What follows belongs to an exercise in optimizing a design on an open flow for small area; a production flow would make more cautious choices.
At most, simulation tests tie the RTL to the original design; equivalence was not proved.
Not every run is shown, and edits may drop behaviour that the tests do not exercise.
No functional check of the RTL was part of run 4.

Figure 1. Critical path on the layout (run 1).
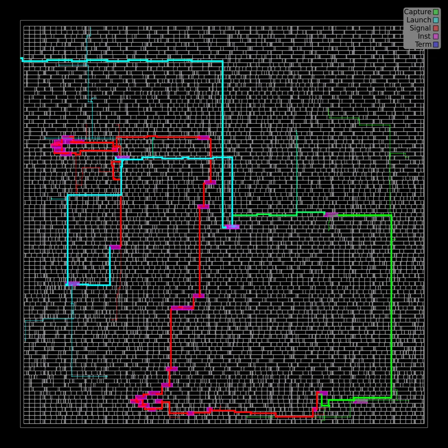
Figure 2. Metal layers overlaid (run 1).
Bar = 100 um.
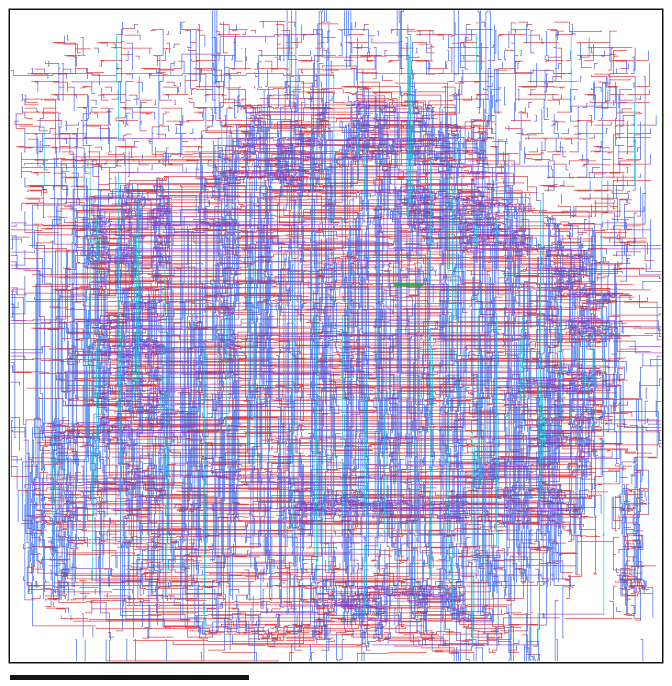
Figure 3. Placement by cell class (run 1).
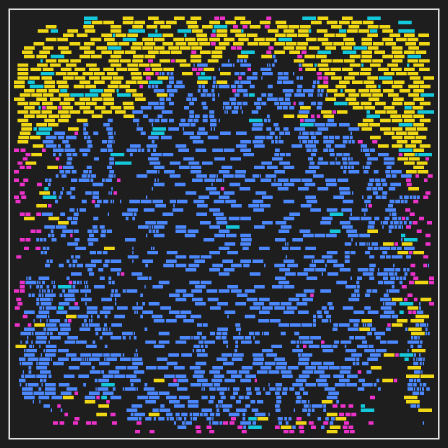
--- flow/design.v ---
module grayscale_conv (
  input  logic [2:0][2:0][7:0] pixel_i,
  input  logic [107:0]         k_i,
  output logic [7:0]           pixel_o
);
  wire s1;
  wire c2;
  wire s3;
  wire c4;
  wire s5;
  wire c6;
  wire s7;
  wire c8;
  wire s9;
  wire c10;
  wire s11;
  wire c12;
  wire s13;
  wire c14;
  wire s15;
  wire c16;
  wire d17;
  wire d18;
  wire d19;
  wire p20;
  wire p21;
  wire p22;
  wire p23;
  wire p24;
  wire p25;
  wire p26;
  wire p27;
  wire p28;
  wire p29;
  wire d30;
  wire d31;
  wire d32;
  wire p33;
  wire p34;
  wire p35;
  wire p36;
  wire p37;
  wire p38;
  wire p39;
  wire p40;
  wire p41;
  wire p42;
  wire d43;
  wire d44;
  wire d45;
  wire p46;
  wire p47;
  wire p48;
  wire p49;
  wire p50;
  wire p51;
  wire p52;
  wire p53;
  wire p54;
  wire p55;
  wire d56;
  wire d57;
  wire d58;
  wire p59;
  wire p60;
  wire p61;
  wire p62;
  wire p63;
  wire p64;
  wire p65;
  wire p66;
  wire p67;
  wire p68;
  wire d69;
  wire d70;
  wire d71;
  wire p72;
  wire p73;
  wire p74;
  wire p75;
  wire p76;
  wire p77;
  wire p78;
  wire p79;
  wire p80;
  wire p81;
  wire p82;
  wire p83;
  wire p84;
  wire p85;
  wire p86;
  wire p87;
  wire p88;
  wire p89;
  wire p90;
  wire p91;
  wire p92;
  wire p93;
  wire p94;
  wire p95;
  wire p96;
  wire p97;
  wire s98;
  wire c99;
  wire s100;
  wire c101;
  wire s102;
  wire c103;
  wire s104;
  wire c105;
  wire s106;
  wire c107;
  wire s108;
  wire c109;
  wire s110;
  wire c111;
  wire s112;
  wire c113;
  wire d114;
  wire d115;
  wire d116;
  wire p117;
  wire p118;
  wire p119;
  wire p120;
  wire p121;
  wire p122;
  wire p123;
  wire p124;
  wire p125;
  wire p126;
  wire d127;
  wire d128;
  wire d129;
  wire p130;
  wire p131;
  wire p132;
  wire p133;
  wire p134;
  wire p135;
  wire p136;
  wire p137;
  wire p138;
  wire p139;
  wire d140;
  wire d141;
  wire d142;
  wire p143;
  wire p144;
  wire p145;
  wire p146;
  wire p147;
  wire p148;
  wire p149;
  wire p150;
  wire p151;
  wire p152;
  wire d153;
  wire d154;
  wire d155;
  wire p156;
  wire p157;
  wire p158;
  wire p159;
  wire p160;
  wire p161;
  wire p162;
  wire p163;
  wire p164;
  wire p165;
  wire d166;
  wire d167;
  wire d168;
  wire p169;
  wire p170;
  wire p171;
  wire p172;
  wire p173;
  wire p174;
  wire p175;
  wire p176;
  wire p177;
  wire p178;
  wire p179;
  wire p180;
  wire p181;
  wire p182;
  wire p183;
  wire p184;
  wire p185;
  wire p186;
  wire p187;
  wire p188;
  wire p189;
  wire p190;
  wire p191;
  wire p192;
  wire p193;
  wire p194;
  wire s195;
  wire c196;
  wire s197;
  wire c198;
  wire s199;
  wire c200;
  wire s201;
  wire c202;
  wire s203;
  wire c204;
  wire s205;
  wire c206;
  wire s207;
  wire c208;
  wire s209;
  wire c210;
  wire d211;
  wire d212;
  wire d213;
  wire p214;
  wire p215;
  wire p216;
  wire p217;
  wire p218;
  wire p219;
  wire p220;
  wire p221;
  wire p222;
  wire p223;
  wire d224;
  wire d225;
  wire d226;
  wire p227;
  wire p228;
  wire p229;
  wire p230;
  wire p231;
  wire p232;
  wire p233;
  wire p234;
  wire p235;
  wire p236;
  wire d237;
  wire d238;
  wire d239;
  wire p240;
  wire p241;
  wire p242;
  wire p243;
  wire p244;
  wire p245;
  wire p246;
  wire p247;
  wire p248;
  wire p249;
  wire d250;
  wire d251;
  wire d252;
  wire p253;
  wire p254;
  wire p255;
  wire p256;
  wire p257;
  wire p258;
  wire p259;
  wire p260;
  wire p261;
  wire p262;
  wire d263;
  wire d264;
  wire d265;
  wire p266;
  wire p267;
  wire p268;
  wire p269;
  wire p270;
  wire p271;
  wire p272;
  wire p273;
  wire p274;
  wire p275;
  wire p276;
  wire p277;
  wire p278;
  wire p279;
  wire p280;
  wire p281;
  wire p282;
  wire p283;
  wire p284;
  wire p285;
  wire p286;
  wire p287;
  wire p288;
  wire p289;
  wire p290;
  wire p291;
  wire s292;
  wire c293;
  wire s294;
  wire c295;
  wire s296;
  wire c297;
  wire s298;
  wire c299;
  wire s300;
  wire c301;
  wire s302;
  wire c303;
  wire s304;
  wire c305;
  wire s306;
  wire c307;
  wire d308;
  wire d309;
  wire d310;
  wire p311;
  wire p312;
  wire p313;
  wire p314;
  wire p315;
  wire p316;
  wire p317;
  wire p318;
  wire p319;
  wire p320;
  wire d321;
  wire d322;
  wire d323;
  wire p324;
  wire p325;
  wire p326;
  wire p327;
  wire p328;
  wire p329;
  wire p330;
  wire p331;
  wire p332;
  wire p333;
  wire d334;
  wire d335;
  wire d336;
  wire p337;
  wire p338;
  wire p339;
  wire p340;
  wire p341;
  wire p342;
  wire p343;
  wire p344;
  wire p345;
  wire p346;
  wire d347;
  wire d348;
  wire d349;
  wire p350;
  wire p351;
  wire p352;
  wire p353;
  wire p354;
  wire p355;
  wire p356;
  wire p357;
  wire p358;
  wire p359;
  wire d360;
  wire d361;
  wire d362;
  wire p363;
  wire p364;
  wire p365;
  wire p366;
  wire p367;
  wire p368;
  wire p369;
  wire p370;
  wire p371;
  wire p372;
  wire p373;
  wire p374;
  wire p375;
  wire p376;
  wire p377;
  wire p378;
  wire p379;
  wire p380;
  wire p381;
  wire p382;
  wire p383;
  wire p384;
  wire p385;
  wire p386;
  wire p387;
  wire p388;
  wire s389;
  wire c390;
  wire s391;
  wire c392;
  wire s393;
  wire c394;
  wire s395;
  wire c396;
  wire s397;
  wire c398;
  wire s399;
  wire c400;
  wire s401;
  wire c402;
  wire s403;
  wire c404;
  wire d405;
  wire d406;
  wire d407;
  wire p408;
  wire p409;
  wire p410;
  wire p411;
  wire p412;
  wire p413;
  wire p414;
  wire p415;
  wire p416;
  wire p417;
  wire d418;
  wire d419;
  wire d420;
  wire p421;
  wire p422;
  wire p423;
  wire p424;
  wire p425;
  wire p426;
  wire p427;
  wire p428;
  wire p429;
  wire p430;
  wire d431;
  wire d432;
  wire d433;
  wire p434;
  wire p435;
  wire p436;
  wire p437;
  wire p438;
  wire p439;
  wire p440;
  wire p441;
  wire p442;
  wire p443;
  wire d444;
  wire d445;
  wire d446;
  wire p447;
  wire p448;
  wire p449;
  wire p450;
  wire p451;
  wire p452;
  wire p453;
  wire p454;
  wire p455;
  wire p456;
  wire d457;
  wire d458;
  wire d459;
  wire p460;
  wire p461;
  wire p462;
  wire p463;
  wire p464;
  wire p465;
  wire p466;
  wire p467;
  wire p468;
  wire p469;
  wire p470;
  wire p471;
  wire p472;
  wire p473;
  wire p474;
  wire p475;
  wire p476;
  wire p477;
  wire p478;
  wire p479;
  wire p480;
  wire p481;
  wire p482;
  wire p483;
  wire p484;
  wire p485;
  wire s486;
  wire c487;
  wire s488;
  wire c489;
  wire s490;
  wire c491;
  wire s492;
  wire c493;
  wire s494;
  wire c495;
  wire s496;
  wire c497;
  wire s498;
  wire c499;
  wire s500;
  wire c501;
  wire d502;
  wire d503;
  wire d504;
  wire p505;
  wire p506;
  wire p507;
  wire p508;
  wire p509;
  wire p510;
  wire p511;
  wire p512;
  wire p513;
  wire p514;
  wire d515;
  wire d516;
  wire d517;
  wire p518;
  wire p519;
  wire p520;
  wire p521;
  wire p522;
  wire p523;
  wire p524;
  wire p525;
  wire p526;
  wire p527;
  wire d528;
  wire d529;
  wire d530;
  wire p531;
  wire p532;
  wire p533;
  wire p534;
  wire p535;
  wire p536;
  wire p537;
  wire p538;
  wire p539;
  wire p540;
  wire d541;
  wire d542;
  wire d543;
  wire p544;
  wire p545;
  wire p546;
  wire p547;
  wire p548;
  wire p549;
  wire p550;
  wire p551;
  wire p552;
  wire p553;
  wire d554;
  wire d555;
  wire d556;
  wire p557;
  wire p558;
  wire p559;
  wire p560;
  wire p561;
  wire p562;
  wire p563;
  wire p564;
  wire p565;
  wire p566;
  wire p567;
  wire p568;
  wire p569;
  wire p570;
  wire p571;
  wire p572;
  wire p573;
  wire p574;
  wire p575;
  wire p576;
  wire p577;
  wire p578;
  wire p579;
  wire p580;
  wire p581;
  wire p582;
  wire s583;
  wire c584;
  wire s585;
  wire c586;
  wire s587;
  wire c588;
  wire s589;
  wire c590;
  wire s591;
  wire c592;
  wire s593;
  wire c594;
  wire s595;
  wire c596;
  wire s597;
  wire c598;
  wire d599;
  wire d600;
  wire d601;
  wire p602;
  wire p603;
  wire p604;
  wire p605;
  wire p606;
  wire p607;
  wire p608;
  wire p609;
  wire p610;
  wire p611;
  wire d612;
  wire d613;
  wire d614;
  wire p615;
  wire p616;
  wire p617;
  wire p618;
  wire p619;
  wire p620;
  wire p621;
  wire p622;
  wire p623;
  wire p624;
  wire d625;
  wire d626;
  wire d627;
  wire p628;
  wire p629;
  wire p630;
  wire p631;
  wire p632;
  wire p633;
  wire p634;
  wire p635;
  wire p636;
  wire p637;
  wire d638;
  wire d639;
  wire d640;
  wire p641;
  wire p642;
  wire p643;
  wire p644;
  wire p645;
  wire p646;
  wire p647;
  wire p648;
  wire p649;
  wire p650;
  wire d651;
  wire d652;
  wire d653;
  wire p654;
  wire p655;
  wire p656;
  wire p657;
  wire p658;
  wire p659;
  wire p660;
  wire p661;
  wire p662;
  wire p663;
  wire p664;
  wire p665;
  wire p666;
  wire p667;
  wire p668;
  wire p669;
  wire p670;
  wire p671;
  wire p672;
  wire p673;
  wire p674;
  wire p675;
  wire p676;
  wire p677;
  wire p678;
  wire p679;
  wire s680;
  wire c681;
  wire s682;
  wire c683;
  wire s684;
  wire c685;
  wire s686;
  wire c687;
  wire s688;
  wire c689;
  wire s690;
  wire c691;
  wire s692;
  wire c693;
  wire s694;
  wire c695;
  wire d696;
  wire d697;
  wire d698;
  wire p699;
  wire p700;
  wire p701;
  wire p702;
  wire p703;
  wire p704;
  wire p705;
  wire p706;
  wire p707;
  wire p708;
  wire d709;
  wire d710;
  wire d711;
  wire p712;
  wire p713;
  wire p714;
  wire p715;
  wire p716;
  wire p717;
  wire p718;
  wire p719;
  wire p720;
  wire p721;
  wire d722;
  wire d723;
  wire d724;
  wire p725;
  wire p726;
  wire p727;
  wire p728;
  wire p729;
  wire p730;
  wire p731;
  wire p732;
  wire p733;
  wire p734;
  wire d735;
  wire d736;
  wire d737;
  wire p738;
  wire p739;
  wire p740;
  wire p741;
  wire p742;
  wire p743;
  wire p744;
  wire p745;
  wire p746;
  wire p747;
  wire d748;
  wire d749;
  wire d750;
  wire p751;
  wire p752;
  wire p753;
  wire p754;
  wire p755;
  wire p756;
  wire p757;
  wire p758;
  wire p759;
  wire p760;
  wire p761;
  wire p762;
  wire p763;
  wire p764;
  wire p765;
  wire p766;
  wire p767;
  wire p768;
  wire p769;
  wire p770;
  wire p771;
  wire p772;
  wire p773;
  wire p774;
  wire p775;
  wire p776;
  wire s777;
  wire c778;
  wire s779;
  wire c780;
  wire s781;
  wire c782;
  wire s783;
  wire c784;
  wire s785;
  wire c786;
  wire s787;
  wire c788;
  wire s789;
  wire c790;
  wire s791;
  wire c792;
  wire d793;
  wire d794;
  wire d795;
  wire p796;
  wire p797;
  wire p798;
  wire p799;
  wire p800;
  wire p801;
  wire p802;
  wire p803;
  wire p804;
  wire p805;
  wire d806;
  wire d807;
  wire d808;
  wire p809;
  wire p810;
  wire p811;
  wire p812;
  wire p813;
  wire p814;
  wire p815;
  wire p816;
  wire p817;
  wire p818;
  wire d819;
  wire d820;
  wire d821;
  wire p822;
  wire p823;
  wire p824;
  wire p825;
  wire p826;
  wire p827;
  wire p828;
  wire p829;
  wire p830;
  wire p831;
  wire d832;
  wire d833;
  wire d834;
  wire p835;
  wire p836;
  wire p837;
  wire p838;
  wire p839;
  wire p840;
  wire p841;
  wire p842;
  wire p843;
  wire p844;
  wire d845;
  wire d846;
  wire d847;
  wire p848;
  wire p849;
  wire p850;
  wire p851;
  wire p852;
  wire p853;
  wire p854;
  wire p855;
  wire p856;
  wire p857;
  wire p858;
  wire p859;
  wire p860;
  wire p861;
  wire p862;
  wire p863;
  wire p864;
  wire p865;
  wire p866;
  wire p867;
  wire p868;
  wire p869;
  wire p870;
  wire p871;
  wire p872;
  wire p873;
  wire s874;
  wire c875;
  wire s876;
  wire c877;
  wire s878;
  wire c879;
  wire s880;
  wire c881;
  wire s882;
  wire c883;
  wire s884;
  wire c885;
  wire s886;
  wire c887;
  wire s888;
  wire c889;
  wire s890;
  wire c891;
  wire s892;
  wire c893;
  wire s894;
  wire c895;
  wire s896;
  wire c897;
  wire s898;
  wire c899;
  wire s900;
  wire c901;
  wire s902;
  wire c903;
  wire s904;
  wire c905;
  wire s906;
  wire c907;
  wire s908;
  wire c909;
  wire s910;
  wire c911;
  wire s912;
  wire c913;
  wire s914;
  wire c915;
  wire s916;
  wire c917;
  wire s918;
  wire c919;
  wire s920;
  wire c921;
  wire s922;
  wire c923;
  wire s924;
  wire c925;
  wire s926;
  wire c927;
  wire s928;
  wire c929;
  wire s930;
  wire c931;
  wire s932;
  wire c933;
  wire s934;
  wire c935;
  wire s936;
  wire c937;
  wire s938;
  wire c939;
  wire s940;
  wire c941;
  wire s942;
  wire c943;
  wire s944;
  wire c945;
  wire s946;
  wire c947;
  wire s948;
  wire c949;
  wire s950;
  wire c951;
  wire s952;
  wire c953;
  wire s954;
  wire c955;
  wire s956;
  wire c957;
  wire s958;
  wire c959;
  wire s960;
  wire c961;
  wire s962;
  wire c963;
  wire s964;
  wire c965;
  wire s966;
  wire c967;
  wire s968;
  wire c969;
  wire s970;
  wire c971;
  wire s972;
  wire c973;
  wire s974;
  wire c975;
  wire s976;
  wire c977;
  wire s978;
  wire c979;
  wire s980;
  wire c981;
  wire s982;
  wire c983;
  wire s984;
  wire c985;
  wire s986;
  wire c987;
  wire s988;
  wire c989;
  wire s990;
  wire c991;
  wire s992;
  wire c993;
  wire s994;
  wire c995;
  wire s996;
  wire c997;
  wire s998;
  wire c999;
  wire s1000;
  wire c1001;
  wire s1002;
  wire c1003;
  wire s1004;
  wire c1005;
  wire s1006;
  wire c1007;
  wire s1008;
  wire c1009;
  wire s1010;
  wire c1011;
  wire s1012;
  wire c1013;
  wire s1014;
  wire c1015;
  wire s1016;
  wire c1017;
  wire s1018;
  wire c1019;
  wire s1020;
  wire c1021;
  wire s1022;
  wire c1023;
  wire s1024;
  wire c1025;
  wire s1026;
  wire c1027;
  wire s1028;
  wire c1029;
  wire s1030;
  wire c1031;
  wire s1032;
  wire c1033;
  wire s1034;
  wire c1035;
  wire s1036;
  wire c1037;
  wire s1038;
  wire c1039;
  wire s1040;
  wire c1041;
  wire s1042;
  wire c1043;
  wire s1044;
  wire c1045;
  wire s1046;
  wire c1047;
  wire s1048;
  wire c1049;
  wire s1050;
  wire c1051;
  wire s1052;
  wire c1053;
  wire s1054;
  wire c1055;
  wire s1056;
  wire c1057;
  wire s1058;
  wire c1059;
  wire s1060;
  wire c1061;
  wire s1062;
  wire c1063;
  wire s1064;
  wire c1065;
  wire s1066;
  wire c1067;
  wire s1068;
  wire c1069;
  wire s1070;
  wire c1071;
  wire s1072;
  wire c1073;
  wire s1074;
  wire c1075;
  wire s1076;
  wire c1077;
  wire s1078;
  wire c1079;
  wire s1080;
  wire c1081;
  wire s1082;
  wire c1083;
  wire s1084;
  wire c1085;
  wire s1086;
  wire c1087;
  wire s1088;
  wire c1089;
  wire s1090;
  wire c1091;
  wire s1092;
  wire c1093;
  wire s1094;
  wire c1095;
  wire s1096;
  wire c1097;
  wire s1098;
  wire c1099;
  wire s1100;
  wire c1101;
  wire s1102;
  wire c1103;
  wire s1104;
  wire c1105;
  wire s1106;
  wire c1107;
  wire s1108;
  wire c1109;
  wire s1110;
  wire c1111;
  wire s1112;
  wire c1113;
  wire s1114;
  wire c1115;
  wire s1116;
  wire c1117;
  wire s1118;
  wire c1119;
  wire s1120;
  wire c1121;
  wire s1122;
  wire c1123;
  wire s1124;
  wire c1125;
  wire s1126;
  wire c1127;
  wire s1128;
  wire c1129;
  wire s1130;
  wire c1131;
  wire s1132;
  wire c1133;
  wire s1134;
  wire c1135;
  wire s1136;
  wire c1137;
  wire s1138;
  wire c1139;
  wire s1140;
  wire c1141;
  wire s1142;
  wire c1143;
  wire s1144;
  wire c1145;
  wire s1146;
  wire c1147;
  wire s1148;
  wire c1149;
  wire s1150;
  wire c1151;
  wire s1152;
  wire c1153;
  wire s1154;
  wire c1155;
  wire s1156;
  wire c1157;
  wire s1158;
  wire c1159;
  wire s1160;
  wire c1161;
  wire s1162;
  wire c1163;
  wire s1164;
  wire c1165;
  wire s1166;
  wire c1167;
  wire s1168;
  wire c1169;
  wire s1170;
  wire c1171;
  wire s1172;
  wire c1173;
  wire s1174;
  wire c1175;
  wire s1176;
  wire c1177;
  wire s1178;
  wire c1179;
  wire s1180;
  wire c1181;
  wire s1182;
  wire c1183;
  wire s1184;
  wire c1185;
  wire s1186;
  wire c1187;
  wire s1188;
  wire c1189;
  wire s1190;
  wire c1191;
  wire s1192;
  wire c1193;
  wire s1194;
  wire c1195;
  wire s1196;
  wire c1197;
  wire s1198;
  wire c1199;
  wire s1200;
  wire c1201;
  wire s1202;
  wire c1203;
  wire s1204;
  wire c1205;
  wire s1206;
  wire c1207;
  wire s1208;
  wire c1209;
  wire s1210;
  wire c1211;
  wire s1212;
  wire c1213;
  wire s1214;
  wire c1215;
  wire s1216;
  wire c1217;
  wire s1218;
  wire c1219;
  wire s1220;
  wire c1221;
  wire s1222;
  wire c1223;
  wire s1224;
  wire c1225;
  wire s1226;
  wire c1227;
  wire s1228;
  wire c1229;
  wire s1230;
  wire c1231;
  wire s1232;
  wire c1233;
  wire s1234;
  wire c1235;
  wire s1236;
  wire c1237;
  wire s1238;
  wire c1239;
  wire s1240;
  wire c1241;
  wire s1242;
  wire c1243;
  wire s1244;
  wire c1245;
  wire s1246;
  wire c1247;
  wire s1248;
  wire c1249;
  wire s1250;
  wire c1251;
  wire s1252;
  wire c1253;
  wire s1254;
  wire c1255;
  wire s1256;
  wire c1257;
  wire s1258;
  wire c1259;
  wire s1260;
  wire c1261;
  wire s1262;
  wire c1263;
  wire s1264;
  wire c1265;
  wire s1266;
  wire c1267;
  wire s1268;
  wire c1269;
  wire s1270;
  wire c1271;
  wire s1272;
  wire c1273;
  wire s1274;
  wire c1275;
  wire s1276;
  wire c1277;
  wire s1278;
  wire c1279;
  wire s1280;
  wire c1281;
  wire s1282;
  wire c1283;
  wire s1284;
  wire c1285;
  wire s1286;
  wire c1287;
  wire s1288;
  wire c1289;
  wire s1290;
  wire c1291;
  wire s1292;
  wire c1293;
  wire s1294;
  wire c1295;
  wire s1296;
  wire c1297;
  wire s1298;
  wire c1299;
  wire s1300;
  wire c1301;
  wire s1302;
  wire c1303;
  wire s1304;
  wire c1305;
  wire s1306;
  wire c1307;
  wire s1308;
  wire c1309;
  wire s1310;
  wire c1311;
  wire s1312;
  wire c1313;
  wire s1314;
  wire c1315;
  wire s1316;
  wire c1317;
  wire s1318;
  wire c1319;
  wire s1320;
  wire c1321;
  wire s1322;
  wire c1323;
  wire s1324;
  wire c1325;
  wire s1326;
  wire c1327;
  wire s1328;
  wire c1329;
  wire s1330;
  wire c1331;
  wire s1332;
  wire c1333;
  wire s1334;
  wire c1335;
  wire s1336;
  wire c1337;
  wire s1338;
  wire c1339;
  wire s1340;
  wire c1341;
  wire s1342;
  wire c1343;
  wire s1344;
  wire c1345;
  wire s1346;
  wire c1347;
  wire s1348;
  wire c1349;
  wire s1350;
  wire c1351;
  wire s1352;
  wire c1353;
  wire s1354;
  wire c1355;
  wire s1356;
  wire c1357;
  wire s1358;
  wire c1359;
  wire s1360;
  wire c1361;
  wire s1362;
  wire c1363;
  wire s1364;
  wire c1365;
  wire s1366;
  wire c1367;
  wire s1368;
  wire c1369;
  wire s1370;
  wire c1371;
  wire s1372;
  wire c1373;
  wire s1374;
  wire c1375;
  wire s1376;
  wire c1377;
  wire s1378;
  wire c1379;
  wire s1380;
  wire c1381;
  wire s1382;
  wire c1383;
  wire s1384;
  wire c1385;
  wire s1386;
  wire c1387;
  wire s1388;
  wire c1389;
  wire s1390;
  wire c1391;
  wire s1392;
  wire c1393;
  wire s1394;
  wire c1395;
  wire s1396;
  wire c1397;
  wire s1398;
  wire c1399;
  wire s1400;
  wire c1401;
  wire s1402;
  wire c1403;
  wire s1404;
  wire c1405;
  wire s1406;
  wire c1407;
  wire s1408;
  wire c1409;
  wire s1410;
  wire c1411;
  wire s1412;
  wire c1413;
  wire s1414;
  wire c1415;
  wire s1416;
  wire c1417;
  wire s1418;
  wire c1419;
  wire s1420;
  wire c1421;
  wire s1422;
  wire c1423;
  wire s1424;
  wire c1425;
  wire s1426;
  wire c1427;
  wire s1428;
  wire c1429;
  wire s1430;
  wire c1431;
  wire s1432;
  wire c1433;
  wire s1434;
  wire c1435;
  wire s1436;
  wire c1437;
  wire s1438;
  wire c1439;
  wire s1440;
  wire c1441;
  wire s1442;
  wire c1443;
  wire s1444;
  wire c1445;
  wire s1446;
  wire c1447;
  wire s1448;
  wire c1449;
  wire s1450;
  wire c1451;
  wire s1452;
  wire c1453;
  wire s1454;
  wire c1455;
  wire s1456;
  wire c1457;
  wire s1458;
  wire c1459;
  wire s1460;
  wire c1461;
  wire s1462;
  wire c1463;
  wire s1464;
  wire c1465;
  wire s1466;
  wire c1467;
  wire s1468;
  wire c1469;
  wire s1470;
  wire c1471;
  wire s1472;
  wire c1473;
  wire s1474;
  wire c1475;
  wire s1476;
  wire c1477;
  wire s1478;
  wire c1479;
  wire s1480;
  wire c1481;
  wire s1482;
  wire c1483;
  wire s1484;
  wire c1485;
  wire s1486;
  wire c1487;
  wire s1488;
  wire c1489;
  wire s1490;
  wire c1491;
  wire s1492;
  wire c1493;
  wire s1494;
  wire c1495;
  wire s1496;
  wire c1497;
  wire s1498;
  wire c1499;
  wire s1500;
  wire c1501;
  wire s1502;
  wire c1503;
  wire s1504;
  wire c1505;
  wire s1506;
  wire c1507;
  wire s1508;
  wire c1509;
  wire s1510;
  wire c1511;
  wire s1512;
  wire c1513;
  wire s1514;
  wire c1515;
  wire s1516;
  wire c1517;
  wire s1518;
  wire c1519;
  wire s1520;
  wire c1521;
  wire s1522;
  wire c1523;
  wire s1524;
  wire c1525;
  wire s1526;
  wire c1527;
  wire s1528;
  wire c1529;
  wire s1530;
  wire c1531;
  wire s1532;
  wire c1533;
  wire s1534;
  wire c1535;
  wire s1536;
  wire c1537;
  wire s1538;
  wire c1539;
  wire s1540;
  wire c1541;
  wire s1542;
  wire c1543;
  wire s1544;
  wire c1545;
  wire s1546;
  wire c1547;
  wire s1548;
  wire c1549;
  wire s1550;
  wire c1551;
  wire s1552;
  wire c1553;
  wire s1554;
  wire c1555;
  wire s1556;
  wire c1557;
  wire s1558;
  wire c1559;
  wire s1560;
  wire c1561;
  wire s1562;
  wire c1563;
  wire s1564;
  wire c1565;
  wire s1566;
  wire c1567;
  wire s1568;
  wire c1569;
  wire s1570;
  wire c1571;
  wire s1572;
  wire c1573;
  wire s1574;
  wire c1575;
  wire s1576;
  wire c1577;
  wire s1578;
  wire c1579;
  wire s1580;
  wire c1581;
  wire s1582;
  wire c1583;
  wire s1584;
  wire c1585;
  wire s1586;
  wire c1587;
  wire s1588;
  wire c1589;
  wire s1590;
  wire c1591;
  wire s1592;
  wire c1593;
  wire s1594;
  wire c1595;
  wire s1596;
  wire c1597;
  wire s1598;
  wire c1599;
  wire s1600;
  wire c1601;
  wire s1602;
  wire c1603;
  wire s1604;
  wire c1605;
  wire s1606;
  wire c1607;
  wire s1608;
  wire c1609;
  wire s1610;
  wire c1611;
  wire s1612;
  wire c1613;
  wire s1614;
  wire c1615;
  wire s1616;
  wire c1617;
  wire s1618;
  wire c1619;
  wire s1620;
  wire c1621;
  wire s1622;
  wire c1623;
  wire s1624;
  wire c1625;
  wire s1626;
  wire c1627;
  wire s1628;
  wire c1629;
  wire s1630;
  wire c1631;
  wire s1632;
  wire c1633;
  wire s1634;
  wire c1635;
  wire s1636;
  wire c1637;
  wire s1638;
  wire c1639;
  wire s1640;
  wire c1641;
  wire s1642;
  wire c1643;
  wire s1644;
  wire c1645;
  wire s1646;
  wire c1647;
  wire s1648;
  wire c1649;
  wire s1650;
  wire c1651;
  wire s1652;
  wire c1653;
  wire s1654;
  wire c1655;
  wire s1656;
  wire c1657;
  wire s1658;
  wire c1659;
  wire s1660;
  wire c1661;
  wire s1662;
  wire c1663;
  wire s1664;
  wire c1665;
  wire s1666;
  wire c1667;
  wire s1668;
  wire c1669;
  wire s1670;
  wire c1671;
  wire s1672;
  wire c1673;
  wire s1674;
  wire c1675;
  wire s1676;
  wire c1677;
  wire s1678;
  wire c1679;
  wire s1680;
  wire c1681;
  wire s1682;
  wire c1683;
  wire s1684;
  wire c1685;
  wire s1686;
  wire c1687;
  wire s1688;
  wire c1689;
  wire s1690;
  wire c1691;
  wire s1692;
  wire c1693;
  wire s1694;
  wire c1695;
  wire s1696;
  wire c1697;
  wire s1698;
  wire c1699;
  wire s1700;
  wire c1701;
  wire s1702;
  wire c1703;
  wire s1704;
  wire c1705;
  wire s1706;
  wire c1707;
  wire s1708;
  wire c1709;
  wire s1710;
  wire c1711;
  wire s1712;
  wire c1713;
  wire s1714;
  wire c1715;
  wire s1716;
  wire c1717;
  wire s1718;
  wire c1719;
  wire s1720;
  wire c1721;
  wire s1722;
  wire c1723;
  wire s1724;
  wire c1725;
  wire s1726;
  wire c1727;
  wire s1728;
  wire c1729;
  wire s1730;
  wire c1731;
  wire s1732;
  wire c1733;
  wire s1734;
  wire c1735;
  wire s1736;
  wire c1737;
  wire s1738;
  wire c1739;
  wire s1740;
  wire c1741;
  wire s1742;
  wire c1743;
  wire s1744;
  wire c1745;
  wire s1746;
  wire c1747;
  wire s1748;
  wire c1749;
  wire s1750;
  wire c1751;
  wire s1752;
  wire c1753;
  wire s1754;
  wire c1755;
  wire s1756;
  wire c1757;
  wire s1758;
  wire c1759;
  wire s1760;
  wire c1761;
  wire s1762;
  wire c1763;
  wire s1764;
  wire c1765;
  wire s1766;
  wire c1767;
  wire s1768;
  wire c1769;
  wire s1770;
  wire c1771;
  wire s1772;
  wire c1773;
  wire s1774;
  wire c1775;
  wire s1776;
  wire c1777;
  wire s1778;
  wire c1779;
  wire s1780;
  wire c1781;
  wire s1782;
  wire c1783;
  wire s1784;
  wire c1785;
  wire s1786;
  wire c1787;
  wire s1788;
  wire c1789;
  wire s1790;
  wire c1791;
  wire s1792;
  wire c1793;
  wire s1794;
  wire c1795;
  wire s1796;
  wire c1797;
  wire s1798;
  wire c1799;
  wire s1800;
  wire c1801;
  wire s1802;
  wire c1803;
  wire s1804;
  wire c1805;
  wire s1806;
  wire c1807;
  wire s1808;
  wire c1809;
  wire s1810;
  wire c1811;
  wire s1812;
  wire c1813;
  wire s1814;
  wire c1815;
  wire s1816;
  wire c1817;
  wire s1818;
  wire c1819;
  wire s1820;
  wire c1821;
  wire s1822;
  wire c1823;
  wire s1824;
  wire c1825;
  wire s1826;
  wire c1827;
  wire s1828;
  wire c1829;
  wire s1830;
  wire c1831;
  wire s1832;
  wire c1833;
  wire s1834;
  wire c1835;
  wire s1836;
  wire c1837;
  wire s1838;
  wire c1839;
  wire s1840;
  wire c1841;
  wire s1842;
  wire c1843;
  wire s1844;
  wire c1845;
  wire s1846;
  wire c1847;
  wire s1848;
  wire c1849;
  wire s1850;
  wire c1851;
  wire s1852;
  wire c1853;
  wire s1854;
  wire c1855;
  wire s1856;
  wire c1857;
  wire s1858;
  wire c1859;
  wire s1860;
  wire c1861;
  wire s1862;
  wire c1863;
  wire s1864;
  wire c1865;
  wire s1866;
  wire c1867;
  wire s1868;
  wire c1869;
  wire s1870;
  wire c1871;
  wire s1872;
  wire c1873;
  wire s1874;
  wire c1875;
  wire s1876;
  wire c1877;
  wire s1878;
  wire c1879;
  wire s1880;
  wire c1881;
  wire s1882;
  wire c1883;
  wire s1884;
  wire c1885;
  wire s1886;
  wire c1887;
  wire s1888;
  wire c1889;
  wire s1890;
  wire c1891;
  wire s1892;
  wire c1893;
  wire s1894;
  wire c1895;
  wire s1896;
  wire c1897;
  wire s1898;
  wire c1899;
  wire s1900;
  wire c1901;
  wire s1902;
  wire c1903;
  wire s1904;
  wire c1905;
  wire s1906;
  wire c1907;
  wire s1908;
  wire c1909;
  wire s1910;
  wire c1911;
  wire s1912;
  wire c1913;
  wire s1914;
  wire c1915;
  wire s1916;
  wire c1917;
  wire s1918;
  wire c1919;
  wire s1920;
  wire c1921;
  wire s1922;
  wire c1923;
  wire s1924;
  wire c1925;
  wire s1926;
  wire c1927;
  wire s1928;
  wire c1929;
  wire s1930;
  wire c1931;
  wire s1932;
  wire c1933;
  wire s1934;
  wire c1935;
  wire s1936;
  wire c1937;
  wire s1938;
  wire c1939;
  wire s1940;
  wire c1941;
  wire s1942;
  wire c1943;
  wire s1944;
  wire c1945;
  wire s1946;
  wire c1947;
  wire s1948;
  wire c1949;
  wire s1950;
  wire c1951;
  wire s1952;
  wire c1953;
  wire s1954;
  wire c1955;
  wire s1956;
  wire c1957;
  wire s1958;
  wire c1959;
  wire s1960;
  wire c1961;
  wire s1962;
  wire c1963;
  wire s1964;
  wire c1965;
  wire s1966;
  wire c1967;
  wire s1968;
  wire c1969;
  wire s1970;
  wire c1971;
  wire s1972;
  wire c1973;
  wire s1974;
  wire c1975;
  wire s1976;
  wire c1977;
  wire s1978;
  wire c1979;
  wire s1980;
  wire c1981;
  wire s1982;
  wire c1983;
  wire s1984;
  wire c1985;
  wire s1986;
  wire c1987;
  wire s1988;
  wire c1989;
  wire s1990;
  wire c1991;
  wire s1992;
  wire c1993;
  wire s1994;
  wire c1995;
  wire s1996;
  wire c1997;
  wire s1998;
  wire c1999;
  wire s2000;
  wire c2001;
  wire s2002;
  wire c2003;
  wire s2004;
  wire c2005;
  wire s2006;
  wire c2007;
  wire s2008;
  wire c2009;
  wire s2010;
  wire c2011;
  wire s2012;
  wire c2013;
  wire s2014;
  wire c2015;
  wire s2016;
  wire c2017;
  wire s2018;
  wire c2019;
  wire s2020;
  wire c2021;
  wire s2022;
  wire c2023;
  wire s2024;
  wire c2025;
  wire s2026;
  wire c2027;
  wire s2028;
  wire c2029;
  mac_ha u2 (.a(pixel_i[0][0][1]), .b(pixel_i[0][0][0]), .s(s1), .co(c2));
  mac_fa u4 (.a(pixel_i[0][0][2]), .b(pixel_i[0][0][1]), .c(c2), .s(s3), .co(c4));
  mac_fa u6 (.a(pixel_i[0][0][3]), .b(pixel_i[0][0][2]), .c(c4), .s(s5), .co(c6));
  mac_fa u8 (.a(pixel_i[0][0][4]), .b(pixel_i[0][0][3]), .c(c6), .s(s7), .co(c8));
  mac_fa u10 (.a(pixel_i[0][0][5]), .b(pixel_i[0][0][4]), .c(c8), .s(s9), .co(c10));
  mac_fa u12 (.a(pixel_i[0][0][6]), .b(pixel_i[0][0][5]), .c(c10), .s(s11), .co(c12));
  mac_fa u14 (.a(pixel_i[0][0][7]), .b(pixel_i[0][0][6]), .c(c12), .s(s13), .co(c14));
  mac_ha u16 (.a(pixel_i[0][0][7]), .b(c14), .s(s15), .co(c16));
  assign d17 = k_i[0] & ~k_i[1];
  assign d18 = ~k_i[0] & k_i[1];
  assign d19 = k_i[0] & k_i[1];
  assign p20 = ~(k_i[0] & pixel_i[0][0][0]);
  mac_sel3 u21 (.s1(d17), .a(pixel_i[0][0][1]), .s2(d18), .b(pixel_i[0][0][0]), .s3(d19), .c(s1), .y(p21));
  mac_sel3 u22 (.s1(d17), .a(pixel_i[0][0][2]), .s2(d18), .b(pixel_i[0][0][1]), .s3(d19), .c(s3), .y(p22));
  mac_sel3 u23 (.s1(d17), .a(pixel_i[0][0][3]), .s2(d18), .b(pixel_i[0][0][2]), .s3(d19), .c(s5), .y(p23));
  mac_sel3 u24 (.s1(d17), .a(pixel_i[0][0][4]), .s2(d18), .b(pixel_i[0][0][3]), .s3(d19), .c(s7), .y(p24));
  mac_sel3 u25 (.s1(d17), .a(pixel_i[0][0][5]), .s2(d18), .b(pixel_i[0][0][4]), .s3(d19), .c(s9), .y(p25));
  mac_sel3 u26 (.s1(d17), .a(pixel_i[0][0][6]), .s2(d18), .b(pixel_i[0][0][5]), .s3(d19), .c(s11), .y(p26));
  mac_sel3 u27 (.s1(d17), .a(pixel_i[0][0][7]), .s2(d18), .b(pixel_i[0][0][6]), .s3(d19), .c(s13), .y(p27));
  mac_sel2 u28 (.s2(d18), .b(pixel_i[0][0][7]), .s3(d19), .c(s15), .y(p28));
  assign p29 = ~(d19 & c16);
  assign d30 = k_i[2] & ~k_i[3];
  assign d31 = ~k_i[2] & k_i[3];
  assign d32 = k_i[2] & k_i[3];
  assign p33 = ~(k_i[2] & pixel_i[0][0][0]);
  mac_sel3 u34 (.s1(d30), .a(pixel_i[0][0][1]), .s2(d31), .b(pixel_i[0][0][0]), .s3(d32), .c(s1), .y(p34));
  mac_sel3 u35 (.s1(d30), .a(pixel_i[0][0][2]), .s2(d31), .b(pixel_i[0][0][1]), .s3(d32), .c(s3), .y(p35));
  mac_sel3 u36 (.s1(d30), .a(pixel_i[0][0][3]), .s2(d31), .b(pixel_i[0][0][2]), .s3(d32), .c(s5), .y(p36));
  mac_sel3 u37 (.s1(d30), .a(pixel_i[0][0][4]), .s2(d31), .b(pixel_i[0][0][3]), .s3(d32), .c(s7), .y(p37));
  mac_sel3 u38 (.s1(d30), .a(pixel_i[0][0][5]), .s2(d31), .b(pixel_i[0][0][4]), .s3(d32), .c(s9), .y(p38));
  mac_sel3 u39 (.s1(d30), .a(pixel_i[0][0][6]), .s2(d31), .b(pixel_i[0][0][5]), .s3(d32), .c(s11), .y(p39));
  mac_sel3 u40 (.s1(d30), .a(pixel_i[0][0][7]), .s2(d31), .b(pixel_i[0][0][6]), .s3(d32), .c(s13), .y(p40));
  mac_sel2 u41 (.s2(d31), .b(pixel_i[0][0][7]), .s3(d32), .c(s15), .y(p41));
  assign p42 = ~(d32 & c16);
  assign d43 = k_i[4] & ~k_i[5];
  assign d44 = ~k_i[4] & k_i[5];
  assign d45 = k_i[4] & k_i[5];
  assign p46 = ~(k_i[4] & pixel_i[0][0][0]);
  mac_sel3 u47 (.s1(d43), .a(pixel_i[0][0][1]), .s2(d44), .b(pixel_i[0][0][0]), .s3(d45), .c(s1), .y(p47));
  mac_sel3 u48 (.s1(d43), .a(pixel_i[0][0][2]), .s2(d44), .b(pixel_i[0][0][1]), .s3(d45), .c(s3), .y(p48));
  mac_sel3 u49 (.s1(d43), .a(pixel_i[0][0][3]), .s2(d44), .b(pixel_i[0][0][2]), .s3(d45), .c(s5), .y(p49));
  mac_sel3 u50 (.s1(d43), .a(pixel_i[0][0][4]), .s2(d44), .b(pixel_i[0][0][3]), .s3(d45), .c(s7), .y(p50));
  mac_sel3 u51 (.s1(d43), .a(pixel_i[0][0][5]), .s2(d44), .b(pixel_i[0][0][4]), .s3(d45), .c(s9), .y(p51));
  mac_sel3 u52 (.s1(d43), .a(pixel_i[0][0][6]), .s2(d44), .b(pixel_i[0][0][5]), .s3(d45), .c(s11), .y(p52));
  mac_sel3 u53 (.s1(d43), .a(pixel_i[0][0][7]), .s2(d44), .b(pixel_i[0][0][6]), .s3(d45), .c(s13), .y(p53));
  mac_sel2 u54 (.s2(d44), .b(pixel_i[0][0][7]), .s3(d45), .c(s15), .y(p54));
  assign p55 = ~(d45 & c16);
  assign d56 = k_i[6] & ~k_i[7];
  assign d57 = ~k_i[6] & k_i[7];
  assign d58 = k_i[6] & k_i[7];
  assign p59 = ~(k_i[6] & pixel_i[0][0][0]);
  mac_sel3 u60 (.s1(d56), .a(pixel_i[0][0][1]), .s2(d57), .b(pixel_i[0][0][0]), .s3(d58), .c(s1), .y(p60));
  mac_sel3 u61 (.s1(d56), .a(pixel_i[0][0][2]), .s2(d57), .b(pixel_i[0][0][1]), .s3(d58), .c(s3), .y(p61));
  mac_sel3 u62 (.s1(d56), .a(pixel_i[0][0][3]), .s2(d57), .b(pixel_i[0][0][2]), .s3(d58), .c(s5), .y(p62));
  mac_sel3 u63 (.s1(d56), .a(pixel_i[0][0][4]), .s2(d57), .b(pixel_i[0][0][3]), .s3(d58), .c(s7), .y(p63));
  mac_sel3 u64 (.s1(d56), .a(pixel_i[0][0][5]), .s2(d57), .b(pixel_i[0][0][4]), .s3(d58), .c(s9), .y(p64));
  mac_sel3 u65 (.s1(d56), .a(pixel_i[0][0][6]), .s2(d57), .b(pixel_i[0][0][5]), .s3(d58), .c(s11), .y(p65));
  mac_sel3 u66 (.s1(d56), .a(pixel_i[0][0][7]), .s2(d57), .b(pixel_i[0][0][6]), .s3(d58), .c(s13), .y(p66));
  mac_sel2 u67 (.s2(d57), .b(pixel_i[0][0][7]), .s3(d58), .c(s15), .y(p67));
  assign p68 = ~(d58 & c16);
  assign d69 = k_i[8] & ~k_i[9];
  assign d70 = ~k_i[8] & k_i[9];
  assign d71 = k_i[8] & k_i[9];
  assign p72 = ~(k_i[8] & pixel_i[0][0][0]);
  mac_sel3 u73 (.s1(d69), .a(pixel_i[0][0][1]), .s2(d70), .b(pixel_i[0][0][0]), .s3(d71), .c(s1), .y(p73));
  mac_sel3 u74 (.s1(d69), .a(pixel_i[0][0][2]), .s2(d70), .b(pixel_i[0][0][1]), .s3(d71), .c(s3), .y(p74));
  mac_sel3 u75 (.s1(d69), .a(pixel_i[0][0][3]), .s2(d70), .b(pixel_i[0][0][2]), .s3(d71), .c(s5), .y(p75));
  mac_sel3 u76 (.s1(d69), .a(pixel_i[0][0][4]), .s2(d70), .b(pixel_i[0][0][3]), .s3(d71), .c(s7), .y(p76));
  mac_sel3 u77 (.s1(d69), .a(pixel_i[0][0][5]), .s2(d70), .b(pixel_i[0][0][4]), .s3(d71), .c(s9), .y(p77));
  mac_sel3 u78 (.s1(d69), .a(pixel_i[0][0][6]), .s2(d70), .b(pixel_i[0][0][5]), .s3(d71), .c(s11), .y(p78));
  mac_sel3 u79 (.s1(d69), .a(pixel_i[0][0][7]), .s2(d70), .b(pixel_i[0][0][6]), .s3(d71), .c(s13), .y(p79));
  mac_sel2 u80 (.s2(d70), .b(pixel_i[0][0][7]), .s3(d71), .c(s15), .y(p80));
  assign p81 = ~(d71 & c16);
  assign p82 = ~(k_i[10] & pixel_i[0][0][0]);
  assign p83 = k_i[11] & pixel_i[0][0][0];
  assign p84 = ~(k_i[10] & pixel_i[0][0][1]);
  assign p85 = k_i[11] & pixel_i[0][0][1];
  assign p86 = ~(k_i[10] & pixel_i[0][0][2]);
  assign p87 = k_i[11] & pixel_i[0][0][2];
  assign p88 = ~(k_i[10] & pixel_i[0][0][3]);
  assign p89 = k_i[11] & pixel_i[0][0][3];
  assign p90 = ~(k_i[10] & pixel_i[0][0][4]);
  assign p91 = k_i[11] & pixel_i[0][0][4];
  assign p92 = ~(k_i[10] & pixel_i[0][0][5]);
  assign p93 = k_i[11] & pixel_i[0][0][5];
  assign p94 = ~(k_i[10] & pixel_i[0][0][6]);
  assign p95 = k_i[11] & pixel_i[0][0][6];
  assign p96 = ~(k_i[10] & pixel_i[0][0][7]);
  assign p97 = k_i[11] & pixel_i[0][0][7];
  mac_ha u99 (.a(pixel_i[0][1][1]), .b(pixel_i[0][1][0]), .s(s98), .co(c99));
  mac_fa u101 (.a(pixel_i[0][1][2]), .b(pixel_i[0][1][1]), .c(c99), .s(s100), .co(c101));
  mac_fa u103 (.a(pixel_i[0][1][3]), .b(pixel_i[0][1][2]), .c(c101), .s(s102), .co(c103));
  mac_fa u105 (.a(pixel_i[0][1][4]), .b(pixel_i[0][1][3]), .c(c103), .s(s104), .co(c105));
  mac_fa u107 (.a(pixel_i[0][1][5]), .b(pixel_i[0][1][4]), .c(c105), .s(s106), .co(c107));
  mac_fa u109 (.a(pixel_i[0][1][6]), .b(pixel_i[0][1][5]), .c(c107), .s(s108), .co(c109));
  mac_fa u111 (.a(pixel_i[0][1][7]), .b(pixel_i[0][1][6]), .c(c109), .s(s110), .co(c111));
  mac_ha u113 (.a(pixel_i[0][1][7]), .b(c111), .s(s112), .co(c113));
  assign d114 = k_i[12] & ~k_i[13];
  assign d115 = ~k_i[12] & k_i[13];
  assign d116 = k_i[12] & k_i[13];
  assign p117 = ~(k_i[12] & pixel_i[0][1][0]);
  mac_sel3 u118 (.s1(d114), .a(pixel_i[0][1][1]), .s2(d115), .b(pixel_i[0][1][0]), .s3(d116), .c(s98), .y(p118));
  mac_sel3 u119 (.s1(d114), .a(pixel_i[0][1][2]), .s2(d115), .b(pixel_i[0][1][1]), .s3(d116), .c(s100), .y(p119));
  mac_sel3 u120 (.s1(d114), .a(pixel_i[0][1][3]), .s2(d115), .b(pixel_i[0][1][2]), .s3(d116), .c(s102), .y(p120));
  mac_sel3 u121 (.s1(d114), .a(pixel_i[0][1][4]), .s2(d115), .b(pixel_i[0][1][3]), .s3(d116), .c(s104), .y(p121));
  mac_sel3 u122 (.s1(d114), .a(pixel_i[0][1][5]), .s2(d115), .b(pixel_i[0][1][4]), .s3(d116), .c(s106), .y(p122));
  mac_sel3 u123 (.s1(d114), .a(pixel_i[0][1][6]), .s2(d115), .b(pixel_i[0][1][5]), .s3(d116), .c(s108), .y(p123));
  mac_sel3 u124 (.s1(d114), .a(pixel_i[0][1][7]), .s2(d115), .b(pixel_i[0][1][6]), .s3(d116), .c(s110), .y(p124));
  mac_sel2 u125 (.s2(d115), .b(pixel_i[0][1][7]), .s3(d116), .c(s112), .y(p125));
  assign p126 = ~(d116 & c113);
  assign d127 = k_i[14] & ~k_i[15];
  assign d128 = ~k_i[14] & k_i[15];
  assign d129 = k_i[14] & k_i[15];
  assign p130 = ~(k_i[14] & pixel_i[0][1][0]);
  mac_sel3 u131 (.s1(d127), .a(pixel_i[0][1][1]), .s2(d128), .b(pixel_i[0][1][0]), .s3(d129), .c(s98), .y(p131));
  mac_sel3 u132 (.s1(d127), .a(pixel_i[0][1][2]), .s2(d128), .b(pixel_i[0][1][1]), .s3(d129), .c(s100), .y(p132));
  mac_sel3 u133 (.s1(d127), .a(pixel_i[0][1][3]), .s2(d128), .b(pixel_i[0][1][2]), .s3(d129), .c(s102), .y(p133));
  mac_sel3 u134 (.s1(d127), .a(pixel_i[0][1][4]), .s2(d128), .b(pixel_i[0][1][3]), .s3(d129), .c(s104), .y(p134));
  mac_sel3 u135 (.s1(d127), .a(pixel_i[0][1][5]), .s2(d128), .b(pixel_i[0][1][4]), .s3(d129), .c(s106), .y(p135));
  mac_sel3 u136 (.s1(d127), .a(pixel_i[0][1][6]), .s2(d128), .b(pixel_i[0][1][5]), .s3(d129), .c(s108), .y(p136));
  mac_sel3 u137 (.s1(d127), .a(pixel_i[0][1][7]), .s2(d128), .b(pixel_i[0][1][6]), .s3(d129), .c(s110), .y(p137));
  mac_sel2 u138 (.s2(d128), .b(pixel_i[0][1][7]), .s3(d129), .c(s112), .y(p138));
  assign p139 = ~(d129 & c113);
  assign d140 = k_i[16] & ~k_i[17];
  assign d141 = ~k_i[16] & k_i[17];
  assign d142 = k_i[16] & k_i[17];
  assign p143 = ~(k_i[16] & pixel_i[0][1][0]);
  mac_sel3 u144 (.s1(d140), .a(pixel_i[0][1][1]), .s2(d141), .b(pixel_i[0][1][0]), .s3(d142), .c(s98), .y(p144));
  mac_sel3 u145 (.s1(d140), .a(pixel_i[0][1][2]), .s2(d141), .b(pixel_i[0][1][1]), .s3(d142), .c(s100), .y(p145));
  mac_sel3 u146 (.s1(d140), .a(pixel_i[0][1][3]), .s2(d141), .b(pixel_i[0][1][2]), .s3(d142), .c(s102), .y(p146));
  mac_sel3 u147 (.s1(d140), .a(pixel_i[0][1][4]), .s2(d141), .b(pixel_i[0][1][3]), .s3(d142), .c(s104), .y(p147));
  mac_sel3 u148 (.s1(d140), .a(pixel_i[0][1][5]), .s2(d141), .b(pixel_i[0][1][4]), .s3(d142), .c(s106), .y(p148));
  mac_sel3 u149 (.s1(d140), .a(pixel_i[0][1][6]), .s2(d141), .b(pixel_i[0][1][5]), .s3(d142), .c(s108), .y(p149));
  mac_sel3 u150 (.s1(d140), .a(pixel_i[0][1][7]), .s2(d141), .b(pixel_i[0][1][6]), .s3(d142), .c(s110), .y(p150));
  mac_sel2 u151 (.s2(d141), .b(pixel_i[0][1][7]), .s3(d142), .c(s112), .y(p151));
  assign p152 = ~(d142 & c113);
  assign d153 = k_i[18] & ~k_i[19];
  assign d154 = ~k_i[18] & k_i[19];
  assign d155 = k_i[18] & k_i[19];
  assign p156 = ~(k_i[18] & pixel_i[0][1][0]);
  mac_sel3 u157 (.s1(d153), .a(pixel_i[0][1][1]), .s2(d154), .b(pixel_i[0][1][0]), .s3(d155), .c(s98), .y(p157));
  mac_sel3 u158 (.s1(d153), .a(pixel_i[0][1][2]), .s2(d154), .b(pixel_i[0][1][1]), .s3(d155), .c(s100), .y(p158));
  mac_sel3 u159 (.s1(d153), .a(pixel_i[0][1][3]), .s2(d154), .b(pixel_i[0][1][2]), .s3(d155), .c(s102), .y(p159));
  mac_sel3 u160 (.s1(d153), .a(pixel_i[0][1][4]), .s2(d154), .b(pixel_i[0][1][3]), .s3(d155), .c(s104), .y(p160));
  mac_sel3 u161 (.s1(d153), .a(pixel_i[0][1][5]), .s2(d154), .b(pixel_i[0][1][4]), .s3(d155), .c(s106), .y(p161));
  mac_sel3 u162 (.s1(d153), .a(pixel_i[0][1][6]), .s2(d154), .b(pixel_i[0][1][5]), .s3(d155), .c(s108), .y(p162));
  mac_sel3 u163 (.s1(d153), .a(pixel_i[0][1][7]), .s2(d154), .b(pixel_i[0][1][6]), .s3(d155), .c(s110), .y(p163));
  mac_sel2 u164 (.s2(d154), .b(pixel_i[0][1][7]), .s3(d155), .c(s112), .y(p164));
  assign p165 = ~(d155 & c113);
  assign d166 = k_i[20] & ~k_i[21];
  assign d167 = ~k_i[20] & k_i[21];
  assign d168 = k_i[20] & k_i[21];
  assign p169 = ~(k_i[20] & pixel_i[0][1][0]);
  mac_sel3 u170 (.s1(d166), .a(pixel_i[0][1][1]), .s2(d167), .b(pixel_i[0][1][0]), .s3(d168), .c(s98), .y(p170));
  mac_sel3 u171 (.s1(d166), .a(pixel_i[0][1][2]), .s2(d167), .b(pixel_i[0][1][1]), .s3(d168), .c(s100), .y(p171));
  mac_sel3 u172 (.s1(d166), .a(pixel_i[0][1][3]), .s2(d167), .b(pixel_i[0][1][2]), .s3(d168), .c(s102), .y(p172));
  mac_sel3 u173 (.s1(d166), .a(pixel_i[0][1][4]), .s2(d167), .b(pixel_i[0][1][3]), .s3(d168), .c(s104), .y(p173));
  mac_sel3 u174 (.s1(d166), .a(pixel_i[0][1][5]), .s2(d167), .b(pixel_i[0][1][4]), .s3(d168), .c(s106), .y(p174));
  mac_sel3 u175 (.s1(d166), .a(pixel_i[0][1][6]), .s2(d167), .b(pixel_i[0][1][5]), .s3(d168), .c(s108), .y(p175));
  mac_sel3 u176 (.s1(d166), .a(pixel_i[0][1][7]), .s2(d167), .b(pixel_i[0][1][6]), .s3(d168), .c(s110), .y(p176));
  mac_sel2 u177 (.s2(d167), .b(pixel_i[0][1][7]), .s3(d168), .c(s112), .y(p177));
  assign p178 = ~(d168 & c113);
  assign p179 = ~(k_i[22] & pixel_i[0][1][0]);
  assign p180 = k_i[23] & pixel_i[0][1][0];
  assign p181 = ~(k_i[22] & pixel_i[0][1][1]);
  assign p182 = k_i[23] & pixel_i[0][1][1];
  assign p183 = ~(k_i[22] & pixel_i[0][1][2]);
  assign p184 = k_i[23] & pixel_i[0][1][2];
  assign p185 = ~(k_i[22] & pixel_i[0][1][3]);
  assign p186 = k_i[23] & pixel_i[0][1][3];
  assign p187 = ~(k_i[22] & pixel_i[0][1][4]);
  assign p188 = k_i[23] & pixel_i[0][1][4];
  assign p189 = ~(k_i[22] & pixel_i[0][1][5]);
  assign p190 = k_i[23] & pixel_i[0][1][5];
  assign p191 = ~(k_i[22] & pixel_i[0][1][6]);
  assign p192 = k_i[23] & pixel_i[0][1][6];
  assign p193 = ~(k_i[22] & pixel_i[0][1][7]);
  assign p194 = k_i[23] & pixel_i[0][1][7];
  mac_ha u196 (.a(pixel_i[0][2][1]), .b(pixel_i[0][2][0]), .s(s195), .co(c196));
  mac_fa u198 (.a(pixel_i[0][2][2]), .b(pixel_i[0][2][1]), .c(c196), .s(s197), .co(c198));
  mac_fa u200 (.a(pixel_i[0][2][3]), .b(pixel_i[0][2][2]), .c(c198), .s(s199), .co(c200));
  mac_fa u202 (.a(pixel_i[0][2][4]), .b(pixel_i[0][2][3]), .c(c200), .s(s201), .co(c202));
  mac_fa u204 (.a(pixel_i[0][2][5]), .b(pixel_i[0][2][4]), .c(c202), .s(s203), .co(c204));
  mac_fa u206 (.a(pixel_i[0][2][6]), .b(pixel_i[0][2][5]), .c(c204), .s(s205), .co(c206));
  mac_fa u208 (.a(pixel_i[0][2][7]), .b(pixel_i[0][2][6]), .c(c206), .s(s207), .co(c208));
  mac_ha u210 (.a(pixel_i[0][2][7]), .b(c208), .s(s209), .co(c210));
  assign d211 = k_i[24] & ~k_i[25];
  assign d212 = ~k_i[24] & k_i[25];
  assign d213 = k_i[24] & k_i[25];
  assign p214 = ~(k_i[24] & pixel_i[0][2][0]);
  mac_sel3 u215 (.s1(d211), .a(pixel_i[0][2][1]), .s2(d212), .b(pixel_i[0][2][0]), .s3(d213), .c(s195), .y(p215));
  mac_sel3 u216 (.s1(d211), .a(pixel_i[0][2][2]), .s2(d212), .b(pixel_i[0][2][1]), .s3(d213), .c(s197), .y(p216));
  mac_sel3 u217 (.s1(d211), .a(pixel_i[0][2][3]), .s2(d212), .b(pixel_i[0][2][2]), .s3(d213), .c(s199), .y(p217));
  mac_sel3 u218 (.s1(d211), .a(pixel_i[0][2][4]), .s2(d212), .b(pixel_i[0][2][3]), .s3(d213), .c(s201), .y(p218));
  mac_sel3 u219 (.s1(d211), .a(pixel_i[0][2][5]), .s2(d212), .b(pixel_i[0][2][4]), .s3(d213), .c(s203), .y(p219));
  mac_sel3 u220 (.s1(d211), .a(pixel_i[0][2][6]), .s2(d212), .b(pixel_i[0][2][5]), .s3(d213), .c(s205), .y(p220));
  mac_sel3 u221 (.s1(d211), .a(pixel_i[0][2][7]), .s2(d212), .b(pixel_i[0][2][6]), .s3(d213), .c(s207), .y(p221));
  mac_sel2 u222 (.s2(d212), .b(pixel_i[0][2][7]), .s3(d213), .c(s209), .y(p222));
  assign p223 = ~(d213 & c210);
  assign d224 = k_i[26] & ~k_i[27];
  assign d225 = ~k_i[26] & k_i[27];
  assign d226 = k_i[26] & k_i[27];
  assign p227 = ~(k_i[26] & pixel_i[0][2][0]);
  mac_sel3 u228 (.s1(d224), .a(pixel_i[0][2][1]), .s2(d225), .b(pixel_i[0][2][0]), .s3(d226), .c(s195), .y(p228));
  mac_sel3 u229 (.s1(d224), .a(pixel_i[0][2][2]), .s2(d225), .b(pixel_i[0][2][1]), .s3(d226), .c(s197), .y(p229));
  mac_sel3 u230 (.s1(d224), .a(pixel_i[0][2][3]), .s2(d225), .b(pixel_i[0][2][2]), .s3(d226), .c(s199), .y(p230));
  mac_sel3 u231 (.s1(d224), .a(pixel_i[0][2][4]), .s2(d225), .b(pixel_i[0][2][3]), .s3(d226), .c(s201), .y(p231));
  mac_sel3 u232 (.s1(d224), .a(pixel_i[0][2][5]), .s2(d225), .b(pixel_i[0][2][4]), .s3(d226), .c(s203), .y(p232));
  mac_sel3 u233 (.s1(d224), .a(pixel_i[0][2][6]), .s2(d225), .b(pixel_i[0][2][5]), .s3(d226), .c(s205), .y(p233));
  mac_sel3 u234 (.s1(d224), .a(pixel_i[0][2][7]), .s2(d225), .b(pixel_i[0][2][6]), .s3(d226), .c(s207), .y(p234));
  mac_sel2 u235 (.s2(d225), .b(pixel_i[0][2][7]), .s3(d226), .c(s209), .y(p235));
  assign p236 = ~(d226 & c210);
  assign d237 = k_i[28] & ~k_i[29];
  assign d238 = ~k_i[28] & k_i[29];
  assign d239 = k_i[28] & k_i[29];
  assign p240 = ~(k_i[28] & pixel_i[0][2][0]);
  mac_sel3 u241 (.s1(d237), .a(pixel_i[0][2][1]), .s2(d238), .b(pixel_i[0][2][0]), .s3(d239), .c(s195), .y(p241));
  mac_sel3 u242 (.s1(d237), .a(pixel_i[0][2][2]), .s2(d238), .b(pixel_i[0][2][1]), .s3(d239), .c(s197), .y(p242));
  mac_sel3 u243 (.s1(d237), .a(pixel_i[0][2][3]), .s2(d238), .b(pixel_i[0][2][2]), .s3(d239), .c(s199), .y(p243));
  mac_sel3 u244 (.s1(d237), .a(pixel_i[0][2][4]), .s2(d238), .b(pixel_i[0][2][3]), .s3(d239), .c(s201), .y(p244));
  mac_sel3 u245 (.s1(d237), .a(pixel_i[0][2][5]), .s2(d238), .b(pixel_i[0][2][4]), .s3(d239), .c(s203), .y(p245));
  mac_sel3 u246 (.s1(d237), .a(pixel_i[0][2][6]), .s2(d238), .b(pixel_i[0][2][5]), .s3(d239), .c(s205), .y(p246));
  mac_sel3 u247 (.s1(d237), .a(pixel_i[0][2][7]), .s2(d238), .b(pixel_i[0][2][6]), .s3(d239), .c(s207), .y(p247));
  mac_sel2 u248 (.s2(d238), .b(pixel_i[0][2][7]), .s3(d239), .c(s209), .y(p248));
  assign p249 = ~(d239 & c210);
  assign d250 = k_i[30] & ~k_i[31];
  assign d251 = ~k_i[30] & k_i[31];
  assign d252 = k_i[30] & k_i[31];
  assign p253 = ~(k_i[30] & pixel_i[0][2][0]);
  mac_sel3 u254 (.s1(d250), .a(pixel_i[0][2][1]), .s2(d251), .b(pixel_i[0][2][0]), .s3(d252), .c(s195), .y(p254));
  mac_sel3 u255 (.s1(d250), .a(pixel_i[0][2][2]), .s2(d251), .b(pixel_i[0][2][1]), .s3(d252), .c(s197), .y(p255));
  mac_sel3 u256 (.s1(d250), .a(pixel_i[0][2][3]), .s2(d251), .b(pixel_i[0][2][2]), .s3(d252), .c(s199), .y(p256));
  mac_sel3 u257 (.s1(d250), .a(pixel_i[0][2][4]), .s2(d251), .b(pixel_i[0][2][3]), .s3(d252), .c(s201), .y(p257));
  mac_sel3 u258 (.s1(d250), .a(pixel_i[0][2][5]), .s2(d251), .b(pixel_i[0][2][4]), .s3(d252), .c(s203), .y(p258));
  mac_sel3 u259 (.s1(d250), .a(pixel_i[0][2][6]), .s2(d251), .b(pixel_i[0][2][5]), .s3(d252), .c(s205), .y(p259));
  mac_sel3 u260 (.s1(d250), .a(pixel_i[0][2][7]), .s2(d251), .b(pixel_i[0][2][6]), .s3(d252), .c(s207), .y(p260));
  mac_sel2 u261 (.s2(d251), .b(pixel_i[0][2][7]), .s3(d252), .c(s209), .y(p261));
  assign p262 = ~(d252 & c210);
  assign d263 = k_i[32] & ~k_i[33];
  assign d264 = ~k_i[32] & k_i[33];
  assign d265 = k_i[32] & k_i[33];
  assign p266 = ~(k_i[32] & pixel_i[0][2][0]);
  mac_sel3 u267 (.s1(d263), .a(pixel_i[0][2][1]), .s2(d264), .b(pixel_i[0][2][0]), .s3(d265), .c(s195), .y(p267));
  mac_sel3 u268 (.s1(d263), .a(pixel_i[0][2][2]), .s2(d264), .b(pixel_i[0][2][1]), .s3(d265), .c(s197), .y(p268));
  mac_sel3 u269 (.s1(d263), .a(pixel_i[0][2][3]), .s2(d264), .b(pixel_i[0][2][2]), .s3(d265), .c(s199), .y(p269));
  mac_sel3 u270 (.s1(d263), .a(pixel_i[0][2][4]), .s2(d264), .b(pixel_i[0][2][3]), .s3(d265), .c(s201), .y(p270));
  mac_sel3 u271 (.s1(d263), .a(pixel_i[0][2][5]), .s2(d264), .b(pixel_i[0][2][4]), .s3(d265), .c(s203), .y(p271));
  mac_sel3 u272 (.s1(d263), .a(pixel_i[0][2][6]), .s2(d264), .b(pixel_i[0][2][5]), .s3(d265), .c(s205), .y(p272));
  mac_sel3 u273 (.s1(d263), .a(pixel_i[0][2][7]), .s2(d264), .b(pixel_i[0][2][6]), .s3(d265), .c(s207), .y(p273));
  mac_sel2 u274 (.s2(d264), .b(pixel_i[0][2][7]), .s3(d265), .c(s209), .y(p274));
  assign p275 = ~(d265 & c210);
  assign p276 = ~(k_i[34] & pixel_i[0][2][0]);
  assign p277 = k_i[35] & pixel_i[0][2][0];
  assign p278 = ~(k_i[34] & pixel_i[0][2][1]);
  assign p279 = k_i[35] & pixel_i[0][2][1];
  assign p280 = ~(k_i[34] & pixel_i[0][2][2]);
  assign p281 = k_i[35] & pixel_i[0][2][2];
  assign p282 = ~(k_i[34] & pixel_i[0][2][3]);
  assign p283 = k_i[35] & pixel_i[0][2][3];
  assign p284 = ~(k_i[34] & pixel_i[0][2][4]);
  assign p285 = k_i[35] & pixel_i[0][2][4];
  assign p286 = ~(k_i[34] & pixel_i[0][2][5]);
  assign p287 = k_i[35] & pixel_i[0][2][5];
  assign p288 = ~(k_i[34] & pixel_i[0][2][6]);
  assign p289 = k_i[35] & pixel_i[0][2][6];
  assign p290 = ~(k_i[34] & pixel_i[0][2][7]);
  assign p291 = k_i[35] & pixel_i[0][2][7];
  mac_ha u293 (.a(pixel_i[1][0][1]), .b(pixel_i[1][0][0]), .s(s292), .co(c293));
  mac_fa u295 (.a(pixel_i[1][0][2]), .b(pixel_i[1][0][1]), .c(c293), .s(s294), .co(c295));
  mac_fa u297 (.a(pixel_i[1][0][3]), .b(pixel_i[1][0][2]), .c(c295), .s(s296), .co(c297));
  mac_fa u299 (.a(pixel_i[1][0][4]), .b(pixel_i[1][0][3]), .c(c297), .s(s298), .co(c299));
  mac_fa u301 (.a(pixel_i[1][0][5]), .b(pixel_i[1][0][4]), .c(c299), .s(s300), .co(c301));
  mac_fa u303 (.a(pixel_i[1][0][6]), .b(pixel_i[1][0][5]), .c(c301), .s(s302), .co(c303));
  mac_fa u305 (.a(pixel_i[1][0][7]), .b(pixel_i[1][0][6]), .c(c303), .s(s304), .co(c305));
  mac_ha u307 (.a(pixel_i[1][0][7]), .b(c305), .s(s306), .co(c307));
  assign d308 = k_i[36] & ~k_i[37];
  assign d309 = ~k_i[36] & k_i[37];
  assign d310 = k_i[36] & k_i[37];
  assign p311 = ~(k_i[36] & pixel_i[1][0][0]);
  mac_sel3 u312 (.s1(d308), .a(pixel_i[1][0][1]), .s2(d309), .b(pixel_i[1][0][0]), .s3(d310), .c(s292), .y(p312));
  mac_sel3 u313 (.s1(d308), .a(pixel_i[1][0][2]), .s2(d309), .b(pixel_i[1][0][1]), .s3(d310), .c(s294), .y(p313));
  mac_sel3 u314 (.s1(d308), .a(pixel_i[1][0][3]), .s2(d309), .b(pixel_i[1][0][2]), .s3(d310), .c(s296), .y(p314));
  mac_sel3 u315 (.s1(d308), .a(pixel_i[1][0][4]), .s2(d309), .b(pixel_i[1][0][3]), .s3(d310), .c(s298), .y(p315));
  mac_sel3 u316 (.s1(d308), .a(pixel_i[1][0][5]), .s2(d309), .b(pixel_i[1][0][4]), .s3(d310), .c(s300), .y(p316));
  mac_sel3 u317 (.s1(d308), .a(pixel_i[1][0][6]), .s2(d309), .b(pixel_i[1][0][5]), .s3(d310), .c(s302), .y(p317));
  mac_sel3 u318 (.s1(d308), .a(pixel_i[1][0][7]), .s2(d309), .b(pixel_i[1][0][6]), .s3(d310), .c(s304), .y(p318));
  mac_sel2 u319 (.s2(d309), .b(pixel_i[1][0][7]), .s3(d310), .c(s306), .y(p319));
  assign p320 = ~(d310 & c307);
  assign d321 = k_i[38] & ~k_i[39];
  assign d322 = ~k_i[38] & k_i[39];
  assign d323 = k_i[38] & k_i[39];
  assign p324 = ~(k_i[38] & pixel_i[1][0][0]);
  mac_sel3 u325 (.s1(d321), .a(pixel_i[1][0][1]), .s2(d322), .b(pixel_i[1][0][0]), .s3(d323), .c(s292), .y(p325));
  mac_sel3 u326 (.s1(d321), .a(pixel_i[1][0][2]), .s2(d322), .b(pixel_i[1][0][1]), .s3(d323), .c(s294), .y(p326));
  mac_sel3 u327 (.s1(d321), .a(pixel_i[1][0][3]), .s2(d322), .b(pixel_i[1][0][2]), .s3(d323), .c(s296), .y(p327));
  mac_sel3 u328 (.s1(d321), .a(pixel_i[1][0][4]), .s2(d322), .b(pixel_i[1][0][3]), .s3(d323), .c(s298), .y(p328));
  mac_sel3 u329 (.s1(d321), .a(pixel_i[1][0][5]), .s2(d322), .b(pixel_i[1][0][4]), .s3(d323), .c(s300), .y(p329));
  mac_sel3 u330 (.s1(d321), .a(pixel_i[1][0][6]), .s2(d322), .b(pixel_i[1][0][5]), .s3(d323), .c(s302), .y(p330));
  mac_sel3 u331 (.s1(d321), .a(pixel_i[1][0][7]), .s2(d322), .b(pixel_i[1][0][6]), .s3(d323), .c(s304), .y(p331));
  mac_sel2 u332 (.s2(d322), .b(pixel_i[1][0][7]), .s3(d323), .c(s306), .y(p332));
  assign p333 = ~(d323 & c307);
  assign d334 = k_i[40] & ~k_i[41];
  assign d335 = ~k_i[40] & k_i[41];
  assign d336 = k_i[40] & k_i[41];
  assign p337 = ~(k_i[40] & pixel_i[1][0][0]);
  mac_sel3 u338 (.s1(d334), .a(pixel_i[1][0][1]), .s2(d335), .b(pixel_i[1][0][0]), .s3(d336), .c(s292), .y(p338));
  mac_sel3 u339 (.s1(d334), .a(pixel_i[1][0][2]), .s2(d335), .b(pixel_i[1][0][1]), .s3(d336), .c(s294), .y(p339));
  mac_sel3 u340 (.s1(d334), .a(pixel_i[1][0][3]), .s2(d335), .b(pixel_i[1][0][2]), .s3(d336), .c(s296), .y(p340));
  mac_sel3 u341 (.s1(d334), .a(pixel_i[1][0][4]), .s2(d335), .b(pixel_i[1][0][3]), .s3(d336), .c(s298), .y(p341));
  mac_sel3 u342 (.s1(d334), .a(pixel_i[1][0][5]), .s2(d335), .b(pixel_i[1][0][4]), .s3(d336), .c(s300), .y(p342));
  mac_sel3 u343 (.s1(d334), .a(pixel_i[1][0][6]), .s2(d335), .b(pixel_i[1][0][5]), .s3(d336), .c(s302), .y(p343));
  mac_sel3 u344 (.s1(d334), .a(pixel_i[1][0][7]), .s2(d335), .b(pixel_i[1][0][6]), .s3(d336), .c(s304), .y(p344));
  mac_sel2 u345 (.s2(d335), .b(pixel_i[1][0][7]), .s3(d336), .c(s306), .y(p345));
  assign p346 = ~(d336 & c307);
  assign d347 = k_i[42] & ~k_i[43];
  assign d348 = ~k_i[42] & k_i[43];
  assign d349 = k_i[42] & k_i[43];
  assign p350 = ~(k_i[42] & pixel_i[1][0][0]);
  mac_sel3 u351 (.s1(d347), .a(pixel_i[1][0][1]), .s2(d348), .b(pixel_i[1][0][0]), .s3(d349), .c(s292), .y(p351));
  mac_sel3 u352 (.s1(d347), .a(pixel_i[1][0][2]), .s2(d348), .b(pixel_i[1][0][1]), .s3(d349), .c(s294), .y(p352));
  mac_sel3 u353 (.s1(d347), .a(pixel_i[1][0][3]), .s2(d348), .b(pixel_i[1][0][2]), .s3(d349), .c(s296), .y(p353));
  mac_sel3 u354 (.s1(d347), .a(pixel_i[1][0][4]), .s2(d348), .b(pixel_i[1][0][3]), .s3(d349), .c(s298), .y(p354));
  mac_sel3 u355 (.s1(d347), .a(pixel_i[1][0][5]), .s2(d348), .b(pixel_i[1][0][4]), .s3(d349), .c(s300), .y(p355));
  mac_sel3 u356 (.s1(d347), .a(pixel_i[1][0][6]), .s2(d348), .b(pixel_i[1][0][5]), .s3(d349), .c(s302), .y(p356));
  mac_sel3 u357 (.s1(d347), .a(pixel_i[1][0][7]), .s2(d348), .b(pixel_i[1][0][6]), .s3(d349), .c(s304), .y(p357));
  mac_sel2 u358 (.s2(d348), .b(pixel_i[1][0][7]), .s3(d349), .c(s306), .y(p358));
  assign p359 = ~(d349 & c307);
  assign d360 = k_i[44] & ~k_i[45];
  assign d361 = ~k_i[44] & k_i[45];
  assign d362 = k_i[44] & k_i[45];
  assign p363 = ~(k_i[44] & pixel_i[1][0][0]);
  mac_sel3 u364 (.s1(d360), .a(pixel_i[1][0][1]), .s2(d361), .b(pixel_i[1][0][0]), .s3(d362), .c(s292), .y(p364));
  mac_sel3 u365 (.s1(d360), .a(pixel_i[1][0][2]), .s2(d361), .b(pixel_i[1][0][1]), .s3(d362), .c(s294), .y(p365));
  mac_sel3 u366 (.s1(d360), .a(pixel_i[1][0][3]), .s2(d361), .b(pixel_i[1][0][2]), .s3(d362), .c(s296), .y(p366));
  mac_sel3 u367 (.s1(d360), .a(pixel_i[1][0][4]), .s2(d361), .b(pixel_i[1][0][3]), .s3(d362), .c(s298), .y(p367));
  mac_sel3 u368 (.s1(d360), .a(pixel_i[1][0][5]), .s2(d361), .b(pixel_i[1][0][4]), .s3(d362), .c(s300), .y(p368));
  mac_sel3 u369 (.s1(d360), .a(pixel_i[1][0][6]), .s2(d361), .b(pixel_i[1][0][5]), .s3(d362), .c(s302), .y(p369));
  mac_sel3 u370 (.s1(d360), .a(pixel_i[1][0][7]), .s2(d361), .b(pixel_i[1][0][6]), .s3(d362), .c(s304), .y(p370));
  mac_sel2 u371 (.s2(d361), .b(pixel_i[1][0][7]), .s3(d362), .c(s306), .y(p371));
  assign p372 = ~(d362 & c307);
  assign p373 = ~(k_i[46] & pixel_i[1][0][0]);
  assign p374 = k_i[47] & pixel_i[1][0][0];
  assign p375 = ~(k_i[46] & pixel_i[1][0][1]);
  assign p376 = k_i[47] & pixel_i[1][0][1];
  assign p377 = ~(k_i[46] & pixel_i[1][0][2]);
  assign p378 = k_i[47] & pixel_i[1][0][2];
  assign p379 = ~(k_i[46] & pixel_i[1][0][3]);
  assign p380 = k_i[47] & pixel_i[1][0][3];
  assign p381 = ~(k_i[46] & pixel_i[1][0][4]);
  assign p382 = k_i[47] & pixel_i[1][0][4];
  assign p383 = ~(k_i[46] & pixel_i[1][0][5]);
  assign p384 = k_i[47] & pixel_i[1][0][5];
  assign p385 = ~(k_i[46] & pixel_i[1][0][6]);
  assign p386 = k_i[47] & pixel_i[1][0][6];
  assign p387 = ~(k_i[46] & pixel_i[1][0][7]);
  assign p388 = k_i[47] & pixel_i[1][0][7];
  mac_ha u390 (.a(pixel_i[1][1][1]), .b(pixel_i[1][1][0]), .s(s389), .co(c390));
  mac_fa u392 (.a(pixel_i[1][1][2]), .b(pixel_i[1][1][1]), .c(c390), .s(s391), .co(c392));
  mac_fa u394 (.a(pixel_i[1][1][3]), .b(pixel_i[1][1][2]), .c(c392), .s(s393), .co(c394));
  mac_fa u396 (.a(pixel_i[1][1][4]), .b(pixel_i[1][1][3]), .c(c394), .s(s395), .co(c396));
  mac_fa u398 (.a(pixel_i[1][1][5]), .b(pixel_i[1][1][4]), .c(c396), .s(s397), .co(c398));
  mac_fa u400 (.a(pixel_i[1][1][6]), .b(pixel_i[1][1][5]), .c(c398), .s(s399), .co(c400));
  mac_fa u402 (.a(pixel_i[1][1][7]), .b(pixel_i[1][1][6]), .c(c400), .s(s401), .co(c402));
  mac_ha u404 (.a(pixel_i[1][1][7]), .b(c402), .s(s403), .co(c404));
  assign d405 = k_i[48] & ~k_i[49];
  assign d406 = ~k_i[48] & k_i[49];
  assign d407 = k_i[48] & k_i[49];
  assign p408 = ~(k_i[48] & pixel_i[1][1][0]);
  mac_sel3 u409 (.s1(d405), .a(pixel_i[1][1][1]), .s2(d406), .b(pixel_i[1][1][0]), .s3(d407), .c(s389), .y(p409));
  mac_sel3 u410 (.s1(d405), .a(pixel_i[1][1][2]), .s2(d406), .b(pixel_i[1][1][1]), .s3(d407), .c(s391), .y(p410));
  mac_sel3 u411 (.s1(d405), .a(pixel_i[1][1][3]), .s2(d406), .b(pixel_i[1][1][2]), .s3(d407), .c(s393), .y(p411));
  mac_sel3 u412 (.s1(d405), .a(pixel_i[1][1][4]), .s2(d406), .b(pixel_i[1][1][3]), .s3(d407), .c(s395), .y(p412));
  mac_sel3 u413 (.s1(d405), .a(pixel_i[1][1][5]), .s2(d406), .b(pixel_i[1][1][4]), .s3(d407), .c(s397), .y(p413));
  mac_sel3 u414 (.s1(d405), .a(pixel_i[1][1][6]), .s2(d406), .b(pixel_i[1][1][5]), .s3(d407), .c(s399), .y(p414));
  mac_sel3 u415 (.s1(d405), .a(pixel_i[1][1][7]), .s2(d406), .b(pixel_i[1][1][6]), .s3(d407), .c(s401), .y(p415));
  mac_sel2 u416 (.s2(d406), .b(pixel_i[1][1][7]), .s3(d407), .c(s403), .y(p416));
  assign p417 = ~(d407 & c404);
  assign d418 = k_i[50] & ~k_i[51];
  assign d419 = ~k_i[50] & k_i[51];
  assign d420 = k_i[50] & k_i[51];
  assign p421 = ~(k_i[50] & pixel_i[1][1][0]);
  mac_sel3 u422 (.s1(d418), .a(pixel_i[1][1][1]), .s2(d419), .b(pixel_i[1][1][0]), .s3(d420), .c(s389), .y(p422));
  mac_sel3 u423 (.s1(d418), .a(pixel_i[1][1][2]), .s2(d419), .b(pixel_i[1][1][1]), .s3(d420), .c(s391), .y(p423));
  mac_sel3 u424 (.s1(d418), .a(pixel_i[1][1][3]), .s2(d419), .b(pixel_i[1][1][2]), .s3(d420), .c(s393), .y(p424));
  mac_sel3 u425 (.s1(d418), .a(pixel_i[1][1][4]), .s2(d419), .b(pixel_i[1][1][3]), .s3(d420), .c(s395), .y(p425));
  mac_sel3 u426 (.s1(d418), .a(pixel_i[1][1][5]), .s2(d419), .b(pixel_i[1][1][4]), .s3(d420), .c(s397), .y(p426));
  mac_sel3 u427 (.s1(d418), .a(pixel_i[1][1][6]), .s2(d419), .b(pixel_i[1][1][5]), .s3(d420), .c(s399), .y(p427));
  mac_sel3 u428 (.s1(d418), .a(pixel_i[1][1][7]), .s2(d419), .b(pixel_i[1][1][6]), .s3(d420), .c(s401), .y(p428));
  mac_sel2 u429 (.s2(d419), .b(pixel_i[1][1][7]), .s3(d420), .c(s403), .y(p429));
  assign p430 = ~(d420 & c404);
  assign d431 = k_i[52] & ~k_i[53];
  assign d432 = ~k_i[52] & k_i[53];
  assign d433 = k_i[52] & k_i[53];
  assign p434 = ~(k_i[52] & pixel_i[1][1][0]);
  mac_sel3 u435 (.s1(d431), .a(pixel_i[1][1][1]), .s2(d432), .b(pixel_i[1][1][0]), .s3(d433), .c(s389), .y(p435));
  mac_sel3 u436 (.s1(d431), .a(pixel_i[1][1][2]), .s2(d432), .b(pixel_i[1][1][1]), .s3(d433), .c(s391), .y(p436));
  mac_sel3 u437 (.s1(d431), .a(pixel_i[1][1][3]), .s2(d432), .b(pixel_i[1][1][2]), .s3(d433), .c(s393), .y(p437));
  mac_sel3 u438 (.s1(d431), .a(pixel_i[1][1][4]), .s2(d432), .b(pixel_i[1][1][3]), .s3(d433), .c(s395), .y(p438));
  mac_sel3 u439 (.s1(d431), .a(pixel_i[1][1][5]), .s2(d432), .b(pixel_i[1][1][4]), .s3(d433), .c(s397), .y(p439));
  mac_sel3 u440 (.s1(d431), .a(pixel_i[1][1][6]), .s2(d432), .b(pixel_i[1][1][5]), .s3(d433), .c(s399), .y(p440));
  mac_sel3 u441 (.s1(d431), .a(pixel_i[1][1][7]), .s2(d432), .b(pixel_i[1][1][6]), .s3(d433), .c(s401), .y(p441));
  mac_sel2 u442 (.s2(d432), .b(pixel_i[1][1][7]), .s3(d433), .c(s403), .y(p442));
  assign p443 = ~(d433 & c404);
  assign d444 = k_i[54] & ~k_i[55];
  assign d445 = ~k_i[54] & k_i[55];
  assign d446 = k_i[54] & k_i[55];
  assign p447 = ~(k_i[54] & pixel_i[1][1][0]);
  mac_sel3 u448 (.s1(d444), .a(pixel_i[1][1][1]), .s2(d445), .b(pixel_i[1][1][0]), .s3(d446), .c(s389), .y(p448));
  mac_sel3 u449 (.s1(d444), .a(pixel_i[1][1][2]), .s2(d445), .b(pixel_i[1][1][1]), .s3(d446), .c(s391), .y(p449));
  mac_sel3 u450 (.s1(d444), .a(pixel_i[1][1][3]), .s2(d445), .b(pixel_i[1][1][2]), .s3(d446), .c(s393), .y(p450));
  mac_sel3 u451 (.s1(d444), .a(pixel_i[1][1][4]), .s2(d445), .b(pixel_i[1][1][3]), .s3(d446), .c(s395), .y(p451));
  mac_sel3 u452 (.s1(d444), .a(pixel_i[1][1][5]), .s2(d445), .b(pixel_i[1][1][4]), .s3(d446), .c(s397), .y(p452));
  mac_sel3 u453 (.s1(d444), .a(pixel_i[1][1][6]), .s2(d445), .b(pixel_i[1][1][5]), .s3(d446), .c(s399), .y(p453));
  mac_sel3 u454 (.s1(d444), .a(pixel_i[1][1][7]), .s2(d445), .b(pixel_i[1][1][6]), .s3(d446), .c(s401), .y(p454));
  mac_sel2 u455 (.s2(d445), .b(pixel_i[1][1][7]), .s3(d446), .c(s403), .y(p455));
  assign p456 = ~(d446 & c404);
  assign d457 = k_i[56] & ~k_i[57];
  assign d458 = ~k_i[56] & k_i[57];
  assign d459 = k_i[56] & k_i[57];
  assign p460 = ~(k_i[56] & pixel_i[1][1][0]);
  mac_sel3 u461 (.s1(d457), .a(pixel_i[1][1][1]), .s2(d458), .b(pixel_i[1][1][0]), .s3(d459), .c(s389), .y(p461));
  mac_sel3 u462 (.s1(d457), .a(pixel_i[1][1][2]), .s2(d458), .b(pixel_i[1][1][1]), .s3(d459), .c(s391), .y(p462));
  mac_sel3 u463 (.s1(d457), .a(pixel_i[1][1][3]), .s2(d458), .b(pixel_i[1][1][2]), .s3(d459), .c(s393), .y(p463));
  mac_sel3 u464 (.s1(d457), .a(pixel_i[1][1][4]), .s2(d458), .b(pixel_i[1][1][3]), .s3(d459), .c(s395), .y(p464));
  mac_sel3 u465 (.s1(d457), .a(pixel_i[1][1][5]), .s2(d458), .b(pixel_i[1][1][4]), .s3(d459), .c(s397), .y(p465));
  mac_sel3 u466 (.s1(d457), .a(pixel_i[1][1][6]), .s2(d458), .b(pixel_i[1][1][5]), .s3(d459), .c(s399), .y(p466));
  mac_sel3 u467 (.s1(d457), .a(pixel_i[1][1][7]), .s2(d458), .b(pixel_i[1][1][6]), .s3(d459), .c(s401), .y(p467));
  mac_sel2 u468 (.s2(d458), .b(pixel_i[1][1][7]), .s3(d459), .c(s403), .y(p468));
  assign p469 = ~(d459 & c404);
  assign p470 = ~(k_i[58] & pixel_i[1][1][0]);
  assign p471 = k_i[59] & pixel_i[1][1][0];
  assign p472 = ~(k_i[58] & pixel_i[1][1][1]);
  assign p473 = k_i[59] & pixel_i[1][1][1];
  assign p474 = ~(k_i[58] & pixel_i[1][1][2]);
  assign p475 = k_i[59] & pixel_i[1][1][2];
  assign p476 = ~(k_i[58] & pixel_i[1][1][3]);
  assign p477 = k_i[59] & pixel_i[1][1][3];
  assign p478 = ~(k_i[58] & pixel_i[1][1][4]);
  assign p479 = k_i[59] & pixel_i[1][1][4];
  assign p480 = ~(k_i[58] & pixel_i[1][1][5]);
  assign p481 = k_i[59] & pixel_i[1][1][5];
  assign p482 = ~(k_i[58] & pixel_i[1][1][6]);
  assign p483 = k_i[59] & pixel_i[1][1][6];
  assign p484 = ~(k_i[58] & pixel_i[1][1][7]);
  assign p485 = k_i[59] & pixel_i[1][1][7];
  mac_ha u487 (.a(pixel_i[1][2][1]), .b(pixel_i[1][2][0]), .s(s486), .co(c487));
  mac_fa u489 (.a(pixel_i[1][2][2]), .b(pixel_i[1][2][1]), .c(c487), .s(s488), .co(c489));
  mac_fa u491 (.a(pixel_i[1][2][3]), .b(pixel_i[1][2][2]), .c(c489), .s(s490), .co(c491));
  mac_fa u493 (.a(pixel_i[1][2][4]), .b(pixel_i[1][2][3]), .c(c491), .s(s492), .co(c493));
  mac_fa u495 (.a(pixel_i[1][2][5]), .b(pixel_i[1][2][4]), .c(c493), .s(s494), .co(c495));
  mac_fa u497 (.a(pixel_i[1][2][6]), .b(pixel_i[1][2][5]), .c(c495), .s(s496), .co(c497));
  mac_fa u499 (.a(pixel_i[1][2][7]), .b(pixel_i[1][2][6]), .c(c497), .s(s498), .co(c499));
  mac_ha u501 (.a(pixel_i[1][2][7]), .b(c499), .s(s500), .co(c501));
  assign d502 = k_i[60] & ~k_i[61];
  assign d503 = ~k_i[60] & k_i[61];
  assign d504 = k_i[60] & k_i[61];
  assign p505 = ~(k_i[60] & pixel_i[1][2][0]);
  mac_sel3 u506 (.s1(d502), .a(pixel_i[1][2][1]), .s2(d503), .b(pixel_i[1][2][0]), .s3(d504), .c(s486), .y(p506));
  mac_sel3 u507 (.s1(d502), .a(pixel_i[1][2][2]), .s2(d503), .b(pixel_i[1][2][1]), .s3(d504), .c(s488), .y(p507));
  mac_sel3 u508 (.s1(d502), .a(pixel_i[1][2][3]), .s2(d503), .b(pixel_i[1][2][2]), .s3(d504), .c(s490), .y(p508));
  mac_sel3 u509 (.s1(d502), .a(pixel_i[1][2][4]), .s2(d503), .b(pixel_i[1][2][3]), .s3(d504), .c(s492), .y(p509));
  mac_sel3 u510 (.s1(d502), .a(pixel_i[1][2][5]), .s2(d503), .b(pixel_i[1][2][4]), .s3(d504), .c(s494), .y(p510));
  mac_sel3 u511 (.s1(d502), .a(pixel_i[1][2][6]), .s2(d503), .b(pixel_i[1][2][5]), .s3(d504), .c(s496), .y(p511));
  mac_sel3 u512 (.s1(d502), .a(pixel_i[1][2][7]), .s2(d503), .b(pixel_i[1][2][6]), .s3(d504), .c(s498), .y(p512));
  mac_sel2 u513 (.s2(d503), .b(pixel_i[1][2][7]), .s3(d504), .c(s500), .y(p513));
  assign p514 = ~(d504 & c501);
  assign d515 = k_i[62] & ~k_i[63];
  assign d516 = ~k_i[62] & k_i[63];
  assign d517 = k_i[62] & k_i[63];
  assign p518 = ~(k_i[62] & pixel_i[1][2][0]);
  mac_sel3 u519 (.s1(d515), .a(pixel_i[1][2][1]), .s2(d516), .b(pixel_i[1][2][0]), .s3(d517), .c(s486), .y(p519));
  mac_sel3 u520 (.s1(d515), .a(pixel_i[1][2][2]), .s2(d516), .b(pixel_i[1][2][1]), .s3(d517), .c(s488), .y(p520));
  mac_sel3 u521 (.s1(d515), .a(pixel_i[1][2][3]), .s2(d516), .b(pixel_i[1][2][2]), .s3(d517), .c(s490), .y(p521));
  mac_sel3 u522 (.s1(d515), .a(pixel_i[1][2][4]), .s2(d516), .b(pixel_i[1][2][3]), .s3(d517), .c(s492), .y(p522));
  mac_sel3 u523 (.s1(d515), .a(pixel_i[1][2][5]), .s2(d516), .b(pixel_i[1][2][4]), .s3(d517), .c(s494), .y(p523));
  mac_sel3 u524 (.s1(d515), .a(pixel_i[1][2][6]), .s2(d516), .b(pixel_i[1][2][5]), .s3(d517), .c(s496), .y(p524));
  mac_sel3 u525 (.s1(d515), .a(pixel_i[1][2][7]), .s2(d516), .b(pixel_i[1][2][6]), .s3(d517), .c(s498), .y(p525));
  mac_sel2 u526 (.s2(d516), .b(pixel_i[1][2][7]), .s3(d517), .c(s500), .y(p526));
  assign p527 = ~(d517 & c501);
  assign d528 = k_i[64] & ~k_i[65];
  assign d529 = ~k_i[64] & k_i[65];
  assign d530 = k_i[64] & k_i[65];
  assign p531 = ~(k_i[64] & pixel_i[1][2][0]);
  mac_sel3 u532 (.s1(d528), .a(pixel_i[1][2][1]), .s2(d529), .b(pixel_i[1][2][0]), .s3(d530), .c(s486), .y(p532));
  mac_sel3 u533 (.s1(d528), .a(pixel_i[1][2][2]), .s2(d529), .b(pixel_i[1][2][1]), .s3(d530), .c(s488), .y(p533));
  mac_sel3 u534 (.s1(d528), .a(pixel_i[1][2][3]), .s2(d529), .b(pixel_i[1][2][2]), .s3(d530), .c(s490), .y(p534));
  mac_sel3 u535 (.s1(d528), .a(pixel_i[1][2][4]), .s2(d529), .b(pixel_i[1][2][3]), .s3(d530), .c(s492), .y(p535));
  mac_sel3 u536 (.s1(d528), .a(pixel_i[1][2][5]), .s2(d529), .b(pixel_i[1][2][4]), .s3(d530), .c(s494), .y(p536));
  mac_sel3 u537 (.s1(d528), .a(pixel_i[1][2][6]), .s2(d529), .b(pixel_i[1][2][5]), .s3(d530), .c(s496), .y(p537));
  mac_sel3 u538 (.s1(d528), .a(pixel_i[1][2][7]), .s2(d529), .b(pixel_i[1][2][6]), .s3(d530), .c(s498), .y(p538));
  mac_sel2 u539 (.s2(d529), .b(pixel_i[1][2][7]), .s3(d530), .c(s500), .y(p539));
  assign p540 = ~(d530 & c501);
  assign d541 = k_i[66] & ~k_i[67];
  assign d542 = ~k_i[66] & k_i[67];
  assign d543 = k_i[66] & k_i[67];
  assign p544 = ~(k_i[66] & pixel_i[1][2][0]);
  mac_sel3 u545 (.s1(d541), .a(pixel_i[1][2][1]), .s2(d542), .b(pixel_i[1][2][0]), .s3(d543), .c(s486), .y(p545));
  mac_sel3 u546 (.s1(d541), .a(pixel_i[1][2][2]), .s2(d542), .b(pixel_i[1][2][1]), .s3(d543), .c(s488), .y(p546));
  mac_sel3 u547 (.s1(d541), .a(pixel_i[1][2][3]), .s2(d542), .b(pixel_i[1][2][2]), .s3(d543), .c(s490), .y(p547));
  mac_sel3 u548 (.s1(d541), .a(pixel_i[1][2][4]), .s2(d542), .b(pixel_i[1][2][3]), .s3(d543), .c(s492), .y(p548));
  mac_sel3 u549 (.s1(d541), .a(pixel_i[1][2][5]), .s2(d542), .b(pixel_i[1][2][4]), .s3(d543), .c(s494), .y(p549));
  mac_sel3 u550 (.s1(d541), .a(pixel_i[1][2][6]), .s2(d542), .b(pixel_i[1][2][5]), .s3(d543), .c(s496), .y(p550));
  mac_sel3 u551 (.s1(d541), .a(pixel_i[1][2][7]), .s2(d542), .b(pixel_i[1][2][6]), .s3(d543), .c(s498), .y(p551));
  mac_sel2 u552 (.s2(d542), .b(pixel_i[1][2][7]), .s3(d543), .c(s500), .y(p552));
  assign p553 = ~(d543 & c501);
  assign d554 = k_i[68] & ~k_i[69];
  assign d555 = ~k_i[68] & k_i[69];
  assign d556 = k_i[68] & k_i[69];
  assign p557 = ~(k_i[68] & pixel_i[1][2][0]);
  mac_sel3 u558 (.s1(d554), .a(pixel_i[1][2][1]), .s2(d555), .b(pixel_i[1][2][0]), .s3(d556), .c(s486), .y(p558));
  mac_sel3 u559 (.s1(d554), .a(pixel_i[1][2][2]), .s2(d555), .b(pixel_i[1][2][1]), .s3(d556), .c(s488), .y(p559));
  mac_sel3 u560 (.s1(d554), .a(pixel_i[1][2][3]), .s2(d555), .b(pixel_i[1][2][2]), .s3(d556), .c(s490), .y(p560));
  mac_sel3 u561 (.s1(d554), .a(pixel_i[1][2][4]), .s2(d555), .b(pixel_i[1][2][3]), .s3(d556), .c(s492), .y(p561));
  mac_sel3 u562 (.s1(d554), .a(pixel_i[1][2][5]), .s2(d555), .b(pixel_i[1][2][4]), .s3(d556), .c(s494), .y(p562));
  mac_sel3 u563 (.s1(d554), .a(pixel_i[1][2][6]), .s2(d555), .b(pixel_i[1][2][5]), .s3(d556), .c(s496), .y(p563));
  mac_sel3 u564 (.s1(d554), .a(pixel_i[1][2][7]), .s2(d555), .b(pixel_i[1][2][6]), .s3(d556), .c(s498), .y(p564));
  mac_sel2 u565 (.s2(d555), .b(pixel_i[1][2][7]), .s3(d556), .c(s500), .y(p565));
  assign p566 = ~(d556 & c501);
  assign p567 = ~(k_i[70] & pixel_i[1][2][0]);
  assign p568 = k_i[71] & pixel_i[1][2][0];
  assign p569 = ~(k_i[70] & pixel_i[1][2][1]);
  assign p570 = k_i[71] & pixel_i[1][2][1];
  assign p571 = ~(k_i[70] & pixel_i[1][2][2]);
  assign p572 = k_i[71] & pixel_i[1][2][2];
  assign p573 = ~(k_i[70] & pixel_i[1][2][3]);
  assign p574 = k_i[71] & pixel_i[1][2][3];
  assign p575 = ~(k_i[70] & pixel_i[1][2][4]);
  assign p576 = k_i[71] & pixel_i[1][2][4];
  assign p577 = ~(k_i[70] & pixel_i[1][2][5]);
  assign p578 = k_i[71] & pixel_i[1][2][5];
  assign p579 = ~(k_i[70] & pixel_i[1][2][6]);
  assign p580 = k_i[71] & pixel_i[1][2][6];
  assign p581 = ~(k_i[70] & pixel_i[1][2][7]);
  assign p582 = k_i[71] & pixel_i[1][2][7];
  mac_ha u584 (.a(pixel_i[2][0][1]), .b(pixel_i[2][0][0]), .s(s583), .co(c584));
  mac_fa u586 (.a(pixel_i[2][0][2]), .b(pixel_i[2][0][1]), .c(c584), .s(s585), .co(c586));
  mac_fa u588 (.a(pixel_i[2][0][3]), .b(pixel_i[2][0][2]), .c(c586), .s(s587), .co(c588));
  mac_fa u590 (.a(pixel_i[2][0][4]), .b(pixel_i[2][0][3]), .c(c588), .s(s589), .co(c590));
  mac_fa u592 (.a(pixel_i[2][0][5]), .b(pixel_i[2][0][4]), .c(c590), .s(s591), .co(c592));
  mac_fa u594 (.a(pixel_i[2][0][6]), .b(pixel_i[2][0][5]), .c(c592), .s(s593), .co(c594));
  mac_fa u596 (.a(pixel_i[2][0][7]), .b(pixel_i[2][0][6]), .c(c594), .s(s595), .co(c596));
  mac_ha u598 (.a(pixel_i[2][0][7]), .b(c596), .s(s597), .co(c598));
  assign d599 = k_i[72] & ~k_i[73];
  assign d600 = ~k_i[72] & k_i[73];
  assign d601 = k_i[72] & k_i[73];
  assign p602 = ~(k_i[72] & pixel_i[2][0][0]);
  mac_sel3 u603 (.s1(d599), .a(pixel_i[2][0][1]), .s2(d600), .b(pixel_i[2][0][0]), .s3(d601), .c(s583), .y(p603));
  mac_sel3 u604 (.s1(d599), .a(pixel_i[2][0][2]), .s2(d600), .b(pixel_i[2][0][1]), .s3(d601), .c(s585), .y(p604));
  mac_sel3 u605 (.s1(d599), .a(pixel_i[2][0][3]), .s2(d600), .b(pixel_i[2][0][2]), .s3(d601), .c(s587), .y(p605));
  mac_sel3 u606 (.s1(d599), .a(pixel_i[2][0][4]), .s2(d600), .b(pixel_i[2][0][3]), .s3(d601), .c(s589), .y(p606));
  mac_sel3 u607 (.s1(d599), .a(pixel_i[2][0][5]), .s2(d600), .b(pixel_i[2][0][4]), .s3(d601), .c(s591), .y(p607));
  mac_sel3 u608 (.s1(d599), .a(pixel_i[2][0][6]), .s2(d600), .b(pixel_i[2][0][5]), .s3(d601), .c(s593), .y(p608));
  mac_sel3 u609 (.s1(d599), .a(pixel_i[2][0][7]), .s2(d600), .b(pixel_i[2][0][6]), .s3(d601), .c(s595), .y(p609));
  mac_sel2 u610 (.s2(d600), .b(pixel_i[2][0][7]), .s3(d601), .c(s597), .y(p610));
  assign p611 = ~(d601 & c598);
  assign d612 = k_i[74] & ~k_i[75];
  assign d613 = ~k_i[74] & k_i[75];
  assign d614 = k_i[74] & k_i[75];
  assign p615 = ~(k_i[74] & pixel_i[2][0][0]);
  mac_sel3 u616 (.s1(d612), .a(pixel_i[2][0][1]), .s2(d613), .b(pixel_i[2][0][0]), .s3(d614), .c(s583), .y(p616));
  mac_sel3 u617 (.s1(d612), .a(pixel_i[2][0][2]), .s2(d613), .b(pixel_i[2][0][1]), .s3(d614), .c(s585), .y(p617));
  mac_sel3 u618 (.s1(d612), .a(pixel_i[2][0][3]), .s2(d613), .b(pixel_i[2][0][2]), .s3(d614), .c(s587), .y(p618));
  mac_sel3 u619 (.s1(d612), .a(pixel_i[2][0][4]), .s2(d613), .b(pixel_i[2][0][3]), .s3(d614), .c(s589), .y(p619));
  mac_sel3 u620 (.s1(d612), .a(pixel_i[2][0][5]), .s2(d613), .b(pixel_i[2][0][4]), .s3(d614), .c(s591), .y(p620));
  mac_sel3 u621 (.s1(d612), .a(pixel_i[2][0][6]), .s2(d613), .b(pixel_i[2][0][5]), .s3(d614), .c(s593), .y(p621));
  mac_sel3 u622 (.s1(d612), .a(pixel_i[2][0][7]), .s2(d613), .b(pixel_i[2][0][6]), .s3(d614), .c(s595), .y(p622));
  mac_sel2 u623 (.s2(d613), .b(pixel_i[2][0][7]), .s3(d614), .c(s597), .y(p623));
  assign p624 = ~(d614 & c598);
  assign d625 = k_i[76] & ~k_i[77];
  assign d626 = ~k_i[76] & k_i[77];
  assign d627 = k_i[76] & k_i[77];
  assign p628 = ~(k_i[76] & pixel_i[2][0][0]);
  mac_sel3 u629 (.s1(d625), .a(pixel_i[2][0][1]), .s2(d626), .b(pixel_i[2][0][0]), .s3(d627), .c(s583), .y(p629));
  mac_sel3 u630 (.s1(d625), .a(pixel_i[2][0][2]), .s2(d626), .b(pixel_i[2][0][1]), .s3(d627), .c(s585), .y(p630));
  mac_sel3 u631 (.s1(d625), .a(pixel_i[2][0][3]), .s2(d626), .b(pixel_i[2][0][2]), .s3(d627), .c(s587), .y(p631));
  mac_sel3 u632 (.s1(d625), .a(pixel_i[2][0][4]), .s2(d626), .b(pixel_i[2][0][3]), .s3(d627), .c(s589), .y(p632));
  mac_sel3 u633 (.s1(d625), .a(pixel_i[2][0][5]), .s2(d626), .b(pixel_i[2][0][4]), .s3(d627), .c(s591), .y(p633));
  mac_sel3 u634 (.s1(d625), .a(pixel_i[2][0][6]), .s2(d626), .b(pixel_i[2][0][5]), .s3(d627), .c(s593), .y(p634));
  mac_sel3 u635 (.s1(d625), .a(pixel_i[2][0][7]), .s2(d626), .b(pixel_i[2][0][6]), .s3(d627), .c(s595), .y(p635));
  mac_sel2 u636 (.s2(d626), .b(pixel_i[2][0][7]), .s3(d627), .c(s597), .y(p636));
  assign p637 = ~(d627 & c598);
  assign d638 = k_i[78] & ~k_i[79];
  assign d639 = ~k_i[78] & k_i[79];
  assign d640 = k_i[78] & k_i[79];
  assign p641 = ~(k_i[78] & pixel_i[2][0][0]);
  mac_sel3 u642 (.s1(d638), .a(pixel_i[2][0][1]), .s2(d639), .b(pixel_i[2][0][0]), .s3(d640), .c(s583), .y(p642));
  mac_sel3 u643 (.s1(d638), .a(pixel_i[2][0][2]), .s2(d639), .b(pixel_i[2][0][1]), .s3(d640), .c(s585), .y(p643));
  mac_sel3 u644 (.s1(d638), .a(pixel_i[2][0][3]), .s2(d639), .b(pixel_i[2][0][2]), .s3(d640), .c(s587), .y(p644));
  mac_sel3 u645 (.s1(d638), .a(pixel_i[2][0][4]), .s2(d639), .b(pixel_i[2][0][3]), .s3(d640), .c(s589), .y(p645));
  mac_sel3 u646 (.s1(d638), .a(pixel_i[2][0][5]), .s2(d639), .b(pixel_i[2][0][4]), .s3(d640), .c(s591), .y(p646));
  mac_sel3 u647 (.s1(d638), .a(pixel_i[2][0][6]), .s2(d639), .b(pixel_i[2][0][5]), .s3(d640), .c(s593), .y(p647));
  mac_sel3 u648 (.s1(d638), .a(pixel_i[2][0][7]), .s2(d639), .b(pixel_i[2][0][6]), .s3(d640), .c(s595), .y(p648));
  mac_sel2 u649 (.s2(d639), .b(pixel_i[2][0][7]), .s3(d640), .c(s597), .y(p649));
  assign p650 = ~(d640 & c598);
  assign d651 = k_i[80] & ~k_i[81];
  assign d652 = ~k_i[80] & k_i[81];
  assign d653 = k_i[80] & k_i[81];
  assign p654 = ~(k_i[80] & pixel_i[2][0][0]);
  mac_sel3 u655 (.s1(d651), .a(pixel_i[2][0][1]), .s2(d652), .b(pixel_i[2][0][0]), .s3(d653), .c(s583), .y(p655));
  mac_sel3 u656 (.s1(d651), .a(pixel_i[2][0][2]), .s2(d652), .b(pixel_i[2][0][1]), .s3(d653), .c(s585), .y(p656));
  mac_sel3 u657 (.s1(d651), .a(pixel_i[2][0][3]), .s2(d652), .b(pixel_i[2][0][2]), .s3(d653), .c(s587), .y(p657));
  mac_sel3 u658 (.s1(d651), .a(pixel_i[2][0][4]), .s2(d652), .b(pixel_i[2][0][3]), .s3(d653), .c(s589), .y(p658));
  mac_sel3 u659 (.s1(d651), .a(pixel_i[2][0][5]), .s2(d652), .b(pixel_i[2][0][4]), .s3(d653), .c(s591), .y(p659));
  mac_sel3 u660 (.s1(d651), .a(pixel_i[2][0][6]), .s2(d652), .b(pixel_i[2][0][5]), .s3(d653), .c(s593), .y(p660));
  mac_sel3 u661 (.s1(d651), .a(pixel_i[2][0][7]), .s2(d652), .b(pixel_i[2][0][6]), .s3(d653), .c(s595), .y(p661));
  mac_sel2 u662 (.s2(d652), .b(pixel_i[2][0][7]), .s3(d653), .c(s597), .y(p662));
  assign p663 = ~(d653 & c598);
  assign p664 = ~(k_i[82] & pixel_i[2][0][0]);
  assign p665 = k_i[83] & pixel_i[2][0][0];
  assign p666 = ~(k_i[82] & pixel_i[2][0][1]);
  assign p667 = k_i[83] & pixel_i[2][0][1];
  assign p668 = ~(k_i[82] & pixel_i[2][0][2]);
  assign p669 = k_i[83] & pixel_i[2][0][2];
  assign p670 = ~(k_i[82] & pixel_i[2][0][3]);
  assign p671 = k_i[83] & pixel_i[2][0][3];
  assign p672 = ~(k_i[82] & pixel_i[2][0][4]);
  assign p673 = k_i[83] & pixel_i[2][0][4];
  assign p674 = ~(k_i[82] & pixel_i[2][0][5]);
  assign p675 = k_i[83] & pixel_i[2][0][5];
  assign p676 = ~(k_i[82] & pixel_i[2][0][6]);
  assign p677 = k_i[83] & pixel_i[2][0][6];
  assign p678 = ~(k_i[82] & pixel_i[2][0][7]);
  assign p679 = k_i[83] & pixel_i[2][0][7];
  mac_ha u681 (.a(pixel_i[2][1][1]), .b(pixel_i[2][1][0]), .s(s680), .co(c681));
  mac_fa u683 (.a(pixel_i[2][1][2]), .b(pixel_i[2][1][1]), .c(c681), .s(s682), .co(c683));
  mac_fa u685 (.a(pixel_i[2][1][3]), .b(pixel_i[2][1][2]), .c(c683), .s(s684), .co(c685));
  mac_fa u687 (.a(pixel_i[2][1][4]), .b(pixel_i[2][1][3]), .c(c685), .s(s686), .co(c687));
  mac_fa u689 (.a(pixel_i[2][1][5]), .b(pixel_i[2][1][4]), .c(c687), .s(s688), .co(c689));
  mac_fa u691 (.a(pixel_i[2][1][6]), .b(pixel_i[2][1][5]), .c(c689), .s(s690), .co(c691));
  mac_fa u693 (.a(pixel_i[2][1][7]), .b(pixel_i[2][1][6]), .c(c691), .s(s692), .co(c693));
  mac_ha u695 (.a(pixel_i[2][1][7]), .b(c693), .s(s694), .co(c695));
  assign d696 = k_i[84] & ~k_i[85];
  assign d697 = ~k_i[84] & k_i[85];
  assign d698 = k_i[84] & k_i[85];
  assign p699 = ~(k_i[84] & pixel_i[2][1][0]);
  mac_sel3 u700 (.s1(d696), .a(pixel_i[2][1][1]), .s2(d697), .b(pixel_i[2][1][0]), .s3(d698), .c(s680), .y(p700));
  mac_sel3 u701 (.s1(d696), .a(pixel_i[2][1][2]), .s2(d697), .b(pixel_i[2][1][1]), .s3(d698), .c(s682), .y(p701));
  mac_sel3 u702 (.s1(d696), .a(pixel_i[2][1][3]), .s2(d697), .b(pixel_i[2][1][2]), .s3(d698), .c(s684), .y(p702));
  mac_sel3 u703 (.s1(d696), .a(pixel_i[2][1][4]), .s2(d697), .b(pixel_i[2][1][3]), .s3(d698), .c(s686), .y(p703));
  mac_sel3 u704 (.s1(d696), .a(pixel_i[2][1][5]), .s2(d697), .b(pixel_i[2][1][4]), .s3(d698), .c(s688), .y(p704));
  mac_sel3 u705 (.s1(d696), .a(pixel_i[2][1][6]), .s2(d697), .b(pixel_i[2][1][5]), .s3(d698), .c(s690), .y(p705));
  mac_sel3 u706 (.s1(d696), .a(pixel_i[2][1][7]), .s2(d697), .b(pixel_i[2][1][6]), .s3(d698), .c(s692), .y(p706));
  mac_sel2 u707 (.s2(d697), .b(pixel_i[2][1][7]), .s3(d698), .c(s694), .y(p707));
  assign p708 = ~(d698 & c695);
  assign d709 = k_i[86] & ~k_i[87];
  assign d710 = ~k_i[86] & k_i[87];
  assign d711 = k_i[86] & k_i[87];
  assign p712 = ~(k_i[86] & pixel_i[2][1][0]);
  mac_sel3 u713 (.s1(d709), .a(pixel_i[2][1][1]), .s2(d710), .b(pixel_i[2][1][0]), .s3(d711), .c(s680), .y(p713));
  mac_sel3 u714 (.s1(d709), .a(pixel_i[2][1][2]), .s2(d710), .b(pixel_i[2][1][1]), .s3(d711), .c(s682), .y(p714));
  mac_sel3 u715 (.s1(d709), .a(pixel_i[2][1][3]), .s2(d710), .b(pixel_i[2][1][2]), .s3(d711), .c(s684), .y(p715));
  mac_sel3 u716 (.s1(d709), .a(pixel_i[2][1][4]), .s2(d710), .b(pixel_i[2][1][3]), .s3(d711), .c(s686), .y(p716));
  mac_sel3 u717 (.s1(d709), .a(pixel_i[2][1][5]), .s2(d710), .b(pixel_i[2][1][4]), .s3(d711), .c(s688), .y(p717));
  mac_sel3 u718 (.s1(d709), .a(pixel_i[2][1][6]), .s2(d710), .b(pixel_i[2][1][5]), .s3(d711), .c(s690), .y(p718));
  mac_sel3 u719 (.s1(d709), .a(pixel_i[2][1][7]), .s2(d710), .b(pixel_i[2][1][6]), .s3(d711), .c(s692), .y(p719));
  mac_sel2 u720 (.s2(d710), .b(pixel_i[2][1][7]), .s3(d711), .c(s694), .y(p720));
  assign p721 = ~(d711 & c695);
  assign d722 = k_i[88] & ~k_i[89];
  assign d723 = ~k_i[88] & k_i[89];
  assign d724 = k_i[88] & k_i[89];
  assign p725 = ~(k_i[88] & pixel_i[2][1][0]);
  mac_sel3 u726 (.s1(d722), .a(pixel_i[2][1][1]), .s2(d723), .b(pixel_i[2][1][0]), .s3(d724), .c(s680), .y(p726));
  mac_sel3 u727 (.s1(d722), .a(pixel_i[2][1][2]), .s2(d723), .b(pixel_i[2][1][1]), .s3(d724), .c(s682), .y(p727));
  mac_sel3 u728 (.s1(d722), .a(pixel_i[2][1][3]), .s2(d723), .b(pixel_i[2][1][2]), .s3(d724), .c(s684), .y(p728));
  mac_sel3 u729 (.s1(d722), .a(pixel_i[2][1][4]), .s2(d723), .b(pixel_i[2][1][3]), .s3(d724), .c(s686), .y(p729));
  mac_sel3 u730 (.s1(d722), .a(pixel_i[2][1][5]), .s2(d723), .b(pixel_i[2][1][4]), .s3(d724), .c(s688), .y(p730));
  mac_sel3 u731 (.s1(d722), .a(pixel_i[2][1][6]), .s2(d723), .b(pixel_i[2][1][5]), .s3(d724), .c(s690), .y(p731));
  mac_sel3 u732 (.s1(d722), .a(pixel_i[2][1][7]), .s2(d723), .b(pixel_i[2][1][6]), .s3(d724), .c(s692), .y(p732));
  mac_sel2 u733 (.s2(d723), .b(pixel_i[2][1][7]), .s3(d724), .c(s694), .y(p733));
  assign p734 = ~(d724 & c695);
  assign d735 = k_i[90] & ~k_i[91];
  assign d736 = ~k_i[90] & k_i[91];
  assign d737 = k_i[90] & k_i[91];
  assign p738 = ~(k_i[90] & pixel_i[2][1][0]);
  mac_sel3 u739 (.s1(d735), .a(pixel_i[2][1][1]), .s2(d736), .b(pixel_i[2][1][0]), .s3(d737), .c(s680), .y(p739));
  mac_sel3 u740 (.s1(d735), .a(pixel_i[2][1][2]), .s2(d736), .b(pixel_i[2][1][1]), .s3(d737), .c(s682), .y(p740));
  mac_sel3 u741 (.s1(d735), .a(pixel_i[2][1][3]), .s2(d736), .b(pixel_i[2][1][2]), .s3(d737), .c(s684), .y(p741));
  mac_sel3 u742 (.s1(d735), .a(pixel_i[2][1][4]), .s2(d736), .b(pixel_i[2][1][3]), .s3(d737), .c(s686), .y(p742));
  mac_sel3 u743 (.s1(d735), .a(pixel_i[2][1][5]), .s2(d736), .b(pixel_i[2][1][4]), .s3(d737), .c(s688), .y(p743));
  mac_sel3 u744 (.s1(d735), .a(pixel_i[2][1][6]), .s2(d736), .b(pixel_i[2][1][5]), .s3(d737), .c(s690), .y(p744));
  mac_sel3 u745 (.s1(d735), .a(pixel_i[2][1][7]), .s2(d736), .b(pixel_i[2][1][6]), .s3(d737), .c(s692), .y(p745));
  mac_sel2 u746 (.s2(d736), .b(pixel_i[2][1][7]), .s3(d737), .c(s694), .y(p746));
  assign p747 = ~(d737 & c695);
  assign d748 = k_i[92] & ~k_i[93];
  assign d749 = ~k_i[92] & k_i[93];
  assign d750 = k_i[92] & k_i[93];
  assign p751 = ~(k_i[92] & pixel_i[2][1][0]);
  mac_sel3 u752 (.s1(d748), .a(pixel_i[2][1][1]), .s2(d749), .b(pixel_i[2][1][0]), .s3(d750), .c(s680), .y(p752));
  mac_sel3 u753 (.s1(d748), .a(pixel_i[2][1][2]), .s2(d749), .b(pixel_i[2][1][1]), .s3(d750), .c(s682), .y(p753));
  mac_sel3 u754 (.s1(d748), .a(pixel_i[2][1][3]), .s2(d749), .b(pixel_i[2][1][2]), .s3(d750), .c(s684), .y(p754));
  mac_sel3 u755 (.s1(d748), .a(pixel_i[2][1][4]), .s2(d749), .b(pixel_i[2][1][3]), .s3(d750), .c(s686), .y(p755));
  mac_sel3 u756 (.s1(d748), .a(pixel_i[2][1][5]), .s2(d749), .b(pixel_i[2][1][4]), .s3(d750), .c(s688), .y(p756));
  mac_sel3 u757 (.s1(d748), .a(pixel_i[2][1][6]), .s2(d749), .b(pixel_i[2][1][5]), .s3(d750), .c(s690), .y(p757));
  mac_sel3 u758 (.s1(d748), .a(pixel_i[2][1][7]), .s2(d749), .b(pixel_i[2][1][6]), .s3(d750), .c(s692), .y(p758));
  mac_sel2 u759 (.s2(d749), .b(pixel_i[2][1][7]), .s3(d750), .c(s694), .y(p759));
  assign p760 = ~(d750 & c695);
  assign p761 = ~(k_i[94] & pixel_i[2][1][0]);
  assign p762 = k_i[95] & pixel_i[2][1][0];
  assign p763 = ~(k_i[94] & pixel_i[2][1][1]);
  assign p764 = k_i[95] & pixel_i[2][1][1];
  assign p765 = ~(k_i[94] & pixel_i[2][1][2]);
  assign p766 = k_i[95] & pixel_i[2][1][2];
  assign p767 = ~(k_i[94] & pixel_i[2][1][3]);
  assign p768 = k_i[95] & pixel_i[2][1][3];
  assign p769 = ~(k_i[94] & pixel_i[2][1][4]);
  assign p770 = k_i[95] & pixel_i[2][1][4];
  assign p771 = ~(k_i[94] & pixel_i[2][1][5]);
  assign p772 = k_i[95] & pixel_i[2][1][5];
  assign p773 = ~(k_i[94] & pixel_i[2][1][6]);
  assign p774 = k_i[95] & pixel_i[2][1][6];
  assign p775 = ~(k_i[94] & pixel_i[2][1][7]);
  assign p776 = k_i[95] & pixel_i[2][1][7];
  mac_ha u778 (.a(pixel_i[2][2][1]), .b(pixel_i[2][2][0]), .s(s777), .co(c778));
  mac_fa u780 (.a(pixel_i[2][2][2]), .b(pixel_i[2][2][1]), .c(c778), .s(s779), .co(c780));
  mac_fa u782 (.a(pixel_i[2][2][3]), .b(pixel_i[2][2][2]), .c(c780), .s(s781), .co(c782));
  mac_fa u784 (.a(pixel_i[2][2][4]), .b(pixel_i[2][2][3]), .c(c782), .s(s783), .co(c784));
  mac_fa u786 (.a(pixel_i[2][2][5]), .b(pixel_i[2][2][4]), .c(c784), .s(s785), .co(c786));
  mac_fa u788 (.a(pixel_i[2][2][6]), .b(pixel_i[2][2][5]), .c(c786), .s(s787), .co(c788));
  mac_fa u790 (.a(pixel_i[2][2][7]), .b(pixel_i[2][2][6]), .c(c788), .s(s789), .co(c790));
  mac_ha u792 (.a(pixel_i[2][2][7]), .b(c790), .s(s791), .co(c792));
  assign d793 = k_i[96] & ~k_i[97];
  assign d794 = ~k_i[96] & k_i[97];
  assign d795 = k_i[96] & k_i[97];
  assign p796 = ~(k_i[96] & pixel_i[2][2][0]);
  mac_sel3 u797 (.s1(d793), .a(pixel_i[2][2][1]), .s2(d794), .b(pixel_i[2][2][0]), .s3(d795), .c(s777), .y(p797));
  mac_sel3 u798 (.s1(d793), .a(pixel_i[2][2][2]), .s2(d794), .b(pixel_i[2][2][1]), .s3(d795), .c(s779), .y(p798));
  mac_sel3 u799 (.s1(d793), .a(pixel_i[2][2][3]), .s2(d794), .b(pixel_i[2][2][2]), .s3(d795), .c(s781), .y(p799));
  mac_sel3 u800 (.s1(d793), .a(pixel_i[2][2][4]), .s2(d794), .b(pixel_i[2][2][3]), .s3(d795), .c(s783), .y(p800));
  mac_sel3 u801 (.s1(d793), .a(pixel_i[2][2][5]), .s2(d794), .b(pixel_i[2][2][4]), .s3(d795), .c(s785), .y(p801));
  mac_sel3 u802 (.s1(d793), .a(pixel_i[2][2][6]), .s2(d794), .b(pixel_i[2][2][5]), .s3(d795), .c(s787), .y(p802));
  mac_sel3 u803 (.s1(d793), .a(pixel_i[2][2][7]), .s2(d794), .b(pixel_i[2][2][6]), .s3(d795), .c(s789), .y(p803));
  mac_sel2 u804 (.s2(d794), .b(pixel_i[2][2][7]), .s3(d795), .c(s791), .y(p804));
  assign p805 = ~(d795 & c792);
  assign d806 = k_i[98] & ~k_i[99];
  assign d807 = ~k_i[98] & k_i[99];
  assign d808 = k_i[98] & k_i[99];
  assign p809 = ~(k_i[98] & pixel_i[2][2][0]);
  mac_sel3 u810 (.s1(d806), .a(pixel_i[2][2][1]), .s2(d807), .b(pixel_i[2][2][0]), .s3(d808), .c(s777), .y(p810));
  mac_sel3 u811 (.s1(d806), .a(pixel_i[2][2][2]), .s2(d807), .b(pixel_i[2][2][1]), .s3(d808), .c(s779), .y(p811));
  mac_sel3 u812 (.s1(d806), .a(pixel_i[2][2][3]), .s2(d807), .b(pixel_i[2][2][2]), .s3(d808), .c(s781), .y(p812));
  mac_sel3 u813 (.s1(d806), .a(pixel_i[2][2][4]), .s2(d807), .b(pixel_i[2][2][3]), .s3(d808), .c(s783), .y(p813));
  mac_sel3 u814 (.s1(d806), .a(pixel_i[2][2][5]), .s2(d807), .b(pixel_i[2][2][4]), .s3(d808), .c(s785), .y(p814));
  mac_sel3 u815 (.s1(d806), .a(pixel_i[2][2][6]), .s2(d807), .b(pixel_i[2][2][5]), .s3(d808), .c(s787), .y(p815));
  mac_sel3 u816 (.s1(d806), .a(pixel_i[2][2][7]), .s2(d807), .b(pixel_i[2][2][6]), .s3(d808), .c(s789), .y(p816));
  mac_sel2 u817 (.s2(d807), .b(pixel_i[2][2][7]), .s3(d808), .c(s791), .y(p817));
  assign p818 = ~(d808 & c792);
  assign d819 = k_i[100] & ~k_i[101];
  assign d820 = ~k_i[100] & k_i[101];
  assign d821 = k_i[100] & k_i[101];
  assign p822 = ~(k_i[100] & pixel_i[2][2][0]);
  mac_sel3 u823 (.s1(d819), .a(pixel_i[2][2][1]), .s2(d820), .b(pixel_i[2][2][0]), .s3(d821), .c(s777), .y(p823));
  mac_sel3 u824 (.s1(d819), .a(pixel_i[2][2][2]), .s2(d820), .b(pixel_i[2][2][1]), .s3(d821), .c(s779), .y(p824));
  mac_sel3 u825 (.s1(d819), .a(pixel_i[2][2][3]), .s2(d820), .b(pixel_i[2][2][2]), .s3(d821), .c(s781), .y(p825));
  mac_sel3 u826 (.s1(d819), .a(pixel_i[2][2][4]), .s2(d820), .b(pixel_i[2][2][3]), .s3(d821), .c(s783), .y(p826));
  mac_sel3 u827 (.s1(d819), .a(pixel_i[2][2][5]), .s2(d820), .b(pixel_i[2][2][4]), .s3(d821), .c(s785), .y(p827));
  mac_sel3 u828 (.s1(d819), .a(pixel_i[2][2][6]), .s2(d820), .b(pixel_i[2][2][5]), .s3(d821), .c(s787), .y(p828));
  mac_sel3 u829 (.s1(d819), .a(pixel_i[2][2][7]), .s2(d820), .b(pixel_i[2][2][6]), .s3(d821), .c(s789), .y(p829));
  mac_sel2 u830 (.s2(d820), .b(pixel_i[2][2][7]), .s3(d821), .c(s791), .y(p830));
  assign p831 = ~(d821 & c792);
  assign d832 = k_i[102] & ~k_i[103];
  assign d833 = ~k_i[102] & k_i[103];
  assign d834 = k_i[102] & k_i[103];
  assign p835 = ~(k_i[102] & pixel_i[2][2][0]);
  mac_sel3 u836 (.s1(d832), .a(pixel_i[2][2][1]), .s2(d833), .b(pixel_i[2][2][0]), .s3(d834), .c(s777), .y(p836));
  mac_sel3 u837 (.s1(d832), .a(pixel_i[2][2][2]), .s2(d833), .b(pixel_i[2][2][1]), .s3(d834), .c(s779), .y(p837));
  mac_sel3 u838 (.s1(d832), .a(pixel_i[2][2][3]), .s2(d833), .b(pixel_i[2][2][2]), .s3(d834), .c(s781), .y(p838));
  mac_sel3 u839 (.s1(d832), .a(pixel_i[2][2][4]), .s2(d833), .b(pixel_i[2][2][3]), .s3(d834), .c(s783), .y(p839));
  mac_sel3 u840 (.s1(d832), .a(pixel_i[2][2][5]), .s2(d833), .b(pixel_i[2][2][4]), .s3(d834), .c(s785), .y(p840));
  mac_sel3 u841 (.s1(d832), .a(pixel_i[2][2][6]), .s2(d833), .b(pixel_i[2][2][5]), .s3(d834), .c(s787), .y(p841));
  mac_sel3 u842 (.s1(d832), .a(pixel_i[2][2][7]), .s2(d833), .b(pixel_i[2][2][6]), .s3(d834), .c(s789), .y(p842));
  mac_sel2 u843 (.s2(d833), .b(pixel_i[2][2][7]), .s3(d834), .c(s791), .y(p843));
  assign p844 = ~(d834 & c792);
  assign d845 = k_i[104] & ~k_i[105];
  assign d846 = ~k_i[104] & k_i[105];
  assign d847 = k_i[104] & k_i[105];
  assign p848 = ~(k_i[104] & pixel_i[2][2][0]);
  mac_sel3 u849 (.s1(d845), .a(pixel_i[2][2][1]), .s2(d846), .b(pixel_i[2][2][0]), .s3(d847), .c(s777), .y(p849));
  mac_sel3 u850 (.s1(d845), .a(pixel_i[2][2][2]), .s2(d846), .b(pixel_i[2][2][1]), .s3(d847), .c(s779), .y(p850));
  mac_sel3 u851 (.s1(d845), .a(pixel_i[2][2][3]), .s2(d846), .b(pixel_i[2][2][2]), .s3(d847), .c(s781), .y(p851));
  mac_sel3 u852 (.s1(d845), .a(pixel_i[2][2][4]), .s2(d846), .b(pixel_i[2][2][3]), .s3(d847), .c(s783), .y(p852));
  mac_sel3 u853 (.s1(d845), .a(pixel_i[2][2][5]), .s2(d846), .b(pixel_i[2][2][4]), .s3(d847), .c(s785), .y(p853));
  mac_sel3 u854 (.s1(d845), .a(pixel_i[2][2][6]), .s2(d846), .b(pixel_i[2][2][5]), .s3(d847), .c(s787), .y(p854));
  mac_sel3 u855 (.s1(d845), .a(pixel_i[2][2][7]), .s2(d846), .b(pixel_i[2][2][6]), .s3(d847), .c(s789), .y(p855));
  mac_sel2 u856 (.s2(d846), .b(pixel_i[2][2][7]), .s3(d847), .c(s791), .y(p856));
  assign p857 = ~(d847 & c792);
  assign p858 = ~(k_i[106] & pixel_i[2][2][0]);
  assign p859 = k_i[107] & pixel_i[2][2][0];
  assign p860 = ~(k_i[106] & pixel_i[2][2][1]);
  assign p861 = k_i[107] & pixel_i[2][2][1];
  assign p862 = ~(k_i[106] & pixel_i[2][2][2]);
  assign p863 = k_i[107] & pixel_i[2][2][2];
  assign p864 = ~(k_i[106] & pixel_i[2][2][3]);
  assign p865 = k_i[107] & pixel_i[2][2][3];
  assign p866 = ~(k_i[106] & pixel_i[2][2][4]);
  assign p867 = k_i[107] & pixel_i[2][2][4];
  assign p868 = ~(k_i[106] & pixel_i[2][2][5]);
  assign p869 = k_i[107] & pixel_i[2][2][5];
  assign p870 = ~(k_i[106] & pixel_i[2][2][6]);
  assign p871 = k_i[107] & pixel_i[2][2][6];
  assign p872 = ~(k_i[106] & pixel_i[2][2][7]);
  assign p873 = k_i[107] & pixel_i[2][2][7];
  mac_fa u875 (.a(p117), .b(p20), .c(p214), .s(s874), .co(c875));
  mac_fa u877 (.a(p311), .b(p408), .c(p505), .s(s876), .co(c877));
  mac_fa u879 (.a(p602), .b(p699), .c(p796), .s(s878), .co(c879));
  mac_fa u881 (.a(s874), .b(s876), .c(s878), .s(s880), .co(c881));
  mac_fa u883 (.a(c875), .b(c877), .c(c879), .s(s882), .co(c883));
  mac_fa u885 (.a(p118), .b(p21), .c(p215), .s(s884), .co(c885));
  mac_fa u887 (.a(p312), .b(p409), .c(p506), .s(s886), .co(c887));
  mac_fa u889 (.a(p603), .b(p700), .c(p797), .s(s888), .co(c889));
  mac_fa u891 (.a(c881), .b(s882), .c(s884), .s(s890), .co(c891));
  mac_fa u893 (.a(s886), .b(s888), .c(s890), .s(s892), .co(c893));
  assign s894 = ~(p130 ^ p227);
  assign c895 = p130 | p227;
  mac_fa u897 (.a(p324), .b(p33), .c(p421), .s(s896), .co(c897));
  mac_fa u899 (.a(p518), .b(p615), .c(p712), .s(s898), .co(c899));
  mac_fa u901 (.a(p809), .b(s894), .c(s896), .s(s900), .co(c901));
  mac_fa u903 (.a(s898), .b(p119), .c(p216), .s(s902), .co(c903));
  mac_fa u905 (.a(p313), .b(p410), .c(p507), .s(s904), .co(c905));
  mac_fa u907 (.a(p604), .b(p701), .c(p798), .s(s906), .co(c907));
  mac_fa u909 (.a(c883), .b(c885), .c(c887), .s(s908), .co(c909));
  mac_fa u911 (.a(c889), .b(p22), .c(s900), .s(s910), .co(c911));
  mac_fa u913 (.a(s902), .b(s904), .c(s906), .s(s912), .co(c913));
  mac_fa u915 (.a(c891), .b(s908), .c(s910), .s(s914), .co(c915));
  mac_fa u917 (.a(s912), .b(c893), .c(s914), .s(s916), .co(c917));
  assign s918 = ~(c895 ^ c897);
  assign c919 = c895 | c897;
  mac_fa u921 (.a(c899), .b(p120), .c(p131), .s(s920), .co(c921));
  mac_fa u923 (.a(p217), .b(p228), .c(p314), .s(s922), .co(c923));
  mac_fa u925 (.a(p325), .b(p34), .c(p411), .s(s924), .co(c925));
  mac_fa u927 (.a(p422), .b(p508), .c(p519), .s(s926), .co(c927));
  mac_fa u929 (.a(p605), .b(p616), .c(p702), .s(s928), .co(c929));
  mac_fa u931 (.a(p713), .b(p799), .c(p810), .s(s930), .co(c931));
  mac_fa u933 (.a(c901), .b(s918), .c(c903), .s(s932), .co(c933));
  mac_fa u935 (.a(c905), .b(c907), .c(s920), .s(s934), .co(c935));
  mac_fa u937 (.a(s922), .b(s924), .c(s926), .s(s936), .co(c937));
  mac_fa u939 (.a(s928), .b(s930), .c(c909), .s(s938), .co(c939));
  mac_fa u941 (.a(c911), .b(p23), .c(c913), .s(s940), .co(c941));
  mac_fa u943 (.a(s932), .b(s934), .c(s936), .s(s942), .co(c943));
  mac_fa u945 (.a(s938), .b(c915), .c(s940), .s(s944), .co(c945));
  mac_fa u947 (.a(s942), .b(c917), .c(s944), .s(s946), .co(c947));
  assign s948 = ~(p143 ^ p240);
  assign c949 = p143 | p240;
  mac_fa u951 (.a(p337), .b(p434), .c(p46), .s(s950), .co(c951));
  mac_fa u953 (.a(p531), .b(p628), .c(p725), .s(s952), .co(c953));
  mac_fa u955 (.a(p822), .b(s948), .c(s950), .s(s954), .co(c955));
  mac_fa u957 (.a(s952), .b(p121), .c(p132), .s(s956), .co(c957));
  mac_fa u959 (.a(p218), .b(p229), .c(p315), .s(s958), .co(c959));
  mac_fa u961 (.a(p326), .b(p412), .c(p423), .s(s960), .co(c961));
  mac_fa u963 (.a(p509), .b(p520), .c(p606), .s(s962), .co(c963));
  mac_fa u965 (.a(p617), .b(p703), .c(p714), .s(s964), .co(c965));
  mac_fa u967 (.a(p800), .b(p811), .c(c919), .s(s966), .co(c967));
  mac_fa u969 (.a(c921), .b(c923), .c(c925), .s(s968), .co(c969));
  mac_fa u971 (.a(c927), .b(c929), .c(c931), .s(s970), .co(c971));
  mac_fa u973 (.a(p35), .b(s954), .c(s956), .s(s972), .co(c973));
  mac_fa u975 (.a(s958), .b(s960), .c(s962), .s(s974), .co(c975));
  mac_fa u977 (.a(s964), .b(s966), .c(c933), .s(s976), .co(c977));
  mac_fa u979 (.a(c935), .b(c937), .c(s968), .s(s978), .co(c979));
  mac_fa u981 (.a(s970), .b(s972), .c(s974), .s(s980), .co(c981));
  mac_fa u983 (.a(c939), .b(p24), .c(c941), .s(s982), .co(c983));
  mac_fa u985 (.a(s976), .b(c943), .c(s978), .s(s984), .co(c985));
  mac_fa u987 (.a(s980), .b(c945), .c(s982), .s(s986), .co(c987));
  mac_fa u989 (.a(s984), .b(c947), .c(s986), .s(s988), .co(c989));
  assign s990 = ~(c949 ^ c951);
  assign c991 = c949 | c951;
  mac_fa u993 (.a(c953), .b(p122), .c(p133), .s(s992), .co(c993));
  mac_fa u995 (.a(p144), .b(p219), .c(p230), .s(s994), .co(c995));
  mac_fa u997 (.a(p241), .b(p316), .c(p327), .s(s996), .co(c997));
  mac_fa u999 (.a(p338), .b(p413), .c(p424), .s(s998), .co(c999));
  mac_fa u1001 (.a(p435), .b(p47), .c(p510), .s(s1000), .co(c1001));
  mac_fa u1003 (.a(p521), .b(p532), .c(p607), .s(s1002), .co(c1003));
  mac_fa u1005 (.a(p618), .b(p629), .c(p704), .s(s1004), .co(c1005));
  mac_fa u1007 (.a(p715), .b(p726), .c(p801), .s(s1006), .co(c1007));
  mac_fa u1009 (.a(p812), .b(p823), .c(c955), .s(s1008), .co(c1009));
  mac_fa u1011 (.a(s990), .b(c957), .c(c959), .s(s1010), .co(c1011));
  mac_fa u1013 (.a(c961), .b(c963), .c(c965), .s(s1012), .co(c1013));
  mac_fa u1015 (.a(s1000), .b(s1002), .c(s1004), .s(s1014), .co(c1015));
  mac_fa u1017 (.a(s1006), .b(s992), .c(s994), .s(s1016), .co(c1017));
  mac_fa u1019 (.a(s996), .b(s998), .c(c967), .s(s1018), .co(c1019));
  mac_fa u1021 (.a(c969), .b(c971), .c(p36), .s(s1020), .co(c1021));
  mac_fa u1023 (.a(s1008), .b(c973), .c(c975), .s(s1022), .co(c1023));
  mac_fa u1025 (.a(s1010), .b(s1012), .c(s1014), .s(s1024), .co(c1025));
  mac_fa u1027 (.a(s1016), .b(s1018), .c(c977), .s(s1026), .co(c1027));
  mac_fa u1029 (.a(c979), .b(s1020), .c(c981), .s(s1028), .co(c1029));
  mac_fa u1031 (.a(s1022), .b(s1024), .c(p25), .s(s1030), .co(c1031));
  mac_fa u1033 (.a(c983), .b(s1026), .c(c985), .s(s1032), .co(c1033));
  mac_fa u1035 (.a(s1028), .b(s1030), .c(c987), .s(s1034), .co(c1035));
  mac_fa u1037 (.a(s1032), .b(c989), .c(s1034), .s(s1036), .co(c1037));
  assign s1038 = ~(p156 ^ p253);
  assign c1039 = p156 | p253;
  mac_fa u1041 (.a(p350), .b(p447), .c(p544), .s(s1040), .co(c1041));
  mac_fa u1043 (.a(p59), .b(p641), .c(p738), .s(s1042), .co(c1043));
  mac_fa u1045 (.a(p835), .b(s1038), .c(s1040), .s(s1044), .co(c1045));
  mac_fa u1047 (.a(s1042), .b(p123), .c(p134), .s(s1046), .co(c1047));
  mac_fa u1049 (.a(p145), .b(p220), .c(p231), .s(s1048), .co(c1049));
  mac_fa u1051 (.a(p242), .b(p317), .c(p328), .s(s1050), .co(c1051));
  mac_fa u1053 (.a(p339), .b(p414), .c(p425), .s(s1052), .co(c1053));
  mac_fa u1055 (.a(p436), .b(p511), .c(p522), .s(s1054), .co(c1055));
  mac_fa u1057 (.a(p533), .b(p608), .c(p619), .s(s1056), .co(c1057));
  mac_fa u1059 (.a(p630), .b(p705), .c(p716), .s(s1058), .co(c1059));
  mac_fa u1061 (.a(p727), .b(p802), .c(p813), .s(s1060), .co(c1061));
  mac_fa u1063 (.a(p824), .b(c991), .c(c1001), .s(s1062), .co(c1063));
  mac_fa u1065 (.a(c1003), .b(c1005), .c(c1007), .s(s1064), .co(c1065));
  mac_fa u1067 (.a(c993), .b(c995), .c(c997), .s(s1066), .co(c1067));
  mac_fa u1069 (.a(c999), .b(p48), .c(s1044), .s(s1068), .co(c1069));
  mac_fa u1071 (.a(s1046), .b(s1048), .c(s1050), .s(s1070), .co(c1071));
  mac_fa u1073 (.a(s1052), .b(s1054), .c(s1056), .s(s1072), .co(c1073));
  mac_fa u1075 (.a(s1058), .b(s1060), .c(c1009), .s(s1074), .co(c1075));
  mac_fa u1077 (.a(c1011), .b(c1013), .c(c1015), .s(s1076), .co(c1077));
  mac_fa u1079 (.a(c1017), .b(s1062), .c(s1064), .s(s1078), .co(c1079));
  mac_fa u1081 (.a(s1066), .b(s1068), .c(c1019), .s(s1080), .co(c1081));
  mac_fa u1083 (.a(s1070), .b(s1072), .c(c1021), .s(s1082), .co(c1083));
  mac_fa u1085 (.a(p37), .b(s1074), .c(c1023), .s(s1084), .co(c1085));
  mac_fa u1087 (.a(c1025), .b(s1076), .c(s1078), .s(s1086), .co(c1087));
  mac_fa u1089 (.a(s1080), .b(c1027), .c(s1082), .s(s1088), .co(c1089));
  mac_fa u1091 (.a(c1029), .b(s1084), .c(s1086), .s(s1090), .co(c1091));
  mac_fa u1093 (.a(c1031), .b(p26), .c(c1033), .s(s1092), .co(c1093));
  mac_fa u1095 (.a(s1088), .b(s1090), .c(c1035), .s(s1094), .co(c1095));
  mac_fa u1097 (.a(s1092), .b(c1037), .c(s1094), .s(s1096), .co(c1097));
  assign s1098 = ~(c1039 ^ c1041);
  assign c1099 = c1039 | c1041;
  mac_fa u1101 (.a(c1043), .b(p135), .c(p146), .s(s1100), .co(c1101));
  mac_fa u1103 (.a(p157), .b(p232), .c(p243), .s(s1102), .co(c1103));
  mac_fa u1105 (.a(p254), .b(p329), .c(p340), .s(s1104), .co(c1105));
  mac_fa u1107 (.a(p351), .b(p426), .c(p437), .s(s1106), .co(c1107));
  mac_fa u1109 (.a(p448), .b(p523), .c(p534), .s(s1108), .co(c1109));
  mac_fa u1111 (.a(p545), .b(p60), .c(p620), .s(s1110), .co(c1111));
  mac_fa u1113 (.a(p631), .b(p642), .c(p717), .s(s1112), .co(c1113));
  mac_fa u1115 (.a(p728), .b(p739), .c(p814), .s(s1114), .co(c1115));
  mac_fa u1117 (.a(p825), .b(p836), .c(p124), .s(s1116), .co(c1117));
  mac_fa u1119 (.a(p221), .b(p318), .c(p415), .s(s1118), .co(c1119));
  mac_fa u1121 (.a(p512), .b(p609), .c(p706), .s(s1120), .co(c1121));
  mac_fa u1123 (.a(p803), .b(c1045), .c(s1098), .s(s1122), .co(c1123));
  mac_fa u1125 (.a(c1047), .b(c1049), .c(c1051), .s(s1124), .co(c1125));
  mac_fa u1127 (.a(c1053), .b(c1055), .c(c1057), .s(s1126), .co(c1127));
  mac_fa u1129 (.a(c1059), .b(c1061), .c(s1100), .s(s1128), .co(c1129));
  mac_fa u1131 (.a(s1102), .b(s1104), .c(s1106), .s(s1130), .co(c1131));
  mac_fa u1133 (.a(s1108), .b(s1110), .c(s1112), .s(s1132), .co(c1133));
  mac_fa u1135 (.a(s1114), .b(s1116), .c(s1118), .s(s1134), .co(c1135));
  mac_fa u1137 (.a(s1120), .b(c1063), .c(c1065), .s(s1136), .co(c1137));
  mac_fa u1139 (.a(c1067), .b(c1069), .c(p49), .s(s1138), .co(c1139));
  mac_fa u1141 (.a(s1122), .b(c1071), .c(c1073), .s(s1140), .co(c1141));
  mac_fa u1143 (.a(s1124), .b(s1126), .c(s1128), .s(s1142), .co(c1143));
  mac_fa u1145 (.a(s1130), .b(s1132), .c(c1075), .s(s1144), .co(c1145));
  mac_fa u1147 (.a(s1134), .b(c1077), .c(c1079), .s(s1146), .co(c1147));
  mac_fa u1149 (.a(s1136), .b(s1138), .c(c1081), .s(s1148), .co(c1149));
  mac_fa u1151 (.a(s1140), .b(s1142), .c(c1083), .s(s1150), .co(c1151));
  mac_fa u1153 (.a(p38), .b(s1144), .c(c1085), .s(s1152), .co(c1153));
  mac_fa u1155 (.a(c1087), .b(s1146), .c(s1148), .s(s1154), .co(c1155));
  mac_fa u1157 (.a(c1089), .b(s1150), .c(s1152), .s(s1156), .co(c1157));
  mac_fa u1159 (.a(c1091), .b(p27), .c(s1154), .s(s1158), .co(c1159));
  mac_fa u1161 (.a(c1093), .b(s1156), .c(s1158), .s(s1160), .co(c1161));
  mac_fa u1163 (.a(c1095), .b(s1160), .c(c1097), .s(s1162), .co(c1163));
  assign s1164 = ~(p169 ^ p266);
  assign c1165 = p169 | p266;
  mac_fa u1167 (.a(p363), .b(p460), .c(p557), .s(s1166), .co(c1167));
  mac_fa u1169 (.a(p654), .b(p72), .c(p751), .s(s1168), .co(c1169));
  mac_fa u1171 (.a(p848), .b(s1164), .c(s1166), .s(s1170), .co(c1171));
  mac_fa u1173 (.a(s1168), .b(p136), .c(p147), .s(s1172), .co(c1173));
  mac_fa u1175 (.a(p158), .b(p233), .c(p244), .s(s1174), .co(c1175));
  mac_fa u1177 (.a(p255), .b(p330), .c(p341), .s(s1176), .co(c1177));
  mac_fa u1179 (.a(p352), .b(p427), .c(p438), .s(s1178), .co(c1179));
  mac_fa u1181 (.a(p449), .b(p524), .c(p535), .s(s1180), .co(c1181));
  mac_fa u1183 (.a(p546), .b(p621), .c(p632), .s(s1182), .co(c1183));
  mac_fa u1185 (.a(p643), .b(p718), .c(p729), .s(s1184), .co(c1185));
  mac_fa u1187 (.a(p740), .b(p815), .c(p826), .s(s1186), .co(c1187));
  mac_fa u1189 (.a(p837), .b(c1099), .c(p125), .s(s1188), .co(c1189));
  mac_fa u1191 (.a(p222), .b(p319), .c(p416), .s(s1190), .co(c1191));
  mac_fa u1193 (.a(p513), .b(p610), .c(p707), .s(s1192), .co(c1193));
  mac_fa u1195 (.a(p804), .b(c1101), .c(c1103), .s(s1194), .co(c1195));
  mac_fa u1197 (.a(c1105), .b(c1107), .c(c1109), .s(s1196), .co(c1197));
  mac_fa u1199 (.a(c1111), .b(c1113), .c(c1115), .s(s1198), .co(c1199));
  mac_fa u1201 (.a(p61), .b(s1170), .c(s1172), .s(s1200), .co(c1201));
  mac_fa u1203 (.a(s1174), .b(s1176), .c(s1178), .s(s1202), .co(c1203));
  mac_fa u1205 (.a(s1180), .b(s1182), .c(s1184), .s(s1204), .co(c1205));
  mac_fa u1207 (.a(s1186), .b(c1117), .c(c1119), .s(s1206), .co(c1207));
  mac_fa u1209 (.a(c1121), .b(c1123), .c(c1125), .s(s1208), .co(c1209));
  mac_fa u1211 (.a(c1127), .b(s1188), .c(s1190), .s(s1210), .co(c1211));
  mac_fa u1213 (.a(s1192), .b(c1129), .c(c1131), .s(s1212), .co(c1213));
  mac_fa u1215 (.a(c1133), .b(s1194), .c(s1196), .s(s1214), .co(c1215));
  mac_fa u1217 (.a(s1198), .b(s1200), .c(s1202), .s(s1216), .co(c1217));
  mac_fa u1219 (.a(s1204), .b(c1135), .c(s1206), .s(s1218), .co(c1219));
  mac_fa u1221 (.a(c1137), .b(c1139), .c(p50), .s(s1220), .co(c1221));
  mac_fa u1223 (.a(c1141), .b(s1208), .c(s1210), .s(s1222), .co(c1223));
  mac_fa u1225 (.a(c1143), .b(s1212), .c(s1214), .s(s1224), .co(c1225));
  mac_fa u1227 (.a(c1145), .b(s1216), .c(s1218), .s(s1226), .co(c1227));
  mac_fa u1229 (.a(c1147), .b(s1220), .c(c1149), .s(s1228), .co(c1229));
  mac_fa u1231 (.a(s1222), .b(s1224), .c(c1151), .s(s1230), .co(c1231));
  mac_fa u1233 (.a(p39), .b(c1153), .c(s1226), .s(s1232), .co(c1233));
  mac_fa u1235 (.a(c1155), .b(s1228), .c(s1230), .s(s1234), .co(c1235));
  mac_fa u1237 (.a(p28), .b(c1157), .c(s1232), .s(s1236), .co(c1237));
  mac_fa u1239 (.a(c1159), .b(s1234), .c(s1236), .s(s1238), .co(c1239));
  mac_fa u1241 (.a(c1161), .b(s1238), .c(c1163), .s(s1240), .co(c1241));
  assign s1242 = ~(c1165 ^ c1167);
  assign c1243 = c1165 | c1167;
  mac_fa u1245 (.a(c1169), .b(p148), .c(p159), .s(s1244), .co(c1245));
  mac_fa u1247 (.a(p170), .b(p245), .c(p256), .s(s1246), .co(c1247));
  mac_fa u1249 (.a(p267), .b(p342), .c(p353), .s(s1248), .co(c1249));
  mac_fa u1251 (.a(p364), .b(p439), .c(p450), .s(s1250), .co(c1251));
  mac_fa u1253 (.a(p461), .b(p536), .c(p547), .s(s1252), .co(c1253));
  mac_fa u1255 (.a(p558), .b(p633), .c(p644), .s(s1254), .co(c1255));
  mac_fa u1257 (.a(p655), .b(p73), .c(p730), .s(s1256), .co(c1257));
  mac_fa u1259 (.a(p741), .b(p752), .c(p827), .s(s1258), .co(c1259));
  mac_fa u1261 (.a(p838), .b(p849), .c(p137), .s(s1260), .co(c1261));
  mac_fa u1263 (.a(p234), .b(p331), .c(p428), .s(s1262), .co(c1263));
  mac_fa u1265 (.a(p525), .b(p622), .c(p719), .s(s1264), .co(c1265));
  mac_fa u1267 (.a(p816), .b(p126), .c(p223), .s(s1266), .co(c1267));
  mac_fa u1269 (.a(p320), .b(p417), .c(p514), .s(s1268), .co(c1269));
  mac_fa u1271 (.a(p611), .b(p708), .c(p805), .s(s1270), .co(c1271));
  mac_fa u1273 (.a(c1171), .b(s1242), .c(c1173), .s(s1272), .co(c1273));
  mac_fa u1275 (.a(c1175), .b(c1177), .c(c1179), .s(s1274), .co(c1275));
  mac_fa u1277 (.a(c1181), .b(c1183), .c(c1185), .s(s1276), .co(c1277));
  mac_fa u1279 (.a(c1187), .b(s1244), .c(s1246), .s(s1278), .co(c1279));
  mac_fa u1281 (.a(s1248), .b(s1250), .c(s1252), .s(s1280), .co(c1281));
  mac_fa u1283 (.a(s1254), .b(s1256), .c(s1258), .s(s1282), .co(c1283));
  mac_fa u1285 (.a(s1260), .b(s1262), .c(s1264), .s(s1284), .co(c1285));
  mac_fa u1287 (.a(s1266), .b(s1268), .c(s1270), .s(s1286), .co(c1287));
  mac_fa u1289 (.a(c1189), .b(c1191), .c(c1193), .s(s1288), .co(c1289));
  mac_fa u1291 (.a(c1195), .b(c1197), .c(c1199), .s(s1290), .co(c1291));
  mac_fa u1293 (.a(p62), .b(c1201), .c(c1203), .s(s1292), .co(c1293));
  mac_fa u1295 (.a(c1205), .b(s1272), .c(s1274), .s(s1294), .co(c1295));
  mac_fa u1297 (.a(s1276), .b(c1207), .c(s1278), .s(s1296), .co(c1297));
  mac_fa u1299 (.a(s1280), .b(s1282), .c(c1209), .s(s1298), .co(c1299));
  mac_fa u1301 (.a(s1284), .b(s1286), .c(c1211), .s(s1300), .co(c1301));
  mac_fa u1303 (.a(s1288), .b(c1213), .c(c1215), .s(s1302), .co(c1303));
  mac_fa u1305 (.a(s1290), .b(c1217), .c(s1292), .s(s1304), .co(c1305));
  mac_fa u1307 (.a(s1294), .b(c1219), .c(s1296), .s(s1306), .co(c1307));
  mac_fa u1309 (.a(c1221), .b(p51), .c(s1298), .s(s1308), .co(c1309));
  mac_fa u1311 (.a(c1223), .b(s1300), .c(c1225), .s(s1310), .co(c1311));
  mac_fa u1313 (.a(s1302), .b(s1304), .c(c1227), .s(s1312), .co(c1313));
  mac_fa u1315 (.a(s1306), .b(c1229), .c(s1308), .s(s1314), .co(c1315));
  mac_fa u1317 (.a(s1310), .b(c1231), .c(p40), .s(s1316), .co(c1317));
  mac_fa u1319 (.a(p29), .b(c1233), .c(s1312), .s(s1318), .co(c1319));
  mac_fa u1321 (.a(s1314), .b(c1235), .c(s1316), .s(s1320), .co(c1321));
  mac_fa u1323 (.a(c1237), .b(s1318), .c(s1320), .s(s1322), .co(c1323));
  mac_fa u1325 (.a(c1239), .b(s1322), .c(c1241), .s(s1324), .co(c1325));
  mac_fa u1327 (.a(p179), .b(p276), .c(p373), .s(s1326), .co(c1327));
  mac_fa u1329 (.a(p470), .b(p567), .c(p664), .s(s1328), .co(c1329));
  mac_fa u1331 (.a(p761), .b(p82), .c(p858), .s(s1330), .co(c1331));
  mac_fa u1333 (.a(p149), .b(p160), .c(p171), .s(s1332), .co(c1333));
  mac_fa u1335 (.a(p246), .b(p257), .c(p268), .s(s1334), .co(c1335));
  mac_fa u1337 (.a(p343), .b(p354), .c(p365), .s(s1336), .co(c1337));
  mac_fa u1339 (.a(p440), .b(p451), .c(p462), .s(s1338), .co(c1339));
  mac_fa u1341 (.a(p537), .b(p548), .c(p559), .s(s1340), .co(c1341));
  mac_fa u1343 (.a(p634), .b(p645), .c(p656), .s(s1342), .co(c1343));
  mac_fa u1345 (.a(p731), .b(p742), .c(p753), .s(s1344), .co(c1345));
  mac_fa u1347 (.a(p828), .b(p839), .c(p850), .s(s1346), .co(c1347));
  mac_fa u1349 (.a(s1326), .b(s1328), .c(s1330), .s(s1348), .co(c1349));
  mac_fa u1351 (.a(c1243), .b(p138), .c(p235), .s(s1350), .co(c1351));
  mac_fa u1353 (.a(p332), .b(p429), .c(p526), .s(s1352), .co(c1353));
  mac_fa u1355 (.a(p623), .b(p720), .c(p817), .s(s1354), .co(c1355));
  mac_fa u1357 (.a(c1245), .b(c1247), .c(c1249), .s(s1356), .co(c1357));
  mac_fa u1359 (.a(c1251), .b(c1253), .c(c1255), .s(s1358), .co(c1359));
  mac_fa u1361 (.a(c1257), .b(c1259), .c(p74), .s(s1360), .co(c1361));
  mac_fa u1363 (.a(s1332), .b(s1334), .c(s1336), .s(s1362), .co(c1363));
  mac_fa u1365 (.a(s1338), .b(s1340), .c(s1342), .s(s1364), .co(c1365));
  mac_fa u1367 (.a(s1344), .b(s1346), .c(c1261), .s(s1366), .co(c1367));
  mac_fa u1369 (.a(c1263), .b(c1265), .c(c1267), .s(s1368), .co(c1369));
  mac_fa u1371 (.a(c1269), .b(c1271), .c(s1348), .s(s1370), .co(c1371));
  mac_fa u1373 (.a(c1273), .b(c1275), .c(c1277), .s(s1372), .co(c1373));
  mac_fa u1375 (.a(s1350), .b(s1352), .c(s1354), .s(s1374), .co(c1375));
  mac_fa u1377 (.a(c1279), .b(c1281), .c(c1283), .s(s1376), .co(c1377));
  mac_fa u1379 (.a(s1356), .b(s1358), .c(s1360), .s(s1378), .co(c1379));
  mac_fa u1381 (.a(s1362), .b(s1364), .c(c1285), .s(s1380), .co(c1381));
  mac_fa u1383 (.a(s1366), .b(c1287), .c(s1368), .s(s1382), .co(c1383));
  mac_fa u1385 (.a(s1370), .b(c1289), .c(c1291), .s(s1384), .co(c1385));
  mac_fa u1387 (.a(p63), .b(c1293), .c(c1295), .s(s1386), .co(c1387));
  mac_fa u1389 (.a(s1372), .b(s1374), .c(c1297), .s(s1388), .co(c1389));
  mac_fa u1391 (.a(s1376), .b(s1378), .c(c1299), .s(s1390), .co(c1391));
  mac_fa u1393 (.a(s1380), .b(s1382), .c(c1301), .s(s1392), .co(c1393));
  mac_fa u1395 (.a(c1303), .b(s1384), .c(c1305), .s(s1394), .co(c1395));
  mac_fa u1397 (.a(s1386), .b(c1307), .c(s1388), .s(s1396), .co(c1397));
  mac_fa u1399 (.a(p52), .b(c1309), .c(s1390), .s(s1398), .co(c1399));
  mac_fa u1401 (.a(s1392), .b(c1311), .c(s1394), .s(s1400), .co(c1401));
  mac_fa u1403 (.a(c1313), .b(s1396), .c(p41), .s(s1402), .co(c1403));
  mac_fa u1405 (.a(c1315), .b(s1398), .c(c1317), .s(s1404), .co(c1405));
  mac_fa u1407 (.a(s1400), .b(c1319), .c(s1402), .s(s1406), .co(c1407));
  mac_fa u1409 (.a(c1321), .b(s1404), .c(s1406), .s(s1408), .co(c1409));
  mac_fa u1411 (.a(c1323), .b(s1408), .c(c1325), .s(s1410), .co(c1411));
  assign s1412 = ~(p181 ^ p278);
  assign c1413 = p181 | p278;
  mac_fa u1415 (.a(p375), .b(p472), .c(p569), .s(s1414), .co(c1415));
  mac_fa u1417 (.a(p666), .b(p763), .c(p84), .s(s1416), .co(c1417));
  mac_fa u1419 (.a(p860), .b(p180), .c(p277), .s(s1418), .co(c1419));
  mac_fa u1421 (.a(p374), .b(p471), .c(p568), .s(s1420), .co(c1421));
  mac_fa u1423 (.a(p665), .b(p762), .c(p83), .s(s1422), .co(c1423));
  mac_fa u1425 (.a(p859), .b(c1327), .c(c1329), .s(s1424), .co(c1425));
  mac_fa u1427 (.a(c1331), .b(p161), .c(p172), .s(s1426), .co(c1427));
  mac_fa u1429 (.a(p258), .b(p269), .c(p355), .s(s1428), .co(c1429));
  mac_fa u1431 (.a(p366), .b(p452), .c(p463), .s(s1430), .co(c1431));
  mac_fa u1433 (.a(p549), .b(p560), .c(p646), .s(s1432), .co(c1433));
  mac_fa u1435 (.a(p657), .b(p743), .c(p754), .s(s1434), .co(c1435));
  mac_fa u1437 (.a(p840), .b(p851), .c(s1412), .s(s1436), .co(c1437));
  mac_fa u1439 (.a(s1414), .b(s1416), .c(s1418), .s(s1438), .co(c1439));
  mac_fa u1441 (.a(s1420), .b(s1422), .c(p150), .s(s1440), .co(c1441));
  mac_fa u1443 (.a(p247), .b(p344), .c(p441), .s(s1442), .co(c1443));
  mac_fa u1445 (.a(p538), .b(p635), .c(p732), .s(s1444), .co(c1445));
  mac_fa u1447 (.a(p829), .b(p139), .c(p236), .s(s1446), .co(c1447));
  mac_fa u1449 (.a(p333), .b(p430), .c(p527), .s(s1448), .co(c1449));
  mac_fa u1451 (.a(p624), .b(p721), .c(p818), .s(s1450), .co(c1451));
  mac_fa u1453 (.a(c1333), .b(c1335), .c(c1337), .s(s1452), .co(c1453));
  mac_fa u1455 (.a(c1339), .b(c1341), .c(c1343), .s(s1454), .co(c1455));
  mac_fa u1457 (.a(c1345), .b(c1347), .c(c1349), .s(s1456), .co(c1457));
  mac_fa u1459 (.a(s1424), .b(s1426), .c(s1428), .s(s1458), .co(c1459));
  mac_fa u1461 (.a(s1430), .b(s1432), .c(s1434), .s(s1460), .co(c1461));
  mac_fa u1463 (.a(s1436), .b(s1438), .c(s1440), .s(s1462), .co(c1463));
  mac_fa u1465 (.a(s1442), .b(s1444), .c(s1446), .s(s1464), .co(c1465));
  mac_fa u1467 (.a(s1448), .b(s1450), .c(c1351), .s(s1466), .co(c1467));
  mac_fa u1469 (.a(c1353), .b(c1355), .c(c1357), .s(s1468), .co(c1469));
  mac_fa u1471 (.a(c1359), .b(c1361), .c(p75), .s(s1470), .co(c1471));
  mac_fa u1473 (.a(c1363), .b(c1365), .c(s1452), .s(s1472), .co(c1473));
  mac_fa u1475 (.a(s1454), .b(c1367), .c(c1369), .s(s1474), .co(c1475));
  mac_fa u1477 (.a(c1371), .b(s1456), .c(s1458), .s(s1476), .co(c1477));
  mac_fa u1479 (.a(s1460), .b(c1373), .c(s1462), .s(s1478), .co(c1479));
  mac_fa u1481 (.a(s1464), .b(c1375), .c(s1466), .s(s1480), .co(c1481));
  mac_fa u1483 (.a(c1377), .b(s1468), .c(c1379), .s(s1482), .co(c1483));
  mac_fa u1485 (.a(s1470), .b(s1472), .c(c1381), .s(s1484), .co(c1485));
  mac_fa u1487 (.a(c1383), .b(s1474), .c(s1476), .s(s1486), .co(c1487));
  mac_fa u1489 (.a(c1385), .b(p64), .c(c1387), .s(s1488), .co(c1489));
  mac_fa u1491 (.a(s1478), .b(s1480), .c(c1389), .s(s1490), .co(c1491));
  mac_fa u1493 (.a(s1482), .b(c1391), .c(s1484), .s(s1492), .co(c1493));
  mac_fa u1495 (.a(c1393), .b(s1486), .c(c1395), .s(s1494), .co(c1495));
  mac_fa u1497 (.a(s1488), .b(c1397), .c(s1490), .s(s1496), .co(c1497));
  mac_fa u1499 (.a(p53), .b(p42), .c(c1399), .s(s1498), .co(c1499));
  mac_fa u1501 (.a(s1492), .b(c1401), .c(s1494), .s(s1500), .co(c1501));
  mac_fa u1503 (.a(s1496), .b(c1403), .c(s1498), .s(s1502), .co(c1503));
  mac_fa u1505 (.a(c1405), .b(s1500), .c(c1407), .s(s1504), .co(c1505));
  mac_fa u1507 (.a(s1502), .b(c1409), .c(s1504), .s(s1506), .co(c1507));
  mac_ha u1509 (.a(s1506), .b(c1411), .s(s1508), .co(c1509));
  assign s1510 = ~(p183 ^ p280);
  assign c1511 = p183 | p280;
  mac_fa u1513 (.a(p377), .b(p474), .c(p571), .s(s1512), .co(c1513));
  mac_fa u1515 (.a(p668), .b(p765), .c(p86), .s(s1514), .co(c1515));
  mac_fa u1517 (.a(p862), .b(p182), .c(p279), .s(s1516), .co(c1517));
  mac_fa u1519 (.a(p376), .b(p473), .c(p570), .s(s1518), .co(c1519));
  mac_fa u1521 (.a(p667), .b(p764), .c(p85), .s(s1520), .co(c1521));
  mac_fa u1523 (.a(p861), .b(c1413), .c(c1415), .s(s1522), .co(c1523));
  mac_fa u1525 (.a(c1417), .b(p162), .c(p173), .s(s1524), .co(c1525));
  mac_fa u1527 (.a(p259), .b(p270), .c(p356), .s(s1526), .co(c1527));
  mac_fa u1529 (.a(p367), .b(p453), .c(p464), .s(s1528), .co(c1529));
  mac_fa u1531 (.a(p550), .b(p561), .c(p647), .s(s1530), .co(c1531));
  mac_fa u1533 (.a(p658), .b(p744), .c(p755), .s(s1532), .co(c1533));
  mac_fa u1535 (.a(p841), .b(p852), .c(c1419), .s(s1534), .co(c1535));
  mac_fa u1537 (.a(c1421), .b(c1423), .c(s1510), .s(s1536), .co(c1537));
  mac_fa u1539 (.a(s1512), .b(s1514), .c(s1516), .s(s1538), .co(c1539));
  mac_fa u1541 (.a(s1518), .b(s1520), .c(p151), .s(s1540), .co(c1541));
  mac_fa u1543 (.a(p248), .b(p345), .c(p442), .s(s1542), .co(c1543));
  mac_fa u1545 (.a(p539), .b(p636), .c(p733), .s(s1544), .co(c1545));
  mac_fa u1547 (.a(p830), .b(c1425), .c(c1427), .s(s1546), .co(c1547));
  mac_fa u1549 (.a(c1429), .b(c1431), .c(c1433), .s(s1548), .co(c1549));
  mac_fa u1551 (.a(c1435), .b(c1437), .c(s1522), .s(s1550), .co(c1551));
  mac_fa u1553 (.a(s1524), .b(s1526), .c(s1528), .s(s1552), .co(c1553));
  mac_fa u1555 (.a(s1530), .b(s1532), .c(c1439), .s(s1554), .co(c1555));
  mac_fa u1557 (.a(s1534), .b(c1441), .c(c1443), .s(s1556), .co(c1557));
  mac_fa u1559 (.a(c1445), .b(c1447), .c(c1449), .s(s1558), .co(c1559));
  mac_fa u1561 (.a(c1451), .b(s1536), .c(s1538), .s(s1560), .co(c1561));
  mac_fa u1563 (.a(c1453), .b(c1455), .c(s1540), .s(s1562), .co(c1563));
  mac_fa u1565 (.a(s1542), .b(s1544), .c(c1457), .s(s1564), .co(c1565));
  mac_fa u1567 (.a(c1459), .b(c1461), .c(s1546), .s(s1566), .co(c1567));
  mac_fa u1569 (.a(s1548), .b(s1550), .c(s1552), .s(s1568), .co(c1569));
  mac_fa u1571 (.a(s1554), .b(c1463), .c(s1556), .s(s1570), .co(c1571));
  mac_fa u1573 (.a(c1465), .b(s1558), .c(c1467), .s(s1572), .co(c1573));
  mac_fa u1575 (.a(s1560), .b(c1469), .c(c1471), .s(s1574), .co(c1575));
  mac_fa u1577 (.a(p76), .b(c1473), .c(s1562), .s(s1576), .co(c1577));
  mac_fa u1579 (.a(c1475), .b(s1564), .c(c1477), .s(s1578), .co(c1579));
  mac_fa u1581 (.a(s1566), .b(s1568), .c(c1479), .s(s1580), .co(c1581));
  mac_fa u1583 (.a(s1570), .b(c1481), .c(s1572), .s(s1582), .co(c1583));
  mac_fa u1585 (.a(c1483), .b(s1574), .c(c1485), .s(s1584), .co(c1585));
  mac_fa u1587 (.a(s1576), .b(c1487), .c(s1578), .s(s1586), .co(c1587));
  mac_fa u1589 (.a(p65), .b(c1489), .c(s1580), .s(s1588), .co(c1589));
  mac_fa u1591 (.a(s1582), .b(c1491), .c(c1493), .s(s1590), .co(c1591));
  mac_fa u1593 (.a(s1584), .b(s1586), .c(p54), .s(s1592), .co(c1593));
  mac_fa u1595 (.a(c1495), .b(s1588), .c(c1497), .s(s1594), .co(c1595));
  mac_fa u1597 (.a(c1499), .b(s1590), .c(s1592), .s(s1596), .co(c1597));
  mac_fa u1599 (.a(c1501), .b(s1594), .c(c1503), .s(s1598), .co(c1599));
  mac_fa u1601 (.a(s1596), .b(c1505), .c(s1598), .s(s1600), .co(c1601));
  assign s1602 = ~(p185 ^ p282);
  assign c1603 = p185 | p282;
  mac_fa u1605 (.a(p379), .b(p476), .c(p573), .s(s1604), .co(c1605));
  mac_fa u1607 (.a(p670), .b(p767), .c(p864), .s(s1606), .co(c1607));
  mac_fa u1609 (.a(p88), .b(p184), .c(p281), .s(s1608), .co(c1609));
  mac_fa u1611 (.a(p378), .b(p475), .c(p572), .s(s1610), .co(c1611));
  mac_fa u1613 (.a(p669), .b(p766), .c(p863), .s(s1612), .co(c1613));
  mac_fa u1615 (.a(p87), .b(c1511), .c(c1513), .s(s1614), .co(c1615));
  mac_fa u1617 (.a(c1515), .b(p174), .c(p271), .s(s1616), .co(c1617));
  mac_fa u1619 (.a(p368), .b(p465), .c(p562), .s(s1618), .co(c1619));
  mac_fa u1621 (.a(p659), .b(p756), .c(p853), .s(s1620), .co(c1621));
  mac_fa u1623 (.a(c1517), .b(c1519), .c(c1521), .s(s1622), .co(c1623));
  mac_fa u1625 (.a(s1602), .b(s1604), .c(s1606), .s(s1624), .co(c1625));
  mac_fa u1627 (.a(s1608), .b(s1610), .c(s1612), .s(s1626), .co(c1627));
  mac_fa u1629 (.a(p163), .b(p260), .c(p357), .s(s1628), .co(c1629));
  mac_fa u1631 (.a(p454), .b(p551), .c(p648), .s(s1630), .co(c1631));
  mac_fa u1633 (.a(p745), .b(p842), .c(p152), .s(s1632), .co(c1633));
  mac_fa u1635 (.a(p249), .b(p346), .c(p443), .s(s1634), .co(c1635));
  mac_fa u1637 (.a(p540), .b(p637), .c(p734), .s(s1636), .co(c1637));
  mac_fa u1639 (.a(p831), .b(c1523), .c(c1525), .s(s1638), .co(c1639));
  mac_fa u1641 (.a(c1527), .b(c1529), .c(c1531), .s(s1640), .co(c1641));
  mac_fa u1643 (.a(c1533), .b(c1535), .c(c1537), .s(s1642), .co(c1643));
  mac_fa u1645 (.a(s1614), .b(s1616), .c(s1618), .s(s1644), .co(c1645));
  mac_fa u1647 (.a(s1620), .b(c1539), .c(s1622), .s(s1646), .co(c1647));
  mac_fa u1649 (.a(s1624), .b(s1626), .c(s1628), .s(s1648), .co(c1649));
  mac_fa u1651 (.a(s1630), .b(s1632), .c(s1634), .s(s1650), .co(c1651));
  mac_fa u1653 (.a(s1636), .b(c1541), .c(c1543), .s(s1652), .co(c1653));
  mac_fa u1655 (.a(c1545), .b(c1547), .c(c1549), .s(s1654), .co(c1655));
  mac_fa u1657 (.a(c1551), .b(c1553), .c(s1638), .s(s1656), .co(c1657));
  mac_fa u1659 (.a(s1640), .b(c1555), .c(c1557), .s(s1658), .co(c1659));
  mac_fa u1661 (.a(c1559), .b(s1642), .c(s1644), .s(s1660), .co(c1661));
  mac_fa u1663 (.a(c1561), .b(s1646), .c(s1648), .s(s1662), .co(c1663));
  mac_fa u1665 (.a(s1650), .b(c1563), .c(s1652), .s(s1664), .co(c1665));
  mac_fa u1667 (.a(c1565), .b(c1567), .c(s1654), .s(s1666), .co(c1667));
  mac_fa u1669 (.a(c1569), .b(s1656), .c(c1571), .s(s1668), .co(c1669));
  mac_fa u1671 (.a(s1658), .b(c1573), .c(s1660), .s(s1670), .co(c1671));
  mac_fa u1673 (.a(c1575), .b(p77), .c(s1662), .s(s1672), .co(c1673));
  mac_fa u1675 (.a(c1577), .b(s1664), .c(c1579), .s(s1674), .co(c1675));
  mac_fa u1677 (.a(s1666), .b(c1581), .c(s1668), .s(s1676), .co(c1677));
  mac_fa u1679 (.a(c1583), .b(s1670), .c(s1672), .s(s1678), .co(c1679));
  mac_fa u1681 (.a(c1585), .b(c1587), .c(s1674), .s(s1680), .co(c1681));
  mac_fa u1683 (.a(p66), .b(p55), .c(c1589), .s(s1682), .co(c1683));
  mac_fa u1685 (.a(s1676), .b(s1678), .c(c1591), .s(s1684), .co(c1685));
  mac_fa u1687 (.a(s1680), .b(c1593), .c(s1682), .s(s1686), .co(c1687));
  mac_fa u1689 (.a(c1595), .b(s1684), .c(c1597), .s(s1688), .co(c1689));
  mac_fa u1691 (.a(s1686), .b(c1599), .c(s1688), .s(s1690), .co(c1691));
  mac_fa u1693 (.a(p187), .b(p284), .c(p381), .s(s1692), .co(c1693));
  mac_fa u1695 (.a(p478), .b(p575), .c(p672), .s(s1694), .co(c1695));
  mac_fa u1697 (.a(p769), .b(p866), .c(p90), .s(s1696), .co(c1697));
  mac_fa u1699 (.a(p186), .b(p283), .c(p380), .s(s1698), .co(c1699));
  mac_fa u1701 (.a(p477), .b(p574), .c(p671), .s(s1700), .co(c1701));
  mac_fa u1703 (.a(p768), .b(p865), .c(p89), .s(s1702), .co(c1703));
  mac_fa u1705 (.a(c1603), .b(c1605), .c(c1607), .s(s1704), .co(c1705));
  mac_fa u1707 (.a(p175), .b(p272), .c(p369), .s(s1706), .co(c1707));
  mac_fa u1709 (.a(p466), .b(p563), .c(p660), .s(s1708), .co(c1709));
  mac_fa u1711 (.a(p757), .b(p854), .c(c1609), .s(s1710), .co(c1711));
  mac_fa u1713 (.a(c1611), .b(c1613), .c(s1692), .s(s1712), .co(c1713));
  mac_fa u1715 (.a(s1694), .b(s1696), .c(s1698), .s(s1714), .co(c1715));
  mac_fa u1717 (.a(s1700), .b(s1702), .c(p164), .s(s1716), .co(c1717));
  mac_fa u1719 (.a(p261), .b(p358), .c(p455), .s(s1718), .co(c1719));
  mac_fa u1721 (.a(p552), .b(p649), .c(p746), .s(s1720), .co(c1721));
  mac_fa u1723 (.a(p843), .b(c1615), .c(c1617), .s(s1722), .co(c1723));
  mac_fa u1725 (.a(c1619), .b(c1621), .c(c1623), .s(s1724), .co(c1725));
  mac_fa u1727 (.a(c1625), .b(s1704), .c(s1706), .s(s1726), .co(c1727));
  mac_fa u1729 (.a(s1708), .b(c1627), .c(s1710), .s(s1728), .co(c1729));
  mac_fa u1731 (.a(c1629), .b(c1631), .c(c1633), .s(s1730), .co(c1731));
  mac_fa u1733 (.a(c1635), .b(c1637), .c(s1712), .s(s1732), .co(c1733));
  mac_fa u1735 (.a(s1714), .b(c1639), .c(c1641), .s(s1734), .co(c1735));
  mac_fa u1737 (.a(s1716), .b(s1718), .c(s1720), .s(s1736), .co(c1737));
  mac_fa u1739 (.a(c1643), .b(c1645), .c(s1722), .s(s1738), .co(c1739));
  mac_fa u1741 (.a(c1647), .b(s1724), .c(s1726), .s(s1740), .co(c1741));
  mac_fa u1743 (.a(s1728), .b(c1649), .c(c1651), .s(s1742), .co(c1743));
  mac_fa u1745 (.a(s1730), .b(s1732), .c(c1653), .s(s1744), .co(c1745));
  mac_fa u1747 (.a(c1655), .b(c1657), .c(s1734), .s(s1746), .co(c1747));
  mac_fa u1749 (.a(c1659), .b(s1736), .c(c1661), .s(s1748), .co(c1749));
  mac_fa u1751 (.a(s1738), .b(s1740), .c(c1663), .s(s1750), .co(c1751));
  mac_fa u1753 (.a(s1742), .b(c1665), .c(s1744), .s(s1752), .co(c1753));
  mac_fa u1755 (.a(c1667), .b(s1746), .c(c1669), .s(s1754), .co(c1755));
  mac_fa u1757 (.a(c1671), .b(s1748), .c(p78), .s(s1756), .co(c1757));
  mac_fa u1759 (.a(c1673), .b(s1750), .c(s1752), .s(s1758), .co(c1759));
  mac_fa u1761 (.a(c1675), .b(c1677), .c(s1754), .s(s1760), .co(c1761));
  mac_fa u1763 (.a(s1756), .b(p67), .c(c1679), .s(s1762), .co(c1763));
  mac_fa u1765 (.a(s1758), .b(c1681), .c(c1683), .s(s1764), .co(c1765));
  mac_fa u1767 (.a(s1760), .b(s1762), .c(c1685), .s(s1766), .co(c1767));
  mac_fa u1769 (.a(c1687), .b(s1764), .c(s1766), .s(s1768), .co(c1769));
  mac_fa u1771 (.a(c1689), .b(s1768), .c(c1691), .s(s1770), .co(c1771));
  mac_fa u1773 (.a(p189), .b(p286), .c(p383), .s(s1772), .co(c1773));
  mac_fa u1775 (.a(p480), .b(p577), .c(p674), .s(s1774), .co(c1775));
  mac_fa u1777 (.a(p771), .b(p868), .c(p92), .s(s1776), .co(c1777));
  mac_fa u1779 (.a(p188), .b(p285), .c(p382), .s(s1778), .co(c1779));
  mac_fa u1781 (.a(p479), .b(p576), .c(p673), .s(s1780), .co(c1781));
  mac_fa u1783 (.a(p770), .b(p867), .c(p91), .s(s1782), .co(c1783));
  mac_fa u1785 (.a(c1693), .b(c1695), .c(c1697), .s(s1784), .co(c1785));
  mac_fa u1787 (.a(c1699), .b(c1701), .c(c1703), .s(s1786), .co(c1787));
  mac_fa u1789 (.a(s1772), .b(s1774), .c(s1776), .s(s1788), .co(c1789));
  mac_fa u1791 (.a(s1778), .b(s1780), .c(s1782), .s(s1790), .co(c1791));
  mac_fa u1793 (.a(p176), .b(p273), .c(p370), .s(s1792), .co(c1793));
  mac_fa u1795 (.a(p467), .b(p564), .c(p661), .s(s1794), .co(c1795));
  mac_fa u1797 (.a(p758), .b(p855), .c(p165), .s(s1796), .co(c1797));
  mac_fa u1799 (.a(p262), .b(p359), .c(p456), .s(s1798), .co(c1799));
  mac_fa u1801 (.a(p553), .b(p650), .c(p747), .s(s1800), .co(c1801));
  mac_fa u1803 (.a(p844), .b(c1705), .c(c1707), .s(s1802), .co(c1803));
  mac_fa u1805 (.a(c1709), .b(c1711), .c(c1713), .s(s1804), .co(c1805));
  mac_fa u1807 (.a(s1784), .b(c1715), .c(s1786), .s(s1806), .co(c1807));
  mac_fa u1809 (.a(s1788), .b(s1790), .c(s1792), .s(s1808), .co(c1809));
  mac_fa u1811 (.a(s1794), .b(s1796), .c(s1798), .s(s1810), .co(c1811));
  mac_fa u1813 (.a(s1800), .b(c1717), .c(c1719), .s(s1812), .co(c1813));
  mac_fa u1815 (.a(c1721), .b(c1723), .c(c1725), .s(s1814), .co(c1815));
  mac_fa u1817 (.a(c1727), .b(s1802), .c(c1729), .s(s1816), .co(c1817));
  mac_fa u1819 (.a(c1731), .b(c1733), .c(s1804), .s(s1818), .co(c1819));
  mac_fa u1821 (.a(s1806), .b(c1735), .c(s1808), .s(s1820), .co(c1821));
  mac_fa u1823 (.a(s1810), .b(c1737), .c(s1812), .s(s1822), .co(c1823));
  mac_fa u1825 (.a(c1739), .b(s1814), .c(c1741), .s(s1824), .co(c1825));
  mac_fa u1827 (.a(s1816), .b(c1743), .c(s1818), .s(s1826), .co(c1827));
  mac_fa u1829 (.a(c1745), .b(c1747), .c(s1820), .s(s1828), .co(c1829));
  mac_fa u1831 (.a(s1822), .b(c1749), .c(s1824), .s(s1830), .co(c1831));
  mac_fa u1833 (.a(c1751), .b(s1826), .c(c1753), .s(s1832), .co(c1833));
  mac_fa u1835 (.a(s1828), .b(c1755), .c(c1757), .s(s1834), .co(c1835));
  mac_fa u1837 (.a(p79), .b(s1830), .c(p68), .s(s1836), .co(c1837));
  mac_fa u1839 (.a(c1759), .b(s1832), .c(c1761), .s(s1838), .co(c1839));
  mac_fa u1841 (.a(s1834), .b(s1836), .c(c1763), .s(s1840), .co(c1841));
  mac_fa u1843 (.a(c1765), .b(s1838), .c(s1840), .s(s1842), .co(c1843));
  mac_fa u1845 (.a(c1767), .b(s1842), .c(c1769), .s(s1844), .co(c1845));
  mac_fa u1847 (.a(p191), .b(p288), .c(p385), .s(s1846), .co(c1847));
  mac_fa u1849 (.a(p482), .b(p579), .c(p676), .s(s1848), .co(c1849));
  mac_fa u1851 (.a(p773), .b(p870), .c(p94), .s(s1850), .co(c1851));
  mac_fa u1853 (.a(p190), .b(p287), .c(p384), .s(s1852), .co(c1853));
  mac_fa u1855 (.a(p481), .b(p578), .c(p675), .s(s1854), .co(c1855));
  mac_fa u1857 (.a(p772), .b(p869), .c(p93), .s(s1856), .co(c1857));
  mac_fa u1859 (.a(c1773), .b(c1775), .c(c1777), .s(s1858), .co(c1859));
  mac_fa u1861 (.a(c1779), .b(c1781), .c(c1783), .s(s1860), .co(c1861));
  mac_fa u1863 (.a(s1846), .b(s1848), .c(s1850), .s(s1862), .co(c1863));
  mac_fa u1865 (.a(s1852), .b(s1854), .c(s1856), .s(s1864), .co(c1865));
  mac_fa u1867 (.a(p177), .b(p274), .c(p371), .s(s1866), .co(c1867));
  mac_fa u1869 (.a(p468), .b(p565), .c(p662), .s(s1868), .co(c1869));
  mac_fa u1871 (.a(p759), .b(p856), .c(c1785), .s(s1870), .co(c1871));
  mac_fa u1873 (.a(c1787), .b(c1789), .c(s1858), .s(s1872), .co(c1873));
  mac_fa u1875 (.a(c1791), .b(s1860), .c(c1793), .s(s1874), .co(c1875));
  mac_fa u1877 (.a(c1795), .b(c1797), .c(c1799), .s(s1876), .co(c1877));
  mac_fa u1879 (.a(c1801), .b(s1862), .c(s1864), .s(s1878), .co(c1879));
  mac_fa u1881 (.a(c1803), .b(s1866), .c(s1868), .s(s1880), .co(c1881));
  mac_fa u1883 (.a(c1805), .b(s1870), .c(c1807), .s(s1882), .co(c1883));
  mac_fa u1885 (.a(s1872), .b(c1809), .c(s1874), .s(s1884), .co(c1885));
  mac_fa u1887 (.a(c1811), .b(s1876), .c(c1813), .s(s1886), .co(c1887));
  mac_fa u1889 (.a(s1878), .b(c1815), .c(c1817), .s(s1888), .co(c1889));
  mac_fa u1891 (.a(s1880), .b(c1819), .c(s1882), .s(s1890), .co(c1891));
  mac_fa u1893 (.a(c1821), .b(s1884), .c(c1823), .s(s1892), .co(c1893));
  mac_fa u1895 (.a(s1886), .b(c1825), .c(s1888), .s(s1894), .co(c1895));
  mac_fa u1897 (.a(c1827), .b(s1890), .c(c1829), .s(s1896), .co(c1897));
  mac_fa u1899 (.a(s1892), .b(c1831), .c(s1894), .s(s1898), .co(c1899));
  mac_fa u1901 (.a(c1833), .b(p80), .c(s1896), .s(s1900), .co(c1901));
  mac_fa u1903 (.a(c1835), .b(c1837), .c(s1898), .s(s1902), .co(c1903));
  mac_fa u1905 (.a(s1900), .b(c1839), .c(s1902), .s(s1904), .co(c1905));
  mac_fa u1907 (.a(c1841), .b(s1904), .c(c1843), .s(s1906), .co(c1907));
  mac_fa u1909 (.a(p193), .b(p290), .c(p387), .s(s1908), .co(c1909));
  mac_fa u1911 (.a(p484), .b(p581), .c(p678), .s(s1910), .co(c1911));
  mac_fa u1913 (.a(p775), .b(p872), .c(p96), .s(s1912), .co(c1913));
  mac_fa u1915 (.a(p192), .b(p289), .c(p386), .s(s1914), .co(c1915));
  mac_fa u1917 (.a(p483), .b(p580), .c(p677), .s(s1916), .co(c1917));
  mac_fa u1919 (.a(p774), .b(p871), .c(p95), .s(s1918), .co(c1919));
  mac_fa u1921 (.a(c1847), .b(c1849), .c(c1851), .s(s1920), .co(c1921));
  mac_fa u1923 (.a(c1853), .b(c1855), .c(c1857), .s(s1922), .co(c1923));
  mac_fa u1925 (.a(s1908), .b(s1910), .c(s1912), .s(s1924), .co(c1925));
  mac_fa u1927 (.a(s1914), .b(s1916), .c(s1918), .s(s1926), .co(c1927));
  mac_fa u1929 (.a(p178), .b(p275), .c(p372), .s(s1928), .co(c1929));
  mac_fa u1931 (.a(p469), .b(p566), .c(p663), .s(s1930), .co(c1931));
  mac_fa u1933 (.a(p760), .b(p857), .c(c1859), .s(s1932), .co(c1933));
  mac_fa u1935 (.a(c1861), .b(c1863), .c(s1920), .s(s1934), .co(c1935));
  mac_fa u1937 (.a(c1865), .b(s1922), .c(s1924), .s(s1936), .co(c1937));
  mac_fa u1939 (.a(s1926), .b(s1928), .c(s1930), .s(s1938), .co(c1939));
  mac_fa u1941 (.a(c1867), .b(c1869), .c(c1871), .s(s1940), .co(c1941));
  mac_fa u1943 (.a(c1873), .b(s1932), .c(c1875), .s(s1942), .co(c1943));
  mac_fa u1945 (.a(c1877), .b(s1934), .c(c1879), .s(s1944), .co(c1945));
  mac_fa u1947 (.a(s1936), .b(s1938), .c(c1881), .s(s1946), .co(c1947));
  mac_fa u1949 (.a(s1940), .b(c1883), .c(c1885), .s(s1948), .co(c1949));
  mac_fa u1951 (.a(s1942), .b(c1887), .c(s1944), .s(s1950), .co(c1951));
  mac_fa u1953 (.a(c1889), .b(s1946), .c(c1891), .s(s1952), .co(c1953));
  mac_fa u1955 (.a(s1948), .b(c1893), .c(s1950), .s(s1954), .co(c1955));
  mac_fa u1957 (.a(c1895), .b(s1952), .c(p81), .s(s1956), .co(c1957));
  mac_fa u1959 (.a(c1897), .b(s1954), .c(c1899), .s(s1958), .co(c1959));
  mac_fa u1961 (.a(s1956), .b(c1901), .c(c1903), .s(s1960), .co(c1961));
  mac_fa u1963 (.a(s1958), .b(c1905), .c(s1960), .s(s1962), .co(c1963));
  assign s1964 = ~(p194 ^ p291);
  assign c1965 = p194 | p291;
  mac_fa u1967 (.a(p388), .b(p485), .c(p582), .s(s1966), .co(c1967));
  mac_fa u1969 (.a(p679), .b(p776), .c(p873), .s(s1968), .co(c1969));
  mac_fa u1971 (.a(p97), .b(c1909), .c(c1911), .s(s1970), .co(c1971));
  mac_fa u1973 (.a(c1913), .b(c1915), .c(c1917), .s(s1972), .co(c1973));
  mac_fa u1975 (.a(c1919), .b(s1964), .c(s1966), .s(s1974), .co(c1975));
  mac_fa u1977 (.a(s1968), .b(c1921), .c(c1923), .s(s1976), .co(c1977));
  mac_fa u1979 (.a(c1925), .b(s1970), .c(c1927), .s(s1978), .co(c1979));
  mac_fa u1981 (.a(s1972), .b(c1929), .c(c1931), .s(s1980), .co(c1981));
  mac_fa u1983 (.a(s1974), .b(c1933), .c(c1935), .s(s1982), .co(c1983));
  mac_fa u1985 (.a(s1976), .b(c1937), .c(s1978), .s(s1984), .co(c1985));
  mac_fa u1987 (.a(c1939), .b(s1980), .c(c1941), .s(s1986), .co(c1987));
  mac_fa u1989 (.a(c1943), .b(s1982), .c(c1945), .s(s1988), .co(c1989));
  mac_fa u1991 (.a(s1984), .b(c1947), .c(s1986), .s(s1990), .co(c1991));
  mac_fa u1993 (.a(c1949), .b(c1951), .c(s1988), .s(s1992), .co(c1993));
  mac_fa u1995 (.a(s1990), .b(c1953), .c(c1955), .s(s1994), .co(c1995));
  mac_fa u1997 (.a(s1992), .b(c1957), .c(s1994), .s(s1996), .co(c1997));
  mac_fa u1999 (.a(c1959), .b(s1996), .c(c1961), .s(s1998), .co(c1999));
  assign s2000 = ~(c1965 ^ c1967);
  assign c2001 = c1965 | c1967;
  mac_fa u2003 (.a(c1969), .b(c1971), .c(c1973), .s(s2002), .co(c2003));
  mac_fa u2005 (.a(c1975), .b(s2000), .c(c1977), .s(s2004), .co(c2005));
  mac_fa u2007 (.a(c1979), .b(s2002), .c(c1981), .s(s2006), .co(c2007));
  mac_fa u2009 (.a(c1983), .b(s2004), .c(c1985), .s(s2008), .co(c2009));
  mac_fa u2011 (.a(s2006), .b(c1987), .c(c1989), .s(s2010), .co(c2011));
  mac_fa u2013 (.a(s2008), .b(c1991), .c(c1993), .s(s2012), .co(c2013));
  mac_fa u2015 (.a(s2010), .b(c1995), .c(s2012), .s(s2014), .co(c2015));
  mac_fa u2017 (.a(c1997), .b(s2014), .c(c1999), .s(s2016), .co(c2017));
  mac_fa u2019 (.a(c2001), .b(c2003), .c(c2005), .s(s2018), .co(c2019));
  mac_fa u2021 (.a(c2007), .b(s2018), .c(c2009), .s(s2020), .co(c2021));
  mac_fa u2023 (.a(c2011), .b(s2020), .c(c2013), .s(s2022), .co(c2023));
  mac_fa u2025 (.a(c2015), .b(s2022), .c(c2017), .s(s2024), .co(c2025));
  assign s2026 = ~(c2019 ^ c2021);
  assign c2027 = c2019 | c2021;
  mac_fa u2029 (.a(s2026), .b(c2023), .c(c2025), .s(s2028), .co(c2029));
  wire [11:0] s_lo;
  assign s_lo = {s1508, s1410, s1324, s1240, s1162, s1096, s1036, s988, s946, s916, s892, s880};
  wire cy = c1509;   
  wire [11:0] hx, hy;
  assign hx = {1'b1, c2027, s2028, s2024, s2016, c1963, s1962, s1906, s1844, s1770, c1601, c1507};
  assign hy = {1'b0, c2029, 1'b0, 1'b0, 1'b0, s1998, c1907, c1845, c1771, 1'b0, s1690, s1600};
  wire [10:0] hp = hx[10:0] ^ hy[10:0];
  wire [10:0] hg = hx[10:0] & hy[10:0];
  logic hG;
  always_comb begin
    hG = 1'b0;
    for (int i = 0; i < 11; i++) hG = hg[i] | (hp[i] & hG);
  end
  wire ones0 = &hp;
  wire ones1 = ~hp[0] & (&(hp[10:1] ^ hg[9:0]));
  wire sgn = hx[11] ^ hy[11] ^ (hG | (cy & ones0));
  wire ones = cy ? ones1 : ones0;
  assign pixel_o = sgn ? (ones ? ~s_lo[11:4] : 8'hFF) : 8'h00;
endmodule
module mac_fa (input logic a, input logic b, input logic c, output logic s, output logic co);
  assign s = a ^ b ^ c;
  assign co = (a & b) | (c & (a ^ b));
endmodule
module mac_sel3 (input logic s1, input logic a, input logic s2, input logic b, input logic s3, input logic c, output logic y);
  assign y = ~((s1 & a) | (s2 & b) | (s3 & c));
endmodule
module mac_sel2 (input logic s2, input logic b, input logic s3, input logic c, output logic y);
  assign y = ~((s2 & b) | (s3 & c));
endmodule
module mac_ha (input logic a, input logic b, output logic s, output logic co);
  assign s = a ^ b;
  assign co = a & b;
endmodule
module filter_fsm #(
  parameter width = 12,
  parameter input_width = 8,
  parameter im_dim = 28,
  parameter k_size = 9,  
  parameter k_dim = 3  
  )(
  input  logic                  clk_i,
  input  logic                  reset,
  input  logic [input_width-1:0] pixel_i,
  input  logic                  pix_data_valid,
  output logic           [7:0]  pixel_o,
  output logic                  conv_finished,
  output logic                  finished_image,
  output logic                  read_all_pixels,
  input  logic [107:0] k_val
);
  localparam N = 2*im_dim + 2;  
  logic [4:0] col, row;
  always_ff @(posedge clk_i or posedge reset) begin
    if (reset) begin
      col <= '0;
      row <= '0;
      conv_finished <= 1'b0;
      finished_image <= 1'b0;
    end else begin
      conv_finished  <= pix_data_valid && row >= 2 && col >= 2;
      finished_image <= pix_data_valid && row == im_dim-1 && col == im_dim-1;
      if (pix_data_valid) begin
        if (col == im_dim-1) begin
          col <= '0;
          row <= (row == im_dim-1) ? '0 : row + 1'b1;
        end else begin
          col <= col + 1'b1;
        end
      end
    end
  end
  assign read_all_pixels = 1'b0;
  logic [N*8-1:0] sr;
  always_ff @(posedge clk_i) begin
    sr <= {sr[(N-1)*8-1:0], pixel_i};
  end
  logic [2:0][2:0][7:0] win;
  always_comb begin
    for (int j = 0; j < 3; j++)
      for (int i = 0; i < 3; i++)
        if (j == 0 && i == 0) win[j][i] = pixel_i;
        else win[j][i] = sr[(im_dim*j+i-1)*8 +: 8];
  end
  logic [7:0] pix_d;
  grayscale_conv conv_layer (
    .pixel_i(win),
    .k_i(k_val),
    .pixel_o(pix_d)
  );
  always_ff @(posedge clk_i) begin
    pixel_o <= pix_d;
  end
endmodule
--- flow/run.sh ---
#!/bin/bash
# synth_recipe.tcl (not shown) runs the flow's synth.tcl, then flattens the netlist and writes it again
# the make line also repeats each setting of config.mk as NAME=value (left out here)
make -C /OpenROAD-flow-scripts/flow DESIGN_CONFIG=/design/flow/config.mk WORK_HOME=/design/flow/orfs CLKGATE_MAP_FILE= SYNTH_SCRIPT=/design/flow/synth_recipe.tcl finish
--- flow/config.mk ---
export PLATFORM = sky130hd
export DESIGN_NAME = filter_fsm
export DESIGN_NICKNAME = filter_fsm
export VERILOG_FILES = /design/flow/design.v
export SDC_FILE = /design/flow/constraint.sdc
export NUM_CORES = 4
export LEC_CHECK = 0
export CAP_MARGIN = 20
export CORE_MARGIN = 2
export CORE_UTILIZATION = 40
export SLEW_MARGIN = 20
export SYNTH_HIERARCHICAL = 1
--- flow/constraint.sdc ---
create_clock -name core_clock -period 13.0 [get_ports {clk_i}]
set_input_delay 2.6000 -clock core_clock [delete_from_list [all_inputs] [get_ports {clk_i}]]
set_output_delay 2.6000 -clock core_clock [all_outputs]
set_load 0.01 [all_outputs]
==> summary.txt, run 1 <==
STA:
- The aggregate negative setup slack is 0 ns.
- The max-slew violation count is 0.
- The final hold violation count is 0.
- The post-route clock skew is 0.0339 ns.
- The pin slew with the least headroom to its limit is 1.29 ns.
- For this run, the top clock speed supported by timing is 92.2 MHz.

Critical path:
- The length in cells of the worst reg-to-reg path is 25.
- Along the worst path, the maximum fanout reaches 15.
- The kind of cell adding the most delay to the critical path is adder cells.
- The destination of the worst register-to-register timing path is pixel_o[4].
- The master of the slowest instance on the critical path is a222oi_1.
- The critical path's most frequent cell is fa_1.
- The reg-to-reg setup timing slack is 2.15 ns.
- Data on the critical path arrives at its endpoint at 11.34 ns.
- The total buffers and inverters traversed by the critical path is 0.
- The launch point of the worst reg-to-reg path is sr[9].
- The worst setup path is launched from a flip-flop.

Global routing:
- The total global-route track usage is 32.7%.
- The number of antenna violations at the first check in global routing came to 13.
- The first global-routing pass estimated 166000 um of wire.
- Global routing finished with a remaining overflow of 0.
- The met2 track demand over resource is 51.1%.
- Global routing used 6.64% of the available met3 tracks.

Synth:
- The share of the synthesized area in the top cell type is 42.7%.
- Summing the areas of all compound-gate instances in the mapped netlist gives 13.4% of the synthesized area.
- The most used flip-flop cell after synthesis is dfxtp_1.
- After Yosys synthesis, and, or, nand and nor cells account for 7.40% of the synthesized area.
- Among all cell types in the netlist, the one instantiated most often is fa_1.
- Ranked by total cell area, the synthesized netlist is headed by fa_1 (43%), dfxtp_1 (33%), a222oi_1 (11%).
- The mean cell area of the mapped netlist is 14.6 um2.
- Synthesis inferred 484 register bits.
- After synthesis, the largest family of logic cells by area is adder cells.
- The cell count after synthesis came out at 1990.
- After Yosys synthesis, XOR and XNOR cells account for 0.212% of the synthesized area.
- Ranked by instance count, the synthesized netlist is headed by fa_1 (618), dfxtp_1 (472), a222oi_1 (315), nand2_1 (156), and2_1 (129).
- The number of nets handed over by synthesis was 2771.
- The number of enable flip-flop cells after synthesis is 0.
- The netlist area before placement is 29000 um2.

Die:
- The die is 273 um wide.
- The die outline height is 273 um.
- The floorplan step defined a die boundary enclosing 74600 um2.

Flow run:
- The tool flagged a number of max-cap violations equal to 0.

Clocking:
- The post-cts repair resize count is 0.
- In this run the deepest clock path goes through 3 buffers.
- The number of buffers created by CTS is 47.

Placement:
- The worst setup slack after placement is 1.98 ns.
- The total of buffers placed on input and output ports is 128.
- The placed wire-length estimate is 102000 um.
- The routability congestion estimate from global placement is 1.05.

Route:
- In the routed layout, each cell is associated on average with a via count of 6.35.
- The number of iterations in the first detailed-routing pass is 15.
- The routed design uses 55000 um of met2 wire.
- The wire length after detailed routing is 121000 um.

Worst hold path:
- For hold timing, the worst endpoint is sr[35].
- In this run the most critical hold path is launched from sr[27].
- Along the worst hold path, the cell count comes to 0.

Finish:
- From synthesis to final layout, the design area changed by 15.5%.
- In the final layout, the registers with the most flip-flops are sr x464, pixel_o x8.
- The register with the most flip-flops in the layout has 464 of them.
- The final-stage net count is 2995.
- The fill cell total of the finished layout is 6404.
- The register with the most flip-flops is sr.

Outcome:
- The run finished with no timing, DRC or antenna violations.
Back to the opening pictures, Figure 1:
post-route minimum period: 10.85 ns
setup slack of the critical path after layout: 2.15 ns
Non-Filler Instances: 3212
post-layout util: 46.8%

Back to the opening pictures, Figure 2:
[cyan] met4 | wire length: 6710 um
[purple] met3 | wire length: 12700 um
[green] met5 | wire length: 11.0 um
[blue] met2 | wire length: 55.0 mm
[red] met1 | wire length: 46.3 mm
Via Count: 20400
Routed WL per cell: 37.6 um

Back to the opening pictures, Figure 3:
[yellow] flip-flops | cells: 484 | share of their area: 30%
[cyan] clock drivers and dummy loads | cells: 87 | share of their area: 5.0%
[magenta] other buffers and delay cells | cells: 185 | share of their area: 5.3%
[blue] all other logic | cells: 1496 | share of their area: 59%
core area: 71600 um2
final standard cell area without fillers: 33500 um2
number of placement rows: 98
sequential share of cell area: 29.1%

## run 1: area by class of cell
cell class	count	area share [%]
Multi-Input combinational cell	1460	56.9
Sequential cell	484	29.1
Timing Repair Buffer	185	5.08
Clock buffer	61	3.94
Tap cell	950	3.55
Clock inverter	26	0.912
Inverter	36	0.404
Antenna cell	10	0.0747
## run 1: metrics by stage
| stage | area (um2) | util, % | hold slack, ns | instances |
|---|---|---|---|---|
| floorplan | 29000 | - | 0.310 | 1990 |
| global placement | 31800 | 44.4 | 0.309 | 3109 |
| detailed placement | 31800 | 44.4 | 0.312 | 3112 |
| CTS | 33400 | 46.7 | 0.306 | 3199 |
| global route | 33500 | 46.7 | 0.314 | 3202 |
| finish | 33500 | 46.8 | 0.302 | 3212 |
## run 1: placed cells by master (no fill, tap or decap), drive strengths merged, types with 2 or more instances in the layout
cell	instances
inv	43
nand3	4
fa	618
dfrtp	12
xnor2	6
clkbuf	63
a211oi	10
a22oi	45
o21ai	4
or4	2
nand4b	2
nor2	6
nand2	156
clkinvlp	3
clkinv	13
nor2b	91
nor3	4
bufinv	3
dfxtp	472
buf	55
nand4	3
a21oi	5
mux2	2
a222oi	315
a21o	2
ha	44
and2	129
nor4	2
clkdlybuf4s50	128
diode	10
Figure 4. Where the registers sit (run 1).
Other sequential cells in the stronger gray, the rest of the logic in the fainter gray.
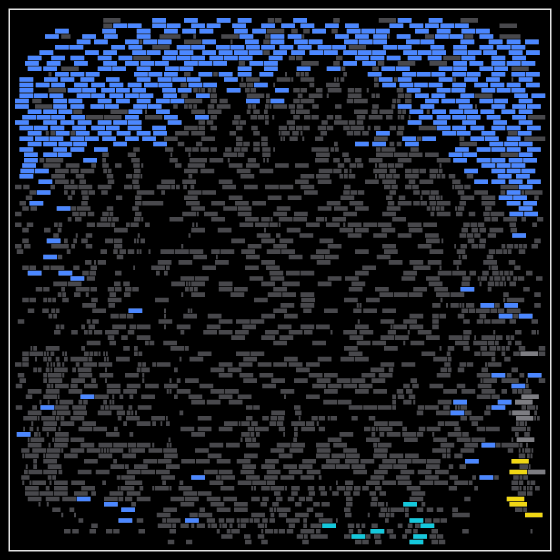

## Run 2: what changed since run 1
==> flow/flow/run.sh (new file) <==
#!/bin/bash
# The standard layout (standard.sh, the standard flow's own ORFS run), with two changes:
# - the port buffers that global placement inserts are the smallest buffer
#   cell (buf_1) instead of the delay-cell buffers buffer_ports picks itself;
# - clock tree synthesis adds no dummy loads.
# The make output goes to flow_make.log here; each ORFS step keeps its own
# log under orfs/logs/.
set -euo pipefail
export BUFFER_PORTS_ARGS="-buffer_cell sky130_fd_sc_hd__buf_1"
export CTS_ARGS="-sink_clustering_enable -repair_clock_nets -dont_use_dummy_load"
bash standard.sh > flow_make.log 2>&1
==> flow/standard.sh (new file) <==
#!/bin/bash
# synth_recipe.tcl (not shown) runs the flow's synth.tcl, then flattens the netlist and writes it again
# the make line also repeats each setting of config.mk as NAME=value (left out here)
make -C /OpenROAD-flow-scripts/flow DESIGN_CONFIG=/design/flow/config.mk WORK_HOME=/design/flow/orfs CLKGATE_MAP_FILE= SYNTH_SCRIPT=/design/flow/synth_recipe.tcl "${@:-finish}"
--- a/flow/config.mk
+++ b/flow/config.mk
@@ -7,6 +7,10 @@
 export LEC_CHECK = 0
 export CAP_MARGIN = 20
+export CELL_PAD_IN_SITES_DETAIL_PLACEMENT = 1
+export CELL_PAD_IN_SITES_GLOBAL_PLACEMENT = 1
 export CORE_MARGIN = 2
 export CORE_UTILIZATION = 40
+export GPL_TIMING_DRIVEN = 0
+export PLACE_DENSITY = 0.5
 export SLEW_MARGIN = 20
 export SYNTH_HIERARCHICAL = 1
removed: flow/run.sh
Figure 5. Where the registers sit (run 2).
Other sequential cells in the stronger gray, the rest of the logic in the fainter gray.
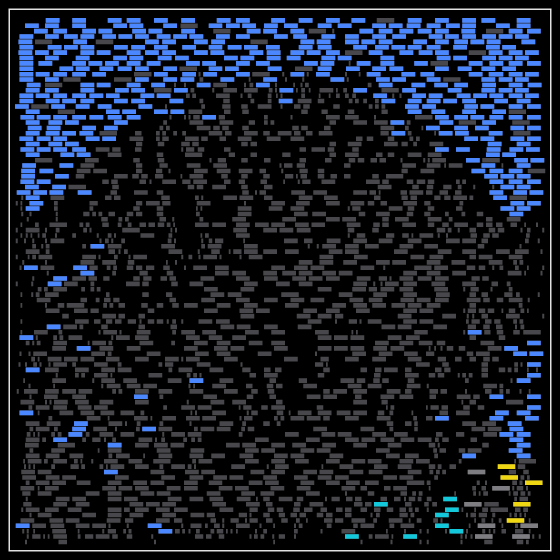
[cyan] pixel_o | sequential cells: 8 | where: south-east
[yellow] row | sequential cells: 5 | where: south-east
[blue] sr | sequential cells: 464
not colored: 7
sequential share of cell area: 30.6%
area occupied by registers: 9750 um2

Figure 6. Critical path on the layout (run 2).
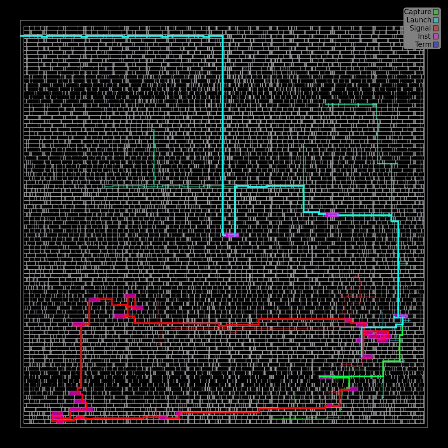
setup slack of the critical path after layout: 1.85 ns
Setup TNS Final: 0 ns
Non-Filler Instances: 3111
post-layout util: 44.5%
post-route minimum period: 11.15 ns

==> summary.txt, run 2 <==
Flow run:
- The count of maximum capacitance violations is 0 (unchanged).

Synth:
- By count the netlist is led by fa_1 (618), dfxtp_1 (472), a222oi_1 (315), nand2_1 (156), and2_1 (129).
- The number of enable flip-flop cells after synthesis is 0 (unchanged).
- The simple logic cell fraction of the synthesized area is 7.40% (unchanged).
- Yosys instantiated no cell more often than fa_1.
- The compound-gate portion of the synthesized area is 13.4% (unchanged).
- The share of the synthesized area in the top cell type was 42.7% (unchanged).
- The number of instances in the synthesized netlist is 1990 (unchanged).
- By area the synthesized netlist is led by fa_1 (43%), dfxtp_1 (33%), a222oi_1 (11%).
- The xor and xnor fraction of the mapped netlist area was 0.212% (unchanged).
- The mean cell area of the mapped netlist was 14.6 um2 (unchanged).
- The most used flip-flop cell after synthesis is dfxtp_1.

Route:
- The via count normalized by instance count came to 6.47 (+1.8%).
- The number of iterations in the first detailed-routing pass is 15 (unchanged).

Die:
- The placeable core area came to 71600 um2 (unchanged).
- The x dimension of the die is 273 um (unchanged).
- The die outline height was 273 um (unchanged).

Finish:
- The layout overhead on the synthesized area is 9.85%.
- Leaving out fill and tap cells, the most frequent cells in the layout are fa_1 (618), dfxtp_1 (471), a222oi_1 (315).
- The commonest non-fill, non-tap cell in the layout is fa_1.
- The final-stage net count is 2943 (-1.7%).
- The number of flip-flops in the largest register is 464 (unchanged).
- The largest registers in the layout are sr x464, pixel_o x8.

Critical path:
- The critical path's most frequent cell is fa_1.
- The total buffers and inverters traversed by the critical path is 0 (unchanged).
- The largest driver fanout on the critical path is 15 (unchanged).
- The worst register-to-register path begins at sr[449].
- For this design, the slowest cell found on the critical path is a222oi_1.

Outcome:
- The flow ran to the end and the layout has no timing, DRC or antenna violations.

Global routing:
- The number of antenna violations at the first check in global routing came to 5 (-8).
- The global-route congestion overflow total was 0 (unchanged).
- The global-route wire length before repair is 168000 um (+1.4%).

Clocking:
- The number of buffers created by CTS was 48 (+2.1%).
- The post-cts repair resize count is 0 (unchanged).
- The maximum buffer depth of the clock tree came to 3 (unchanged).

Placement:
- The placed instance count is 3062 (-1.6%).
- The placed wire-length estimate was 101000 um (-1.0%).

STA:
- The worst hold slack is 0.297 ns (-0.00447 ns).
- The max-slew violation count is 0 (unchanged).
- The post-route clock skew is 0.0426 ns (+0.00877 ns).
- The achievable frequency is 89.7 MHz (-2.7%).
- The pin slew with the least headroom to its limit is 1.35 ns (+0.0603 ns).

Worst hold path:
- The worst hold path begins at sr[328].
Figure 7. Placement by cell class (run 2).
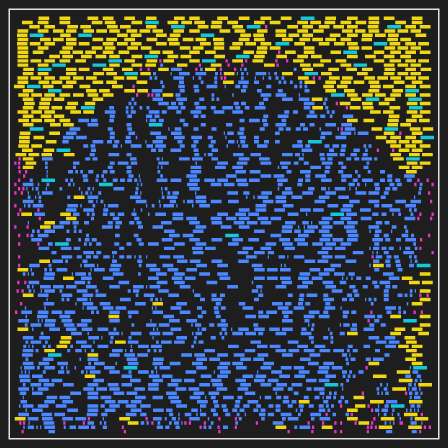
[cyan] cells driving clock nets | cells: 48 | share of their area: 3.9%
[blue] all other logic | cells: 1496 | share of their area: 63%
[yellow] flip-flops | cells: 484 | share of their area: 32%
[magenta] other buffers and delay cells | cells: 132 | share of their area: 1.6%
final standard cell area without fillers: 31800 um2

==> run 2: path summary, 6_finish.rpt <==
| kind | slack (ns) | end | cells after the start |
|---|---|---|---|
| setup / recovery | 1.85 | pixel_o[3] | 24 |
| min in group asynchronous | 2.05 | conv_finished | 2 |
| setup reg to reg | 1.85 | pixel_o[3] | 24 |
| hold reg to reg | 0.30 | sr[336] | 0 |
| hold / removal | 0.30 | sr[336] | 0 |
| max in group asynchronous | 10.60 | row[4] | 2 |
==> run 2: final cells by class <==
| type | instances | area share, % |
|---|---|---|
| multi-input cells | 1460 | 59.9 |
| flip-flops and latches | 484 | 30.6 |
| clock buffers | 48 | 3.77 |
| well taps | 950 | 3.73 |
| repair buffers | 122 | 1.45 |
| inverters | 36 | 0.424 |
| plain buffers | 10 | 0.134 |
| diodes | 1 | 0.00786 |
==> run 2: routing by layer <==
metal / global-route usage, % / routed length, um / vias up
li1: - / - / 7760
met1: 45.6 / 48000 / 10800
met2: 51.1 / 55700 / 1360
met3: 4.91 / 10900 / 242
met4: 15.6 / 6860 / 2
met5: 0 / 13 / -
Figure 8. Metal layers overlaid (run 2).
Bar = 100 um.
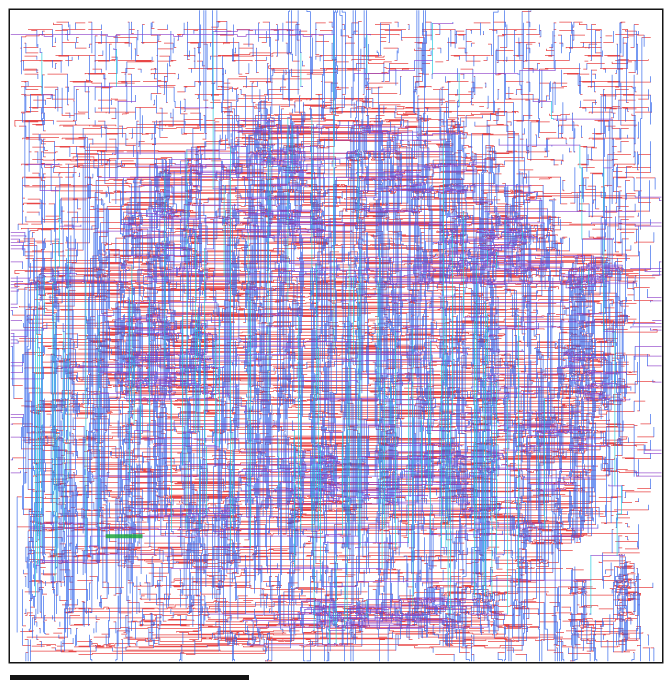

## Run 3: what changed since run 2
==> flow/flow/run.sh (replaced) <==
#!/bin/bash
# The standard layout (standard.sh, the standard flow's own ORFS run), with two changes:
# - the port buffers that global placement inserts are the smallest buffer
#   cell (buf_1) instead of the delay-cell buffers buffer_ports picks itself;
# - clock tree synthesis adds no dummy loads and clusters up to 30 sinks
#   per leaf buffer.
# The make output goes to flow_make.log here; each ORFS step keeps its own
# log under orfs/logs/.
set -euo pipefail
export BUFFER_PORTS_ARGS="-buffer_cell sky130_fd_sc_hd__buf_1"
export CTS_ARGS="-sink_clustering_enable -repair_clock_nets -dont_use_dummy_load -sink_clustering_size 30 -sink_clustering_max_diameter 120"
bash standard.sh > flow_make.log 2>&1
Figure 9. Metal layers overlaid (run 3).
Bar = 100 um.
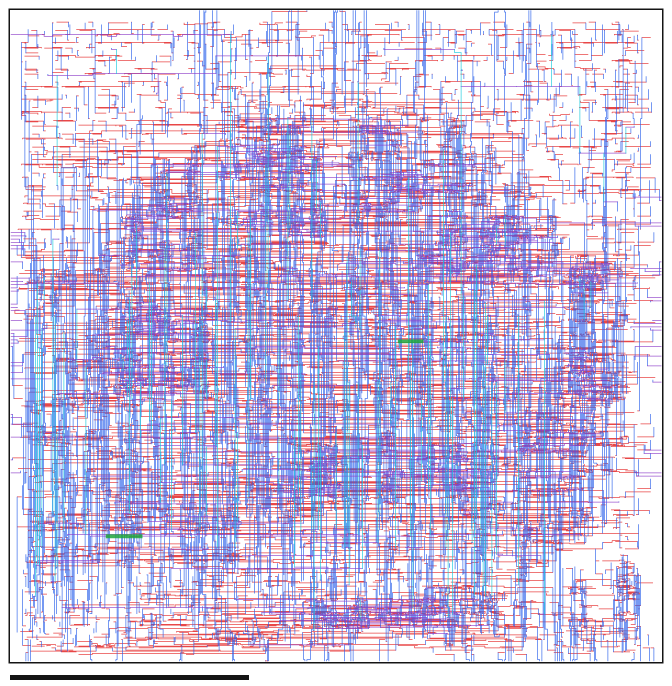
[blue] met2 | wire length: 55.2 mm
[red] met1 | wire length: 47.7 mm
[purple] met3 | wire length: 10400 um
[green] met5 | wire length: 23.0 um
[cyan] met4 | wire length: 6660 um
overall global routing resource usage: 32.5%
Routed WL per cell: 38.9 um

Figure 10. Where the registers sit (run 3).
Other sequential cells in the stronger gray, the rest of the logic in the fainter gray.
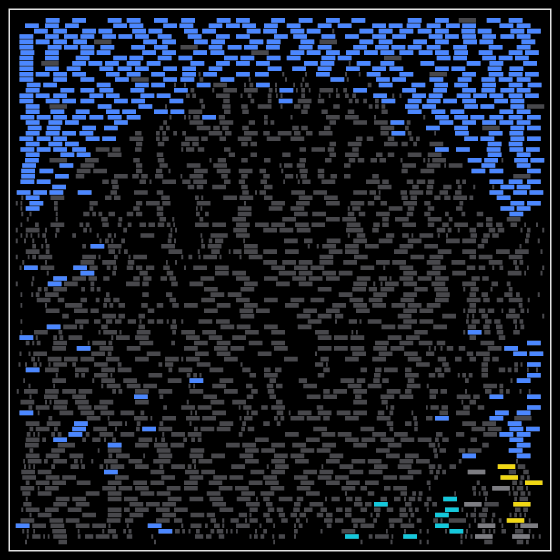
[blue] sr | sequential cells: 464
[yellow] row | sequential cells: 5 | where: south-east
[cyan] pixel_o | sequential cells: 8 | where: south-east
not colored: 7
post-layout util: 43.6%
sequential share of cell area: 31.3%

==> summary.txt, run 3 <==
Outcome:
- The run finished with no timing, DRC or antenna violations.

STA:
- The max-slew violation count is 0 (unchanged).
- The post-route clock skew is 0.0470 ns (+0.00437 ns).
- The aggregate negative setup slack came to 0 ns (unchanged).
- The minimum period implied by the final worst setup slack came to 11.17 ns (+0.0165 ns).

Synth:
- The simple logic cell fraction of the synthesized area is 7.40% (unchanged).
- The most used flip-flop cell after synthesis is dfxtp_1.
- In the post-synthesis netlist, the biggest area contributors are fa_1 (43%), dfxtp_1 (33%), a222oi_1 (11%).
- fa_1 is the most common cell in the netlist.
- The share of the synthesized area in the top cell type came to 42.7% (unchanged).

Clocking:
- The number of buffers created by CTS was 22 (-54%).
- The post-cts repair resize count came to 0 (unchanged).
- The maximum buffer depth of the clock tree is 3 (unchanged).

Finish:
- The register cell area after layout is 9750 um2 (unchanged).
- The layout multi-input combinational cell count was 1460 (unchanged).
- The number of logic inverters in the finished layout is 36 (unchanged).
- The relative area of clock buffers and inverters in the final design is 1.77% (-2.0 points).
- The number of diodes was 3 (+2).
- The count of sequential standard cells is 484 (unchanged).
- The non-clock buffer area fraction after layout was 1.61% (+0.033 points).
- In the layout the commonest cells are fa_1 (618), dfxtp_1 (471), a222oi_1 (315).
- The non-clock buffer count in the final layout came to 132 (unchanged).
- The final-stage net count came to 2917 (-0.88%).
- Compared with the post-synthesis result, the final layout area differs by 7.62%.

Global routing:
- The global-route congestion overflow total is 0 (unchanged).
- The met2 track demand over resource came to 50.9% (-0.16 points).
- The number of antenna violations at the first check in global routing is 5 (unchanged).
- The layer carrying the most global-route usage is met2.
- The met3 global-route usage is 5.17% (+0.25 points).
- The global-route wire length before repair is 166000 um (-1.2%).
- The met1 layer usage reported by global route is 44.6% (-0.94 points).

Critical path:
- The largest individual stage delay along the critical path comes from the cell a222oi_1.
- The count of cell instances traversed by the critical path was 24 (unchanged).
- The length in cells of the worst reg-to-reg path came to 24 (unchanged).
- The largest driver fanout on the critical path is 15 (unchanged).
- The total buffers and inverters traversed by the critical path was 0 (unchanged).

Route:
- The wire length on met3 came to 10400 um (-4.0%).
- The via count normalized by instance count was 6.42 (-0.74%).
- The number of iterations in the first detailed-routing pass came to 14 (-1).
- The met2 layer wire length in the routed design came to 55200 um (-0.79%).
- The routed metal-1 wirelength was 47700 um (-0.59%).
- The highest metal layer carrying signal wires in the routed design is met5.

Die:
- The placeable core area is 71600 um2 (unchanged).
- The well tap count came to 950 (unchanged).

Placement:
- The placed wire-length estimate is 101000 um (unchanged).

Flow run:
- The count of maximum capacitance violations is 0 (unchanged).
Figure 11. Gate families picked out (run 3).
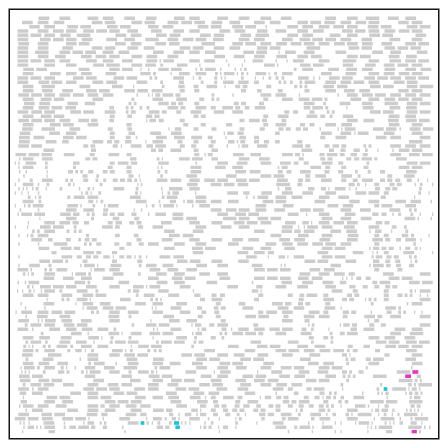
[magenta] multiplexers | cells: 3 | most used: mux2_2
[cyan] AND-OR and OR-AND gates | cells: 4
most common cell after layout, fill and taps aside: fa_1
Non-Filler Instances: 3087
share of the final layout cell area in multi-input gates: 61.1%

[run 3: cell counts after synthesis]
Identical to the previous run, type by type.
[run 3: stage by stage]
step | setup WS [ns] | util, % | hold WS, ns | instances | area [um2]
6_report | 1.83 | 43.6 | 0.318 | 3087 | 31200
5_1_grt | 1.62 | 43.5 | 0.327 | 3084 | 31200
3_5_place_dp | 1.96 | 42.8 | 0.313 | 3062 | 30600
4_1_cts | 1.98 | 43.5 | 0.326 | 3084 | 31200
3_3_place_gp | 2.07 | 42.8 | 0.310 | 3060 | 30600
2_1_floorplan | 3.38 | - | 0.310 | 1990 | 29000
[run 3: final timing paths]
kind | endpoint | start | slack, ns
max in group asynchronous | col[2] | reset | 10.63
max reg2reg | pixel_o[2] | sr[449] | 1.83
min reg2reg | sr[185] | sr[177] | 0.32
max | pixel_o[2] | sr[449] | 1.83
min | sr[185] | sr[177] | 0.32
min in group asynchronous | conv_finished | reset | 2.00
Figure 12. Critical path on the layout (run 3).
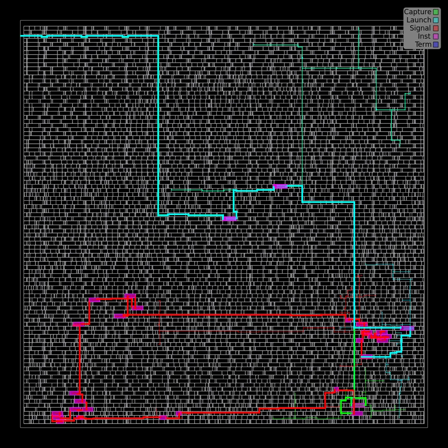

==> run 4: too many edits to list; what changed since run 3 <==
flow/design.v: 3520 -> 4386 lines; modules unchanged: 3
  grayscale_conv: edited, 3446 -> 4318 lines
  removed: mac_sel3, mac_sel2
==> flow/run.sh (new file) <==
#!/bin/bash
# synth_recipe.tcl (not shown) runs the flow's synth.tcl, then flattens the netlist and writes it again
# the make line also repeats each setting of config.mk as NAME=value (left out here)
make -C /OpenROAD-flow-scripts/flow DESIGN_CONFIG=/design/flow/config.mk WORK_HOME=/design/flow/orfs CLKGATE_MAP_FILE= SYNTH_SCRIPT=/design/flow/synth_recipe.tcl finish
==> flow/config.mk (replaced) <==
export PLATFORM = sky130hd
export DESIGN_NAME = filter_fsm
export DESIGN_NICKNAME = filter_fsm
export VERILOG_FILES = /design/flow/design.v
export SDC_FILE = /design/flow/constraint.sdc
export NUM_CORES = 4
export LEC_CHECK = 0
export CAP_MARGIN = 20
export CORE_MARGIN = 2
export CORE_UTILIZATION = 40
export SLEW_MARGIN = 20
export SYNTH_HIERARCHICAL = 1
removed: flow/flow/run.sh
removed: flow/standard.sh
Figure 13. Critical path on the layout (run 4).
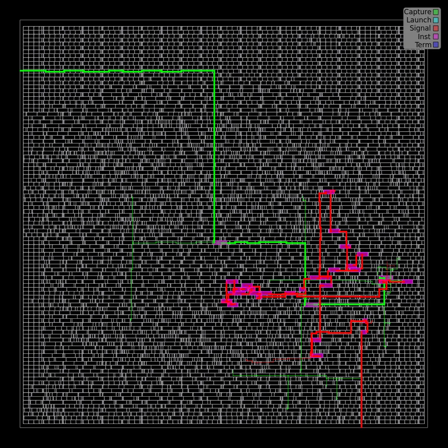
setup slack of the critical path after layout: 0.263 ns
post-route minimum period: 12.74 ns
Non-Filler Instances: 3704
post-layout util: 46.9%

Figure 14. Placement by cell class (run 4).
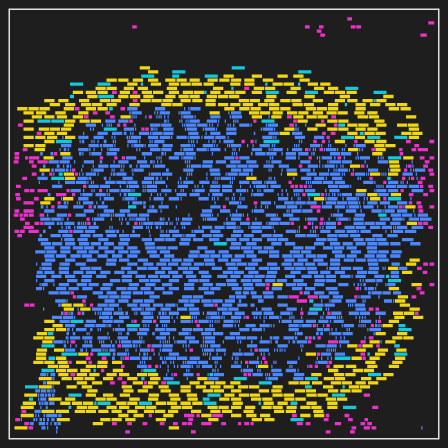
[yellow] flip-flops | cells: 484 | share of their area: 28%
[magenta] other buffers and delay cells | cells: 287 | share of their area: 7.7%
[blue] all other logic | cells: 1803 | share of their area: 60%
[cyan] clock drivers and dummy loads | cells: 87 | share of their area: 4.7%
number of placement rows: 102
core area: 77700 um2
sequential share of cell area: 26.7%
final standard cell area without fillers: 36500 um2

==> summary.txt, run 4 <==
Route:
- The met2 layer wire length in the routed design is 44800 um (-19%).
- The routed length per instance is 25.9 um (-33%).
- The number of iterations in the first detailed-routing pass is 6 (-8).
- The wire length on met3 is 10700 um (+2.3%).
- The top layer reached by signal wires is met4.
- The via count normalized by instance count is 5.22 (-19%).
- The count of antenna-violating nets left after detailed routing is 0.
- The routed metal-1 wirelength is 34900 um (-27%).

Critical path:
- The length in cells of the worst reg-to-reg path came to 28 (+17%).
- The destination of the worst register-to-register timing path is pixel_o[5].
- The reg-to-reg setup timing slack is 1.89 ns (+0.06 ns).
- The master of the slowest instance on the critical path is fa_1.
- The critical path starts at k_val[24].
- The timing endpoint of the critical path is pixel_o[5].
- The required time reported for the critical path endpoint is 13.46 ns.
- The largest driver fanout on the critical path is 8 (-7).

Finish:
- The library cell used most frequently in the layout, excluding fill and tap cells, is fa_1.
- The register with the most flip-flops in the layout has 464 of them.
- The final-stage net count came to 3603 (+24%).
- The top cell types in the final layout, fill and taps aside, are fa_1 (831), nand2_1 (780), dfxtp_1 (472).
- The layout overhead on the synthesized area is 15.8%.

Global routing:
- The global-route congestion overflow total was 0 (unchanged).
- The number of antenna violations at the first check in global routing is 1 (-4).
- The met2 track demand over resource is 39.2% (-12 points).
- The total global-route track usage is 24.7% (-7.8 points).
- The met3 global-route usage came to 6.26% (+1.1 points).
- The global-route wire length before repair is 144000 um (-13%).

Synth:
- The simple logic cell fraction of the synthesized area is 11.5% (+4.1 points).
- The most instantiated library cell after synthesis is fa_1.
- The most used flip-flop cell after synthesis is dfxtp_1.
- The share of the synthesized area in the top cell type is 53.4% (+11 points).

Placement:
- The worst setup slack after placement is -0.585 ns (-2.54 ns).
- The placed wire-length estimate was 82900 um (-18%).
- Buffers placed on the I/O ports in this run total 128.
- The placed instance count is 3614 (+18%).

Flow run:
- The count of maximum capacitance violations is 0 (unchanged).

Clocking:
- The post-cts repair resize count is 0 (unchanged).
- The number of buffers created by CTS is 48 (+120%).

STA:
- The max-slew violation count is 0 (unchanged).
- The aggregate negative setup slack came to 0 ns (unchanged).
- The post-route clock skew is 0.0195 ns (-0.0275 ns).
- The worst hold slack is 0.313 ns (-0.00461 ns).

Worst hold path:
- The path with the worst hold slack has its endpoint at sr[215].
- The startpoint identified for the worst hold timing path is sr[207].

Outcome:
- The run finished with no timing, DRC or antenna violations.
Figure 15. Where the registers sit (run 4).
Other sequential cells in the stronger gray, the rest of the logic in the fainter gray.
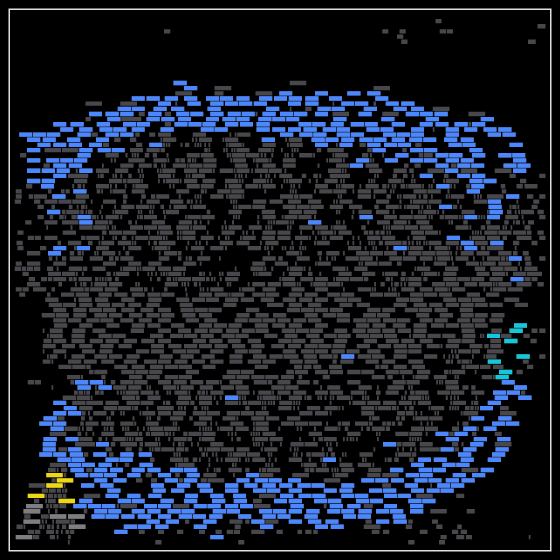
[blue] sr | sequential cells: 464 | where: spread over the die
[yellow] row | sequential cells: 5 | where: south-west
[cyan] pixel_o | sequential cells: 8
not colored: 7
area occupied by registers: 9750 um2

==> run 4: cell types whose count changed after synthesis, sizes merged, moves of 24 or more <==
| cell | before | now |
|---|---|---|
| nand2 | 156 | 780 |
| a222oi | 315 | 0 |
| fa | 618 | 840 |
| clkbuf | 7 | 147 |
| nor2b | 91 | 1 |
| a22oi | 45 | 0 |
| and2 | 129 | 88 |
| buf | 3 | 29 |
| ha | 44 | 20 |
==> run 4: area by class of cell <==
type                            instances  share of cell area, %
Timing Repair Buffer                  287                   7.43
Tap cell                             1040                   3.57
Inverter                               28                  0.288
Multi-Input combinational cell       1775                   57.5
Clock inverter                         23                  0.844
Clock buffer                           64                   3.65
Antenna cell                            3                 0.0206
Sequential cell                       484                   26.7
==> run 4: through the flow <==
stage	cell area [um2]	utilization (%)
after CTS	36400	46.9
after global routing	36500	46.9
after detailed placement	34800	44.8
final	36500	46.9
after global placement	34800	44.8
after floorplan	31500	-
==> run 4: critical path, delay by kind of cell <==
kind                     cells  cell delay [ns]
adder cells (fa/ha/maj)     24             9.30
buffers and inverters        3             0.83
AND/OR/NAND/NOR              2             0.32
AO/OA/AOI/OAI                1             0.11

port drivers added, routing unchanged:
The flow's constraints put no driver on any port. The routed layouts listed below were extracted and timed again, unchanged, in two steps. Step 1 sets driving cells, clkbuf_16 on the clock port and buf_2 on the other inputs (assumed; they add their load-dependent delay and slew). Step 2 times the ports against the registers' clock, not the clock port: input delays grow and output delays shrink by t, the midpoint of the rising clock arrivals with the driver on. a / b / c = ideal / step 1 / step 2; a / b = the first two.
run	t, ns	slack for setup (ns)	worst hold slack (ns)
run 1	0.662	2.152 / 2.152 / 1.927	0.302 / 0.302 / 0.302
run 2	0.635	1.851 / 1.851 / 1.810	0.297 / 0.297 / 0.297
run 3	0.631	1.835 / 1.835 / 1.756	0.318 / 0.318 / 0.318
run 4	0.637	0.263 / 0.260 / -0.378	0.313 / 0.313 / 0.313
Met with ideal ports but missed after step 2: setup timing in run 4. The setup slack of run 4, which loses most, moves by -0.003 ns with the drivers and by -0.641 ns with both steps.
